This is an optimization exercise on Yosys and OpenROAD, whose aim is small area, not a production implementation. The RTL was checked by simulation tests, not by an equivalence proof against the original design. Some runs may be left out. An edit can pass the tests and still lose a function that they never use.

$ cat run.sh
#!/bin/bash
# synth_recipe.tcl (not shown) runs the flow's synth.tcl, then flattens the netlist and writes it again
# the make line also repeats each setting of config.mk as NAME=value (left out here)
make -C /OpenROAD-flow-scripts/flow DESIGN_CONFIG=/design/flow/config.mk WORK_HOME=/design/flow/orfs CLKGATE_MAP_FILE= SYNTH_SCRIPT=/design/flow/synth_recipe.tcl finish
$ cat config.mk
export PLATFORM = sky130hd
export DESIGN_NAME = top_fft_iter
export DESIGN_NICKNAME = top_fft_iter
export VERILOG_FILES = /design/flow/design.v
export SDC_FILE = /design/flow/constraint.sdc
export NUM_CORES = 4
export LEC_CHECK = 0
export CAP_MARGIN = 20
export CORE_MARGIN = 2
export CORE_UTILIZATION = 40
export SLEW_MARGIN = 20
$ cat constraint.sdc
create_clock -name core_clock -period 9.0 [get_ports {CLK}]
set_input_delay 1.8000 -clock core_clock [delete_from_list [all_inputs] [get_ports {CLK}]]
set_output_delay 1.8000 -clock core_clock [all_outputs]
set_load 0.01 [all_outputs]
$ cat design.v
module param_register #(
	parameter BITNESS = 16,
	parameter synch_RESET = 1
)(
	input  wire 		  		CLK,
	input  wire 		  		EN,
	input  wire 		  		RST,
	input  wire	[BITNESS-1:0]	i_DATA,
	output reg	[BITNESS-1:0]	o_DATA
);
	if (synch_RESET == 0) begin
		always @(posedge CLK or posedge RST) begin
			if(RST) begin
				o_DATA <= 0;
			end else begin 
				if (EN) begin 
					o_DATA <= i_DATA;
				end
			end
		end
	end else begin 
		always @(posedge CLK) begin
			if(RST) begin
				o_DATA <= 0;
			end else begin 
				if (EN) begin 
					o_DATA <= i_DATA;
				end
			end
		end
	end
endmodule
module delay_unit #(
	parameter BITNESS = 16,
	parameter delay = 3,
	parameter synch_RESET = 1
)(
	input  wire 		  		CLK,
	input  wire 		  		EN,
	input  wire 		  		RST,
	input  wire	[BITNESS-1:0]	i_DATA,
	output wire	[BITNESS-1:0]	o_DATA
);
	wire [BITNESS-1:0] conections [delay:0];
	assign conections[0] 	= i_DATA;
	assign o_DATA 			= conections[delay];
	genvar i;
	generate
		for (i = 0; i < delay; i = i + 1) begin 
			param_register #(
			.BITNESS	(BITNESS		),
			.synch_RESET(synch_RESET	))
		param (
			.CLK		(CLK			),
			.EN			(EN				),
			.RST		(RST			),
			.i_DATA		(conections[i]	),
			.o_DATA		(conections[i+1])
		);
		end
	endgenerate
endmodule
module ring_shift_register #(
	parameter BITNESS = 16,
	parameter shLeft = 1,
	parameter RESET_VALUE = 1,
	parameter synch_RESET = 1
)(
	input  	wire 						CLK,
	input  	wire 						EN,
	input  	wire 						RST,
	output 	wire		[BITNESS-1:0]	o_DATA
);
	reg [BITNESS-1:0]	Q;
	assign o_DATA 	= Q;
	if (synch_RESET == 0) begin
		if (shLeft == 0) begin 
			always @(posedge CLK or posedge RST) begin
				if (RST) begin
					Q <= RESET_VALUE; 
				end else begin 
					if (EN)  begin
						Q <= { Q[0], Q[BITNESS-1:1]};
					end
				end
			end
		end else begin 
			always @(posedge CLK or posedge RST) begin
				if (RST) begin
					Q <= RESET_VALUE; 
				end else begin 
					if (EN)  begin
						Q <= {Q[BITNESS-2:0], Q[BITNESS-1]};
					end
				end
			end
		end
	end else begin 
		if (shLeft == 0) begin 
			always @(posedge CLK) begin
				if (RST) begin
					Q <= RESET_VALUE; 
				end else begin 
					if (EN)  begin
						Q <= { Q[0], Q[BITNESS-1:1]};
					end
				end
			end
		end else begin 
			always @(posedge CLK) begin
				if (RST) begin
					Q <= RESET_VALUE; 
				end else begin 
					if (EN)  begin
						Q <= {Q[BITNESS-2:0], Q[BITNESS-1]};
					end
				end
			end
		end
	end
endmodule
module dual_port_RAM_unit #(
	parameter DWL = 16,
	parameter AWL = 8,
	parameter INIT_FILE = "",
	parameter RAM_PERFORMANCE = "LOW_LATENCY"
)(
	input  wire 		  	CLK_A,
	input  wire 		  	WrE_A,
	input  wire 		  	EN_A,
	input  wire 		  	RST_A,
	input  wire	[DWL-1:0]	i_DATA_A,
	input  wire	[AWL-1:0]	i_ADDR_A,
	output wire	[DWL-1:0]	o_DATA_A,
	input  wire 		  	CLK_B,
	input  wire 		  	WrE_B,
	input  wire 		  	EN_B,
	input  wire 		  	RST_B,
	input  wire	[DWL-1:0]	i_DATA_B,
	input  wire	[AWL-1:0]	i_ADDR_B,
	output wire	[DWL-1:0]	o_DATA_B
);
	localparam RAM_DEPTH = 2**AWL;
	reg [DWL-1:0] RAM [RAM_DEPTH-1:0];
	reg [DWL-1:0] RAM_data_a;   
	reg [DWL-1:0] RAM_data_b;   
	always @(posedge CLK_A) begin
		if (EN_A) begin 
			if (WrE_A) begin
				RAM[i_ADDR_A] 	<=  i_DATA_A;
			end else begin 
				RAM_data_a 		<= RAM[i_ADDR_A];
			end
		end
	end
	always @(posedge CLK_B) begin
		if (EN_B) begin 
			if (WrE_B) begin
				RAM[i_ADDR_B] 	<=  i_DATA_B;
			end else begin 
				RAM_data_b 		<= RAM[i_ADDR_B];
			end
		end
	end
	generate 
		if (RAM_PERFORMANCE == "LOW_LATENCY") begin : no_output_register
			assign o_DATA_A =  RAM_data_a;
			assign o_DATA_B =  RAM_data_b;
		end else begin : output_register
			reg [DWL-1:0] dout_a_reg;  
			reg [DWL-1:0] dout_b_reg;  
			always @(posedge CLK_A) begin
				if (RST_A) begin 
					dout_a_reg <= {DWL{1'b0}};
				end else begin 
					dout_a_reg <= RAM_data_a;
				end 
			end
			always @(posedge CLK_B) begin
				if (RST_B) begin 
					dout_b_reg <= {DWL{1'b0}};
				end else begin 
					dout_b_reg <= RAM_data_b;
				end 
			end
			assign o_DATA_A =  dout_a_reg;
			assign o_DATA_B =  dout_b_reg;
		end
	endgenerate
endmodule
module in_fft_FIFO_unit #(
	parameter DWL 					= 16,
	parameter AWL 					= 8,
	parameter BIT_REVERS_WRITE 		= 1
)(
	input  wire 		  	CLK,
	input  wire 		  	RST,
	input  wire 		  	BLOCK,
	input  wire				R_INC,
	input  wire				WR_INC,
	output wire	[DWL-1:0]	R_DATA_1_R,
	output wire	[DWL-1:0]	R_DATA_1_I,
	output wire	[DWL-1:0]	R_DATA_2_R,
	output wire	[DWL-1:0]	R_DATA_2_I,
	input wire	[DWL-1:0]	WR_DATA_R,
	input wire	[DWL-1:0]	WR_DATA_I,
	output wire 			R_EMPTY,
	output wire 			WR_FULL
);
	wire 				WrE_A;	
	wire 				EN_A;
	wire 				EN_B;
	wire 	[AWL-1:0]	i_ADDR_A;
	wire 	[AWL-1:0] 	r_addr;
	wire 	[AWL-1:0] 	r_addr_2;
	reg 	[AWL-1:0] 	wr_addr;
	wire 	[AWL-1:0] 	normal_wr_addr;
	wire 	[AWL:0] 	r_ptr;
	wire 	[AWL:0] 	wr_ptr;
	wire         		full;
	wire         		empty;
	wire 		 		en_r;
	wire 		 		en_wr;
	assign en_r 	= R_INC & !empty;
	assign en_wr 	= WR_INC & !full;
	assign WrE_A 	= (BLOCK)?	1'b0 		: 1'b1;
	assign EN_A 	= (BLOCK)? 	en_r 		: en_wr;
	assign i_ADDR_A = (BLOCK)? 	r_addr_2 	: wr_addr;
	assign R_EMPTY 	= empty;
	assign WR_FULL 	= full;
	assign EN_B 	= en_r;
	generate
		if (BIT_REVERS_WRITE) begin 
			always @(normal_wr_addr) 
				wr_addr = BIT_REV(normal_wr_addr);
		end else begin 
			always @(normal_wr_addr) 
				wr_addr = normal_wr_addr;
		end
	endgenerate
	in_fft_FIFO_wptr_full #(
		.AWL		(AWL			)) 
	write_pointer_full_flag (
		.WR_CLK		(CLK			),
		.WR_RST		(RST			),
		.WR_INC		(WR_INC			),
		.BLOCK		(BLOCK			),
		.R_PTR_2	(r_ptr			),
		.WR_FULL	(full			),
		.WR_ADDR	(normal_wr_addr	),
		.WR_PTR		(wr_ptr			)
	);
	in_fft_FIFO_rptr_empty #(
		.AWL		(AWL			))
	read_pointer_empty_flagg(
		.R_CLK		(CLK			),
		.R_RST		(RST			),
		.R_INC		(R_INC			),
		.BLOCK		(BLOCK			),
		.WR_PTR_2	(wr_ptr			),
		.R_EMPTY	(empty			),
		.R_ADDR_2	(r_addr_2		),
		.R_ADDR		(r_addr			),
		.R_PTR		(r_ptr			)
	);
	in_fft_FIFO_dual_port_RAM_MEM_unit #(
		.DWL		(DWL			),
		.AWL		(AWL			)) 
	ram_unit_r (
		.CLK_A		(CLK			),
		.WrE_A		(WrE_A			),
		.EN_A		(EN_A			),
		.RST_A		(RST			),
		.i_DATA_A	(WR_DATA_R		),
		.i_ADDR_A	(i_ADDR_A		),
		.o_DATA_A	(R_DATA_2_R		),
		.CLK_B		(CLK			),
		.WrE_B		(1'b0			),
		.EN_B		(EN_B			),
		.RST_B		(RST			),
		.i_DATA_B	({DWL{1'b0}}	),
		.i_ADDR_B	(r_addr			),
		.o_DATA_B	(R_DATA_1_R		)
	);
	in_fft_FIFO_dual_port_RAM_MEM_unit #(
		.DWL		(DWL			),
		.AWL		(AWL			)) 
	ram_unit_i (
		.CLK_A		(CLK			),
		.WrE_A		(WrE_A			),
		.EN_A		(EN_A			),
		.RST_A		(RST			),
		.i_DATA_A	(WR_DATA_I		),
		.i_ADDR_A	(i_ADDR_A		),
		.o_DATA_A	(R_DATA_2_I		),
		.CLK_B		(CLK			),
		.WrE_B		(1'b0			),
		.EN_B		(EN_B			),
		.RST_B		(RST			),
		.i_DATA_B	({DWL{1'b0}}	),
		.i_ADDR_B	(r_addr			),
		.o_DATA_B	(R_DATA_1_I		)
	);
	function [AWL-1:0] BIT_REV(input [AWL-1:0] A);
		integer i;
		for (i = 0; i < AWL; i = i + 1) begin
			BIT_REV[i] = A[AWL-i-1];
		end 
	endfunction
endmodule
module in_fft_FIFO_wptr_full #(
	parameter AWL = 8
) (
	input 	wire 				WR_CLK,
	input 	wire 				WR_RST,
	input 	wire 				WR_INC,
	input 	wire 				BLOCK,
	input 	wire	[AWL:0]		R_PTR_2,
	output 	reg					WR_FULL,
	output 	wire	[AWL-1:0]	WR_ADDR,
	output 	wire	[AWL:0]		WR_PTR
);
	reg [AWL:0] wr_bin, wr_b_next;
	always @(posedge WR_CLK) begin
		if (WR_RST)begin 
			wr_bin <= 0;
		end else begin 
			wr_bin <= wr_b_next;
		end
	end
	always @(*) begin
		wr_b_next = (!WR_FULL & !BLOCK)? (wr_bin + WR_INC) : wr_bin;
	end
	assign WR_ADDR 	= wr_bin[AWL-1:0];
	assign WR_PTR 	= wr_b_next;
	always @(posedge WR_CLK) begin
		if (WR_RST) begin 
			WR_FULL <= 1'b0;
		end else begin 
			WR_FULL <= ((wr_b_next[AWL]     != R_PTR_2[AWL]  ) &&
						(wr_b_next[AWL-1:0] == R_PTR_2[AWL-1:0]));
		end
	end
endmodule
module in_fft_FIFO_rptr_empty #(
	parameter AWL = 8
) (
	input 	wire 				R_CLK,
	input 	wire 				R_RST,
	input 	wire 				BLOCK,
	input 	wire 				R_INC,
	input 	wire	[AWL:0]		WR_PTR_2,
	output 	reg					R_EMPTY,
	output 	wire	[AWL-1:0]	R_ADDR,
	output 	wire	[AWL-1:0]	R_ADDR_2,
	output 	wire	[AWL:0]		R_PTR
);
	reg [AWL:0] r_bin, r_b_next;
	always @(posedge R_CLK) begin
		if (R_RST)begin 
			r_bin <= 0;
		end else begin 
			if (R_INC) begin 
				r_bin <= r_b_next;
			end
		end
	end
	always @(*) begin
		r_b_next = (!R_EMPTY & BLOCK)? (r_bin + {R_INC, 1'b0}) : r_bin;
	end
	assign R_ADDR 		= r_bin[AWL-1:0];
	assign R_ADDR_2 	= r_bin[AWL-1:0] | 1;
	assign R_PTR 		= r_bin;
	always @(posedge R_CLK) begin
		if (R_RST) begin 
			R_EMPTY <= 1'b1;
		end else begin 
			R_EMPTY <= (r_b_next == WR_PTR_2);
		end
	end
endmodule
module in_fft_FIFO_dual_port_RAM_MEM_unit #(
	parameter DWL = 16,
	parameter AWL = 8,
	parameter INIT_FILE = "",
	parameter RAM_PERFORMANCE = "LOW_LATENCY"
)(
	input  wire 		  	CLK_A,
	input  wire 		  	WrE_A,
	input  wire 		  	EN_A,
	input  wire 		  	RST_A,
	input  wire	[DWL-1:0]	i_DATA_A,
	input  wire	[AWL-1:0]	i_ADDR_A,
	output wire	[DWL-1:0]	o_DATA_A,
	input  wire 		  	CLK_B,
	input  wire 		  	WrE_B,
	input  wire 		  	EN_B,
	input  wire 		  	RST_B,
	input  wire	[DWL-1:0]	i_DATA_B,
	input  wire	[AWL-1:0]	i_ADDR_B,
	output wire	[DWL-1:0]	o_DATA_B
);
	localparam RAM_DEPTH = 2**AWL;
	reg [DWL-1:0] RAM [RAM_DEPTH-1:0];
	reg [DWL-1:0] RAM_data_a;
	reg [DWL-1:0] RAM_data_b;
	always @(posedge CLK_A) begin
		if (EN_A) begin 
			if (WrE_A) begin
				RAM[i_ADDR_A] <=  i_DATA_A;
			end else begin 
				RAM_data_a <= RAM[i_ADDR_A];
			end
		end
	end
	always @(posedge CLK_B) begin
		if (EN_B) begin 
			if (WrE_B) begin
				RAM[i_ADDR_B] <=  i_DATA_B;
			end else begin 
				RAM_data_b <= RAM[i_ADDR_B];
			end
		end
	end
	generate 
		if (RAM_PERFORMANCE == "LOW_LATENCY") begin : no_output_register
			assign o_DATA_A =  RAM_data_a;
			assign o_DATA_B =  RAM_data_b;
		end else begin : output_register
			reg [DWL-1:0] dout_a_reg;
			reg [DWL-1:0] dout_b_reg;
			always @(posedge CLK_A) begin
				if (RST_A) begin 
					dout_a_reg <= {DWL{1'b0}};
				end else begin 
					dout_a_reg <= RAM_data_a;
				end 
			end
			always @(posedge CLK_B) begin
				if (RST_B) begin 
					dout_b_reg <= {DWL{1'b0}};
				end else begin 
					dout_b_reg <= RAM_data_b;
				end 
			end
			assign o_DATA_A =  dout_a_reg;
			assign o_DATA_B =  dout_b_reg;
		end
	endgenerate
endmodule
module out_fft_FIFO_unit #(
	parameter DWL 					= 16,
	parameter AWL 					= 8,
	parameter BIT_REVERS_RIDE 		= 1
)(
	input  wire 		  	CLK,
	input  wire 		  	RST,
	input  wire 		  	BLOCK,
	input  wire				R_INC,
	input  wire				WR_INC,
	output wire	[DWL-1:0]	R_DATA_R,
	output wire	[DWL-1:0]	R_DATA_I,
	input wire	[DWL-1:0]	WR_DATA_1_R,
	input wire	[DWL-1:0]	WR_DATA_1_I,
	input wire	[DWL-1:0]	WR_DATA_2_R,
	input wire	[DWL-1:0]	WR_DATA_2_I,
	output wire 			R_EMPTY,
	output wire 			WR_FULL
);
	wire 				WrE_A;	
	wire 				EN_A;
	wire 				EN_B;
	wire 	[AWL-1:0]	i_ADDR_B;
	reg 	[AWL-1:0] 	r_addr;
	wire 	[AWL-1:0] 	normal_r_addr;
	wire 	[AWL-1:0]	wr_addr;
	wire 	[AWL-1:0]	wr_addr_2;	
	wire	[AWL:0] 	r_ptr;
	wire 	[AWL:0] 	wr_ptr;
	wire         		full;
	wire         		empty;
	wire 		 		en_r;
	wire 		 		en_wr;
	assign en_r 	= R_INC & !empty;
	assign en_wr 	= WR_INC & !full;
	assign WrE_B 	= (BLOCK)?	1'b0 		: 1'b1;
	assign EN_B 	= (BLOCK)? 	en_r 		: en_wr;
	assign i_ADDR_B = (BLOCK)? 	r_addr 		: wr_addr_2;
	assign R_EMPTY 	= empty;
	assign WR_FULL 	= full;
	assign EN_A 	= en_wr;
	generate
		if (BIT_REVERS_RIDE) begin 
			always @(normal_r_addr) 
				r_addr = BIT_REV(normal_r_addr);
		end else begin 
			always @(normal_r_addr) 
				r_addr = normal_r_addr;
		end
	endgenerate
	out_fft_FIFO_wptr_full #(
		.AWL		(AWL			)) 
	write_pointer_full_flag (
		.WR_CLK		(CLK			),
		.WR_RST		(RST			),
		.WR_INC		(WR_INC			),
		.BLOCK		(BLOCK			),
		.R_PTR_2	(r_ptr			),
		.WR_FULL	(full			),
		.WR_ADDR	(wr_addr		),
		.WR_ADDR_2	(wr_addr_2		),
		.WR_PTR		(wr_ptr			)
	);
	out_fft_FIFO_rptr_empty #(
		.AWL		(AWL			))
	read_pointer_empty_flagg(
		.R_CLK		(CLK			),
		.R_RST		(RST			),
		.R_INC		(R_INC			),
		.BLOCK		(BLOCK			),
		.WR_PTR_2	(wr_ptr			),
		.R_EMPTY	(empty			),
		.R_ADDR		(normal_r_addr	),
		.R_PTR		(r_ptr			)
	);
	out_fft_FIFO_dual_port_RAM_MEM_unit #(
		.DWL		(DWL			),
		.AWL		(AWL			)) 
	ram_unit_r (
		.CLK_A		(CLK			),
		.WrE_A		(1'b1			),
		.EN_A		(EN_A			),
		.RST_A		(RST			),
		.i_DATA_A	(WR_DATA_1_R	),
		.i_ADDR_A	(wr_addr		),
		.CLK_B		(CLK			),
		.WrE_B		(WrE_B			),
		.EN_B		(EN_B			),
		.RST_B		(RST			),
		.i_DATA_B	(WR_DATA_2_R	),
		.i_ADDR_B	(i_ADDR_B		),
		.o_DATA_B	(R_DATA_R		)
	);
	out_fft_FIFO_dual_port_RAM_MEM_unit #(
		.DWL		(DWL			),
		.AWL		(AWL			)) 
	ram_unit_i (
		.CLK_A		(CLK			),
		.WrE_A		(1'b1			),
		.EN_A		(EN_A			),
		.RST_A		(RST			),
		.i_DATA_A	(WR_DATA_1_I	),
		.i_ADDR_A	(wr_addr		),
		.CLK_B		(CLK			),
		.WrE_B		(WrE_B			),
		.EN_B		(EN_B			),
		.RST_B		(RST			),
		.i_DATA_B	(WR_DATA_2_I	),
		.i_ADDR_B	(i_ADDR_B		),
		.o_DATA_B	(R_DATA_I		)
	);
	function [AWL-1:0] BIT_REV(input [AWL-1:0] A);
		integer i;
		for (i = 0; i < AWL; i = i + 1) begin
			BIT_REV[i] = A[AWL-i-1];
		end 
	endfunction
endmodule
module out_fft_FIFO_wptr_full #(
	parameter AWL = 8
) (
	input 	wire 				WR_CLK,
	input 	wire 				WR_RST,
	input 	wire 				WR_INC,
	input 	wire 				BLOCK,
	input 	wire	[AWL:0]		R_PTR_2,
	output 	reg					WR_FULL,
	output 	wire	[AWL-1:0]	WR_ADDR,
	output 	wire	[AWL-1:0]	WR_ADDR_2,
	output 	wire	[AWL:0]		WR_PTR
);
	reg [AWL-1:0] wr_bin, wr_b_next;
	always @(posedge WR_CLK) begin
		if (WR_RST)begin 
			wr_bin <= 0;
		end else begin 
			wr_bin <= wr_b_next;
		end
	end
	always @(*) begin
		wr_b_next = (!WR_FULL & !BLOCK)? (wr_bin + WR_INC) : wr_bin;
	end
	assign WR_ADDR = { 1'b0 , wr_bin[AWL-2:0]};
	assign WR_ADDR_2 = { 1'b1 ,wr_bin[AWL-2:0]};
	assign WR_PTR = {wr_b_next[AWL-1], 1'b0, wr_b_next[AWL-2:0]};
	always @(posedge WR_CLK) begin
		if (WR_RST) begin 
			WR_FULL <= 1'b0;
		end else begin 
			WR_FULL <= ((WR_PTR[AWL]     != R_PTR_2[AWL]  ) &&
						(WR_PTR[AWL-1:0] == R_PTR_2[AWL-1:0]));
		end
	end
endmodule
module out_fft_FIFO_rptr_empty #(
	parameter AWL = 8
) (
	input 	wire 				R_CLK,
	input 	wire 				R_RST,
	input 	wire 				BLOCK,
	input 	wire 				R_INC,
	input 	wire	[AWL:0]		WR_PTR_2,
	output 	reg					R_EMPTY,
	output 	wire	[AWL-1:0]	R_ADDR,
	output 	wire	[AWL:0]		R_PTR
);
	reg [AWL:0] r_bin, r_b_next;
	always @(posedge R_CLK) begin
		if (R_RST)begin 
			r_bin <= 0;
		end else begin 
			if (R_INC) begin 
				r_bin <= r_b_next;
			end
		end
	end
	always @(*) begin
		r_b_next = (!R_EMPTY & BLOCK)? (r_bin + R_INC) : r_bin;
	end
	assign R_ADDR = r_bin[AWL-1:0];
	assign R_PTR = r_bin;
	always @(posedge R_CLK) begin
		if (R_RST) begin 
			R_EMPTY <= 1'b1;
		end else begin 
			R_EMPTY <= (r_b_next == WR_PTR_2);
		end
	end
endmodule
module out_fft_FIFO_dual_port_RAM_MEM_unit #(
	parameter DWL = 16,
	parameter AWL = 8,
	parameter INIT_FILE = "",
	parameter RAM_PERFORMANCE = "LOW_LATENCY"
)(
	input  wire 		  	CLK_A,
	input  wire 		  	WrE_A,
	input  wire 		  	EN_A,
	input  wire 		  	RST_A,
	input  wire	[DWL-1:0]	i_DATA_A,
	input  wire	[AWL-1:0]	i_ADDR_A,
	output wire	[DWL-1:0]	o_DATA_A,
	input  wire 		  	CLK_B,
	input  wire 		  	WrE_B,
	input  wire 		  	EN_B,
	input  wire 		  	RST_B,
	input  wire	[DWL-1:0]	i_DATA_B,
	input  wire	[AWL-1:0]	i_ADDR_B,
	output wire	[DWL-1:0]	o_DATA_B
);
	localparam RAM_DEPTH = 2**AWL;
	reg [DWL-1:0] RAM [RAM_DEPTH-1:0];
	reg [DWL-1:0] RAM_data_a;
	reg [DWL-1:0] RAM_data_b;
	always @(posedge CLK_A) begin
		if (EN_A) begin 
			if (WrE_A) begin
				RAM[i_ADDR_A] <=  i_DATA_A;
			end else begin 
				RAM_data_a <= RAM[i_ADDR_A];
			end
		end
	end
	always @(posedge CLK_B) begin
		if (EN_B) begin 
			if (WrE_B) begin
				RAM[i_ADDR_B] <=  i_DATA_B;
			end else begin 
				RAM_data_b <= RAM[i_ADDR_B];
			end
		end
	end
	generate 
		if (RAM_PERFORMANCE == "LOW_LATENCY") begin : no_output_register
			assign o_DATA_A =  RAM_data_a;
			assign o_DATA_B =  RAM_data_b;
		end else begin : output_register
			reg [DWL-1:0] dout_a_reg;
			reg [DWL-1:0] dout_b_reg;
			always @(posedge CLK_A) begin
				if (RST_A) begin 
					dout_a_reg <= {DWL{1'b0}};
				end else begin 
					dout_a_reg <= RAM_data_a;
				end 
			end
			always @(posedge CLK_B) begin
				if (RST_B) begin 
					dout_b_reg <= {DWL{1'b0}};
				end else begin 
					dout_b_reg <= RAM_data_b;
				end 
			end
			assign o_DATA_A =  dout_a_reg;
			assign o_DATA_B =  dout_b_reg;
		end
	endgenerate
endmodule
module sin_table_unit #(
	parameter DWL = 16,
	parameter AWL = 4,
	parameter table_division = 2,
	parameter COS  =  0
)(
	input  wire	[AWL-1:0]	i_ADDR,
	output reg	[DWL-1:0]	o_DATA
);
	always @(*) begin
		if (COS) begin
			case (i_ADDR)
				4'd0:	o_DATA = 16'h7fff;
				4'd1:	o_DATA = 16'h7d8a;
				4'd2:	o_DATA = 16'h7641;
				4'd3:	o_DATA = 16'h6a6d;
				4'd4:	o_DATA = 16'h5a82;
				4'd5:	o_DATA = 16'h471c;
				4'd6:	o_DATA = 16'h30fb;
				4'd7:	o_DATA = 16'h18f8;
				4'd8:	o_DATA = 16'h0000;
				4'd9:	o_DATA = 16'he707;
				4'd10:	o_DATA = 16'hcf04;
				4'd11:	o_DATA = 16'hb8e3;
				4'd12:	o_DATA = 16'ha57d;
				4'd13:	o_DATA = 16'h9592;
				4'd14:	o_DATA = 16'h89be;
				4'd15:	o_DATA = 16'h8275;
				default: o_DATA = 16'h0000;
			endcase
		end else begin
			case (i_ADDR)
				4'd0:	o_DATA = 16'h0000;
				4'd1:	o_DATA = 16'h18f8;
				4'd2:	o_DATA = 16'h30fb;
				4'd3:	o_DATA = 16'h471c;
				4'd4:	o_DATA = 16'h5a82;
				4'd5:	o_DATA = 16'h6a6d;
				4'd6:	o_DATA = 16'h7641;
				4'd7:	o_DATA = 16'h7d8a;
				4'd8:	o_DATA = 16'h7fff;
				4'd9:	o_DATA = 16'h7d8a;
				4'd10:	o_DATA = 16'h7641;
				4'd11:	o_DATA = 16'h6a6d;
				4'd12:	o_DATA = 16'h5a82;
				4'd13:	o_DATA = 16'h471c;
				4'd14:	o_DATA = 16'h30fb;
				4'd15:	o_DATA = 16'h18f8;
				default: o_DATA = 16'h0000;
			endcase
		end
	end
endmodule
module butterfly_address_gen_unit #(
	parameter AWL = 5,
	parameter synch_RESET = 1
)(
	input wire 					CLK,
	input wire 					RST,
	input wire 					EN,
	input wire 					LAY_EN,
	output wire 	[AWL-1:0] 	A_ADDR,
	output wire 	[AWL-1:0]	B_ADDR
);
	localparam shLeft		= 1;
	localparam RESET_VALUE	= 1;
	wire 	[AWL-1:0] addr;
	reg 	[AWL-1:0] next_addr;
	wire 	[AWL-1:0] lay;
	reg 	[AWL-1:0] a;
	reg 	[AWL-1:0] b;
	assign A_ADDR = a;
	assign B_ADDR = b;	
	always @(*) begin
		a <= addr;
		b <= addr | lay;
	end
	always @(*) begin
		next_addr <= ~(lay) & (b + 1);
	end
	param_register #(
		.BITNESS		(AWL			),
		.synch_RESET	(synch_RESET	))
	addr_reg(
		.CLK			(CLK			),
		.EN				(EN				),
		.RST			(RST			),
		.i_DATA			(next_addr		),
		.o_DATA			(addr			)
	);
	ring_shift_register #(
		.BITNESS 		(AWL			),
		.shLeft			(shLeft			),
		.RESET_VALUE	(RESET_VALUE	),
		.synch_RESET	(synch_RESET	))
	ring_reg(
		.CLK			(CLK			),
		.EN				(LAY_EN			),
		.RST			(RST			),	
		.o_DATA			(lay			)
	);
endmodule
module w_address_gen_unit #(
	parameter AWL = 5,
	parameter synch_RESET = 1
)(
	input wire 					CLK,
	input wire 					RST,
	input wire 					EN,
	input wire 					LAY_EN,
	output wire 	[AWL-1:0] 	W_ADDR
);
	localparam shLeft		= 0;
	localparam RESET_VALUE	= {1'b1, {(AWL-1){1'b0}}};
	wire [AWL-1:0] addr;
	wire [AWL-1:0] next_addr;
	wire [AWL-1:0] lay;
	wire [AWL-1:0] mask;
	assign mask = {1'b0, {(AWL-1){1'b1}}};
	assign W_ADDR = addr & mask;
	assign next_addr = addr + lay;
	param_register #(
		.BITNESS		(AWL			),
		.synch_RESET	(synch_RESET	))
	addr_reg(
		.CLK			(CLK			),
		.EN				(EN				),
		.RST			(RST			),
		.i_DATA			(next_addr		),
		.o_DATA			(addr			)
	);
	ring_shift_register #(
		.BITNESS 		(AWL			),
		.shLeft			(shLeft			),
		.synch_RESET	(synch_RESET	),
		.RESET_VALUE	(RESET_VALUE	))
	ring_reg(
		.CLK			(CLK			),
		.EN				(LAY_EN			),
		.RST			(RST			),	
		.o_DATA			(lay			)
	);
endmodule
module complex_butterfly_pipe_3_clk_cycles #(
	parameter IWL1 				= 16,
	parameter IWL2 				= 16,
	parameter OWL 				= 16,
	parameter CONSTANT_SHIFT	= 1,
	parameter synch_RESET		= 1
)(
	input 	wire 				clk,
	input 	wire 				rst,
	input 	wire 				strb_in,
	input 	wire 	[IWL1-1:0]	din1_re,
	input 	wire 	[IWL1-1:0]	din1_im,
	input 	wire 	[IWL2-1:0]	din2_re,
	input 	wire 	[IWL2-1:0]	din2_im,
	input 	wire 	[IWL1-1:0]	din3_re,
	input 	wire 	[IWL1-1:0]	din3_im,
	output 	wire  	[OWL-1:0]	dout1_re,
	output 	wire  	[OWL-1:0]	dout1_im,
	output 	wire  	[OWL-1:0]	dout2_re,
	output 	wire  	[OWL-1:0]	dout2_im,
	output 	wire				strb_out
);
	localparam PROD_WL 	= IWL1 + IWL2;
	localparam AWL 		= OWL + 1 ;
	wire	signed	[IWL2-1:0]			MUL_1_din1;
	wire	signed	[IWL2-1:0]			MUL_1_din2;
	wire	signed	[IWL1-1:0]			MUL_2_din1;
	wire	signed	[IWL2-1:0]			MUL_2_din2;
	wire	signed	[IWL1-1:0]			MUL_3_din1;
	wire	signed	[IWL2-1:0]			MUL_3_din2;
	wire	signed	[IWL1-1:0]			MUL_4_din1;
	wire	signed	[IWL2-1:0]			MUL_4_din2;
	reg		signed	[PROD_WL-1:0]		tmp_mult_1;
	reg		signed	[PROD_WL-1:0]		tmp_mult_2;
	reg		signed	[PROD_WL-1:0]		tmp_mult_3;
	reg		signed	[PROD_WL-1:0]		tmp_mult_4;
	reg		signed	[AWL:0]				tmp_mult_out_1;
	reg		signed	[AWL:0]				tmp_mult_out_2;
	reg		signed	[AWL:0]				tmp_mult_out_3;
	reg		signed	[AWL:0]				tmp_mult_out_4;
	wire			[AWL:0]				mult_out_1;
	wire			[AWL:0]				mult_out_2;
	wire			[AWL:0]				mult_out_3;
	wire			[AWL:0]				mult_out_4;
	reg				[AWL:0]				mult_out_reg_1;
	reg				[AWL:0]				mult_out_reg_2;
	reg				[AWL:0]				mult_out_reg_3;
	reg				[AWL:0]				mult_out_reg_4;
	wire 			[AWL:0]				pre_sum_din3_re;
	wire 			[AWL:0]				pre_sum_din3_im;
	wire	signed	[AWL:0]				ADD_0_din1;
	wire	signed	[AWL:0]				ADD_0_din2;
	wire	signed	[AWL:0]				SUB_0_din1; 
	wire	signed	[AWL:0]				SUB_0_din2;
	reg				[AWL:0]				add_0_out;
	reg				[AWL:0]				sub_0_out;
	wire	signed	[AWL:0]				ADD_1_din1;
	wire	signed	[AWL:0]				ADD_1_din2;
	wire	signed	[AWL:0]				SUB_1_din1; 
	wire	signed	[AWL:0]				SUB_1_din2;
	reg		signed	[AWL:0]				tmp_add_1;
	reg		signed	[AWL:0]				tmp_sub_1;
	reg				[OWL-1:0]			add_1_out;
	reg				[OWL-1:0]			sub_1_out;
	wire	signed	[AWL:0]				ADD_2_din1;
	wire	signed	[AWL:0]				ADD_2_din2;
	wire	signed	[AWL:0]				SUB_2_din1;
	wire	signed	[AWL:0]				SUB_2_din2;
	reg		signed	[AWL:0]				tmp_add_2;
	reg		signed	[AWL:0]				tmp_sub_2;
	reg				[OWL-1:0]			add_2_out;
	reg				[OWL-1:0]			sub_2_out;
	reg				[AWL:0]				re_reg;
	reg				[AWL:0]				im_reg;
	assign strb_out		= 	strb_in;
	assign MUL_1_din1	=	din1_re;
	assign MUL_1_din2	=	din2_re;	
	assign MUL_2_din1	=	din1_im;
	assign MUL_2_din2	=	din2_im;	
	assign MUL_3_din1	=	din1_re;
	assign MUL_3_din2	=	din2_im;	
	assign MUL_4_din1	=	din1_im;
	assign MUL_4_din2	=	din2_re;
	always @(*) begin : mult_alw_1
		tmp_mult_1 = MUL_1_din1 * MUL_1_din2;
		tmp_mult_out_1 = tmp_mult_1[PROD_WL-1:PROD_WL-AWL-1];
	end
	always @(*) begin : mult_alw_2
		tmp_mult_2 = MUL_2_din1 * MUL_2_din2;
		tmp_mult_out_2 = tmp_mult_2[PROD_WL-1:PROD_WL-AWL-1];
	end
	always @(*) begin : mult_alw_3
		tmp_mult_3 = MUL_3_din1 * MUL_3_din2;
		tmp_mult_out_3 = tmp_mult_3[PROD_WL-1:PROD_WL-AWL-1];
	end
	always @(*) begin : mult_alw_4
		tmp_mult_4 = MUL_4_din1 * MUL_4_din2;
		tmp_mult_out_4 = tmp_mult_4[PROD_WL-1:PROD_WL-AWL-1];
	end
	assign mult_out_1 		= (CONSTANT_SHIFT == 0)? tmp_mult_out_1 :  tmp_mult_out_1 >>> 1;
	assign mult_out_2 		= (CONSTANT_SHIFT == 0)? tmp_mult_out_2 :  tmp_mult_out_2 >>> 1;
	assign mult_out_3 		= (CONSTANT_SHIFT == 0)? tmp_mult_out_3 :  tmp_mult_out_3 >>> 1;
	assign mult_out_4 		= (CONSTANT_SHIFT == 0)? tmp_mult_out_4 :  tmp_mult_out_4 >>> 1;
	assign pre_sum_din3_re 	= (CONSTANT_SHIFT == 0)? {din3_re[IWL1-1], din3_re, 1'b0}: {din3_re[IWL1-1], din3_re[IWL1-1], din3_re};
	assign pre_sum_din3_im 	= (CONSTANT_SHIFT == 0)? {din3_im[IWL1-1], din3_im, 1'b0}: {din3_im[IWL1-1], din3_im[IWL1-1], din3_im};
	assign ADD_0_din1 =	mult_out_reg_3;
	assign ADD_0_din2 =	mult_out_reg_4;
	always @* begin : add_0_alw
		add_0_out = ADD_0_din1 + ADD_0_din2; 
	end
	assign SUB_0_din1 =	mult_out_reg_1;
	assign SUB_0_din2 =	mult_out_reg_2;
	always @* begin : sub_0_alw
		sub_0_out = SUB_0_din1 - SUB_0_din2;
	end
	assign ADD_1_din1 =	pre_sum_din3_re;
	assign ADD_1_din2 =	re_reg;
	always @* begin : add_1_alw
		tmp_add_1 = ADD_1_din1 + ADD_1_din2 + 2'b01;
		if (tmp_add_1[AWL] == tmp_add_1[AWL-1]) begin 
			add_1_out = tmp_add_1[AWL-1: AWL-OWL];
		end else begin 
			add_1_out[OWL-1] = tmp_add_1[AWL];
			add_1_out[OWL-2:0] = {OWL-1{tmp_add_1[AWL-1]}};
		end 
	end
	assign SUB_1_din1 =	pre_sum_din3_re;
	assign SUB_1_din2 =	re_reg;
	always @* begin : sub_1_alw
		tmp_sub_1 = SUB_1_din1 - SUB_1_din2 + 2'b01;
		if (tmp_sub_1[AWL] == tmp_sub_1[AWL-1]) begin 
			sub_1_out = tmp_sub_1[AWL-1: AWL-OWL];
		end else begin 
			sub_1_out[OWL-1] = tmp_sub_1[AWL];
			sub_1_out[OWL-2:0] = {OWL-1{tmp_sub_1[AWL-1]}};
		end 
	end
	assign ADD_2_din1 = pre_sum_din3_im;
	assign ADD_2_din2 = im_reg; 
	always @* begin : add_2_alw
		tmp_add_2 = ADD_2_din1 + ADD_2_din2 + 2'b01;
		if (tmp_add_2[AWL] == tmp_add_2[AWL-1]) begin 
			add_2_out = tmp_add_2[AWL-1: AWL-OWL];
		end else begin 
			add_2_out[OWL-1] = tmp_add_2[AWL];
			add_2_out[OWL-2:0] = {OWL-1{tmp_add_2[AWL-1]}};
		end 
	end
	assign SUB_2_din1 = pre_sum_din3_im; 
	assign SUB_2_din2 = im_reg; 
	always @* begin : sub_2_alw
		tmp_sub_2 = SUB_2_din1 - SUB_2_din2 + 2'b01;
		if (tmp_sub_2[AWL] == tmp_sub_2[AWL-1]) begin 
			sub_2_out = tmp_sub_2[AWL-1: AWL-OWL];
		end else begin 
			sub_2_out[OWL-1] = tmp_sub_2[AWL];
			sub_2_out[OWL-2:0] = {OWL-1{tmp_sub_2[AWL-1]}};
		end 
	end
	always @(posedge clk) begin : pipe
		mult_out_reg_1 <= mult_out_1;
		mult_out_reg_2 <= mult_out_2;
		mult_out_reg_3 <= mult_out_3;
		mult_out_reg_4 <= mult_out_4;
	end
	always @(posedge clk) begin
		re_reg <= sub_0_out;
		im_reg <= add_0_out;
	end
	param_register #(
		.BITNESS		(OWL			),
		.synch_RESET	(synch_RESET	))
	reg_dout1_re(
		.CLK			(clk			),
		.EN				(strb_in		),
		.RST			(rst			),
		.i_DATA			(add_1_out		),
		.o_DATA			(dout1_re		)
	);
	param_register #(
		.BITNESS		(OWL			),
		.synch_RESET	(synch_RESET	))
	reg_dout1_im(
		.CLK			(clk			),
		.EN				(strb_in		),
		.RST			(rst			),
		.i_DATA			(add_2_out		),
		.o_DATA			(dout1_im		)
	);
	param_register #(
		.BITNESS		(OWL			),
		.synch_RESET	(synch_RESET	))
	reg_dout2_re(
		.CLK			(clk			),
		.EN				(strb_in		),
		.RST			(rst			),
		.i_DATA			(sub_1_out		),
		.o_DATA			(dout2_re		)
	);
	param_register #(
		.BITNESS		(OWL			),
		.synch_RESET	(synch_RESET	))
	reg_dout2_im(
		.CLK			(clk			),
		.EN				(strb_in		),
		.RST			(rst			),
		.i_DATA			(sub_2_out		),
		.o_DATA			(dout2_im		)
	);
endmodule 
module complex_butterfly_selection #(
	parameter IWL1 				= 16,
	parameter IWL2 				= 16,
	parameter OWL 				= 16,
	parameter CONSTANT_SHIFT	= 1,
	parameter BUT_CLK_CYCLE 	= 5,
	parameter synch_RESET		= 1
)(
	input 	wire 				clk,
	input 	wire 				rst,
	input 	wire 				strb_in,
	input 	wire 	[IWL1-1:0]	din1_re,
	input 	wire 	[IWL1-1:0]	din1_im,
	input 	wire 	[IWL2-1:0]	din2_re,
	input 	wire 	[IWL2-1:0]	din2_im,
	input 	wire 	[IWL1-1:0]	din3_re,
	input 	wire 	[IWL1-1:0]	din3_im,
	output 	wire  	[OWL-1:0]	dout1_re,
	output 	wire  	[OWL-1:0]	dout1_im,
	output 	wire  	[OWL-1:0]	dout2_re,
	output 	wire  	[OWL-1:0]	dout2_im,
	output 	wire				strb_out
);
	generate 
		if (BUT_CLK_CYCLE == 3) begin
			complex_butterfly_pipe_3_clk_cycles #(
				.IWL1			(IWL1			),
				.IWL2			(IWL2			),
				.OWL			(OWL			),
				.synch_RESET	(synch_RESET	),
				.CONSTANT_SHIFT	(CONSTANT_SHIFT	))
			cplx_but_4MUL_3ADD_3SUB(
				.clk 			(clk 			),	        
				.rst         	(rst         	),
				.strb_in 		(strb_in 		),	    
				.din1_re 		(din1_re 		),	 
				.din1_im     	(din1_im     	),
				.din2_re     	(din2_re     	),   
				.din2_im     	(din2_im     	),
				.din3_re		(din3_re		),   
				.din3_im		(din3_im		),
				.dout1_re     	(dout1_re     	),
				.dout1_im     	(dout1_im     	),
				.dout2_re     	(dout2_re     	),
				.dout2_im     	(dout2_im     	),
				.strb_out    	(strb_out    	)
			);
		end
	endgenerate
endmodule	
module control_unit_fft_iter_3_cyc_but #(
	parameter LAYERS 		= 5,
	parameter BUTTERFLYES 	= 16,
	parameter LayWL 		= 3,
	parameter ButtWL 		= 4
)(
	input 	wire					CLK,
	input 	wire					RST,
	input 	wire					EN,
	input 	wire					START,	
	output	wire					BUSY,
	output 	wire					BUT_STROB,
	output 	wire					LAY_EN,
	output 	wire					ADDR_EN,
	output 	wire					ADDR_RST,
	output 	wire					RAM_EN_R,
	output 	wire					RAM_EN_WR,
	output 	wire					Wr,
	output 	wire					LAST_LAY	
);
	localparam FSM_BITNESS = 2;
	localparam FSM_STATE_WAIT 		= 0;  
	localparam FSM_STATE_R_STROB 	= 1;  
	localparam FSM_STATE_DELAY	 	= 3;  
	localparam FSM_STATE_ADDRgen_WR = 2;  
	reg 	[FSM_BITNESS-1:0]	state;
	reg 	[FSM_BITNESS-1:0]	next_state;
	reg 	[ButtWL+LayWL-1:0] 	counter;
	wire 	[ButtWL-1:0]		butt_count;
	wire 	[LayWL-1:0]			lay_count;
	wire						tmp_last_lay_en;
	reg							tmp_last_lay;
	wire 						tmp_but_strob;
	wire 						tmp_addr_en;
	wire						tmp_end;
	wire						tmp_busy;
	wire						tmp_count_rst;
	wire						tmp_addr_rst;
	wire						tmp_lay_en;
	wire 						tmp_wr;
	wire 						tmp_ram_en_r;
	wire 						tmp_ram_en_wr;
	assign tmp_busy 		= 	(state != FSM_STATE_WAIT)		? 1'b1 : 1'b0;
	assign tmp_but_strob 	= 	(state == FSM_STATE_R_STROB)	? 1'b1 : 1'b0;
	assign tmp_addr_en 		=	(state == FSM_STATE_ADDRgen_WR)	? 1'b1 : 1'b0; 
	assign tmp_wr 			= 	(state == FSM_STATE_ADDRgen_WR)	? 1'b1 : 1'b0;
	assign tmp_addr_rst 	= 	(state == FSM_STATE_WAIT)		? 1'b1 : 1'b0;
	assign tmp_count_rst 	= 	(state == FSM_STATE_WAIT)		? 1'b1 : 1'b0;
	assign tmp_ram_en_r 	= 	(state == FSM_STATE_R_STROB) 	? 1'b1 : 1'b0;
	assign tmp_ram_en_wr 	= 	(state == FSM_STATE_ADDRgen_WR) ? 1'b1 : 1'b0;
	assign tmp_end		 	= 	((butt_count == 2)				&& 
								(lay_count == LAYERS))			? 1'b1 : 1'b0;
	assign tmp_last_lay_en	= 	((butt_count == 3)				&&  
								(lay_count == LAYERS-1))		? 1'b1 : 1'b0;
	assign tmp_lay_en 		= 	((butt_count == {ButtWL{1'b0}}) && 
								(state == FSM_STATE_ADDRgen_WR) && 
								(lay_count != {LayWL{1'b0}}))	? 1'b1 : 1'b0;
	assign butt_count 		= 	counter[ButtWL-1:0];
	assign lay_count		= 	counter[ButtWL+LayWL-1:ButtWL];
	assign LAY_EN			= 	tmp_lay_en;
	assign Wr				= 	tmp_wr;
	assign LAST_LAY			= 	tmp_last_lay;
	assign BUT_STROB 		= 	tmp_but_strob;
	assign ADDR_EN 			= 	tmp_addr_en;
	assign RAM_EN_R			=	tmp_ram_en_r ;
	assign RAM_EN_WR		=	tmp_ram_en_wr;
	assign ADDR_RST			=	tmp_addr_rst;
	assign BUSY 			=	tmp_busy;
	always @(*) begin
		case (state)
			FSM_STATE_WAIT:
				if(START == 1) begin
					next_state = FSM_STATE_R_STROB;
				end else begin
					next_state = state;
				end
			FSM_STATE_R_STROB:
				next_state = FSM_STATE_DELAY;
			FSM_STATE_DELAY:
				next_state = FSM_STATE_ADDRgen_WR;
			FSM_STATE_ADDRgen_WR:
				if(tmp_end == 1) begin
					next_state = FSM_STATE_WAIT;
				end else begin
					next_state = FSM_STATE_R_STROB;
				end
		endcase
	end
	always @(posedge CLK) begin
		if(tmp_count_rst) begin 
			counter <= 0;
		end else begin 
			if (tmp_but_strob) begin
				counter <= counter + 1;
			end
		end
	end
	always @(posedge CLK) begin
		if(tmp_count_rst) begin 
			tmp_last_lay <= 0;
		end else begin 
			if (tmp_last_lay_en) begin
				tmp_last_lay <= 1;
			end
		end
	end
	always @(posedge CLK) begin
		if(RST) begin 
			state <= FSM_STATE_WAIT;
		end else begin 
			if (EN) begin
				state <= next_state;
			end
		end
	end
endmodule
module control_unit_fft_iter_selection #(
	parameter LAYERS 		= 5,
	parameter BUTTERFLYES 	= 16,
	parameter LayWL 		= 3,
	parameter ButtWL 		= 4,
	parameter BUT_CLK_CYCLE = 5
)(
	input 	wire					CLK,
	input 	wire					RST,
	input 	wire					EN,
	input 	wire					START,	
	output	wire					BUSY,
	output 	wire					BUT_STROB,
	output 	wire					LAY_EN,
	output 	wire					ADDR_EN,
	output 	wire					ADDR_RST,
	output 	wire					RAM_EN_R,
	output 	wire					RAM_EN_WR,
	output 	wire					Wr,
	output 	wire					LAST_LAY
);
	generate
		if ((BUT_CLK_CYCLE == 3) || (BUT_CLK_CYCLE == 33)) begin
			control_unit_fft_iter_3_cyc_but #(
				.LAYERS 	(LAYERS			),
				.BUTTERFLYES(BUTTERFLYES	),
				.LayWL 		(LayWL			),
				.ButtWL 	(ButtWL			))	
			control_unit(
				.CLK		(CLK			),
				.RST		(RST			),
				.EN			(EN				),
				.START		(START			),
				.BUSY		(BUSY			),
				.BUT_STROB	(BUT_STROB		),
				.LAY_EN		(LAY_EN			),
				.ADDR_EN	(ADDR_EN		),
				.ADDR_RST	(ADDR_RST		),
				.RAM_EN_R	(RAM_EN_R		),
				.RAM_EN_WR	(RAM_EN_WR		),
				.Wr			(Wr				),
				.LAST_LAY	(LAST_LAY		));
		end
	endgenerate
endmodule
module top_fft_iter #(
	parameter DWL 					= 16,
	parameter W_DWL					= 16,
	parameter AWL 					= 5,
	parameter BIT_REVERS_WRITE 		= 1,
	parameter LayWL 				= 4,
	parameter INVERSE 				= 0,
	parameter BUT_CLK_CYCLE 		= 3,
	parameter synch_RESET			= 1
)(	
	input 	wire					CLK,
	input 	wire					RST,
	input 	wire					EN,
	input 	wire 		[DWL-1:0] 	i_DATA_R,
	input 	wire 		[DWL-1:0] 	i_DATA_I,
	input 	wire					i_WR_DATA,
	input	wire 					IN_FIFO_RST,		
	output 	wire					FULL,
	output 	wire 		[DWL-1:0] 	o_DATA_R,
	output 	wire 		[DWL-1:0] 	o_DATA_I,
	output 	wire					VALID
);
	localparam BUT_NUM 	= 2^(AWL-1);
	localparam a_b_address_delay 	= (BUT_CLK_CYCLE == 33) || (BUT_CLK_CYCLE == 3) || (BUT_CLK_CYCLE == 2) ? 3	: 2;
	localparam w_value_delay 		= (BUT_CLK_CYCLE == 33) || (BUT_CLK_CYCLE == 3) || (BUT_CLK_CYCLE == 2) ? 2	: 1;
	localparam butterfly_constant_shift = (INVERSE == 0)? 1'b1 : 1'b0;
	wire 	[DWL-1:0] 		a_value_r_mux;
	wire 	[DWL-1:0] 		b_value_r_mux;
	wire 	[DWL-1:0] 		a_value_i_mux;
	wire 	[DWL-1:0] 		b_value_i_mux;
	wire  	[DWL-1:0] 		reg_a_value_r;
	wire  	[DWL-1:0] 		reg_b_value_r;
	wire  	[DWL-1:0] 		reg_a_value_i;
	wire  	[DWL-1:0] 		reg_b_value_i;
	wire 	[DWL-1:0] 		x_value_r;
	wire 	[DWL-1:0] 		y_value_r;
	wire 	[DWL-1:0] 		x_value_i;
	wire 	[DWL-1:0] 		y_value_i;
	wire 	[AWL-1:0] 		a_addr_mux;
	wire 	[AWL-1:0] 		b_addr_mux;
	wire  	[AWL-1:0] 		wr_a_addr;
	wire  	[AWL-1:0] 		wr_b_addr;
	wire 	[AWL-1:0] 		r_a_addr;
	wire 	[AWL-1:0] 		r_b_addr;
	wire 	[DWL-1:0] 		RAM_a_value_r;
	wire 	[DWL-1:0] 		RAM_b_value_r;
	wire 	[DWL-1:0] 		RAM_a_value_i;
	wire 	[DWL-1:0] 		RAM_b_value_i;
	wire 	[DWL-1:0] 		in_FIFO_a_value_r;
	wire 	[DWL-1:0] 		in_FIFO_b_value_r;
	wire 	[DWL-1:0] 		in_FIFO_a_value_i;
	wire 	[DWL-1:0] 		in_FIFO_b_value_i;
	wire 					tmp_in_fifo_empty;
	wire 					tmp_in_fifo_full;
	wire					tmp_in_fifo_rst;
	wire					in_fifo_r_en;
	wire 					tmp_out_fifo_empty;
	wire 					tmp_out_fifo_full;
	wire 					tmp_out_fifo_block;
	wire					out_fifo_wr_en;
	wire 	[AWL-1:0] 		w_addr;
	wire 	[W_DWL-1:0] 	cos_value;
	wire 	[W_DWL-1:0] 	sin_value;
	wire 	[W_DWL-1:0] 	w_value_i;
	wire 	[W_DWL-1:0] 	w_value_r;
	wire 	[W_DWL-1:0] 	reg_w_value_i;
	wire 	[W_DWL-1:0] 	reg_w_value_r;
	wire					tmp_full;
	wire 					tmp_valid;
	wire 					first_lay;
	wire					first_reg;
	wire					first_reg_en;
	wire 					tmp_block_reg;
	wire 					tmp_block_rst;
	wire 					last_lay;
	wire					tmp_start;
	wire 					busy;
	wire 					addr_en;
	wire 					addr_rst;
	wire 					lay_en;
	wire 					wr;
	wire 					ram_en;
	wire 					ram_en_r;
	wire 					ram_en_wr;
	wire 					but_strob;
	wire 					strb_out;
	assign a_value_r_mux		= (first_lay )	? in_FIFO_a_value_r	: RAM_a_value_r;
	assign a_value_i_mux		= (first_lay )	? in_FIFO_a_value_i	: RAM_a_value_i;
	assign b_value_r_mux		= (first_lay )	? in_FIFO_b_value_r	: RAM_b_value_r;
	assign b_value_i_mux		= (first_lay )	? in_FIFO_b_value_i	: RAM_b_value_i;
	assign a_addr_mux			= (wr		)	? wr_a_addr			: r_a_addr;
	assign b_addr_mux			= (wr		)	? wr_b_addr			: r_b_addr;
	assign w_value_i 			= (INVERSE	)	? sin_value			: -sin_value;
	assign w_value_r 			= 				cos_value;
	assign ram_en 				= (last_lay )	? ram_en_r			: ram_en_r | ram_en_wr;
	assign in_fifo_r_en			= (first_lay	)	? ram_en_r			:	0;
	assign out_fifo_wr_en		= (last_lay	)	? ram_en_wr			:	0;
	assign tmp_start			= tmp_in_fifo_full & (~busy);
	assign tmp_in_fifo_rst		= RST || (IN_FIFO_RST && !tmp_block_reg);
	assign tmp_block_rst		= RST | (tmp_in_fifo_empty & addr_en);
	assign first_reg_en			= ((BUT_CLK_CYCLE == 4) || (BUT_CLK_CYCLE == 5) || (BUT_CLK_CYCLE == 6)) ? ram_en_r : but_strob;
	assign first_lay				= first_reg || tmp_block_reg;
	assign tmp_full				= first_lay || tmp_in_fifo_full;
	assign FULL					= tmp_full;
	assign VALID				= tmp_out_fifo_block & tmp_valid;
	in_fft_FIFO_unit #(
		.DWL			(DWL						),
		.AWL			(AWL						),
		.BIT_REVERS_WRITE(BIT_REVERS_WRITE			))
	in_fifo(
		.CLK			(CLK						),
		.RST			(tmp_in_fifo_rst			),
		.BLOCK			(tmp_full					),
		.R_INC			(in_fifo_r_en				),
		.WR_INC			(i_WR_DATA					),
		.R_DATA_1_R		(in_FIFO_a_value_r			),
		.R_DATA_1_I		(in_FIFO_a_value_i			),
		.R_DATA_2_R		(in_FIFO_b_value_r			),
		.R_DATA_2_I		(in_FIFO_b_value_i			),
		.WR_DATA_R		(i_DATA_R					),
		.WR_DATA_I		(i_DATA_I					),
		.R_EMPTY		(tmp_in_fifo_empty			),
		.WR_FULL		(tmp_in_fifo_full			)
	);
	param_register #(
		.BITNESS		(1							),
		.synch_RESET	(synch_RESET				))
	block_reg(
		.CLK			(CLK						),
		.EN				(tmp_start					),
		.RST			(tmp_block_rst				),
		.i_DATA			(1'b1						),
		.o_DATA			(tmp_block_reg				)
	);
	param_register #(
		.BITNESS		(1							),
		.synch_RESET	(synch_RESET				))
	firstss_reg(
		.CLK			(CLK						),
		.EN				(first_reg_en				),
		.RST			(RST						),
		.i_DATA			(tmp_block_reg				),
		.o_DATA			(first_reg					)
	);
	butterfly_address_gen_unit #(
		.AWL			(AWL						),
		.synch_RESET	(synch_RESET				))
	butterfly_address_gen(
		.CLK			(CLK						),
		.RST			(addr_rst					),
		.EN				(addr_en					),
		.LAY_EN			(lay_en						),
		.A_ADDR			(r_a_addr					),
		.B_ADDR			(r_b_addr					)
	);
	delay_unit #(
		.BITNESS		(AWL						),
		.delay			(a_b_address_delay			),
		.synch_RESET	(synch_RESET				))
	delay_address_A(
		.CLK			(CLK						),
		.EN				(but_strob					),
		.RST			(RST						),
		.i_DATA			(r_a_addr					),
		.o_DATA			(wr_a_addr					)
	);
	delay_unit #(
		.BITNESS		(AWL						),
		.delay			(a_b_address_delay			),
		.synch_RESET	(synch_RESET				))
	delay_address_B(
		.CLK			(CLK						),
		.EN				(but_strob					),
		.RST			(RST						),
		.i_DATA			(r_b_addr					),
		.o_DATA			(wr_b_addr					)
	);
	w_address_gen_unit #(
		.AWL 			(AWL						),
		.synch_RESET	(synch_RESET				))
	w_address_gen(
		.CLK			(CLK						),
		.RST			(addr_rst					),
		.EN				(addr_en					),
		.LAY_EN			(lay_en						),
		.W_ADDR			(w_addr						)
	);
	sin_table_unit #(
		.DWL			(DWL						),
		.AWL			(AWL-1						),
		.table_division	(2							)) 
	sin_table (
		.i_ADDR			(w_addr[AWL-2:0]			),
		.o_DATA			(sin_value					)
	);
	sin_table_unit #(
		.DWL			(DWL						),
		.AWL			(AWL-1						),
		.COS			(1							),
		.table_division	(2							)) 
	cos_table (
		.i_ADDR			(w_addr[AWL-2:0]			),
		.o_DATA			(cos_value					)
	);
	delay_unit #(
		.BITNESS		(W_DWL						),
		.delay			(w_value_delay				),
		.synch_RESET	(synch_RESET				))
	delay_value_w_r(
		.CLK			(CLK						),
		.EN				(but_strob					),
		.RST			(RST						),
		.i_DATA			(w_value_r					),
		.o_DATA			(reg_w_value_r				)
	);
	delay_unit #(
		.BITNESS		(W_DWL						),
		.delay			(w_value_delay				),
		.synch_RESET	(synch_RESET				))
	delay_value_w_i(
		.CLK			(CLK						),
		.EN				(but_strob					),
		.RST			(RST						),
		.i_DATA			(w_value_i					),
		.o_DATA			(reg_w_value_i				)
	);
	param_register #(
		.BITNESS		(DWL						),
		.synch_RESET	(synch_RESET				))
	a_r_reg(
		.CLK			(CLK						),
		.EN				(but_strob					),
		.RST			(RST						),
		.i_DATA			(a_value_r_mux				),
		.o_DATA			(reg_a_value_r				)
	);
	param_register #(
		.BITNESS		(DWL						),
		.synch_RESET	(synch_RESET				))
	a_i_reg(
		.CLK			(CLK						),
		.EN				(but_strob					),
		.RST			(RST						),
		.i_DATA			(a_value_i_mux				),
		.o_DATA			(reg_a_value_i				)
	);
	param_register #(
		.BITNESS		(DWL						),
		.synch_RESET	(synch_RESET				))
	b_r_reg(
		.CLK			(CLK						),
		.EN				(but_strob					),
		.RST			(RST						),
		.i_DATA			(b_value_r_mux				),
		.o_DATA			(reg_b_value_r				)
	);
	param_register #(
		.BITNESS		(DWL						),
		.synch_RESET	(synch_RESET				))
	b_i_reg(
		.CLK			(CLK						),
		.EN				(but_strob					),
		.RST			(RST						),
		.i_DATA			(b_value_i_mux				),
		.o_DATA			(reg_b_value_i				)
	);
	complex_butterfly_selection #(
		.IWL1			(DWL						),
		.IWL2			(W_DWL						),
		.OWL			(DWL						),
		.CONSTANT_SHIFT	(butterfly_constant_shift	),
		.synch_RESET	(synch_RESET				),
		.BUT_CLK_CYCLE	(BUT_CLK_CYCLE				)) 
	butterfly(
		.clk 			(CLK 						),	        
		.rst         	(RST         				),
		.strb_in 		(but_strob 					),	  
		.din1_re 		(reg_b_value_r				),	
		.din1_im     	(reg_b_value_i	   			),
		.din2_re     	(reg_w_value_r				),  
		.din2_im     	(reg_w_value_i				),
		.din3_re		(reg_a_value_r				),  
		.din3_im		(reg_a_value_i				),
		.dout1_re     	(x_value_r					),
		.dout1_im     	(x_value_i		   			),
		.dout2_re     	(y_value_r		 			),
		.dout2_im     	(y_value_i		   			),
		.strb_out    	(strb_out    				)
	);
	(* DONT_TOUCH = "yes" *) dual_port_RAM_unit #(
		.DWL			(DWL						),
		.AWL			(AWL						),
		.RAM_PERFORMANCE("NO"						)) 
	workt_ram_unit_r (
		.CLK_A			(CLK						),
		.WrE_A			(wr							),
		.EN_A			(ram_en						),
		.RST_A			(RST						),
		.i_DATA_A		(x_value_r					),
		.i_ADDR_A		(a_addr_mux					),
		.o_DATA_A		(RAM_a_value_r				),
		.CLK_B			(CLK						),
		.WrE_B			(wr							),
		.EN_B			(ram_en						),
		.RST_B			(RST						),
		.i_DATA_B		(y_value_r					),
		.i_ADDR_B		(b_addr_mux					),
		.o_DATA_B		(RAM_b_value_r				)
	);
	(* DONT_TOUCH = "yes" *) dual_port_RAM_unit #(
		.DWL			(DWL						),
		.AWL			(AWL						),
		.RAM_PERFORMANCE("NO"						)) 
	workt_ram_unit_i (
		.CLK_A			(CLK						),
		.WrE_A			(wr							),
		.EN_A			(ram_en						),
		.RST_A			(RST						),
		.i_DATA_A		(x_value_i					),
		.i_ADDR_A		(a_addr_mux					),
		.o_DATA_A		(RAM_a_value_i				),
		.CLK_B			(CLK						),
		.WrE_B			(wr							),
		.EN_B			(ram_en						),
		.RST_B			(RST						),
		.i_DATA_B		(y_value_i					),
		.i_ADDR_B		(b_addr_mux					),
		.o_DATA_B		(RAM_b_value_i				)
	);
	out_fft_FIFO_unit #(
		.DWL			(DWL						),
		.AWL			(AWL						),
		.BIT_REVERS_RIDE(0							))
	out_fifo(
		.CLK			(CLK						),
		.RST			(RST						),
		.BLOCK			(tmp_out_fifo_block			),
		.R_INC			(tmp_out_fifo_block			),
		.WR_INC			(out_fifo_wr_en				),
		.R_DATA_R		(o_DATA_R					),
		.R_DATA_I		(o_DATA_I					),
		.WR_DATA_1_R	(x_value_r					),
		.WR_DATA_1_I	(x_value_i					),
		.WR_DATA_2_R	(y_value_r					),
		.WR_DATA_2_I	(y_value_i					),
		.R_EMPTY		(tmp_out_fifo_empty			),
		.WR_FULL		(tmp_out_fifo_full			)
	);
	param_register #(
		.BITNESS		(1							),
		.synch_RESET	(synch_RESET				))
	out_fifo_block_reg(
		.CLK			(CLK						),
		.EN				(tmp_out_fifo_full			),
		.RST			(tmp_out_fifo_empty			),
		.i_DATA			(1'b1						),
		.o_DATA			(tmp_out_fifo_block			)
	);
	param_register #(
		.BITNESS		(1							),
		.synch_RESET	(synch_RESET				))
	valid_reg(
		.CLK			(CLK						),
		.EN				(EN							),
		.RST			(RST						),
		.i_DATA			(tmp_out_fifo_block			),
		.o_DATA			(tmp_valid					)
	);
	control_unit_fft_iter_selection #(
		.LAYERS 		(AWL						),
		.BUTTERFLYES	(BUT_NUM					),
		.LayWL 			(LayWL						),
		.ButtWL 		(AWL-1						),
		.BUT_CLK_CYCLE	(BUT_CLK_CYCLE				))	
	control_unit_selection(
		.CLK			(CLK						),
		.RST			(RST						),
		.EN				(EN							),
		.START			(first_lay					),
		.BUSY			(busy						),
		.BUT_STROB		(but_strob					),
		.LAY_EN			(lay_en						),
		.ADDR_EN		(addr_en					),
		.ADDR_RST		(addr_rst					),
		.RAM_EN_R		(ram_en_r					),
		.RAM_EN_WR		(ram_en_wr					),
		.Wr				(wr							),
		.LAST_LAY		(last_lay					)
	);
endmodule
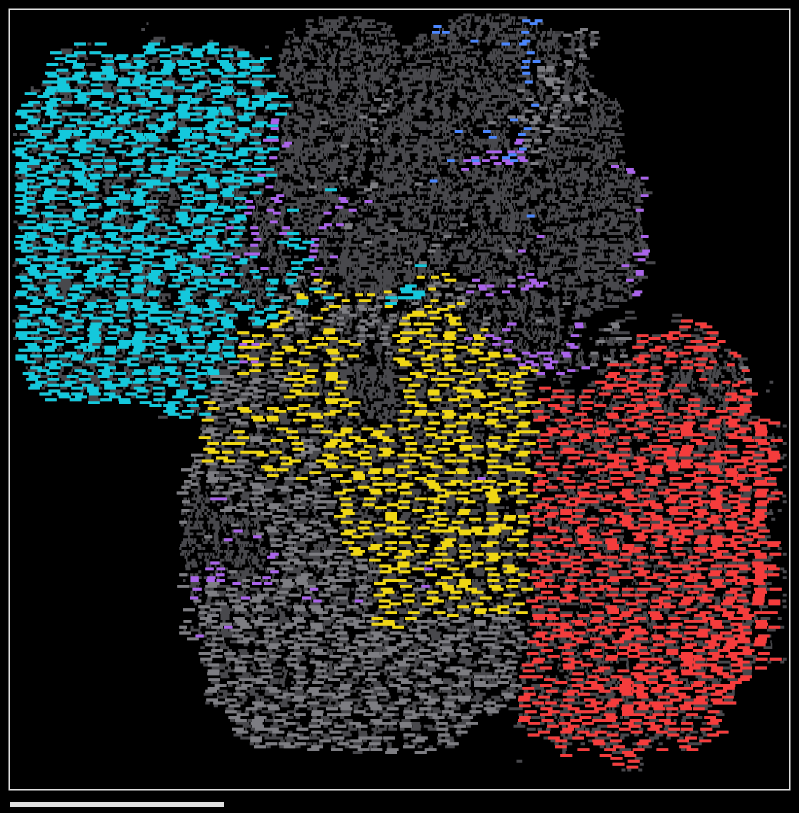
*Hierarchy map of the flops, run 1*
Scale bar: 200 um. Other sequential cells in the stronger grey, the rest of the logic in the fainter grey.
- in_fifo: cyan (flops 1,101)
- out_fifo: red (flops 1,069)
- butterfly: purple (flops 168)
- delay_value_w_r: blue (flops 32)
- workt_ram_unit_i: yellow (flops 576; where centre)
- not coloured: 751
Util after Layout: 0.4444
Final Non-Filler Cells: 22,150
die area: 0.5281 sq mm

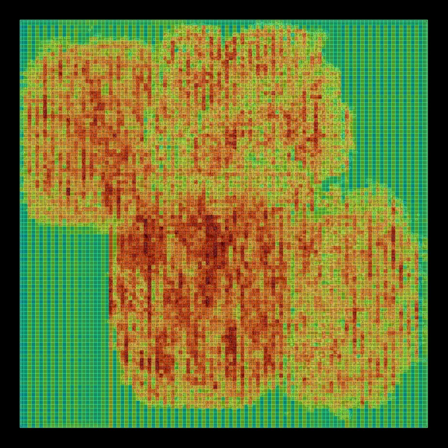
*Routing congestion map, run 1*
Avg WL per Cell: 31.10 um
M3 GR Usage: 0.05053

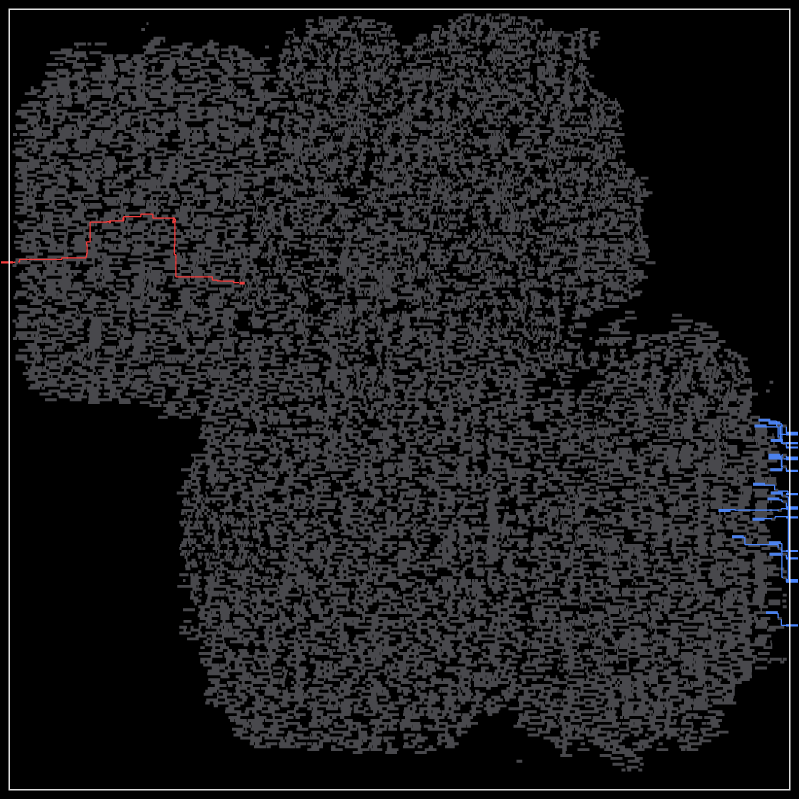
*Port wiring, run 1*
- i_WR_DATA: red (bits 1; direction input; edge west; end cells 5; buffers 1; wire 327 um)
- o_DATA_I: blue (bits 16; direction output; edge east; end cells 16; buffers 16; wire 461 um)
Port Buffer Count: 70
IO Count: 71

==> results.toml, run 1 <==
[logic_synthesis]
yosys_warnings = 22
synthTopCellsByArea = "edfxtp_1, fa_1, mux4_2"
ys.flop_type = "edfxtp_1"
synth_compound_area_frac = 0.06099
synth_area_sq_mm = 0.2089
netlist_instances = 15200
ys_ff_latch = 3697
synth_nets = 16780
synth_top_family_by_area = "multiplexers"
yosysTopAreaCell = "edfxtp_1"
synthArstFlopShare = 0
synth-edff-count = 3232

[global_route]
first_global_vias = 132900
grt_usage = 0.2555
grt_busiest_layer = "met2"
grt-ovfl-total = 0
antenna_found_initial = 47

[clocking]
cts_made_buffers = 402
cts_tree = "yes"
clock_latency_ps = 1050
ctsResizeCount = 0

[final_layout]
final_cell_mix = "edfxtp_1, nand2_1, mux2_2, inv_1, fa_1"
mostFrequentLayoutCell = "edfxtp_1"
multi_input_area_share = 0.4072
fin_nets = 16400
nMultiInputCombCells = 8989
layout.area.top_class = "flip-flops and latches"
seqCellArea_sq_mm = 0.1065
n_all_buffers = 466
seq_share = 0.4603
fin_area_sq_mm = 0.2313
insertedDiodeCount = 36

[worst_setup_path]
critPathTopFamily = "adder cells"
crit_type = "flip-flop to flip-flop"
r2r_start = "delay_value_w_r.genblk1[1].param.o_DATA[2]$_SDFFE_PP0P_"
cpMostUsedCell = "fa_1"
critPathArrivalTime_ps = 8040
r2r_setup_slack_ps = 1810
crit_path_top_delay_cell = "fa_1"
worst_r2r_path_depth = 21
cp-end-kind = "flip-flop"
crit_cells = 21
crit_chain = "buf_4 > nand2_1 > inv_1 > fa_1 > fa_1 > fa_1 > fa_1 > fa_1 > inv_1 > fa_1 > inv_1 > ha_1 > a21o_1 > a21o_1 > a21o_1 > a21o_1 > nor3_1 > a21oi_1 > and2_1 > a311o_1 > xnor2_1"

[routing]
drc = 0
dr_wl_met2_mm = 315.1
met3_length_mm = 69.48
vias_per_cell = 6.060
highest_layer = "met5"
drt-met1-wl_mm = 269.0
antenna_left = 0

[timing]
final_hold_viol_count = 0
setup_viol = 0
max_clock_freq_mhz = 139.0
worstMarginPinSlew_ps = 1282
setup_tns_ps = 0

[place]
place_area_sq_mm = 0.2179
pre_cts_ws_ps = 1632
dp.cells = 21360

[die]
dieHeight_um = 726.7
tap_cells = 6942
initial_core_util = 0.4013

[outcome]
outcome = "timing/DRC/antenna clean"

[min_path]
whs_path_depth = 1
whs_endpoint = "workt_ram_unit_r.output_register.dout_b_reg[6]$_SDFF_PP0_"
### Routed metal, one colour a layer, run 1

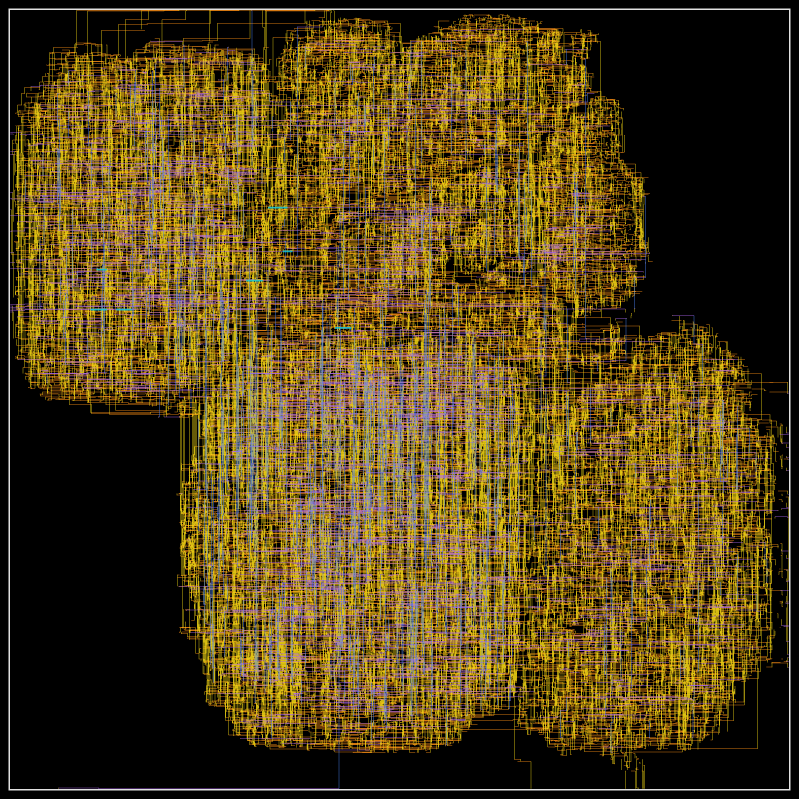

--- run 2 (changed files replaced; the others as in run 1) ---
==> design.v <==
module top_fft_iter (
	input  wire        CLK,
	input  wire        RST,
	input  wire        EN,
	input  wire [15:0] i_DATA_R,
	input  wire [15:0] i_DATA_I,
	input  wire        i_WR_DATA,
	input  wire        IN_FIFO_RST,
	output wire        FULL,
	output wire [15:0] o_DATA_R,
	output wire [15:0] o_DATA_I,
	output wire        VALID
);
	localparam S_WAIT = 2'd0, S_RD = 2'd1, S_DLY = 2'd3, S_WR = 2'd2;
	reg  [1:0] state;
	reg  [6:0] counter;
	reg        last_lay;
	wire       busy     = (state != S_WAIT);
	wire       st_rd    = (state == S_RD);
	wire       st_dly   = (state == S_DLY);
	wire       st_wr    = (state == S_WR);
	wire       first_lay;
	always @(posedge CLK) begin
		if (RST)
			state <= S_WAIT;
		else if (EN) begin
			case (state)
				S_WAIT: if (first_lay) state <= S_RD;
				S_RD:   state <= S_DLY;
				S_DLY:  state <= S_WR;
				default: state <= (counter == 7'd82) ? S_WAIT : S_RD;
			endcase
		end
	end
	always @(posedge CLK) begin
		if (!busy)
			counter <= 7'd0;
		else if (st_rd)
			counter <= counter + 7'd1;
	end
	always @(posedge CLK) begin
		if (!busy)
			last_lay <= 1'b0;
		else if (counter == 7'd67)
			last_lay <= 1'b1;
	end
	reg  [5:0] iw, ir;
	reg        ifull, iempty;
	reg        block_reg, first_reg;
	assign first_lay = first_reg | block_reg;
	wire   tmp_full  = first_lay | ifull;
	wire   in_rst    = RST | (IN_FIFO_RST & ~block_reg);
	wire   in_we     = i_WR_DATA & ~tmp_full;
	wire [5:0] iw_next = in_we ? iw + 6'd1 : iw;
	wire   ir_inc    = first_lay & st_rd & ~iempty;
	wire [5:0] ir_next = ir_inc ? ir + 6'd2 : ir;
	always @(posedge CLK) begin
		if (in_rst) begin
			iw     <= 6'd0;
			ir     <= 6'd0;
			ifull  <= 1'b0;
			iempty <= 1'b1;
		end else begin
			iw     <= iw_next;
			ir     <= ir_next;
			ifull  <= (iw_next[5] != ir[5]) && (iw_next[4:0] == ir[4:0]);
			iempty <= (ir_next == iw_next);
		end
	end
	always @(posedge CLK) begin
		if (RST | (iempty & st_wr))
			block_reg <= 1'b0;
		else if (ifull & ~busy)
			block_reg <= 1'b1;
	end
	always @(posedge CLK) begin
		if (RST)
			first_reg <= 1'b0;
		else if (st_rd)
			first_reg <= block_reg;
	end
	assign FULL = tmp_full;
	reg  [4:0] ow;
	reg  [5:0] orp;
	reg        ofull, oempty, oblock, valid_reg;
	wire       ow_inc   = last_lay & st_wr & ~ofull & ~oblock;
	wire [4:0] ow_next  = ow + {4'd0, ow_inc};
	wire [5:0] ow_ptr   = {ow_next[4], 1'b0, ow_next[3:0]};
	wire       o_rd     = oblock & ~oempty;
	wire [5:0] or_next  = orp + {5'd0, o_rd};
	always @(posedge CLK) begin
		if (RST) begin
			ow     <= 5'd0;
			orp    <= 6'd0;
			ofull  <= 1'b0;
			oempty <= 1'b1;
		end else begin
			ow     <= ow_next;
			orp    <= or_next;
			ofull  <= (ow_ptr[5] != orp[5]) && (ow_ptr[4:0] == orp[4:0]);
			oempty <= (or_next == ow_ptr);
		end
	end
	always @(posedge CLK) begin
		if (oempty)
			oblock <= 1'b0;
		else if (ofull)
			oblock <= 1'b1;
	end
	always @(posedge CLK) begin
		if (RST)
			valid_reg <= 1'b0;
		else if (EN)
			valid_reg <= oblock;
	end
	assign VALID = oblock & valid_reg;
	function [4:0] addr_a(input [6:0] s);
		begin
			case (s[6:4])
				3'd1:    addr_a = {s[3:1], 1'b0, s[0]};
				3'd2:    addr_a = {s[3:2], 1'b0, s[1:0]};
				3'd3:    addr_a = {s[3], 1'b0, s[2:0]};
				3'd4:    addr_a = {1'b0, s[3:0]};
				default: addr_a = {s[3:0], 1'b0};
			endcase
		end
	endfunction
	function [4:0] addr_b(input [6:0] s);
		begin
			case (s[6:4])
				3'd1:    addr_b = {s[3:1], 1'b1, s[0]};
				3'd2:    addr_b = {s[3:2], 1'b1, s[1:0]};
				3'd3:    addr_b = {s[3], 1'b1, s[2:0]};
				3'd4:    addr_b = {1'b1, s[3:0]};
				default: addr_b = {s[3:0], 1'b1};
			endcase
		end
	endfunction
	function [3:0] tw_idx(input [6:0] s);
		begin
			case (s[6:4])
				3'd1:    tw_idx = {s[0], 3'd0};
				3'd2:    tw_idx = {s[1:0], 2'd0};
				3'd3:    tw_idx = {s[2:0], 1'b0};
				3'd4:    tw_idx = s[3:0];
				default: tw_idx = 4'd0;
			endcase
		end
	endfunction
	function [15:0] cos_tab(input [3:0] i);
		begin
			case (i)
				4'd0:  cos_tab = 16'h7fff;
				4'd1:  cos_tab = 16'h7d8a;
				4'd2:  cos_tab = 16'h7641;
				4'd3:  cos_tab = 16'h6a6d;
				4'd4:  cos_tab = 16'h5a82;
				4'd5:  cos_tab = 16'h471c;
				4'd6:  cos_tab = 16'h30fb;
				4'd7:  cos_tab = 16'h18f8;
				4'd8:  cos_tab = 16'h0000;
				4'd9:  cos_tab = 16'he707;
				4'd10: cos_tab = 16'hcf04;
				4'd11: cos_tab = 16'hb8e3;
				4'd12: cos_tab = 16'ha57d;
				4'd13: cos_tab = 16'h9592;
				4'd14: cos_tab = 16'h89be;
				default: cos_tab = 16'h8275;
			endcase
		end
	endfunction
	function [15:0] nsin_tab(input [3:0] i);
		begin
			case (i)
				4'd0:  nsin_tab = 16'h0000;
				4'd1:  nsin_tab = 16'he708;
				4'd2:  nsin_tab = 16'hcf05;
				4'd3:  nsin_tab = 16'hb8e4;
				4'd4:  nsin_tab = 16'ha57e;
				4'd5:  nsin_tab = 16'h9593;
				4'd6:  nsin_tab = 16'h89bf;
				4'd7:  nsin_tab = 16'h8276;
				4'd8:  nsin_tab = 16'h8001;
				4'd9:  nsin_tab = 16'h8276;
				4'd10: nsin_tab = 16'h89bf;
				4'd11: nsin_tab = 16'h9593;
				4'd12: nsin_tab = 16'ha57e;
				4'd13: nsin_tab = 16'hb8e4;
				4'd14: nsin_tab = 16'hcf05;
				default: nsin_tab = 16'he708;
			endcase
		end
	endfunction
	function [15:0] sat_half(input [17:0] t);
		begin
			if (t[17] == t[16])
				sat_half = t[16:1];
			else
				sat_half = {t[17], {15{t[16]}}};
		end
	endfunction
	reg  [6:0]  h1, h2, h3;
	reg         selq;         
	reg         f0;           
	reg  [3:0]  irq;          
	reg  [31:0] ha, hb;       
	reg  [31:0] rb, ra;       
	reg  [16:0] rre, rim;     
	reg  [31:0] xr, yr;       
	wire        if_rd_now = st_rd & first_lay & ~iempty;
	always @(posedge CLK) begin
		if (RST) begin
			h1 <= 7'd127;
			h2 <= 7'd127;
			h3 <= 7'd127;
		end else if (st_rd) begin
			h1 <= counter;
			h2 <= h1;
			h3 <= h2;
		end
	end
	always @(posedge CLK) begin
		f0 <= if_rd_now;
		if (st_rd) begin
			selq <= block_reg | (counter == 7'd81);
			irq  <= ir[4:1];
		end
	end
	wire [4:0]  if_addr = f0 ? {irq, 1'b1} : ir[4:0];
	wire [4:0]  wr_addr = st_dly ? addr_b(h1) : addr_a(h1);
	wire [31:0] if_rd, wr_rd;
	wire [31:0] hb_d = f0 ? if_rd : hb;
	always @(posedge CLK) begin
		if (if_rd_now) ha <= if_rd;
		if (f0)        hb <= if_rd;
		if (st_dly)    rb <= selq ? hb_d : wr_rd;
		if (st_wr)     ra <= selq ? ha : wr_rd;
	end
	wire [3:0]  ti   = tw_idx(h1);
	wire [15:0] wre  = cos_tab(ti);
	wire [15:0] wim  = nsin_tab(ti);
	wire [15:0] m1w  = st_wr ? wre : wim;
	wire [15:0] m2w  = st_wr ? wim : wre;
	wire signed [15:0] b_re = rb[31:16];
	wire signed [15:0] b_im = rb[15:0];
	wire signed [15:0] w1   = m1w;
	wire signed [15:0] w2   = m2w;
	wire signed [31:0] p1 = b_re * w1;
	wire signed [31:0] p2 = b_im * w2;
	wire [16:0] q1 = p1[31:15];
	wire [16:0] q2 = p2[31:15];
	wire [16:0] pr = st_wr ? (q1 - q2) : (q1 + q2);
	always @(posedge CLK) begin
		if (st_wr) rre <= pr;
		if (st_rd) rim <= pr;
	end
	wire        ysel  = st_dly;
	wire [17:0] op_re = ysel ? ~{rre[16], rre} : {rre[16], rre};
	wire [17:0] op_im = ysel ? ~{rim[16], rim} : {rim[16], rim};
	wire [17:0] k12   = {16'd0, ysel, ~ysel};
	wire [17:0] s_re  = {{2{ra[31]}}, ra[31:16]} + op_re + k12;
	wire [17:0] s_im  = {{2{ra[15]}}, ra[15:0]}  + op_im + k12;
	wire [31:0] bf_o  = {sat_half(s_re), sat_half(s_im)};
	always @(posedge CLK) begin
		if (st_dly) yr <= bf_o;
		if (st_wr)  xr <= bf_o;
	end
	wire        h3_wr  = (h3 < 7'd64) | (h3 == 7'd81);
	wire        h3_out = (h3[6:4] == 3'd4);
	wire        wr_we  = h3_wr & ((st_dly & ~RST) | st_wr);
	wire [4:0]  wr_wa  = st_dly ? addr_b(h3) : addr_a(h3);
	wire [31:0] bf_wd  = st_dly ? yr : xr;
	wire [4:0]  in_wa = {iw[0], iw[1], iw[2], iw[3], iw[4]};
	reg  [31:0] ifm [0:31];
	reg  [31:0] wrm [0:31];
	always @(posedge CLK) if (in_we) ifm[in_wa] <= {i_DATA_R, i_DATA_I};
	always @(posedge CLK) if (wr_we) wrm[wr_wa] <= bf_wd;
	assign if_rd = ifm[if_addr];
	assign wr_rd = wrm[wr_addr];
	reg  [31:0] sx [0:15];
	reg  [31:0] sy [0:15];
	reg  [31:0] odata;
	wire        push_x = h3_out & st_wr;
	wire        push_y = h3_out & st_dly & ~RST;
	integer k;
	always @(posedge CLK) begin
		if (push_x | o_rd) begin
			odata <= sx[15];
			for (k = 15; k > 0; k = k - 1)
				sx[k] <= sx[k-1];
			sx[0] <= o_rd ? sy[15] : bf_wd;
		end
		if (push_y | o_rd) begin
			for (k = 15; k > 0; k = k - 1)
				sy[k] <= sy[k-1];
			sy[0] <= bf_wd;
		end
	end
	assign o_DATA_R = odata[31:16];
	assign o_DATA_I = odata[15:0];
endmodule
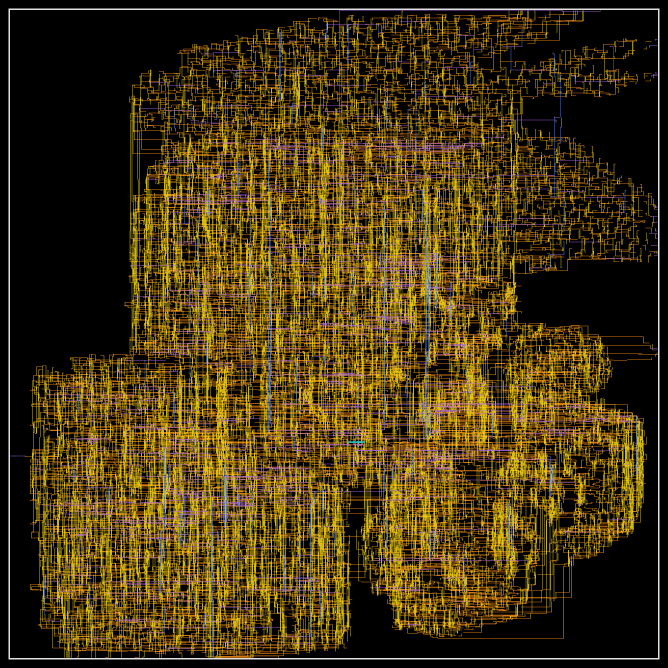
*Routed metal, one colour a layer, run 2*
- met1: orange (wire length 150 mm)
- met5: cyan (wire length 13.8 um)
- met4: blue (wire length 8,500 um)
- met2: yellow (wire length 164 mm)
- met3: purple (wire length 19,600 um)
Avg WL per Cell: 24.28 um
final WL: 341.9 mm

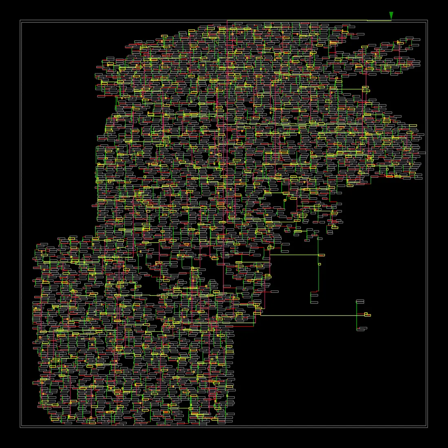
*The clock network, run 2*
clkbuf count: 425
worst skew pair latency: 960 ps
Worst Skew: 104.5 ps

==> run 2 against run 1 <==
Now fails the layout checks on setup timing. Count of clock-buffer cells in the layout fell by 124. Non-clock buffer count up 295. Area after synthesis shrank 30%. Clock skew fell by 16 ps. Cell count fell by 36%. First-iteration DRC count shrank 56%. Synthesized cell count decreased by 46%. Global-route usage shrank 7.2 points. Setup slack got worse by 2900 ps. Sequential share of layout area is 13 points higher. Wire length shrank 50%. Critical path type unchanged. Largest cell class unchanged. Highest routed layer unchanged.
==> results.toml, run 2 <==
[min_path]
whs_path_depth = 0
whs_endpoint = "sx[14][3]$_DFFE_PP_"

[timing]
fin_ws_ps = -1069
final_hold_viol_count = 0
setup_tns_ps = -13510
max_clock_freq_mhz = 99.31
setup_viol = 22

[worst_setup_path]
r2r_setup_slack_ps = -1070
crit_type = "flip-flop to flip-flop"
r2r_start = "h1[4]$_SDFFE_PP1P_"
critPathArrivalTime_ps = 10700
cp-end-kind = "flip-flop"
crit_cells = 46
cpMostUsedCell = "fa_1"
critPathTopFamily = "adder cells"

[global_route]
grt-ovfl-total = 0
antenna_found_initial = 26
grt_usage = 0.1831
first_global_vias = 76990
use_met3 = 0.02380
grt_busiest_layer = "met2"

[routing]
vias_per_cell = 5.272
drt-met1-wl_mm = 149.9
highest_layer = "met5"
antenna_left = 0
met3_length_mm = 19.58
dr_wl_met2_mm = 163.9

[logic_synthesis]
synthTopCellsByArea = "edfxtp_1, mux4_2, fa_1"
synth-edff-count = 3303
synth_nets = 9062
synthArstFlopShare = 0
ys_ff_latch = 3397
synth_compound_area_frac = 0.03581
netlist_instances = 8235
synth_area_sq_mm = 0.1456
synth_top_family_by_area = "adder cells"
ys.flop_type = "edfxtp_1"
yosysTopAreaCell = "edfxtp_1"

[final_layout]
final_cell_mix = "edfxtp_1, inv_1, buf_4, nand2_1"
mostFrequentLayoutCell = "edfxtp_1"
insertedDiodeCount = 10
multi_input_area_share = 0.2512
fin_area_sq_mm = 0.1701
seqCellArea_sq_mm = 0.1011
n_all_buffers = 761
nMultiInputCombCells = 3809
seq_share = 0.5941
finalCoreUtilization = 0.4697

[place]
dp.cells = 13380
pre_cts_ws_ps = -1755
place_area_sq_mm = 0.1567

[die]
dieHeight_um = 607.4
io_pins = 71
tap_cells = 4794
initial_core_util = 0.4020

[clocking]
ctsResizeCount = 198
cts_tree = "yes"
cts_made_buffers = 345

[outcome]
outcome = "finished with violations"
so.violations = "setup timing"
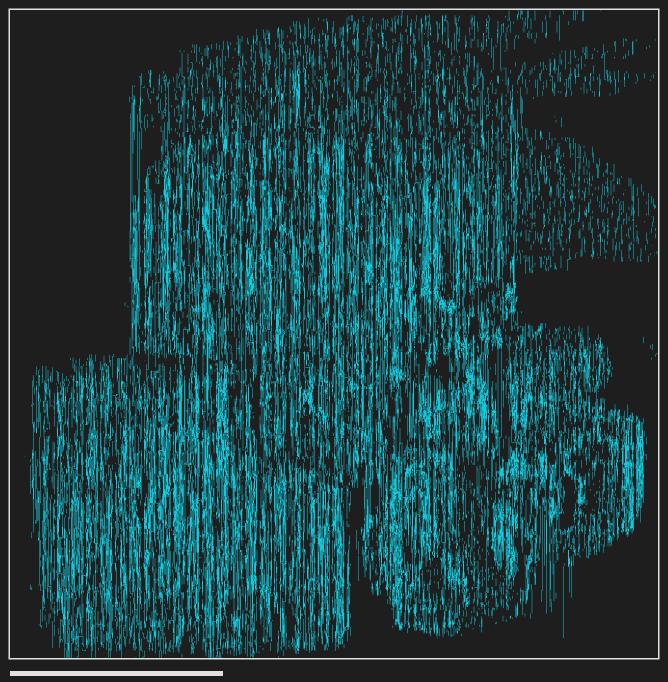
*Signal wires on met2, run 2*
Scale bar: 200 um.
- wire length on this layer: 164 mm
- share of all routed wire: 48%
grt met2 use: 0.2983
vias: 74,240

## Run 3: what changed since run 2
--- a/config.mk
+++ b/config.mk
@@ -5,6 +5,7 @@
 export SDC_FILE = /design/flow/constraint.sdc
 export NUM_CORES = 4
 export LEC_CHECK = 0
+export ABC_AREA = 1
 export CAP_MARGIN = 20
 export CORE_MARGIN = 2
 export CORE_UTILIZATION = 40
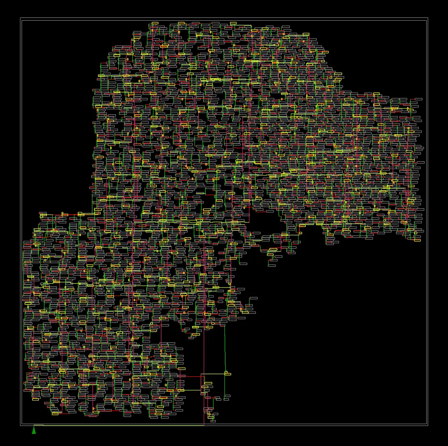
*The clock network, run 3*
TritonCTS sink count: 3,397
worst skew pair latency: 980 ps
num sequential: 3,397
CTS buffer count: 352
Worst Skew: 124.0 ps

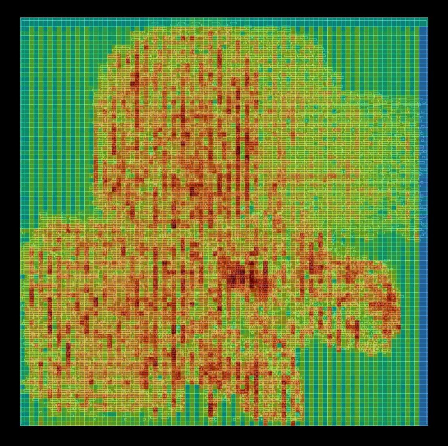
*Routing congestion map, run 3*
met1 Use GR: 0.2809
Util after Layout: 0.4723

==> run 3 against run 2 <==
The layout still fails its checks (setup timing). Fmax up 8.8%. Critical path type unchanged. Setup slack better by 820 ps. Global-route usage rose by 2.2 points. Hold slack improved by 18 ps.
==> results.toml, run 3 <==
[worst_setup_path]
cp-end-kind = "flip-flop"
critPathTopFamily = "adder cells"
critPathLaunchType = "flip-flop"
path_buf_inv = 17
worst_r2r_path_depth = 58
r2r_start = "h1[4]$_SDFFE_PP1P_"
crit_path_top_delay_cell = "fa_1"
critPathArrivalTime_ps = 9980
crit_type = "flip-flop to flip-flop"
r2r_setup_slack_ps = -250
crit_cells = 58

[global_route]
first_global_vias = 90480
use_met3 = 0.02862
grt-ovfl-total = 0
antenna_found_initial = 23
grt_busiest_layer = "met2"
grt_usage = 0.2048
use_met2 = 0.3294

[routing]
num_vias = 90700
wirelength_mm = 391.3
wl_per_cell_um = 22.98
vias_per_cell = 5.328
highest_layer = "met5"
antenna_left = 0
drt-met1-wl_mm = 165.2
dr_wl_met2_mm = 182.9
drc = 0
met3_length_mm = 26.44

[min_path]
whs_endpoint = "sy[3][25]$_DFFE_PP_"
whs_path_depth = 0

[die]
io_pins = 71
initial_core_util = 0.4021
tap_cells = 4950
dieArea_sq_mm = 0.3763
die_x_um = 613.4

[final_layout]
final_cell_mix = "edfxtp_1, nand2_1, inv_1, nor2_1, buf_4"
seq_share = 0.5793
final_cell_count_no_fill = 17020
mostFrequentLayoutCell = "edfxtp_1"
multi_input_area_share = 0.2553
nMultiInputCombCells = 6172
inv_count = 945
fin_area_sq_mm = 0.1745
layout.area.top_class = "flip-flops and latches"
fin_nets = 12620
insertedDiodeCount = 4
n_all_buffers = 921
seqCellArea_sq_mm = 0.1011

[timing]
setup_tns_ps = -1385
max_clock_freq_mhz = 108.1
timing.hold.ws_ps = 410.5
final_hold_viol_count = 0
worstMarginPinSlew_ps = 1170
fin_ws_ps = -253.1
setup_viol = 11

[logic_synthesis]
synth-edff-count = 3303
ys_ff_latch = 3397
synth_top_family_by_area = "adder cells"
yosys_warnings = 3
synth_nets = 11900
yosysTopAreaCell = "edfxtp_1"
synth_compound_area_frac = 0.07576
synthTopCellsByArea = "edfxtp_1, fa_1, nand2_1"
synthArstFlopShare = 0
synth_area_sq_mm = 0.1486
netlist_instances = 11070
synthAdderAreaFrac = 0.09307
ys.flop_type = "edfxtp_1"

[outcome]
so.violations = "setup timing"
outcome = "finished with violations"

[job]
max_cap_violations = 0

[place]
place_area_sq_mm = 0.1597
io_buffers = 70
dp.cells = 16220
pre_cts_ws_ps = -691.2

[clocking]
ctsResizeCount = 337
htreeDepth = 5
cts_tree = "yes"
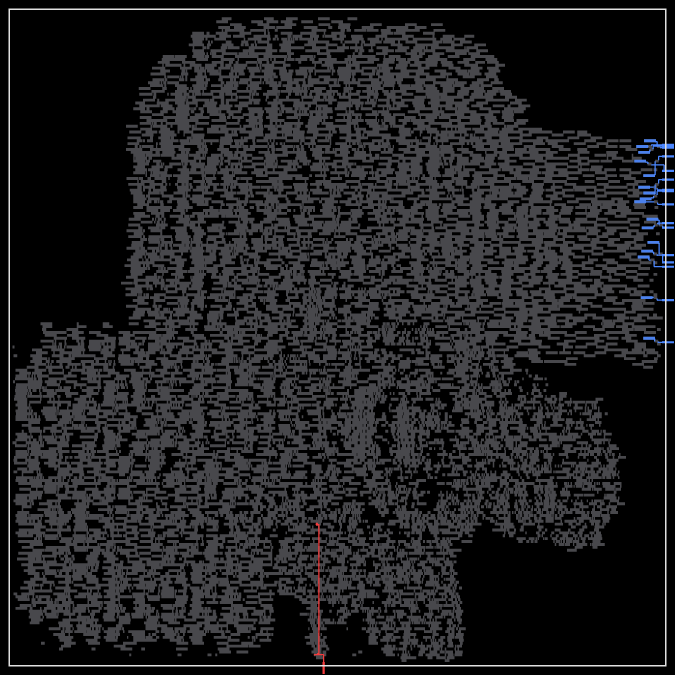
*Port wiring, run 3*

## Run 4: what changed since run 3
--- a/design.v
+++ b/design.v
@@ -191,6 +191,28 @@
 			endcase
 		end
 	endfunction
+	function [31:0] bmul(input [15:0] x, input [15:0] y);
+		integer i;
+		reg b0, b1, b2, ng, one, two;
+		reg [17:0] xs, pp;
+		reg [31:0] acc;
+		begin
+			xs  = {{2{x[15]}}, x};
+			acc = 32'h55560000;    
+			for (i = 0; i < 8; i = i + 1) begin
+				b2  = y[2*i+1];
+				b1  = y[2*i];
+				b0  = (i == 0) ? 1'b0 : y[2*i-1];
+				ng  = b2 & ~(b1 & b0);
+				one = b1 ^ b0;
+				two = (b2 & ~b1 & ~b0) | (~b2 & b1 & b0);
+				pp  = ({18{one}} & xs) | ({18{two}} & {xs[16:0], 1'b0});
+				pp  = pp ^ {18{ng}};
+				acc = acc + ({{14{1'b0}}, ~pp[17], pp[16:0]} << (2*i)) + ({31'd0, ng} << (2*i));
+			end
+			bmul = acc;
+		end
+	endfunction
 	function [15:0] sat_half(input [17:0] t);
 		begin
 			if (t[17] == t[16])
@@ -239,14 +261,18 @@
 	wire [3:0]  ti   = tw_idx(h1);
 	wire [15:0] wre  = cos_tab(ti);
 	wire [15:0] wim  = nsin_tab(ti);
-	wire [15:0] m1w  = st_wr ? wre : wim;
-	wire [15:0] m2w  = st_wr ? wim : wre;
-	wire signed [15:0] b_re = rb[31:16];
-	wire signed [15:0] b_im = rb[15:0];
-	wire signed [15:0] w1   = m1w;
-	wire signed [15:0] w2   = m2w;
-	wire signed [31:0] p1 = b_re * w1;
-	wire signed [31:0] p2 = b_im * w2;
+	reg  [15:0] m1w, m2w;     
+	always @(posedge CLK) begin
+		if (st_dly) begin
+			m1w <= wre;
+			m2w <= wim;
+		end else if (st_wr) begin
+			m1w <= wim;
+			m2w <= wre;
+		end
+	end
+	wire [31:0] p1 = bmul(rb[31:16], m1w);
+	wire [31:0] p2 = bmul(rb[15:0], m2w);
 	wire [16:0] q1 = p1[31:15];
 	wire [16:0] q2 = p2[31:15];
 	wire [16:0] pr = st_wr ? (q1 - q2) : (q1 + q2);
@@ -275,27 +301,38 @@
 	reg  [31:0] wrm [0:31];
 	always @(posedge CLK) if (in_we) ifm[in_wa] <= {i_DATA_R, i_DATA_I};
 	always @(posedge CLK) if (wr_we) wrm[wr_wa] <= bf_wd;
-	assign if_rd = ifm[if_addr];
-	assign wr_rd = wrm[wr_addr];
+	wire [31:0] if_sel = 32'd1 << if_addr;
+	wire [31:0] wr_sel = 32'd1 << wr_addr;
+	reg  [31:0] if_rd_r, wr_rd_r;
+	integer n;
+	always @(*) begin
+		if_rd_r = 32'd0;
+		wr_rd_r = 32'd0;
+		for (n = 0; n < 32; n = n + 1) begin
+			if_rd_r = if_rd_r | ({32{if_sel[n]}} & ifm[n]);
+			wr_rd_r = wr_rd_r | ({32{wr_sel[n]}} & wrm[n]);
+		end
+	end
+	assign if_rd = if_rd_r;
+	assign wr_rd = wr_rd_r;
 	reg  [31:0] sx [0:15];
 	reg  [31:0] sy [0:15];
-	reg  [31:0] odata;
 	wire        push_x = h3_out & st_wr;
 	wire        push_y = h3_out & st_dly & ~RST;
+	wire        pop    = o_rd & (orp[4:0] != 5'd0);
 	integer k;
 	always @(posedge CLK) begin
-		if (push_x | o_rd) begin
-			odata <= sx[15];
+		if (push_x | pop) begin
 			for (k = 15; k > 0; k = k - 1)
 				sx[k] <= sx[k-1];
-			sx[0] <= o_rd ? sy[15] : bf_wd;
+			sx[0] <= pop ? sy[15] : bf_wd;
 		end
-		if (push_y | o_rd) begin
+		if (push_y | pop) begin
 			for (k = 15; k > 0; k = k - 1)
 				sy[k] <= sy[k-1];
 			sy[0] <= bf_wd;
 		end
 	end
-	assign o_DATA_R = odata[31:16];
-	assign o_DATA_I = odata[15:0];
+	assign o_DATA_R = sx[15][31:16];
+	assign o_DATA_I = sx[15][15:0];
 endmodule
--- a/config.mk
+++ b/config.mk
@@ -5,8 +5,8 @@
 export SDC_FILE = /design/flow/constraint.sdc
 export NUM_CORES = 4
 export LEC_CHECK = 0
-export ABC_AREA = 1
 export CAP_MARGIN = 20
 export CORE_MARGIN = 2
 export CORE_UTILIZATION = 40
+export CTS_BUF_LIST = sky130_fd_sc_hd__clkbuf_8
 export SLEW_MARGIN = 20
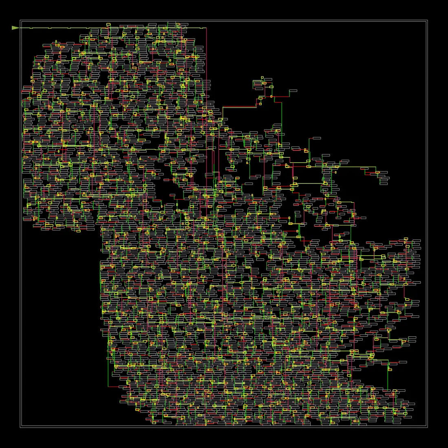
*The clock network, run 4*
CTS buffer count: 554
Worst Skew: 89.36 ps

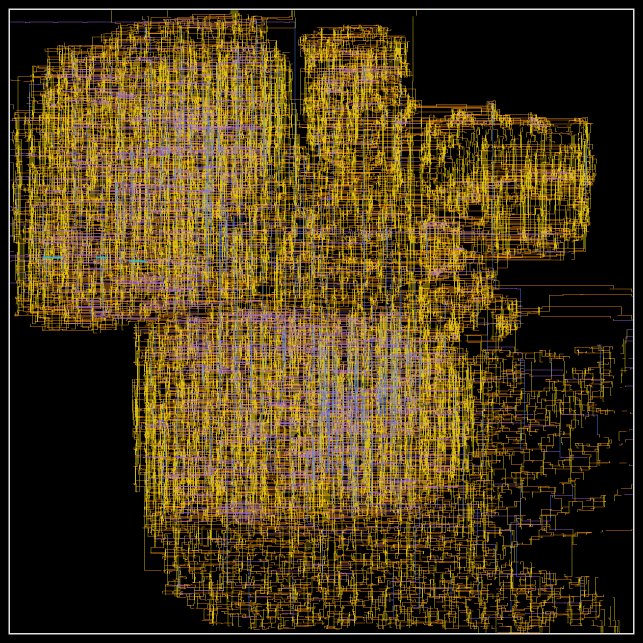
*Routed metal, one colour a layer, run 4*
- met2: yellow (wire length 177 mm)
- met4: blue (wire length 15,400 um)
- met5: cyan (wire length 37.7 um)
- met3: purple (wire length 42.8 mm)
- met1: orange (wire length 155 mm)
final WL: 390.2 mm
vias: 78,350
Avg WL per Cell: 29.18 um
Total Routing Usage GR: 0.2235

==> run 4 against run 3 <==
Now clean on timing, DRC and antenna. Wire length is 0.27% lower. Critical path depth is 25 lower. Non-clock buffer count is 531 lower. Synthesized cell count is 28% lower. Final area is 13% lower. Critical path type unchanged. Critical endpoint unchanged. Largest cell class unchanged.
==> results.toml, run 4 <==
[worst_setup_path]
crit_type = "flip-flop to flip-flop"
r2r_setup_slack_ps = 530
cpMostUsedCell = "xnor2_1"
critPathTopFamily = "adder cells"
r2r_start = "m2w[3]$_DFFE_PP_"
critPathArrivalTime_ps = 9290
path_buf_inv = 4
critPathLaunchType = "flip-flop"
cp-end-kind = "flip-flop"
crit_path_top_delay_cell = "fa_1"

[clocking]
cts_tree = "yes"
htreeDepth = 6
clock_latency_ps = 1150
cts_num_sinks = 3397

[job]
max_cap_violations = 0

[final_layout]
fin_nets = 9031
n_clock_buffer = 573
insertedDiodeCount = 16
n_all_buffers = 390
final_cell_mix = "edfxtp_1, a22oi_1, clkbuf_8, inv_1, nand2_1"
inv_count = 258
fin_area_sq_mm = 0.1525
layout.area.top_class = "flip-flops and latches"
final_cell_count_no_fill = 13370
multi_input_area_share = 0.2088
finalCoreUtilization = 0.4543
seqCellArea_sq_mm = 0.1011
nMultiInputCombCells = 3941
seq_share = 0.6626

[die]
die_x_um = 584.1
initial_core_util = 0.4009
tap_cells = 4407
dieHeight_um = 584.1
io_pins = 71
dieArea_sq_mm = 0.3412

[place]
dp.cells = 12390
io_buffers = 70
pre_cts_ws_ps = 343.6

[logic_synthesis]
netlist_instances = 8023
yosysTopAreaCell = "edfxtp_1"
synth_area_sq_mm = 0.1346
synth_compound_area_frac = 0.09897
ys_ff_latch = 3397
synth_nets = 8512
yosys_warnings = 3
synthTopCellsByArea = "edfxtp_1, a22oi_1, fa_1"

[routing]
highest_layer = "met5"
met3_length_mm = 42.84
drc = 0
dr_wl_met2_mm = 176.7
drt-met1-wl_mm = 155.3
antenna_left = 0

[timing]
fin_ws_ps = 525.9
max_clock_freq_mhz = 118.0
setup_tns_ps = 0
worstMarginPinSlew_ps = 1193

[global_route]
antenna_found_initial = 31
first_global_vias = 76790

[min_path]
whs_endpoint = "sy[13][28]$_DFFE_PP_"
whs_path_depth = 0

[outcome]
outcome = "timing/DRC/antenna clean"
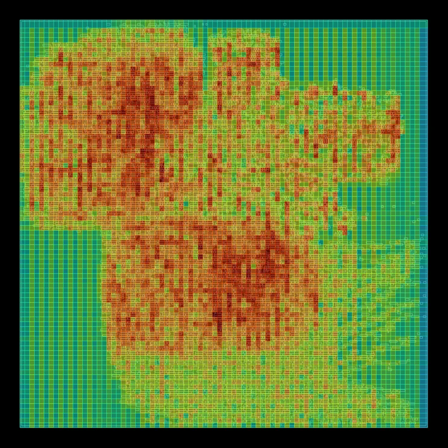
*Routing congestion map, run 4*
grt met2 use: 0.3485
met1 Use GR: 0.3087

## Run 5: what changed since run 4
--- a/config.mk
+++ b/config.mk
@@ -8,5 +8,5 @@
 export CAP_MARGIN = 20
 export CORE_MARGIN = 2
 export CORE_UTILIZATION = 40
-export CTS_BUF_LIST = sky130_fd_sc_hd__clkbuf_8
+export CTS_BUF_LIST = sky130_fd_sc_hd__clkbuf_4
 export SLEW_MARGIN = 20
==> run 5 against run 4 <==
Still clean. Cell count rose by 3.3%. Core utilization is 0.095 points higher. First-iteration DRC count shrank 1.2%. Final area increased by 0.21%. Sequential share of layout area is 0.14 points lower. Via count rose by 2.3%. Synthesized cell count unchanged. Clock skew is 130 ps higher. Die area unchanged.
==> results.toml, run 5 <==
[outcome]
outcome = "timing/DRC/antenna clean"

[die]
core_sq_mm = 0.3358
tap_cells = 4407
dieArea_sq_mm = 0.3412
initial_core_util = 0.4009
std_cell_rows = 213
io_pins = 71
dieHeight_um = 584.1
die_x_um = 584.1

[worst_setup_path]
r2r-end = "rre[16]$_DFFE_PP_"
critPathArrivalTime_ps = 9620
cpMostUsedCell = "xnor2_1"
crit_required_ps = 10130
r2r_setup_slack_ps = 510
worst_r2r_path_depth = 31
crit_type = "flip-flop to flip-flop"
cp-end-kind = "flip-flop"
crit_path_top_delay_cell = "fa_1"
critPathLaunchType = "flip-flop"
critPathTopFamily = "adder cells"
crit_cells = 31
path_buf_inv = 4
cp-endpoint = "rre[16]$_DFFE_PP_"
r2r_start = "m2w[3]$_DFFE_PP_"

[logic_synthesis]
avgSynthCellArea_sq_um = 16.78
ys_ff_latch = 3397
synthAdderAreaFrac = 0.05221
synth_common_cells = "edfxtp_1, a22oi_1, nand2_1, clkbuf_1, nor2_1"
yosys_warnings = 3
synthXorXnorAreaFrac = 0.02511
synth_nets = 8512
synth_compound_area_frac = 0.09897
synthArstFlopShare = 0
synthSimpleGateAreaFrac = 0.04075
synth-edff-count = 3303
synth_top_area_frac = 0.7367
netlist_instances = 8023
synth_area_sq_mm = 0.1346
synthTopCellsByArea = "edfxtp_1, a22oi_1, fa_1"
ys.flop_type = "edfxtp_1"
yosysTopAreaCell = "edfxtp_1"
synth.distinct_cells = 87
synth_top_family_by_area = "compound AO/OA/AOI/OAI gates"
synthMuxAreaShare = 0.01283
yosysMostFrequentCell = "edfxtp_1"

[timing]
fin_crit_sh = 0.9433
timing.hold.ws_ps = 373.6
min_period_ps = 8489
max_clock_freq_mhz = 117.8
final_hold_viol_count = 0
fin_ws_ps = 510.7
setup_viol = 0
setup_tns_ps = 0
worstMarginPinSlew_ps = 1191

[final_layout]
finalCoreUtilization = 0.4552
seq_share = 0.6612
nFlopsAndLatches = 3397
inv_count = 258
final_cell_count_no_fill = 13820
layout.area.top_class = "flip-flops and latches"
mostFrequentLayoutCell = "edfxtp_1"
reg_top3 = "ifm: 1024 flops, wrm: 1024 flops"
area_growth_pct = 13.54
multi_input_area_sq_mm = 0.03187
nMultiInputCombCells = 3941
clock_area_frac = 0.06682
n_all_buffers = 390
insertedDiodeCount = 20
multi_input_area_share = 0.2085
drive_gt1_frac = 0.1974
final_cell_mix = "edfxtp_1, clkbuf_4, a22oi_1, nand2_1, buf_4"
fin_area_sq_mm = 0.1529
seqCellArea_sq_mm = 0.1011
fin_nets = 9303
nonClkBufAreaFrac = 0.02064
fill_cells = 29110

[clocking]
cts_tree = "yes"
cts_root_buf = "clkbuf_4"
cts_num_sinks = 3397
clkTransAtPathRegs_ps = 60
htreeDepth = 6
ctsResizeCount = 0
clock_path_buffers = 4
hold_buffers = 0

[routing]
highest_layer = "met5"
wl_per_cell_um = 28.24
met3_length_mm = 43.83
drt-met1-wl_mm = 153.6
drtIter0Drc = 10720
vias_per_cell = 5.799
antenna_left = 0
dr_wl_met2_mm = 177.7
drc = 0

[job]
max_cap_violations = 0

[global_route]
grt_usage = 0.2239
use_met3 = 0.05249
antenna_found_initial = 36
grt_max_degree = 180
met1_usage = 0.3046
first_global_vias = 78820
grt-ovfl-total = 0
grt_busiest_layer = "met2"

[min_path]
whs_endpoint = "sx[10][20]$_DFFE_PP_"
whs_path_depth = 0
hold_start = "sx[9][20]$_DFFE_PP_"

[place]
dp.final_hpwl_mm = 221.5
place_area_sq_mm = 0.1426
io_buffers = 70
place_congestion = 0.8552
dp.cells = 12390
pre_cts_ws_ps = 343.6
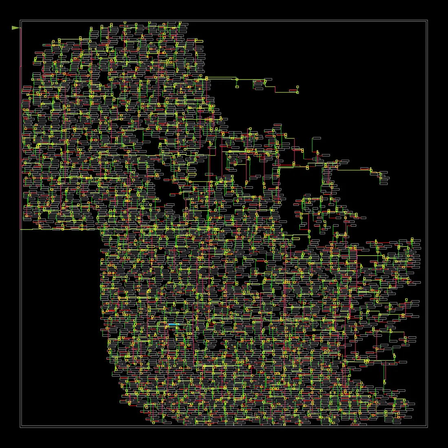
*The clock network, run 5*
CTS buffer count: 826
Worst Skew: 216.2 ps
worst skew pair latency: 1600 ps
clkbuf count: 1,192

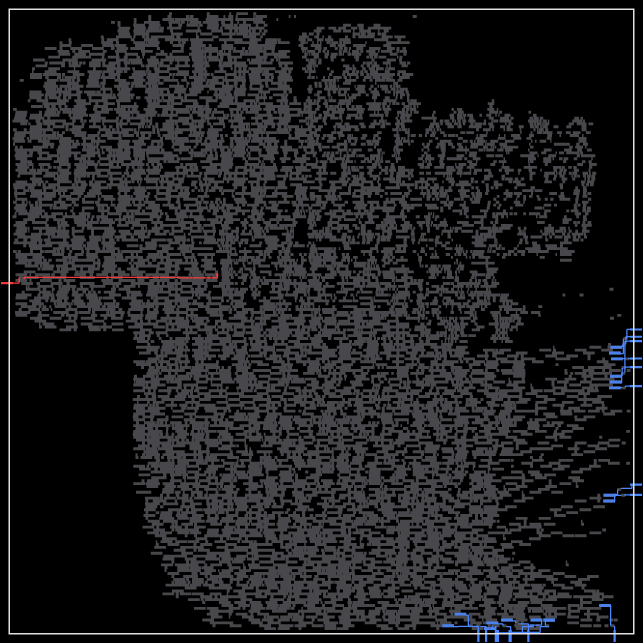
*Port wiring, run 5*
- o_DATA_I: blue (bits 16; direction output; edge 8 east, 8 south; end cells 16; buffers 16; wire 407 um)
- i_WR_DATA: red (bits 1; direction input; edge west; end cells 1; buffers 1; wire 201 um)

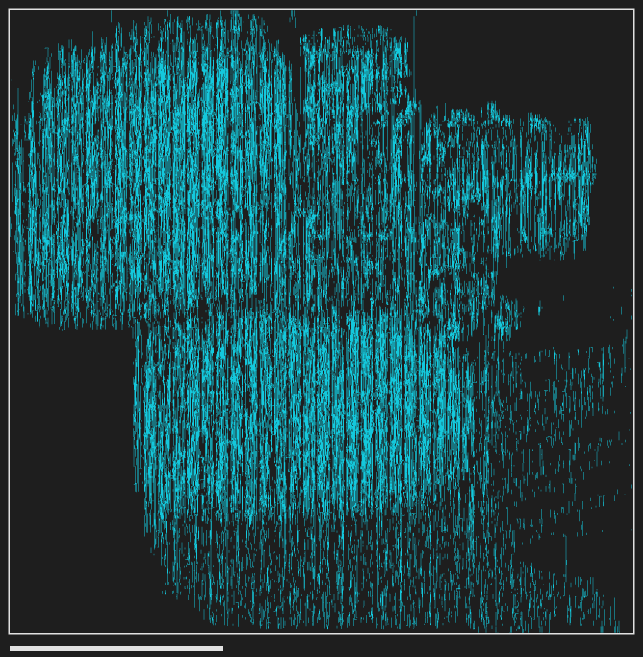
*Signal wires on met2, run 5*
Scale bar: 200 um.
vias: 80,130
grt met2 use: 0.3490
final WL: 390.2 mm

### Routing congestion map, run 5

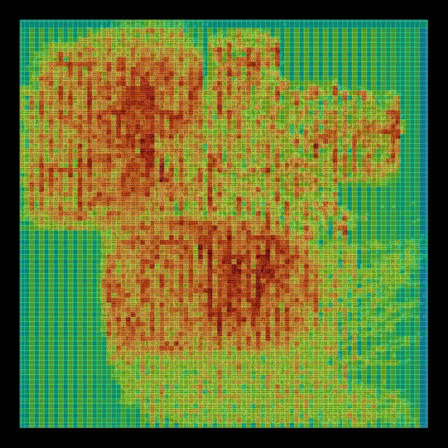

## Run 6: what changed since run 5
--- a/config.mk
+++ b/config.mk
@@ -8,5 +8,7 @@
 export CAP_MARGIN = 20
 export CORE_MARGIN = 2
 export CORE_UTILIZATION = 40
-export CTS_BUF_LIST = sky130_fd_sc_hd__clkbuf_4
+export CTS_BUF_LIST = sky130_fd_sc_hd__clkbuf_8
+export CTS_CLUSTER_DIAMETER = 60
+export CTS_CLUSTER_SIZE = 16
 export SLEW_MARGIN = 20
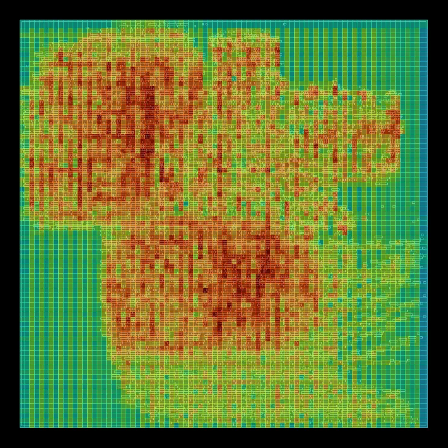
*Routing congestion map, run 6*
met1 Use GR: 0.3086
busiest grt layer: met2

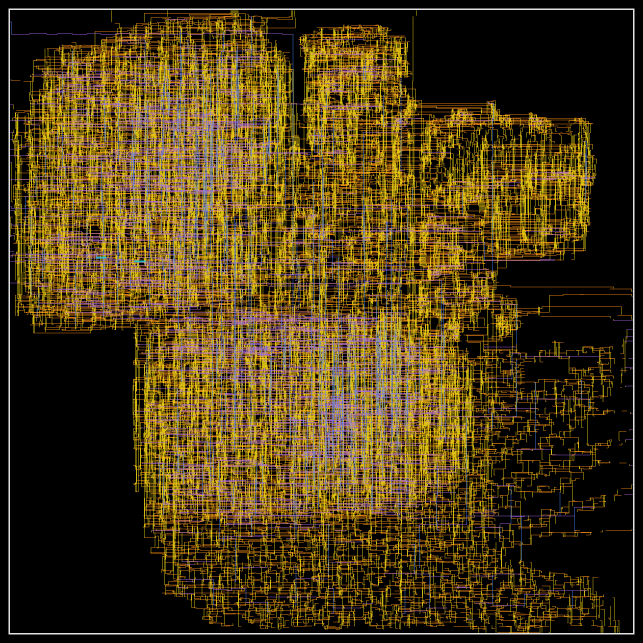
*Routed metal, one colour a layer, run 6*
- met2: yellow (wire length 174 mm)
- met1: orange (wire length 155 mm)
- met4: blue (wire length 15,000 um)
- met3: purple (wire length 40.9 mm)
- met5: cyan (wire length 17.5 um)
final WL: 384.4 mm
Avg WL per Cell: 29.93 um

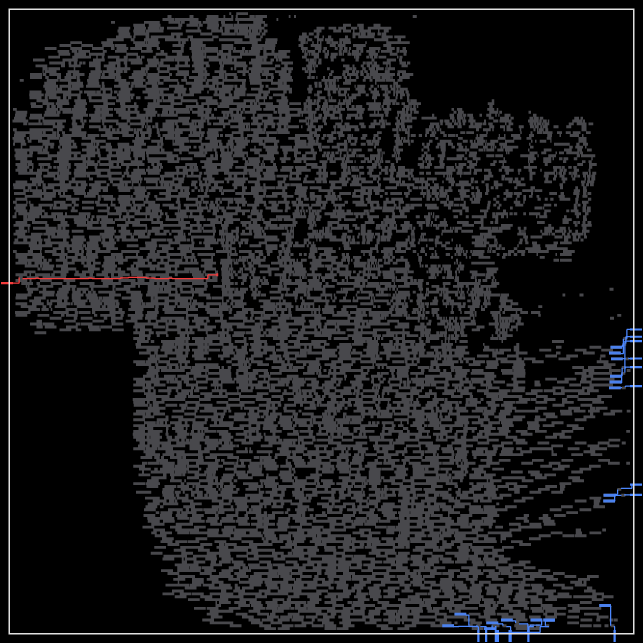
*Port wiring, run 6*

==> run 6 against run 5 <==
Critical path type unchanged. Largest cell class unchanged. Die area is the same. First-iteration DRC count shrank 2.6%. Register-to-register slack gained 20 ps. Global-route usage shrank 0.36 points. Sequential share of layout area grew 2.2 points.
==> results.toml, run 6 <==
[die]
die_x_um = 584.1
std_cell_rows = 213
io_pins = 71
dieHeight_um = 584.1
tap_cells = 4407
core_sq_mm = 0.3358
dieArea_sq_mm = 0.3412

[worst_setup_path]
r2r-end = "rre[16]$_DFFE_PP_"
r2r_start = "m2w[3]$_DFFE_PP_"
crit_type = "flip-flop to flip-flop"
critPathArrivalTime_ps = 9190
worst_r2r_path_depth = 33
cp-endpoint = "rre[16]$_DFFE_PP_"
path_buf_inv = 4
crit_required_ps = 9720
crit_path_top_delay_cell = "fa_1"
critPathLaunchType = "flip-flop"
r2r_setup_slack_ps = 530
critPathTopFamily = "adder cells"

[final_layout]
final_cell_count_no_fill = 12840
area_growth_pct = 9.872
layout.area.top_class = "flip-flops and latches"
multi_input_area_share = 0.2153
reg_top3 = "ifm: 1024 flops, wrm: 1024 flops"
multi_input_area_sq_mm = 0.03185
inv_count = 258
nMultiInputCombCells = 3941
seqCellArea_sq_mm = 0.1011
insertedDiodeCount = 24
clock_area_frac = 0.03568
drive_gt1_frac = 0.1163
finalCoreUtilization = 0.4405
fin_area_sq_mm = 0.1479

[logic_synthesis]
ys.flop_type = "edfxtp_1"
yosysTopAreaCell = "edfxtp_1"
synthArstFlopShare = 0
synthAdderAreaFrac = 0.05221
synth-edff-count = 3303
synth_nets = 8512
yosys_warnings = 3
synthTopCellsByArea = "edfxtp_1, a22oi_1, fa_1"
synth.distinct_cells = 87
synth_area_sq_mm = 0.1346
yosysMostFrequentCell = "edfxtp_1"
synthMuxAreaShare = 0.01283
synth_compound_area_frac = 0.09897
synthSimpleGateAreaFrac = 0.04075
netlist_instances = 8023
synth_top_family_by_area = "compound AO/OA/AOI/OAI gates"
synth_common_cells = "edfxtp_1, a22oi_1, nand2_1, clkbuf_1, nor2_1"

[job]
max_cap_violations = 0

[timing]
setup_tns_ps = 0
fin_ws_ps = 527.7
worstMarginPinSlew_ps = 1181
setup_viol = 0
final_hold_viol_count = 0
max_clock_freq_mhz = 118.0
min_period_ps = 8472
timing.hold.ws_ps = 406.1
fin_crit_sh = 0.9414

[place]
place_area_sq_mm = 0.1426
dp.final_hpwl_mm = 221.5
io_buffers = 70
place_congestion = 0.8552

[routing]
dr_wl_met2_mm = 173.9
vias_per_cell = 5.950
drt-met1-wl_mm = 154.6
num_vias = 76410
antenna_left = 0
met3_length_mm = 40.91
drtIter0Drc = 10440
drc = 0

[clocking]
clock_path_buffers = 4
cts_made_buffers = 279
cts_root_buf = "clkbuf_8"
cts_num_sinks = 3397
hold_buffers = 0
ctsResizeCount = 0
cts_tree = "yes"
clock_latency_ps = 1070

[global_route]
antenna_found_initial = 30
use_met2 = 0.3428
use_met3 = 0.04309
grt_max_degree = 180

[outcome]
outcome = "timing/DRC/antenna clean"

[min_path]
whs_endpoint = "sx[9][27]$_DFFE_PP_"
hold_start = "sx[8][27]$_DFFE_PP_"
whs_path_depth = 0
## Run 7: what changed since run 6
==> flow/run.sh (new file) <==
#!/bin/bash
# The standard layout (standard.sh: the standard flow's synthesis, floorplan, placement,
# CTS, routing), with one change: clock tree synthesis inserts no dummy
# loads and uses the clustering given here.
set -euo pipefail
export CTS_ARGS="-sink_clustering_enable -repair_clock_nets -dont_use_dummy_load -sink_clustering_size 16 -sink_clustering_max_diameter 60 -buf_list sky130_fd_sc_hd__clkbuf_8"
bash standard.sh > standard.log 2>&1
==> standard.sh (new file) <==
#!/bin/bash
# synth_recipe.tcl (not shown) runs the flow's synth.tcl, then flattens the netlist and writes it again
# the make line also repeats each setting of config.mk as NAME=value (left out here)
make -C /OpenROAD-flow-scripts/flow DESIGN_CONFIG=/design/flow/config.mk WORK_HOME=/design/flow/orfs CLKGATE_MAP_FILE= SYNTH_SCRIPT=/design/flow/synth_recipe.tcl "${@:-finish}"
removed: run.sh
==> run 7 against run 6 <==
Die area unchanged. Wire length about the same. Hold slack worse by 38 ps. Largest cell class unchanged. First-iteration DRC count up 0.53%. Critical path depth up 1. Sequential share of layout area up 0.67 points. Still clean.
==> results.toml, run 7 <==
[clocking]
cts_root_buf = "clkbuf_8"
cts_tree = "yes"
clock_path_buffers = 4
cts_made_buffers = 279
post-cts-setup-buffer-count = 0
ctsResizeCount = 0
htreeDepth = 5
clock_latency_ps = 1080
clkTransAtPathRegs_ps = 90
hold_buffers = 0
cts_num_sinks = 3397

[final_layout]
nFlopsAndLatches = 3397
final_cell_mix = "edfxtp_1, a22oi_1, nand2_1, buf_4, clkbuf_8"
nMultiInputCombCells = 3941
multi_input_area_share = 0.2174
multi_input_area_sq_mm = 0.03185
clock_area_frac = 0.02622
nonClkBufAreaFrac = 0.02154
area_growth_pct = 8.799
fin_area_sq_mm = 0.1465
seqCellArea_sq_mm = 0.1011
fill_cells = 29200
layout.area.top_class = "flip-flops and latches"
n_all_buffers = 390
inv_count = 258
drive_gt1_frac = 0.1060
n_clock_buffer = 279
fin_nets = 8756
final_cell_count_no_fill = 12690
mostFrequentLayoutCell = "edfxtp_1"
reg_top3 = "ifm: 1024 flops, wrm: 1024 flops"
insertedDiodeCount = 21
seq_share = 0.6901

[routing]
drt-met1-wl_mm = 154.0
first_pass_iters = 6
dr_wl_met2_mm = 173.8
antenna_left = 0
highest_layer = "met5"
vias_per_cell = 6.018
drc = 0
drtIter0Drc = 10500
met3_length_mm = 40.98

[worst_setup_path]
crit_required_ps = 9760
r2r-end = "rre[15]$_DFFE_PP_"
crit_type = "flip-flop to flip-flop"
crit_path_top_delay_cell = "fa_1"
r2r_setup_slack_ps = 490
critPathTopFamily = "adder cells"
path_buf_inv = 6
cp-endpoint = "rre[15]$_DFFE_PP_"
r2r_start = "m2w[7]$_DFFE_PP_"
crit_path_max_fanout = 7
critPathLaunchType = "flip-flop"
critPathArrivalTime_ps = 9260
crit_start = "m2w[7]$_DFFE_PP_"
slowest_delay_ps = 530
crit_cells = 34
worst_r2r_path_depth = 34
cpMostUsedCell = "o21ai_0"
cp-end-kind = "flip-flop"

[global_route]
grt_pass1_wl_mm = 539.8
grt_max_degree = 180
use_met3 = 0.04478
antenna_found_initial = 31
grt_busiest_layer = "met2"
first_global_vias = 73670
grt-ovfl-total = 0

[timing]
min_period_ps = 8506
fin_crit_sh = 0.9451
max_clock_freq_mhz = 117.6
fin_ws_ps = 493.8
final_hold_viol_count = 0
rsz0062_at_grt = "false"
worstMarginPinSlew_ps = 1198
skew_ps = 145.1
setup_viol = 0
timing.hold.ws_ps = 367.6
slew_viol_final = 0
setup_tns_ps = 0
slew_headroom = 0.2000

[die]
initial_core_util = 0.4009
tap_cells = 4407
core_sq_mm = 0.3358
io_pins = 71
die_x_um = 584.1
dieArea_sq_mm = 0.3412
dieHeight_um = 584.1
std_cell_rows = 213

[logic_synthesis]
synthArstFlopShare = 0
synth_area_sq_mm = 0.1346
synth.distinct_cells = 87
synth_top_area_frac = 0.7367
avgSynthCellArea_sq_um = 16.78
synthAdderAreaFrac = 0.05221
synthMuxAreaShare = 0.01283
yosysMostFrequentCell = "edfxtp_1"
synthXorXnorAreaFrac = 0.02511
ys_ff_latch = 3397
synth_top_family_by_area = "compound AO/OA/AOI/OAI gates"
synth_sequential_area_ratio = 0.7507
netlist_instances = 8023
synth_compound_area_frac = 0.09897
synth-edff-count = 3303
yosysTopAreaCell = "edfxtp_1"
yosys_warnings = 3
synth_common_cells = "edfxtp_1, a22oi_1, nand2_1, clkbuf_1, nor2_1"
synthTopCellsByArea = "edfxtp_1, a22oi_1, fa_1"
synth_nets = 8512
ys.flop_type = "edfxtp_1"
synthSimpleGateAreaFrac = 0.04075

[place]
place_area_sq_mm = 0.1426
dp.cells = 12390
pre_cts_ws_ps = 343.6
place_congestion = 0.8552
io_buffers = 70
dp.final_hpwl_mm = 221.5

[min_path]
hold_start = "sx[8][27]$_DFFE_PP_"
hold_class = "flip-flop to flip-flop"
whs_endpoint = "sx[9][27]$_DFFE_PP_"
whs_path_depth = 0

[job]
max_cap_violations = 0

[outcome]
outcome = "timing/DRC/antenna clean"
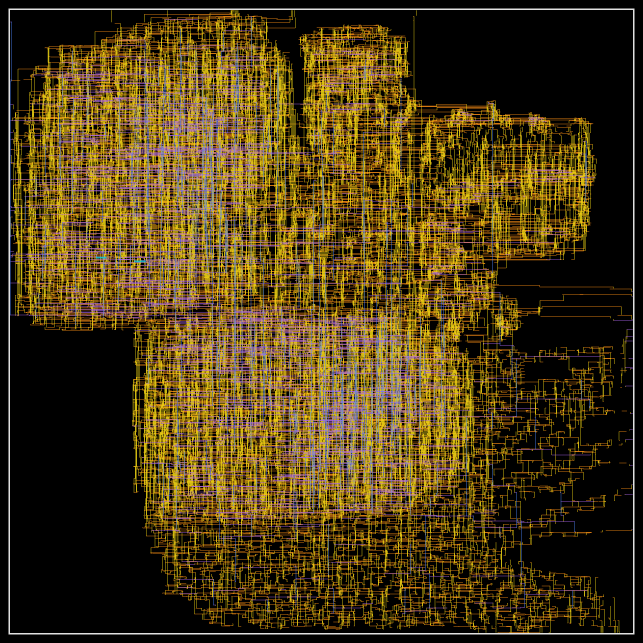
*Routed metal, one colour a layer, run 7*
- met2: yellow (wire length 174 mm)
- met3: purple (wire length 41.0 mm)
- met4: blue (wire length 15,200 um)
- met1: orange (wire length 154 mm)
- met5: cyan (wire length 17.5 um)
Avg WL per Cell: 30.26 um
Total Routing Usage GR: 0.2199
vias: 76,390
final WL: 384.1 mm

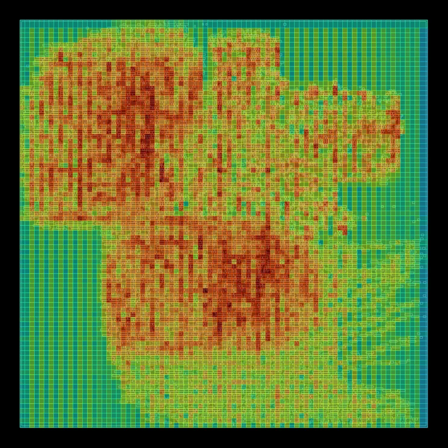
*Routing congestion map, run 7*
grt met2 use: 0.3426
met1 Use GR: 0.3071
Util after Layout: 0.4362

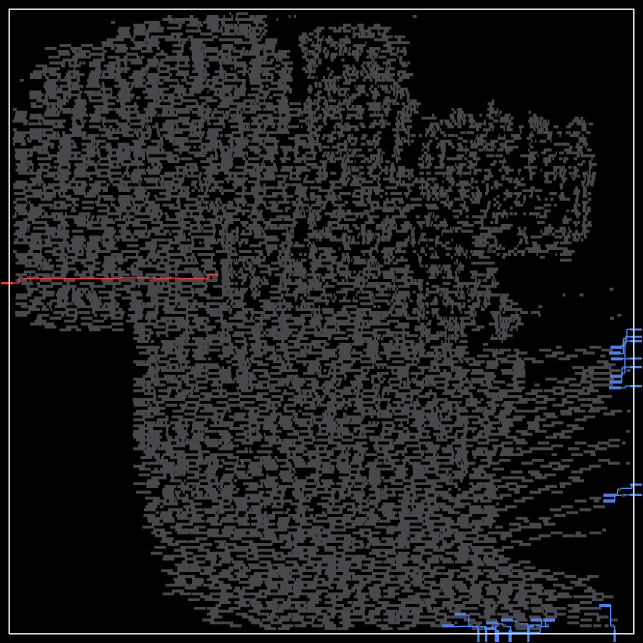
*Port wiring, run 7*

## Run 8: what changed since run 7
--- a/config.mk
+++ b/config.mk
@@ -5,10 +5,10 @@
 export SDC_FILE = /design/flow/constraint.sdc
 export NUM_CORES = 4
 export LEC_CHECK = 0
-export CAP_MARGIN = 20
+export CAP_MARGIN = 10
 export CORE_MARGIN = 2
-export CORE_UTILIZATION = 40
+export CORE_UTILIZATION = 50
 export CTS_BUF_LIST = sky130_fd_sc_hd__clkbuf_8
 export CTS_CLUSTER_DIAMETER = 60
 export CTS_CLUSTER_SIZE = 16
-export SLEW_MARGIN = 20
+export SLEW_MARGIN = 10
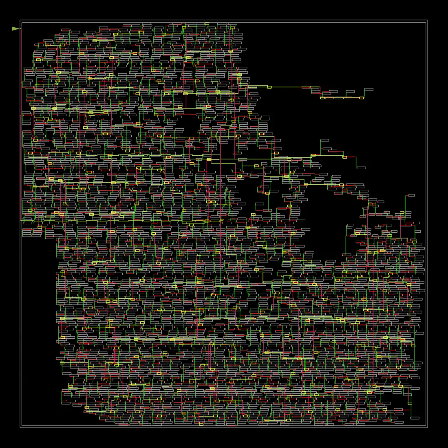
*The clock network, run 8*
CTS buffer count: 268
worst skew pair latency: 1100 ps
clkbuf count: 268
Worst Skew: 158.2 ps

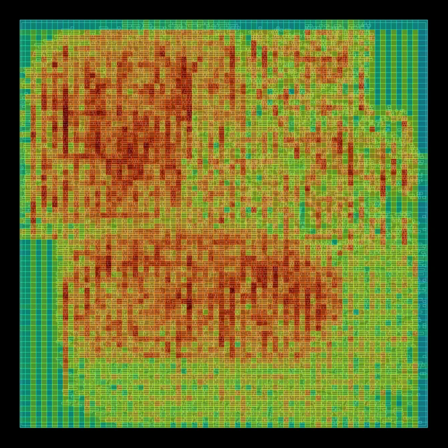
*Routing congestion map, run 8*
M3 GR Usage: 0.05573
Util after Layout: 0.5420
met1 Use GR: 0.4119
Avg WL per Cell: 32.57 um

==> run 8 against run 7 <==
Wire length rose by 0.18%. Synthesized cell count did not move. Clock skew rose by 13 ps. Cell count fell by 6.9%. Register-to-register slack improved by 50 ps.
==> results.toml, run 8 <==
[outcome]
outcome = "timing/DRC/antenna clean"

[logic_synthesis]
yosysTopAreaCell = "edfxtp_1"
avgSynthCellArea_sq_um = 16.78
netlist_instances = 8023
ys_ff_latch = 3397
yosysMostFrequentCell = "edfxtp_1"
synth.distinct_cells = 87
ys.flop_type = "edfxtp_1"
yosys_warnings = 3
synth_compound_area_frac = 0.09897
synth_nets = 8512
synthArstFlopShare = 0
synth-edff-count = 3303
synthTopCellsByArea = "edfxtp_1, a22oi_1, fa_1"
synthMuxAreaShare = 0.01283
synth_common_cells = "edfxtp_1, a22oi_1, nand2_1, clkbuf_1, nor2_1"
synth_top_area_frac = 0.7367
synthAdderAreaFrac = 0.05221
synthSimpleGateAreaFrac = 0.04075
synthXorXnorAreaFrac = 0.02511
synth_area_sq_mm = 0.1346
synth_sequential_area_ratio = 0.7507
synth_top_family_by_area = "compound AO/OA/AOI/OAI gates"

[worst_setup_path]
critPathTopFamily = "adder cells"
crit_required_ps = 9730
crit_path_max_fanout = 9
crit_cells = 30
cp-endpoint = "rre[16]$_DFFE_PP_"
cp-end-kind = "flip-flop"
critPathLaunchType = "flip-flop"
r2r_setup_slack_ps = 540
crit_path_top_delay_cell = "fa_1"
worst_r2r_path_depth = 30
crit_start = "m2w[5]$_DFFE_PP_"
path_buf_inv = 3
crit_type = "flip-flop to flip-flop"
r2r-end = "rre[16]$_DFFE_PP_"
r2r_start = "m2w[5]$_DFFE_PP_"
cpMostUsedCell = "xnor2_1"
critPathArrivalTime_ps = 9180
slowest_delay_ps = 580

[routing]
first_pass_iters = 6
drtIter0Drc = 12050
antenna_left = 0
drc = 0
drt-met1-wl_mm = 156.0
vias_per_cell = 6.452
highest_layer = "met5"
dr_wl_met2_mm = 170.2
met3_length_mm = 45.19

[timing]
min_period_ps = 8456
slew_viol_final = 0
setup_tns_ps = 0
slew_headroom = 0.1436
worstMarginPinSlew_ps = 1281
fin_ws_ps = 543.6
final_hold_viol_count = 0
timing.hold.ws_ps = 355.0
fin_crit_sh = 0.9396
max_clock_freq_mhz = 118.3
setup_viol = 0

[final_layout]
fin_nets = 8742
final_cell_count_no_fill = 11810
multi_input_area_sq_mm = 0.03188
fill_cells = 21080
clock_area_frac = 0.02540
final_cell_mix = "edfxtp_1, a22oi_1, nand2_1, buf_4, clkbuf_8"
seq_share = 0.6960
layout.area.top_class = "flip-flops and latches"
reg_top3 = "ifm: 1024 flops, wrm: 1024 flops"
drive_gt1_frac = 0.1030
nMultiInputCombCells = 3941
area_growth_pct = 7.867
inv_count = 258
fin_area_sq_mm = 0.1452
nFlopsAndLatches = 3397
multi_input_area_share = 0.2195
mostFrequentLayoutCell = "edfxtp_1"
insertedDiodeCount = 9
nonClkBufAreaFrac = 0.02154
seqCellArea_sq_mm = 0.1011
n_all_buffers = 387

[global_route]
grt_busiest_layer = "met2"
grt-ovfl-total = 0
grt_max_degree = 195
use_met2 = 0.4144
first_global_vias = 72280
grt_pass1_wl_mm = 537.2
antenna_found_initial = 31

[clocking]
cts_num_sinks = 3397
clkTransAtPathRegs_ps = 90
ctsResizeCount = 0
htreeDepth = 5
clock_path_buffers = 4
cts_tree = "yes"
hold_buffers = 0
cts_root_buf = "clkbuf_8"
post-cts-setup-buffer-count = 0

[job]
max_cap_violations = 0

[die]
tap_cells = 3552
dieHeight_um = 522.9
dieArea_sq_mm = 0.2734
core_sq_mm = 0.2679
std_cell_rows = 190
io_pins = 71
initial_core_util = 0.5025
die_x_um = 522.9

[min_path]
hold_class = "flip-flop to flip-flop"
whs_path_depth = 0
whs_endpoint = "sy[1][30]$_DFFE_PP_"
hold_start = "sy[0][30]$_DFFE_PP_"

[place]
dp.cells = 11530
place_area_sq_mm = 0.1414
dp.final_hpwl_mm = 225.2
io_buffers = 70
place_congestion = 0.8570
pre_cts_ws_ps = 325.6
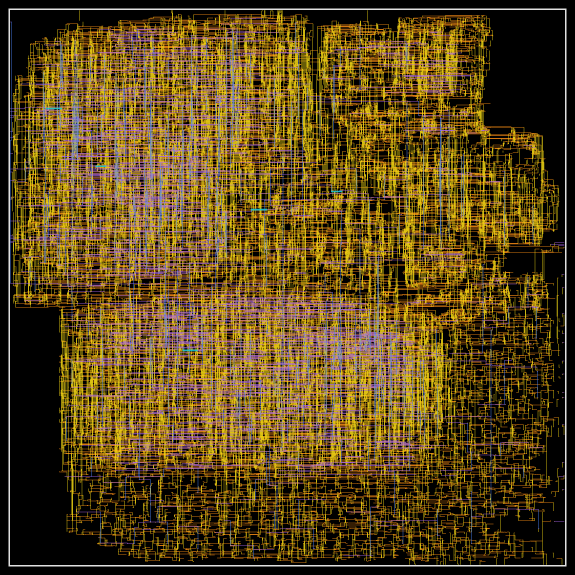
*Routed metal, one colour a layer, run 8*
- met1: orange (wire length 156 mm)
- met3: purple (wire length 45.2 mm)
- met5: cyan (wire length 58.0 um)
- met2: yellow (wire length 170 mm)
- met4: blue (wire length 13,300 um)
final WL: 384.8 mm
Total Routing Usage GR: 0.2770
vias: 76,210

## Run 9: what changed since run 8
--- a/design.v
+++ b/design.v
@@ -296,12 +296,19 @@
 	wire        wr_we  = h3_wr & ((st_dly & ~RST) | st_wr);
 	wire [4:0]  wr_wa  = st_dly ? addr_b(h3) : addr_a(h3);
 	wire [31:0] bf_wd  = st_dly ? yr : xr;
-	wire [4:0]  in_wa = {iw[0], iw[1], iw[2], iw[3], iw[4]};
 	reg  [31:0] ifm [0:31];
+	integer m;
 	reg  [31:0] wrm [0:31];
-	always @(posedge CLK) if (in_we) ifm[in_wa] <= {i_DATA_R, i_DATA_I};
+	always @(posedge CLK) begin
+		if (in_we) begin
+			for (m = 31; m > 0; m = m - 1)
+				ifm[m] <= ifm[m-1];
+			ifm[0] <= {i_DATA_R, i_DATA_I};
+		end
+	end
 	always @(posedge CLK) if (wr_we) wrm[wr_wa] <= bf_wd;
-	wire [31:0] if_sel = 32'd1 << if_addr;
+	wire [4:0]  if_pos = ~{if_addr[0], if_addr[1], if_addr[2], if_addr[3], if_addr[4]};
+	wire [31:0] if_sel = 32'd1 << if_pos;
 	wire [31:0] wr_sel = 32'd1 << wr_addr;
 	reg  [31:0] if_rd_r, wr_rd_r;
 	integer n;
==> run 9 against run 8 <==
Still clean on timing, DRC and antenna. Final area is 0.67% lower. Sequential cell count did not move. Cell count down 1.2%. Synthesized cell count shrank 1.3%. Count of clock-buffer cells in the layout decreased by 21. First-iteration DRC count is 4.3% lower. Register-to-register slack got worse by 30 ps. Fmax decreased by 0.39%. Critical endpoint is now rim[16]$_DFFE_PP_.
==> results.toml, run 9 <==
[final_layout]
final_cell_count_no_fill = 11670
reg_top3 = "ifm: 1024 flops, wrm: 1024 flops"
nonClkBufAreaFrac = 0.02158
fin_area_sq_mm = 0.1442
seq_share = 0.7007
n_all_buffers = 376
multi_input_area_sq_mm = 0.03120
drive_gt1_frac = 0.1001
inv_count = 260
fill_cells = 21200
insertedDiodeCount = 8
mostFrequentLayoutCell = "edfxtp_1"
clock_area_frac = 0.02357
nMultiInputCombCells = 3833
layout.area.top_class = "flip-flops and latches"
area_growth_pct = 7.396
final_cell_mix = "edfxtp_1, a22oi_1, nand2_1, buf_4, ha_1"
fin_nets = 8599
seqCellArea_sq_mm = 0.1011
nFlopsAndLatches = 3397

[die]
dieArea_sq_mm = 0.2728
die_x_um = 522.3
core_sq_mm = 0.2677
initial_core_util = 0.5017
io_pins = 71
std_cell_rows = 190

[worst_setup_path]
cpMostUsedCell = "xnor2_1"
critPathLaunchType = "flip-flop"
r2r_start = "m2w[1]$_DFFE_PP_"
crit_path_top_delay_cell = "fa_1"
critPathTopFamily = "adder cells"
cp-endpoint = "rim[16]$_DFFE_PP_"
worst_r2r_path_depth = 31
crit_type = "flip-flop to flip-flop"
slowest_delay_ps = 580
r2r_setup_slack_ps = 510
cp-end-kind = "flip-flop"
path_buf_inv = 3
crit_path_max_fanout = 12
crit_start = "m2w[1]$_DFFE_PP_"
crit_cells = 31
crit_required_ps = 9710

[clocking]
htreeDepth = 4
cts_made_buffers = 247
cts_num_sinks = 3397
clock_path_buffers = 4
clkTransAtPathRegs_ps = 100
ctsResizeCount = 0
cts_tree = "yes"
cts_root_buf = "clkbuf_8"
post-cts-setup-buffer-count = 0
hold_buffers = 0

[timing]
worstMarginPinSlew_ps = 1271
max_clock_freq_mhz = 117.8
timing.hold.ws_ps = 311.4
setup_viol = 0
min_period_ps = 8490
setup_tns_ps = 0
final_hold_viol_count = 0
slew_headroom = 0.1519
fin_ws_ps = 510.2
slew_viol_final = 0
fin_crit_sh = 0.9433

[logic_synthesis]
yosysTopAreaCell = "edfxtp_1"
synth_top_area_frac = 0.7385
synth_common_cells = "edfxtp_1, a22oi_1, nand2_1, clkbuf_1, ha_1"
synthMuxAreaShare = 0.009130
netlist_instances = 7915
ys.flop_type = "edfxtp_1"
synth_compound_area_frac = 0.1001
synth-edff-count = 3303
avgSynthCellArea_sq_um = 16.97
synth_nets = 8399
synthTopCellsByArea = "edfxtp_1, a22oi_1, fa_1"
synthAdderAreaFrac = 0.05187
synth_top_family_by_area = "compound AO/OA/AOI/OAI gates"
synth_sequential_area_ratio = 0.7525
ys_ff_latch = 3397
synthXorXnorAreaFrac = 0.02641
synth.distinct_cells = 103
yosysMostFrequentCell = "edfxtp_1"
synth_area_sq_mm = 0.1343
yosys_warnings = 4
synthArstFlopShare = 0
synthSimpleGateAreaFrac = 0.03981

[routing]
highest_layer = "met5"
drtIter0Drc = 11530
dr_wl_met2_mm = 156.6
met3_length_mm = 43.63
first_pass_iters = 7
drt-met1-wl_mm = 149.3
drc = 0
antenna_left = 0
vias_per_cell = 6.372

[min_path]
whs_path_depth = 0
hold_start = "sx[1][27]$_DFFE_PP_"
whs_endpoint = "sx[2][27]$_DFFE_PP_"
hold_class = "flip-flop to flip-flop"

[global_route]
grt_pass1_wl_mm = 513.7
first_global_vias = 71470
use_met3 = 0.06132
antenna_found_initial = 20
grt_max_degree = 201
grt-ovfl-total = 0
met1_usage = 0.3900
grt_busiest_layer = "met1"

[job]
max_cap_violations = 0

[outcome]
outcome = "timing/DRC/antenna clean"

[place]
pre_cts_ws_ps = 233.2
io_buffers = 70
dp.cells = 11420
place_area_sq_mm = 0.1407
place_congestion = 0.8772
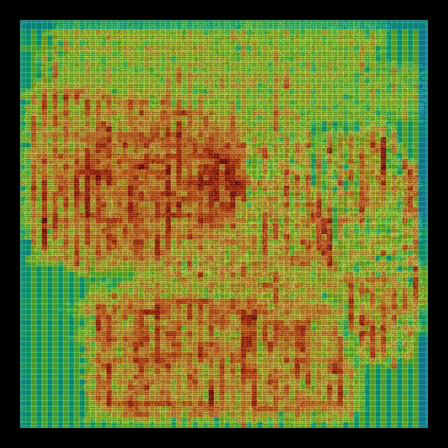
*Routing congestion map, run 9*
Avg WL per Cell: 31.10 um
Util after Layout: 0.5389
grt met2 use: 0.3797
Total Routing Usage GR: 0.2613

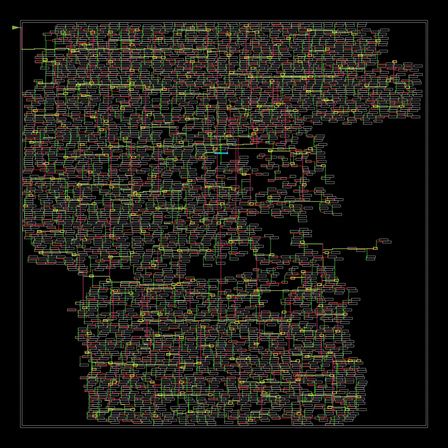
*The clock network, run 9*
worst skew pair latency: 1120 ps
Worst Skew: 162.8 ps
clkbuf count: 247

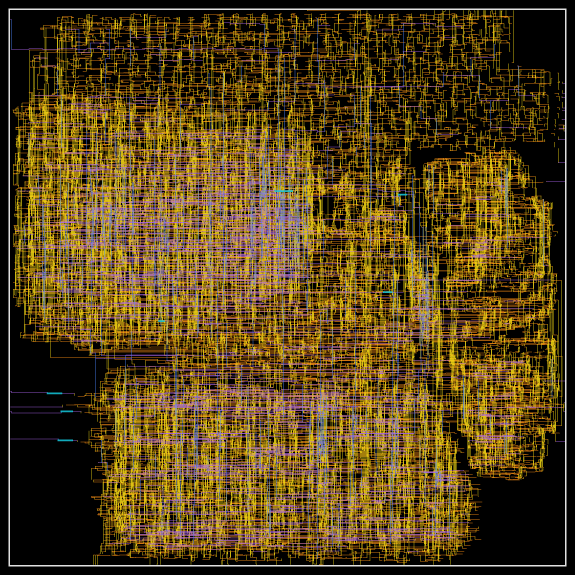
*Routed metal, one colour a layer, run 9*
vias: 74,380
final WL: 363.0 mm

### Port wiring, run 9

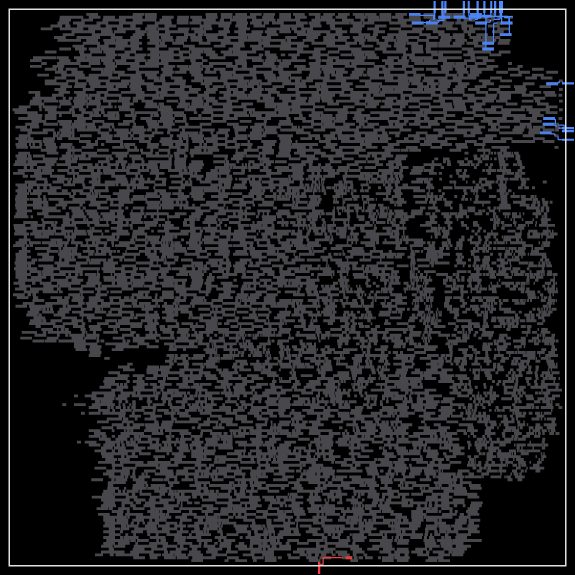

## Run 10: what changed since run 9
--- a/config.mk
+++ b/config.mk
@@ -5,10 +5,10 @@
 export SDC_FILE = /design/flow/constraint.sdc
 export NUM_CORES = 4
 export LEC_CHECK = 0
-export CAP_MARGIN = 10
+export CAP_MARGIN = 20
 export CORE_MARGIN = 2
-export CORE_UTILIZATION = 50
+export CORE_UTILIZATION = 40
 export CTS_BUF_LIST = sky130_fd_sc_hd__clkbuf_8
 export CTS_CLUSTER_DIAMETER = 60
 export CTS_CLUSTER_SIZE = 16
-export SLEW_MARGIN = 10
+export SLEW_MARGIN = 20
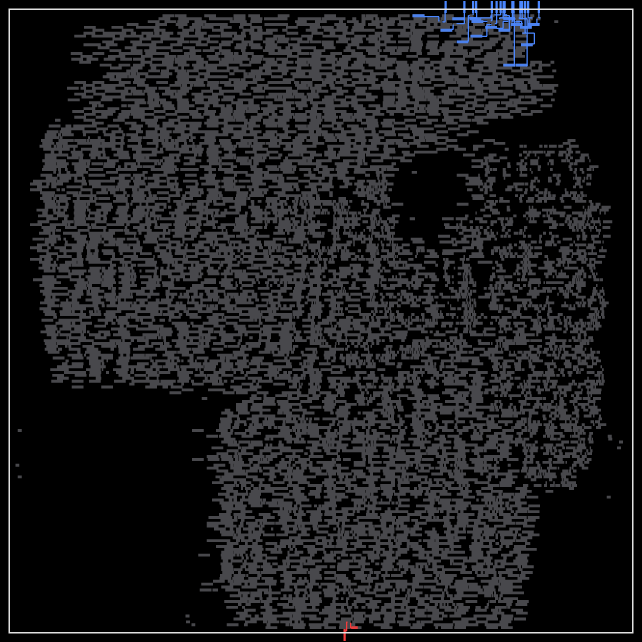
*Port wiring, run 10*

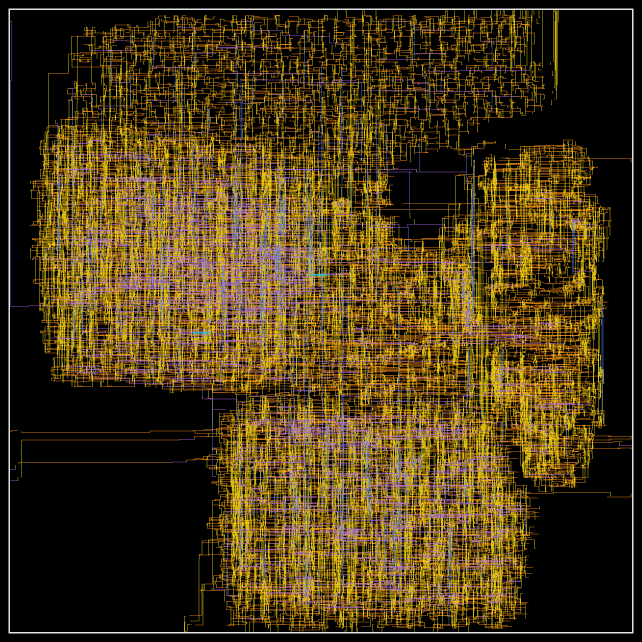
*Routed metal, one colour a layer, run 10*
- met5: cyan (wire length 27.6 um)
- met3: purple (wire length 39.3 mm)
- met2: yellow (wire length 165 mm)
- met1: orange (wire length 151 mm)
- met4: blue (wire length 13,600 um)
Avg WL per Cell: 29.43 um
final WL: 369.3 mm
Total Routing Usage GR: 0.2106
vias: 74,630

==> run 10 against run 9 <==
First-iteration DRC count is 2.0% higher. Die area is 25% higher. Wire length is 1.7% higher. Critical endpoint is now rre[16]$_DFFE_PP_.
==> results.toml, run 10 <==
[global_route]
grt-ovfl-total = 0
grt_busiest_layer = "met2"
grt_max_degree = 201
first_global_vias = 71940

[timing]
min_period_ps = 8494
fin_crit_sh = 0.9437
rsz0062_at_grt = "false"
slew_headroom = 0.1495
skew_ps = 176.4
setup_viol = 0

[clocking]
cts_root_buf = "clkbuf_8"
clkTransAtPathRegs_ps = 90
clock_latency_ps = 1040
cts_tree = "yes"
htreeDepth = 5
cts_num_sinks = 3397
clock_path_buffers = 4

[logic_synthesis]
synth_area_sq_mm = 0.1343
synth_top_family_by_area = "compound AO/OA/AOI/OAI gates"
synthXorXnorAreaFrac = 0.02641
ys.flop_type = "edfxtp_1"
synth_common_cells = "edfxtp_1, a22oi_1, nand2_1, clkbuf_1, ha_1"
synth_sequential_area_ratio = 0.7525
synthSimpleGateAreaFrac = 0.03981
synth_nets = 8399
yosysTopAreaCell = "edfxtp_1"
ys_ff_latch = 3397
synth-edff-count = 3303
synthMuxAreaShare = 0.009130

[final_layout]
nFlopsAndLatches = 3397
n_all_buffers = 394
final_cell_mix = "edfxtp_1, a22oi_1, nand2_1, buf_4, clkbuf_8"
reg_top3 = "ifm: 1024 flops, wrm: 1024 flops"
seq_share = 0.6934
mostFrequentLayoutCell = "edfxtp_1"
inv_count = 260
nonClkBufAreaFrac = 0.02251
drive_gt1_frac = 0.1052
multi_input_area_share = 0.2142

[worst_setup_path]
cp-end-kind = "flip-flop"
slowest_delay_ps = 550
path_buf_inv = 5
critPathLaunchType = "flip-flop"
crit_start = "m2w[4]$_DFFE_PP_"
critPathTopFamily = "adder cells"
cp-endpoint = "rre[16]$_DFFE_PP_"
crit_path_top_delay_cell = "fa_1"
r2r-end = "rre[16]$_DFFE_PP_"
crit_required_ps = 9670
crit_cells = 34

[outcome]
outcome = "timing/DRC/antenna clean"

[routing]
antenna_left = 0
first_pass_iters = 9
drt-met1-wl_mm = 151.2
drtIter0Drc = 11750
met3_length_mm = 39.35

[place]
dp.final_hpwl_mm = 220.2
io_buffers = 70
place_congestion = 0.8744
place_area_sq_mm = 0.1419

[die]
die_x_um = 583.5
core_sq_mm = 0.3340
initial_core_util = 0.4022
io_pins = 71
tap_cells = 4387
dieHeight_um = 583.5
dieArea_sq_mm = 0.3404

[min_path]
hold_start = "sx[6][4]$_DFFE_PP_"
hold_class = "flip-flop to flip-flop"
whs_path_depth = 0
whs_endpoint = "sx[7][4]$_DFFE_PP_"
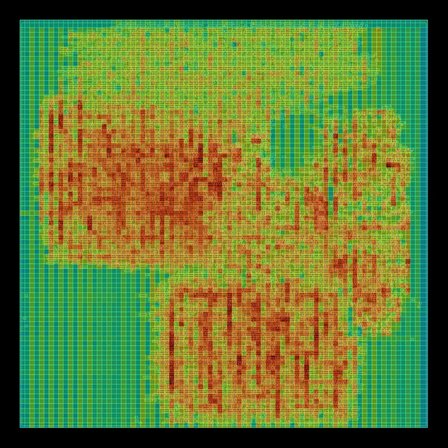
*Routing congestion map, run 10*
met1 Use GR: 0.3025
Util after Layout: 0.4365
M3 GR Usage: 0.03943
grt met2 use: 0.3229

### Signal wires on met2, run 10

Scale bar: 200 um.
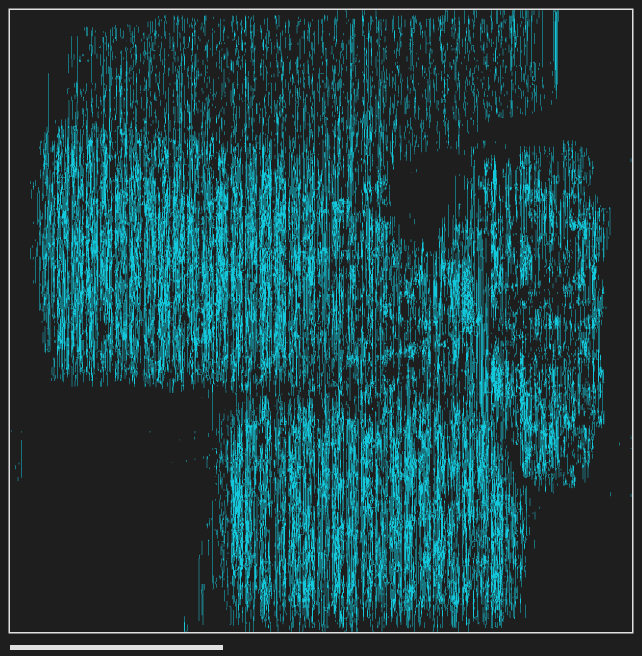

## Run 11: what changed since run 10
--- a/design.v
+++ b/design.v
@@ -261,15 +261,10 @@
 	wire [3:0]  ti   = tw_idx(h1);
 	wire [15:0] wre  = cos_tab(ti);
 	wire [15:0] wim  = nsin_tab(ti);
-	reg  [15:0] m1w, m2w;     
+	reg  [15:0] m1w, m2w;
 	always @(posedge CLK) begin
-		if (st_dly) begin
-			m1w <= wre;
-			m2w <= wim;
-		end else if (st_wr) begin
-			m1w <= wim;
-			m2w <= wre;
-		end
+		m1w <= st_dly ? wre : wim;
+		m2w <= st_dly ? wim : wre;
 	end
 	wire [31:0] p1 = bmul(rb[31:16], m1w);
 	wire [31:0] p2 = bmul(rb[15:0], m2w);
--- a/config.mk
+++ b/config.mk
@@ -7,7 +7,7 @@
 export LEC_CHECK = 0
 export CAP_MARGIN = 20
 export CORE_MARGIN = 2
-export CORE_UTILIZATION = 40
+export CORE_UTILIZATION = 50
 export CTS_BUF_LIST = sky130_fd_sc_hd__clkbuf_8
 export CTS_CLUSTER_DIAMETER = 60
 export CTS_CLUSTER_SIZE = 16
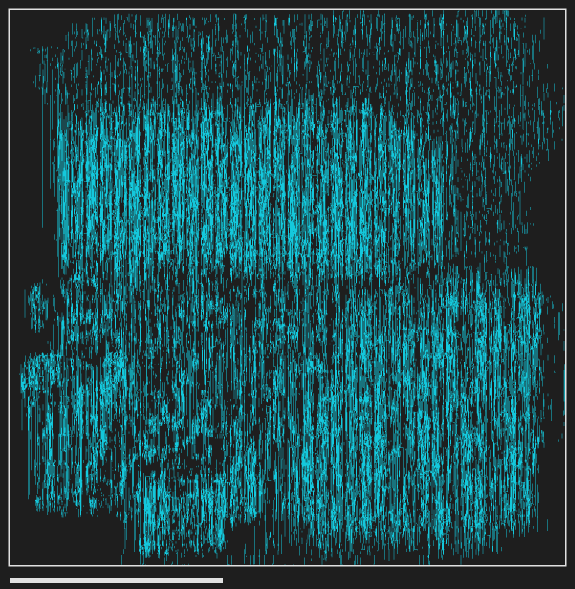
*Signal wires on met2, run 11*
Scale bar: 200 um.
vias: 74,990
grt met2 use: 0.3992
final WL: 370.4 mm

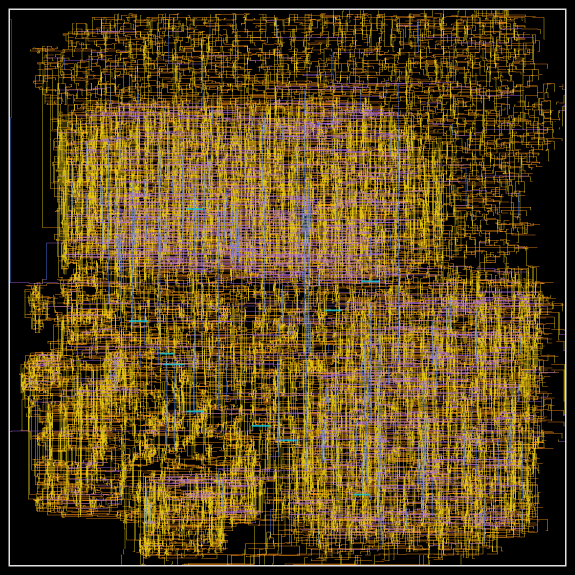
*Routed metal, one colour a layer, run 11*
- met4: blue (wire length 12,700 um)
- met2: yellow (wire length 163 mm)
- met5: cyan (wire length 146 um)
- met3: purple (wire length 43.9 mm)
- met1: orange (wire length 150 mm)

==> run 11 against run 10 <==
Critical path depth fell by 3. Fmax rose by 0.91%. Still clean. Core utilization rose by 10 points. Clock skew fell by 67 ps. Cell count fell by 7.0%. Area after synthesis barely moved. Global-route usage rose by 5.6 points. Wire length rose by 0.29%. Register-to-register slack improved by 80 ps. Critical path type unchanged. Synthesized cell count rose by 0.29%. Die area fell by 20%.
==> results.toml, run 11 <==
[outcome]
outcome = "timing/DRC/antenna clean"

[logic_synthesis]
synthAdderAreaFrac = 0.05187
synthXorXnorAreaFrac = 0.02581
yosysMostFrequentCell = "edfxtp_1"
synth_nets = 8422
synth_compound_area_frac = 0.1004
yosys_warnings = 4
synth_top_area_frac = 0.7313

[routing]
vias_per_cell = 6.421
drtIter0Drc = 11540
highest_layer = "met5"
first_pass_iters = 8
dr_wl_met2_mm = 163.2

[timing]
fin_crit_sh = 0.9352
setup_tns_ps = 0
skew_ps = 109.2
max_clock_freq_mhz = 118.8
worstMarginPinSlew_ps = 1199
timing.hold.ws_ps = 380.7
setup_viol = 0
slew_headroom = 0.1999

[clocking]
cts_num_sinks = 3397
post-cts-setup-buffer-count = 0
cts_tree = "yes"
cts_made_buffers = 272

[global_route]
antenna_found_initial = 28
grt_busiest_layer = "met2"
grt_max_degree = 193
first_global_vias = 72270
grt_pass1_wl_mm = 523.0

[final_layout]
inv_count = 250
fill_cells = 21170
final_cell_mix = "edfxtp_1, a22oi_1, nand2_1, clkbuf_8, ha_1"
multi_input_area_share = 0.2181
drive_gt1_frac = 0.09777
reg_top3 = "ifm: 1024 flops, wrm: 1024 flops"
seqCellArea_sq_mm = 0.1007
n_clock_buffer = 272

[min_path]
hold_start = "sy[2][24]$_DFFE_PP_"

[die]
io_pins = 71
core_sq_mm = 0.2677
initial_core_util = 0.5018

[place]
io_buffers = 70
pre_cts_ws_ps = 545.8
dp.cells = 11400
place_area_sq_mm = 0.1404

[worst_setup_path]
crit_path_max_fanout = 11
path_buf_inv = 3
cp-end-kind = "flip-flop"
r2r_start = "m2w[7]$_DFF_P_"
critPathArrivalTime_ps = 9130
r2r-end = "rre[16]$_DFFE_PP_"
slowest_delay_ps = 530
crit_required_ps = 9710
crit_path_top_delay_cell = "fa_1"
worst_r2r_path_depth = 31

[job]
max_cap_violations = 0
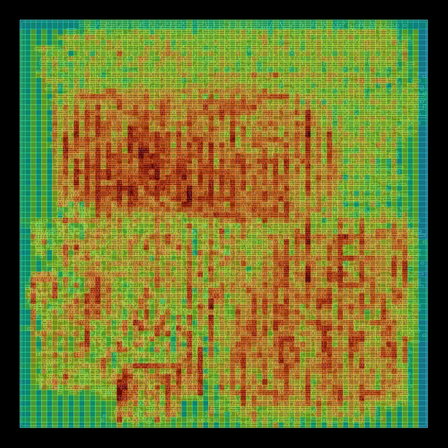
*Routing congestion map, run 11*
Avg WL per Cell: 31.72 um
Util after Layout: 0.5388
M3 GR Usage: 0.06082
Total Routing Usage GR: 0.2668

## Run 12: what changed since run 11
--- a/design.v
+++ b/design.v
@@ -261,10 +261,15 @@
 	wire [3:0]  ti   = tw_idx(h1);
 	wire [15:0] wre  = cos_tab(ti);
 	wire [15:0] wim  = nsin_tab(ti);
-	reg  [15:0] m1w, m2w;
+	reg  [15:0] m1w, m2w;     
 	always @(posedge CLK) begin
-		m1w <= st_dly ? wre : wim;
-		m2w <= st_dly ? wim : wre;
+		if (st_dly) begin
+			m1w <= wre;
+			m2w <= wim;
+		end else if (st_wr) begin
+			m1w <= wim;
+			m2w <= wre;
+		end
 	end
 	wire [31:0] p1 = bmul(rb[31:16], m1w);
 	wire [31:0] p2 = bmul(rb[15:0], m2w);
==> flow/run.sh (replaced) <==
#!/bin/bash
# The standard layout (standard.sh: the standard flow's synthesis, floorplan, placement,
# CTS, routing), with one change: clock tree synthesis inserts no dummy
# loads and uses the clustering given here.
set -euo pipefail
export CTS_ARGS="-sink_clustering_enable -repair_clock_nets -dont_use_dummy_load -sink_clustering_size 18 -sink_clustering_max_diameter 50 -buf_list sky130_fd_sc_hd__clkbuf_8"
bash standard.sh > standard.log 2>&1
--- a/config.mk
+++ b/config.mk
@@ -7,8 +7,8 @@
 export LEC_CHECK = 0
 export CAP_MARGIN = 20
 export CORE_MARGIN = 2
-export CORE_UTILIZATION = 50
+export CORE_UTILIZATION = 40
 export CTS_BUF_LIST = sky130_fd_sc_hd__clkbuf_8
-export CTS_CLUSTER_DIAMETER = 60
-export CTS_CLUSTER_SIZE = 16
+export CTS_CLUSTER_DIAMETER = 50
+export CTS_CLUSTER_SIZE = 18
 export SLEW_MARGIN = 20
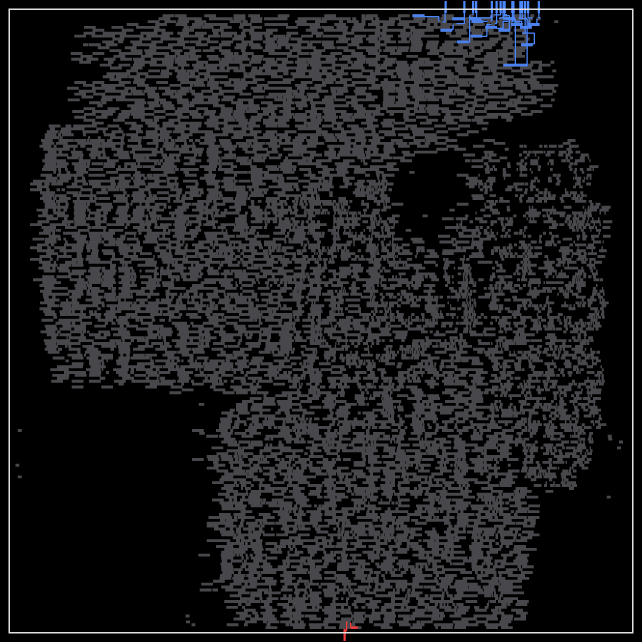
*Port wiring, run 12*

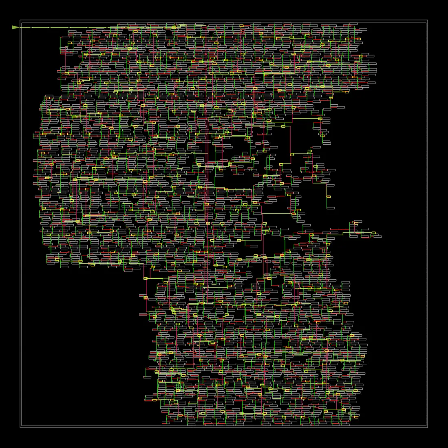
*The clock network, run 12*
Worst Skew: 156.0 ps
worst skew pair latency: 1040 ps

==> run 12 against run 11 <==
Count of clock-buffer cells in the layout is 25 higher. Area after synthesis hardly changed. Via count is 0.37% lower.
==> results.toml, run 12 <==
[outcome]
outcome = "timing/DRC/antenna clean"

[final_layout]
multi_input_area_sq_mm = 0.03125
reg_top3 = "ifm: 1024 flops, wrm: 1024 flops"
seq_share = 0.6913
area_growth_pct = 8.858
nonClkBufAreaFrac = 0.02239
inv_count = 260
final_cell_mix = "edfxtp_1, a22oi_1, nand2_1, buf_4, clkbuf_8"
n_all_buffers = 393
nFlopsAndLatches = 3397

[worst_setup_path]
crit_path_max_fanout = 5
critPathLaunchType = "flip-flop"
r2r-end = "rim[16]$_DFFE_PP_"
crit_start = "m2w[1]$_DFFE_PP_"
slowest_delay_ps = 580
cp-end-kind = "flip-flop"
critPathTopFamily = "adder cells"
crit_required_ps = 9660
critPathArrivalTime_ps = 9130
path_buf_inv = 5
r2r_start = "m2w[1]$_DFFE_PP_"

[place]
dp.cells = 12260
place_congestion = 0.8744
place_area_sq_mm = 0.1419

[global_route]
antenna_found_initial = 22
grt_busiest_layer = "met2"
grt_max_degree = 201
first_global_vias = 72220

[routing]
highest_layer = "met5"
drtIter0Drc = 11630
dr_wl_met2_mm = 163.9
drt-met1-wl_mm = 149.6
vias_per_cell = 5.937
num_vias = 74710
antenna_left = 0
drc = 0

[logic_synthesis]
synthTopCellsByArea = "edfxtp_1, a22oi_1, fa_1"
synthMuxAreaShare = 0.009130
synthXorXnorAreaFrac = 0.02641
synth_top_area_frac = 0.7385
synth-edff-count = 3303
ys.flop_type = "edfxtp_1"
synth.distinct_cells = 103
avgSynthCellArea_sq_um = 16.97
synth_compound_area_frac = 0.1001
netlist_instances = 7915
yosys_warnings = 4
synth_common_cells = "edfxtp_1, a22oi_1, nand2_1, clkbuf_1, ha_1"
yosysTopAreaCell = "edfxtp_1"

[clocking]
hold_buffers = 0
clock_path_buffers = 4
cts_tree = "yes"
cts_root_buf = "clkbuf_8"
post-cts-setup-buffer-count = 0
clkTransAtPathRegs_ps = 70

[min_path]
hold_class = "flip-flop to flip-flop"
hold_start = "sx[13][28]$_DFFE_PP_"

[timing]
fin_crit_sh = 0.9406
timing.hold.ws_ps = 340.8
setup_viol = 0
final_hold_viol_count = 0
worstMarginPinSlew_ps = 1169
slew_headroom = 0.2199
slew_viol_final = 0
setup_tns_ps = 0
max_clock_freq_mhz = 118.1

[die]
initial_core_util = 0.4022
std_cell_rows = 212
core_sq_mm = 0.3340
io_pins = 71
tap_cells = 4387

[job]
max_cap_violations = 0
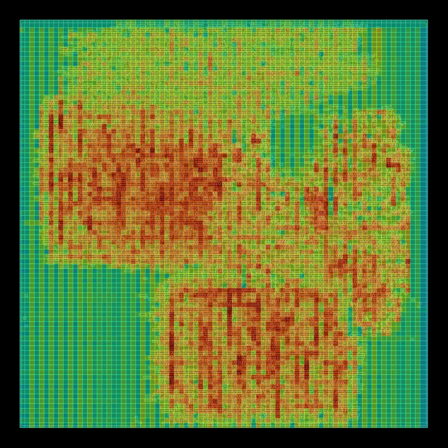
*Routing congestion map, run 12*
met1 Use GR: 0.2989
grt met2 use: 0.3205
Util after Layout: 0.4378
M3 GR Usage: 0.04439

## Run 13: what changed since run 12
--- a/config.mk
+++ b/config.mk
@@ -5,10 +5,10 @@
 export SDC_FILE = /design/flow/constraint.sdc
 export NUM_CORES = 4
 export LEC_CHECK = 0
-export CAP_MARGIN = 20
+export CAP_MARGIN = 10
 export CORE_MARGIN = 2
-export CORE_UTILIZATION = 40
+export CORE_UTILIZATION = 50
 export CTS_BUF_LIST = sky130_fd_sc_hd__clkbuf_8
 export CTS_CLUSTER_DIAMETER = 50
 export CTS_CLUSTER_SIZE = 18
-export SLEW_MARGIN = 20
+export SLEW_MARGIN = 10
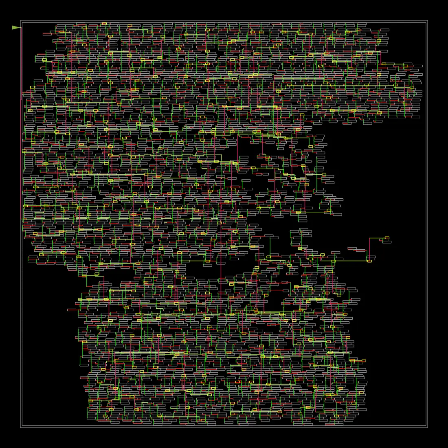
*The clock network, run 13*
CTS buffer count: 321
worst skew pair latency: 1020 ps
Worst Skew: 134.7 ps
clkbuf count: 321

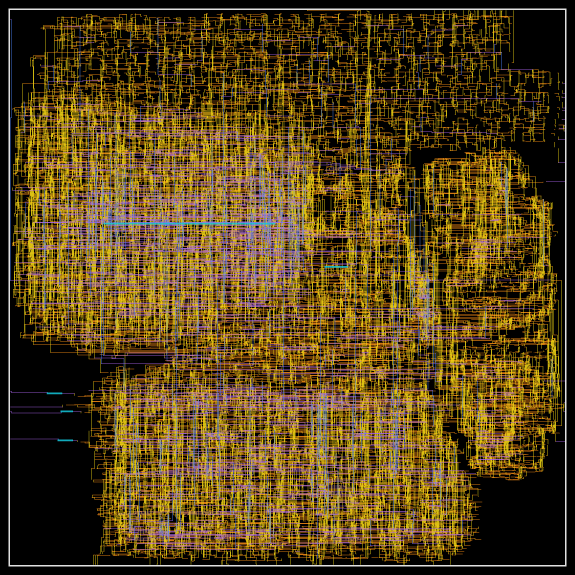
*Routed metal, one colour a layer, run 13*
- met1: orange (wire length 149 mm)
- met5: cyan (wire length 216 um)
- met2: yellow (wire length 157 mm)
- met4: blue (wire length 13,300 um)
- met3: purple (wire length 44.0 mm)

==> run 13 against run 12 <==
Still clean on timing, DRC and antenna. Area after synthesis stayed put. Cell count is 6.6% lower. Register-to-register slack worse by 40 ps. Count of clock-buffer cells in the layout is 24 higher. Clock skew is 21 ps lower. Fmax is 0.46% lower.
==> results.toml, run 13 <==
[outcome]
outcome = "timing/DRC/antenna clean"

[final_layout]
fill_cells = 21110
seqCellArea_sq_mm = 0.1011
n_all_buffers = 376
mostFrequentLayoutCell = "edfxtp_1"
inv_count = 260
area_growth_pct = 8.150
multi_input_area_sq_mm = 0.03119
multi_input_area_share = 0.2147
fin_nets = 8673
insertedDiodeCount = 11
fin_area_sq_mm = 0.1453
reg_top3 = "ifm: 1024 flops, wrm: 1024 flops"
finalCoreUtilization = 0.5426
nFlopsAndLatches = 3397
clock_area_frac = 0.03042
final_cell_count_no_fill = 11750
nonClkBufAreaFrac = 0.02143
seq_share = 0.6958
drive_gt1_frac = 0.1081
nMultiInputCombCells = 3833
layout.area.top_class = "flip-flops and latches"
final_cell_mix = "edfxtp_1, a22oi_1, nand2_1, clkbuf_8, buf_4"

[logic_synthesis]
synth-edff-count = 3303
synth.distinct_cells = 103
netlist_instances = 7915
synthArstFlopShare = 0
synthTopCellsByArea = "edfxtp_1, a22oi_1, fa_1"
avgSynthCellArea_sq_um = 16.97
synth_compound_area_frac = 0.1001
synth_nets = 8399
yosys_warnings = 4
synth_sequential_area_ratio = 0.7525
yosysMostFrequentCell = "edfxtp_1"
synthSimpleGateAreaFrac = 0.03981
synth_top_area_frac = 0.7385
synth_common_cells = "edfxtp_1, a22oi_1, nand2_1, clkbuf_1, ha_1"
synthXorXnorAreaFrac = 0.02641
synth_top_family_by_area = "compound AO/OA/AOI/OAI gates"
synth_area_sq_mm = 0.1343
yosysTopAreaCell = "edfxtp_1"
synthAdderAreaFrac = 0.05187
ys_ff_latch = 3397
ys.flop_type = "edfxtp_1"
synthMuxAreaShare = 0.009130

[worst_setup_path]
worst_r2r_path_depth = 31
crit_start = "m1w[5]$_DFFE_PP_"
crit_type = "flip-flop to flip-flop"
cp-end-kind = "flip-flop"
crit_cells = 31
path_buf_inv = 2
critPathLaunchType = "flip-flop"
r2r-end = "rre[16]$_DFFE_PP_"
r2r_setup_slack_ps = 490
slowest_delay_ps = 640
crit_path_max_fanout = 9
cpMostUsedCell = "xnor2_1"
critPathArrivalTime_ps = 9160
crit_required_ps = 9660
crit_path_top_delay_cell = "o31ai_1"
critPathTopFamily = "compound AO/OA/AOI/OAI gates"
r2r_start = "m1w[5]$_DFFE_PP_"
cp-endpoint = "rre[16]$_DFFE_PP_"

[job]
max_cap_violations = 0

[clocking]
cts_num_sinks = 3397
ctsResizeCount = 0
cts_tree = "yes"
clock_path_buffers = 4
hold_buffers = 0
htreeDepth = 5
cts_root_buf = "clkbuf_8"
clkTransAtPathRegs_ps = 100
post-cts-setup-buffer-count = 0

[timing]
slew_viol_final = 0
fin_ws_ps = 494.8
setup_tns_ps = 0
setup_viol = 0
fin_crit_sh = 0.9450
worstMarginPinSlew_ps = 1280
min_period_ps = 8505
timing.hold.ws_ps = 360.4
slew_headroom = 0.1442
final_hold_viol_count = 0
max_clock_freq_mhz = 117.6

[routing]
vias_per_cell = 6.370
wl_per_cell_um = 30.99
antenna_left = 0
drtIter0Drc = 11580
dr_wl_met2_mm = 157.3
drt-met1-wl_mm = 149.3
num_vias = 74850
highest_layer = "met5"
met3_length_mm = 44.03
first_pass_iters = 9
wirelength_mm = 364.1
drc = 0

[place]
place_congestion = 0.8772
pre_cts_ws_ps = 233.2
dp.final_hpwl_mm = 218.2
dp.cells = 11420
place_area_sq_mm = 0.1407
io_buffers = 70

[die]
io_pins = 71
core_sq_mm = 0.2677
initial_core_util = 0.5017
die_x_um = 522.3
std_cell_rows = 190
dieArea_sq_mm = 0.2728
tap_cells = 3552
dieHeight_um = 522.3

[global_route]
grt_usage = 0.2618
grt_max_degree = 201
first_global_vias = 72190
grt_busiest_layer = "met1"
grt-ovfl-total = 0
use_met3 = 0.06488
grt_pass1_wl_mm = 514.9
antenna_found_initial = 20

[min_path]
whs_endpoint = "sy[7][25]$_DFFE_PP_"
whs_path_depth = 0
hold_start = "sy[6][25]$_DFFE_PP_"
hold_class = "flip-flop to flip-flop"
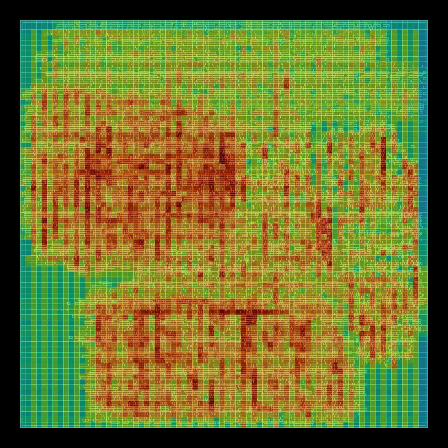
*Routing congestion map, run 13*
grt met2 use: 0.3798
met1 Use GR: 0.3881

## Run 14: what changed since run 13
--- a/design.v
+++ b/design.v
@@ -261,15 +261,10 @@
 	wire [3:0]  ti   = tw_idx(h1);
 	wire [15:0] wre  = cos_tab(ti);
 	wire [15:0] wim  = nsin_tab(ti);
-	reg  [15:0] m1w, m2w;     
+	reg  [15:0] m1w, m2w;
 	always @(posedge CLK) begin
-		if (st_dly) begin
-			m1w <= wre;
-			m2w <= wim;
-		end else if (st_wr) begin
-			m1w <= wim;
-			m2w <= wre;
-		end
+		m1w <= st_dly ? wre : wim;
+		m2w <= st_dly ? wim : wre;
 	end
 	wire [31:0] p1 = bmul(rb[31:16], m1w);
 	wire [31:0] p2 = bmul(rb[15:0], m2w);
==> flow/run.sh (replaced) <==
#!/bin/bash
# The standard layout (standard.sh: the standard flow's synthesis, floorplan, placement,
# CTS, routing), with one change: clock tree synthesis inserts no dummy
# loads and uses the clustering given here.
set -euo pipefail
export CTS_ARGS="-sink_clustering_enable -repair_clock_nets -dont_use_dummy_load -sink_clustering_size 28 -sink_clustering_max_diameter 60 -buf_list sky130_fd_sc_hd__clkbuf_16"
bash standard.sh > standard.log 2>&1
--- a/config.mk
+++ b/config.mk
@@ -8,7 +8,7 @@
 export CAP_MARGIN = 10
 export CORE_MARGIN = 2
 export CORE_UTILIZATION = 50
-export CTS_BUF_LIST = sky130_fd_sc_hd__clkbuf_8
-export CTS_CLUSTER_DIAMETER = 50
-export CTS_CLUSTER_SIZE = 18
+export CTS_BUF_LIST = sky130_fd_sc_hd__clkbuf_16
+export CTS_CLUSTER_DIAMETER = 60
+export CTS_CLUSTER_SIZE = 28
 export SLEW_MARGIN = 10
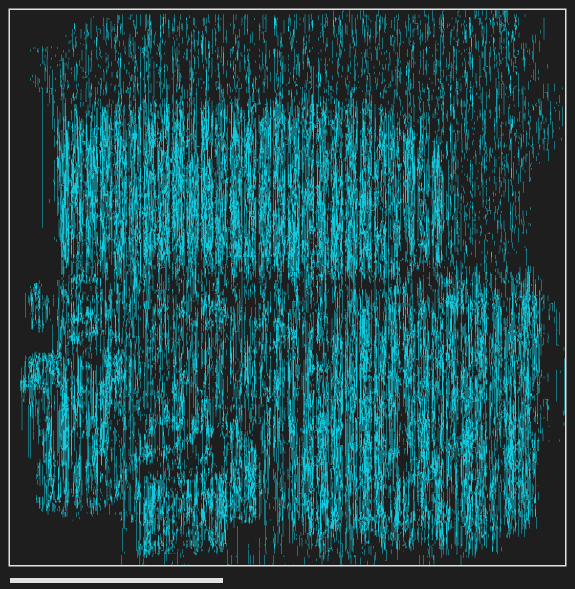
*Signal wires on met2, run 14*
Scale bar: 200 um.
vias: 74,760
grt met2 use: 0.3996
final WL: 369.1 mm

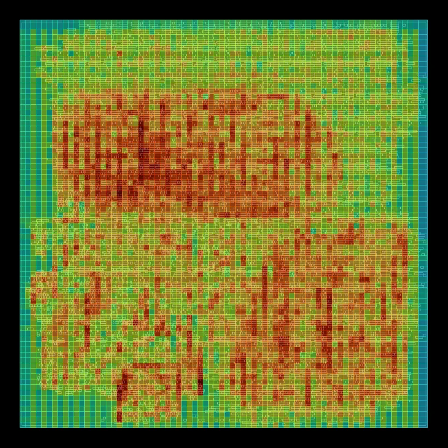
*Routing congestion map, run 14*
Total Routing Usage GR: 0.2659
Avg WL per Cell: 31.76 um
met1 Use GR: 0.3883

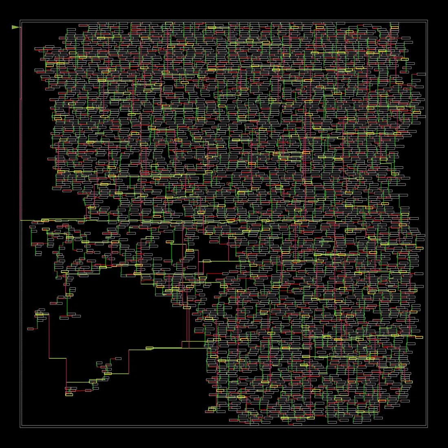
*The clock network, run 14*
Worst Skew: 131.2 ps
CTS buffer count: 211
clkbuf count: 211
worst skew pair latency: 940 ps

==> run 14 against run 13 <==
Critical endpoint unchanged. Critical path type unchanged. Via count decreased by 0.11%. Count of clock-buffer cells in the layout shrank 110. Die area hardly changed. Sequential cell count stayed put.
==> results.toml, run 14 <==
[outcome]
outcome = "timing/DRC/antenna clean"

[final_layout]
multi_input_area_sq_mm = 0.03141
nFlopsAndLatches = 3397
fin_nets = 8549
nonClkBufAreaFrac = 0.02003
inv_count = 250
final_cell_count_no_fill = 11620
mostFrequentLayoutCell = "edfxtp_1"
drive_gt1_frac = 0.09016
fill_cells = 21050
fin_area_sq_mm = 0.1458
layout.area.top_class = "flip-flops and latches"
seq_share = 0.6911
finalCoreUtilization = 0.5446
clock_area_frac = 0.03622
reg_top3 = "ifm: 1024 flops, wrm: 1024 flops"
n_all_buffers = 337
insertedDiodeCount = 6
final_cell_mix = "edfxtp_1, a22oi_1, nand2_1, ha_1, buf_4"
multi_input_area_share = 0.2155
area_growth_pct = 8.532
seqCellArea_sq_mm = 0.1007
nMultiInputCombCells = 3868

[timing]
timing.hold.ws_ps = 370.9
fin_ws_ps = 508.0
min_period_ps = 8492
setup_tns_ps = 0
slew_headroom = 0.1397
worstMarginPinSlew_ps = 1285
max_clock_freq_mhz = 117.8
final_hold_viol_count = 0
fin_crit_sh = 0.9436
rsz0062_at_grt = "false"
setup_viol = 0
slew_viol_final = 0

[clocking]
clock_path_buffers = 4
post-cts-setup-buffer-count = 0
htreeDepth = 4
hold_buffers = 0
clkTransAtPathRegs_ps = 100
cts_tree = "yes"
cts_root_buf = "clkbuf_16"
cts_num_sinks = 3397
ctsResizeCount = 0

[min_path]
whs_path_depth = 0
hold_start = "sy[0][19]$_DFFE_PP_"
whs_endpoint = "sy[1][19]$_DFFE_PP_"
hold_class = "flip-flop to flip-flop"

[logic_synthesis]
ys_ff_latch = 3397
synth.distinct_cells = 103
synthMuxAreaShare = 0.01010
synth_area_sq_mm = 0.1343
ys.flop_type = "edfxtp_1"
synth_sequential_area_ratio = 0.7501
yosysMostFrequentCell = "edfxtp_1"
yosys_warnings = 4
avgSynthCellArea_sq_um = 16.92
synthAdderAreaFrac = 0.05187
yosysTopAreaCell = "edfxtp_1"
synthTopCellsByArea = "edfxtp_1, a22oi_1, fa_1"
synth_top_family_by_area = "compound AO/OA/AOI/OAI gates"
synth_common_cells = "edfxtp_1, a22oi_1, nand2_1, clkbuf_1, nor2_1"
synth_nets = 8422
synthXorXnorAreaFrac = 0.02581
synthSimpleGateAreaFrac = 0.04106
synth-edff-count = 3271
synth_compound_area_frac = 0.1004
netlist_instances = 7938
synth_top_area_frac = 0.7313
synthArstFlopShare = 0

[worst_setup_path]
cp-end-kind = "flip-flop"
crit_path_max_fanout = 8
crit_cells = 31
crit_required_ps = 9580
r2r-end = "rre[16]$_DFFE_PP_"
crit_type = "flip-flop to flip-flop"
critPathLaunchType = "flip-flop"
crit_start = "m2w[7]$_DFF_P_"
crit_path_top_delay_cell = "o21ai_1"
r2r_start = "m2w[7]$_DFF_P_"
worst_r2r_path_depth = 31
cp-endpoint = "rre[16]$_DFFE_PP_"
critPathTopFamily = "compound AO/OA/AOI/OAI gates"
critPathArrivalTime_ps = 9070
path_buf_inv = 2
r2r_setup_slack_ps = 510
slowest_delay_ps = 580

[global_route]
use_met3 = 0.05950
grt_busiest_layer = "met2"
grt-ovfl-total = 0
antenna_found_initial = 22
first_global_vias = 71950
grt_pass1_wl_mm = 522.1
grt_max_degree = 193

[routing]
drtIter0Drc = 12080
antenna_left = 0
dr_wl_met2_mm = 163.8
vias_per_cell = 6.433
highest_layer = "met5"
drc = 0
met3_length_mm = 42.80
drt-met1-wl_mm = 149.6
first_pass_iters = 9

[die]
std_cell_rows = 190
dieArea_sq_mm = 0.2728
core_sq_mm = 0.2677
initial_core_util = 0.5018
tap_cells = 3552
dieHeight_um = 522.3
io_pins = 71
die_x_um = 522.3

[place]
place_congestion = 0.8725
io_buffers = 70
pre_cts_ws_ps = 578.7
place_area_sq_mm = 0.1404
dp.cells = 11400
dp.final_hpwl_mm = 219.2

[job]
max_cap_violations = 0
## Run 15: what changed since run 14
--- a/design.v
+++ b/design.v
@@ -261,10 +261,15 @@
 	wire [3:0]  ti   = tw_idx(h1);
 	wire [15:0] wre  = cos_tab(ti);
 	wire [15:0] wim  = nsin_tab(ti);
-	reg  [15:0] m1w, m2w;
+	reg  [15:0] m1w, m2w;     
 	always @(posedge CLK) begin
-		m1w <= st_dly ? wre : wim;
-		m2w <= st_dly ? wim : wre;
+		if (st_dly) begin
+			m1w <= wre;
+			m2w <= wim;
+		end else if (st_wr) begin
+			m1w <= wim;
+			m2w <= wre;
+		end
 	end
 	wire [31:0] p1 = bmul(rb[31:16], m1w);
 	wire [31:0] p2 = bmul(rb[15:0], m2w);
@@ -291,19 +296,12 @@
 	wire        wr_we  = h3_wr & ((st_dly & ~RST) | st_wr);
 	wire [4:0]  wr_wa  = st_dly ? addr_b(h3) : addr_a(h3);
 	wire [31:0] bf_wd  = st_dly ? yr : xr;
+	wire [4:0]  in_wa = {iw[0], iw[1], iw[2], iw[3], iw[4]};
 	reg  [31:0] ifm [0:31];
-	integer m;
 	reg  [31:0] wrm [0:31];
-	always @(posedge CLK) begin
-		if (in_we) begin
-			for (m = 31; m > 0; m = m - 1)
-				ifm[m] <= ifm[m-1];
-			ifm[0] <= {i_DATA_R, i_DATA_I};
-		end
-	end
+	always @(posedge CLK) if (in_we) ifm[in_wa] <= {i_DATA_R, i_DATA_I};
 	always @(posedge CLK) if (wr_we) wrm[wr_wa] <= bf_wd;
-	wire [4:0]  if_pos = ~{if_addr[0], if_addr[1], if_addr[2], if_addr[3], if_addr[4]};
-	wire [31:0] if_sel = 32'd1 << if_pos;
+	wire [31:0] if_sel = 32'd1 << if_addr;
 	wire [31:0] wr_sel = 32'd1 << wr_addr;
 	reg  [31:0] if_rd_r, wr_rd_r;
 	integer n;
==> flow/run.sh (replaced) <==
#!/bin/bash
# The standard layout (standard.sh: the standard flow's synthesis, floorplan, placement,
# CTS, routing), with one change: clock tree synthesis inserts no dummy
# loads. Its arguments are otherwise ORFS's defaults for this design
# (sink clustering, clock net repair, clkbuf_4 as in config.mk).
set -euo pipefail
export CTS_ARGS="-sink_clustering_enable -repair_clock_nets -dont_use_dummy_load -buf_list sky130_fd_sc_hd__clkbuf_4"
bash standard.sh > standard.log 2>&1
==> config.mk (replaced) <==
export PLATFORM = sky130hd
export DESIGN_NAME = top_fft_iter
export DESIGN_NICKNAME = top_fft_iter
export VERILOG_FILES = /design/flow/design.v
export SDC_FILE = /design/flow/constraint.sdc
export NUM_CORES = 4
export LEC_CHECK = 0
export CAP_MARGIN = 20
export CORE_MARGIN = 2
export CORE_UTILIZATION = 40
export CTS_BUF_LIST = sky130_fd_sc_hd__clkbuf_4
export SLEW_MARGIN = 20
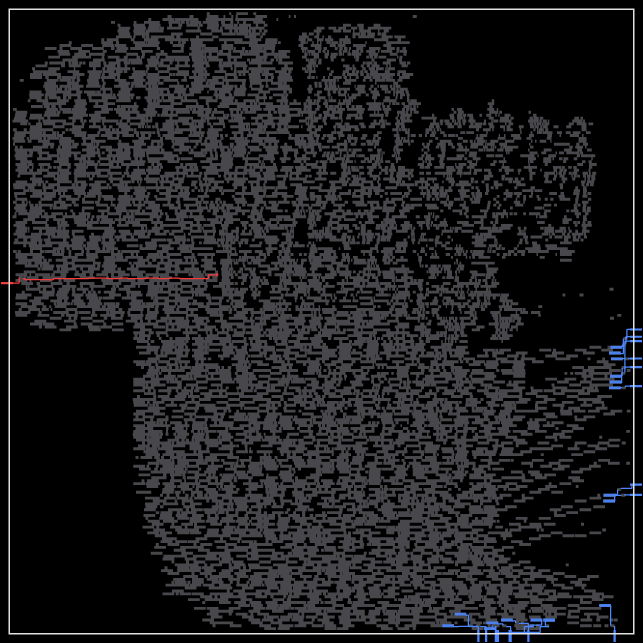
*Port wiring, run 15*
- o_DATA_I: blue (bits 16; direction output; edge 8 east, 8 south; end cells 16; buffers 16; wire 407 um)
- i_WR_DATA: red (bits 1; direction input; edge west; end cells 1; buffers 1; wire 205 um)

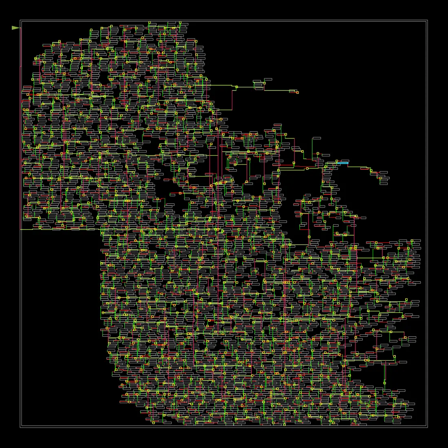
*The clock network, run 15*
CTS buffer count: 826
clkbuf count: 826
worst skew pair latency: 1580 ps

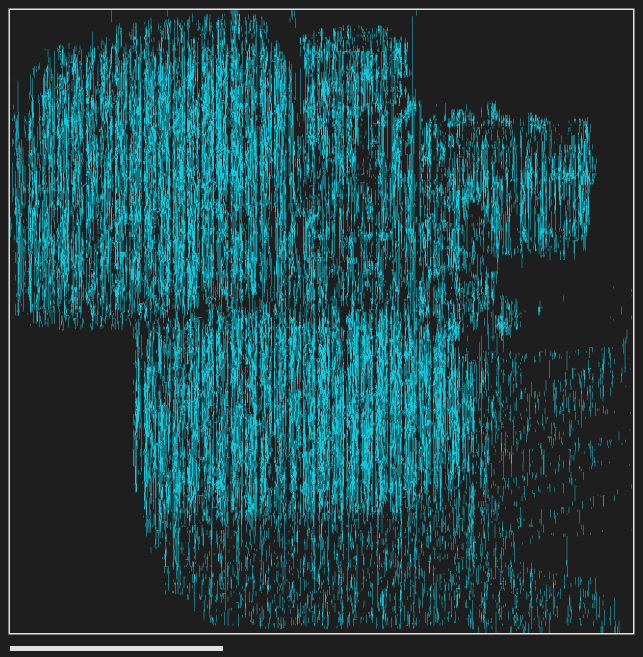
*Signal wires on met2, run 15*
Scale bar: 200 um.
- share of all routed wire: 45%
- nets with wire on the layer: 7,961
- wire length on this layer: 176 mm
- main direction: vertical
- longest straight run: 133 um
final WL: 388.1 mm
vias: 78,870

==> run 15 against run 14 <==
Final area grew 2.1%. Sequential cell count did not move. Still clean on timing, DRC and antenna. Setup slack worse by 25 ps. Wire length increased by 5.2%. Critical path type unchanged. First-iteration DRC count is 13% lower. Cell count up 14%. Die area up 25%. Area after synthesis up 0.23%.
==> results.toml, run 15 <==
[worst_setup_path]
r2r_start = "m2w[3]$_DFFE_PP_"
crit_cells = 33
crit_path_max_fanout = 14
crit_start = "m2w[3]$_DFFE_PP_"
cp-end-kind = "flip-flop"
crit_type = "flip-flop to flip-flop"
critPathArrivalTime_ps = 9610
critPathTopFamily = "adder cells"
worst_r2r_path_depth = 33
cp-endpoint = "rre[16]$_DFFE_PP_"
r2r-end = "rre[16]$_DFFE_PP_"
cpMostUsedCell = "xnor2_1"
slowest_delay_ps = 550
path_buf_inv = 4
crit_required_ps = 10090
crit_path_top_delay_cell = "fa_1"
r2r_setup_slack_ps = 480
critPathLaunchType = "flip-flop"

[min_path]
hold_class = "flip-flop to flip-flop"
whs_endpoint = "sx[7][5]$_DFFE_PP_"
hold_start = "sx[6][5]$_DFFE_PP_"
whs_path_depth = 0

[final_layout]
multi_input_area_share = 0.2141
nMultiInputCombCells = 3941
finalCoreUtilization = 0.4433
layout.area.top_class = "flip-flops and latches"
nFlopsAndLatches = 3397
fill_cells = 29340
insertedDiodeCount = 17
drive_gt1_frac = 0.1617
seq_share = 0.6791
clock_area_frac = 0.04166
fin_area_sq_mm = 0.1488
multi_input_area_sq_mm = 0.03187
n_all_buffers = 390
fin_nets = 9303
seqCellArea_sq_mm = 0.1011
area_growth_pct = 10.56
final_cell_mix = "edfxtp_1, clkbuf_4, a22oi_1, nand2_1, buf_4"
inv_count = 258
reg_top3 = "ifm: 1024 flops, wrm: 1024 flops"
nonClkBufAreaFrac = 0.02122
mostFrequentLayoutCell = "edfxtp_1"
final_cell_count_no_fill = 13240

[logic_synthesis]
synth_nets = 8512
synthXorXnorAreaFrac = 0.02511
ys.flop_type = "edfxtp_1"
synth_sequential_area_ratio = 0.7507
yosys_warnings = 3
synth_top_family_by_area = "compound AO/OA/AOI/OAI gates"
synth_compound_area_frac = 0.09897
synthTopCellsByArea = "edfxtp_1, a22oi_1, fa_1"
synth_common_cells = "edfxtp_1, a22oi_1, nand2_1, clkbuf_1, nor2_1"
synthSimpleGateAreaFrac = 0.04075
ys_ff_latch = 3397
synthMuxAreaShare = 0.01283
synthAdderAreaFrac = 0.05221
avgSynthCellArea_sq_um = 16.78
synthArstFlopShare = 0
netlist_instances = 8023
synth_area_sq_mm = 0.1346
yosysMostFrequentCell = "edfxtp_1"
synth_top_area_frac = 0.7367
yosysTopAreaCell = "edfxtp_1"
synth.distinct_cells = 87
synth-edff-count = 3303

[clocking]
cts_tree = "yes"
hold_buffers = 0
cts_root_buf = "clkbuf_4"
post-cts-setup-buffer-count = 0
htreeDepth = 6
clock_path_buffers = 4
clkTransAtPathRegs_ps = 60
ctsResizeCount = 0
cts_num_sinks = 3397

[global_route]
grt_pass1_wl_mm = 549.2
grt-ovfl-total = 0
use_met3 = 0.05189
grt_busiest_layer = "met2"
grt_max_degree = 180
use_met2 = 0.3466
grt_usage = 0.2230
met1_usage = 0.3043
antenna_found_initial = 35
first_global_vias = 78020

[timing]
min_period_ps = 8517
setup_viol = 0
slew_headroom = 0.1654
rsz0062_at_grt = "false"
max_clock_freq_mhz = 117.4
worstMarginPinSlew_ps = 1250
fin_ws_ps = 482.8
slew_viol_final = 0
timing.hold.ws_ps = 353.2
setup_tns_ps = 0
skew_ps = 227.3
fin_crit_sh = 0.9464
final_hold_viol_count = 0

[outcome]
outcome = "timing/DRC/antenna clean"

[routing]
highest_layer = "met5"
dr_wl_met2_mm = 176.4
first_pass_iters = 6
drt-met1-wl_mm = 153.9
drtIter0Drc = 10460
drc = 0
wl_per_cell_um = 29.33
met3_length_mm = 42.56
antenna_left = 0
vias_per_cell = 5.959

[die]
tap_cells = 4407
die_x_um = 584.1
dieHeight_um = 584.1
dieArea_sq_mm = 0.3412
core_sq_mm = 0.3358
std_cell_rows = 213
io_pins = 71
initial_core_util = 0.4009

[place]
place_congestion = 0.8552
place_area_sq_mm = 0.1426
pre_cts_ws_ps = 343.6
io_buffers = 70
dp.final_hpwl_mm = 221.5
dp.cells = 12390

[job]
max_cap_violations = 0

## Gallery

Port wiring.
shot_01.png
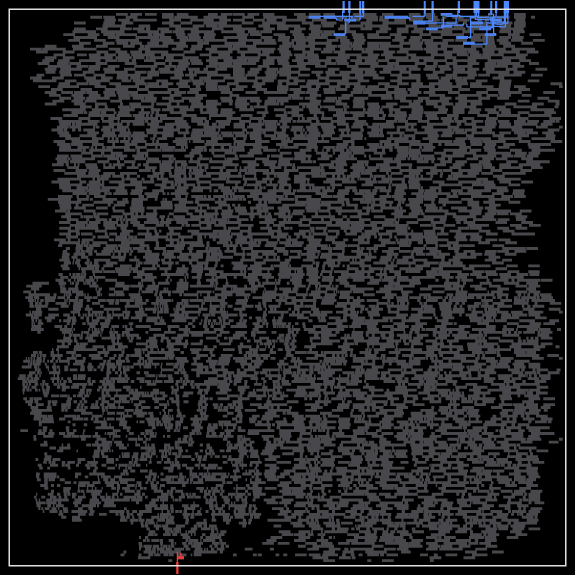
shot_02.png
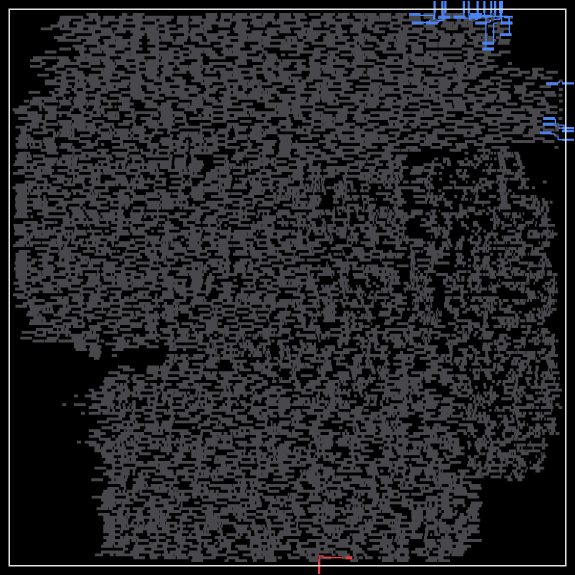
shot_03.png
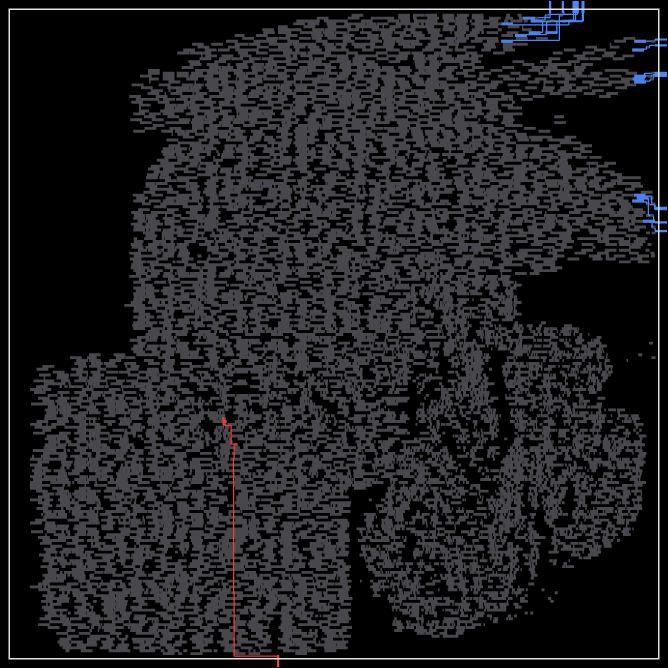
shot_04.png
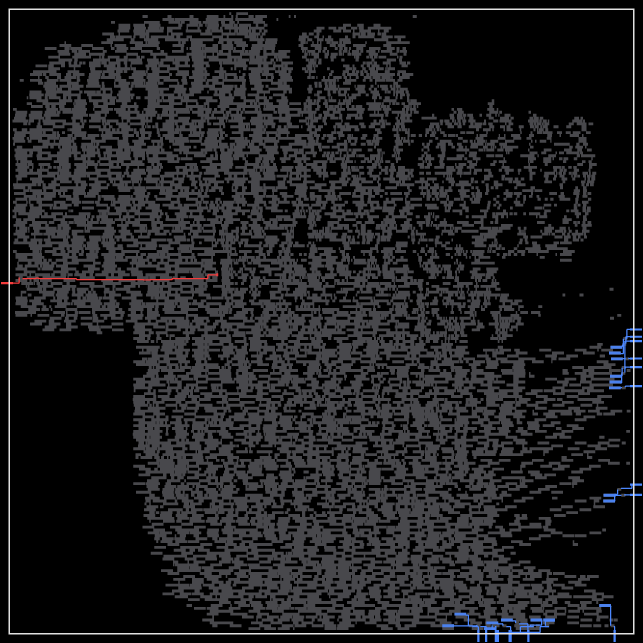
shot_05.png
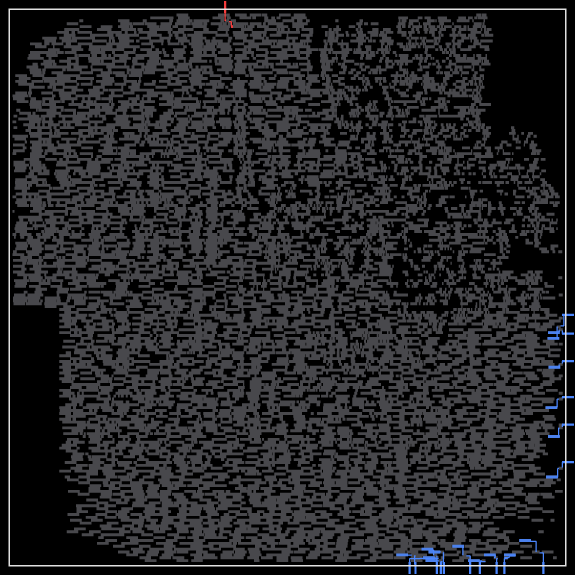
shot_04.png: run 4
shot_02.png: run 13
shot_03.png: run 2
shot_01.png: run 14
shot_05.png: run 8

Key to shot_01.png:
- o_DATA_I: blue (bits 16; direction output; edge north; end cells 16; buffers 16; wire 585 um)
- i_WR_DATA: red (bits 1; direction input; edge south; end cells 1; buffers 1; wire 16.5 um)


==> screenshots <==
Routed metal, one colour a layer.
Plate I
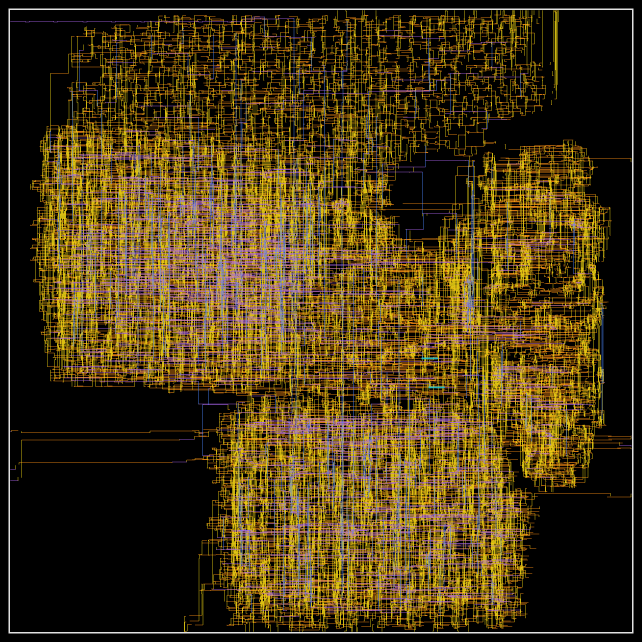
Plate II
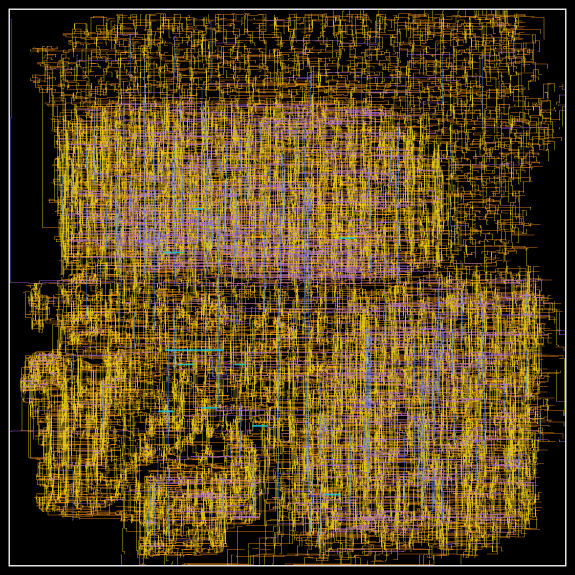
Plate III
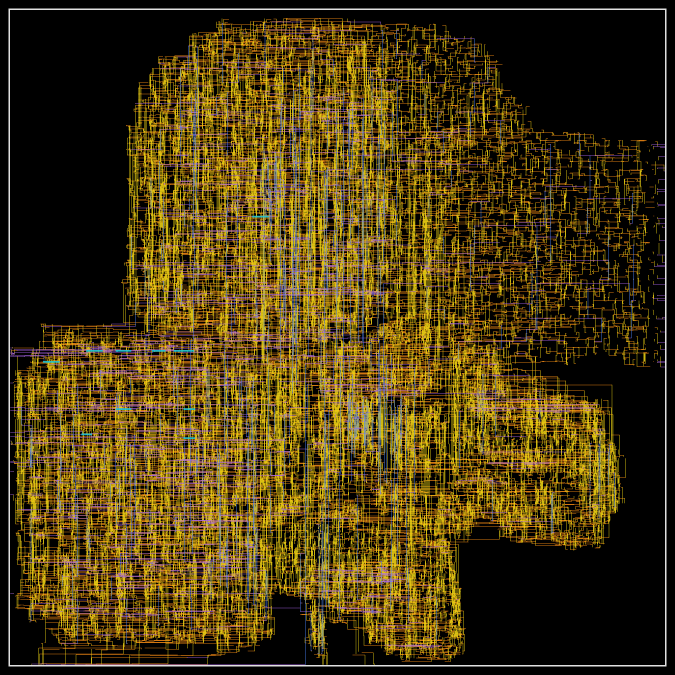
Plate IV
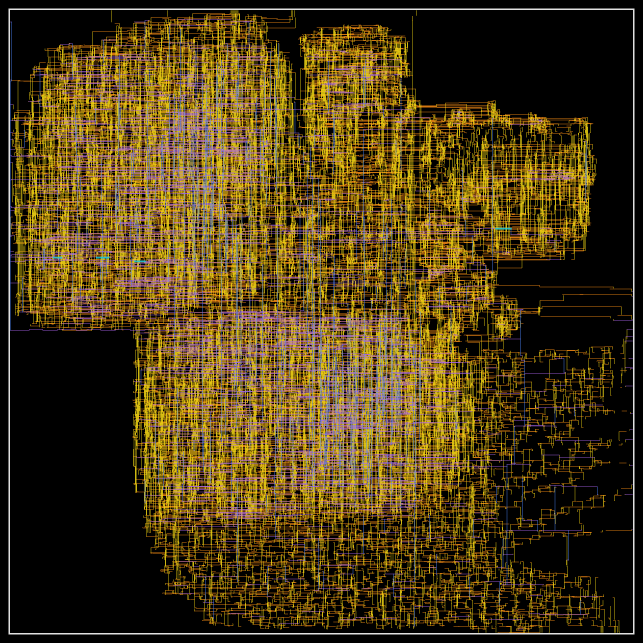
Plate IV is run 15.
Plate I is run 12.
Plate III is run 3.
Plate II is run 14.

Key to Plate III:
- met3: purple (wire length 26.4 mm)
- met4: blue (wire length 16,600 um)
- met5: cyan (wire length 122 um)
- met2: yellow (wire length 183 mm)
- met1: orange (wire length 165 mm)

-- afterwards: timing with drivers on the ports --
The results above use ideal ports. As a check the final layouts listed here were re-extracted and re-timed, cells and wires unchanged.
Step 1, drivers: a clkbuf_16 drives CLK and a buf_2 each remaining input, both assumed.
Step 2 also shifts input and output timing later by t, the mid clock arrival at the registers, as if the neighbouring blocks saw the same clock.
a / b / c = ideal / step 1 / step 2; a / b = the first two.
run	shift t [ns]	setup WS [ns]	hold slack, ns	worst setup path at the end
run 1	1.104	1.805 / 1.805 / 1.805	0.403 / 0.403 / 0.403	register to register
run 2	1.007	-1.069 / -1.069 / -1.069	0.393 / 0.393 / 0.393	register to register
run 3	1.028	-0.253 / -0.253 / -0.253	0.411 / 0.411 / 0.411	register to register
run 4	1.221	0.526 / 0.526 / 0.526	0.385 / 0.385 / 0.385	register to register
run 5	1.593	0.511 / 0.511 / 0.511	0.374 / 0.374 / 0.374	register to register
run 6	1.134	0.528 / 0.528 / 0.528	0.406 / 0.406 / 0.406	register to register
run 7	1.110	0.494 / 0.494 / 0.494	0.368 / 0.368 / 0.368	register to register
run 8	1.097	0.544 / 0.544 / 0.544	0.355 / 0.355 / 0.355	register to register
run 9	1.140	0.510 / 0.510 / 0.510	0.311 / 0.311 / 0.311	register to register
run 10	1.043	0.506 / 0.506 / 0.506	0.380 / 0.380 / 0.380	register to register
run 11	1.048	0.583 / 0.583 / 0.583	0.381 / 0.381 / 0.381	register to register
run 12	1.055	0.534 / 0.534 / 0.534	0.341 / 0.341 / 0.341	register to register
run 13	1.060	0.495 / 0.495 / 0.495	0.360 / 0.360 / 0.360	register to register
run 14	0.962	0.508 / 0.508 / 0.508	0.371 / 0.371 / 0.371	register to register
run 15	1.565	0.483 / 0.483 / 0.483	0.353 / 0.353 / 0.353	register to register
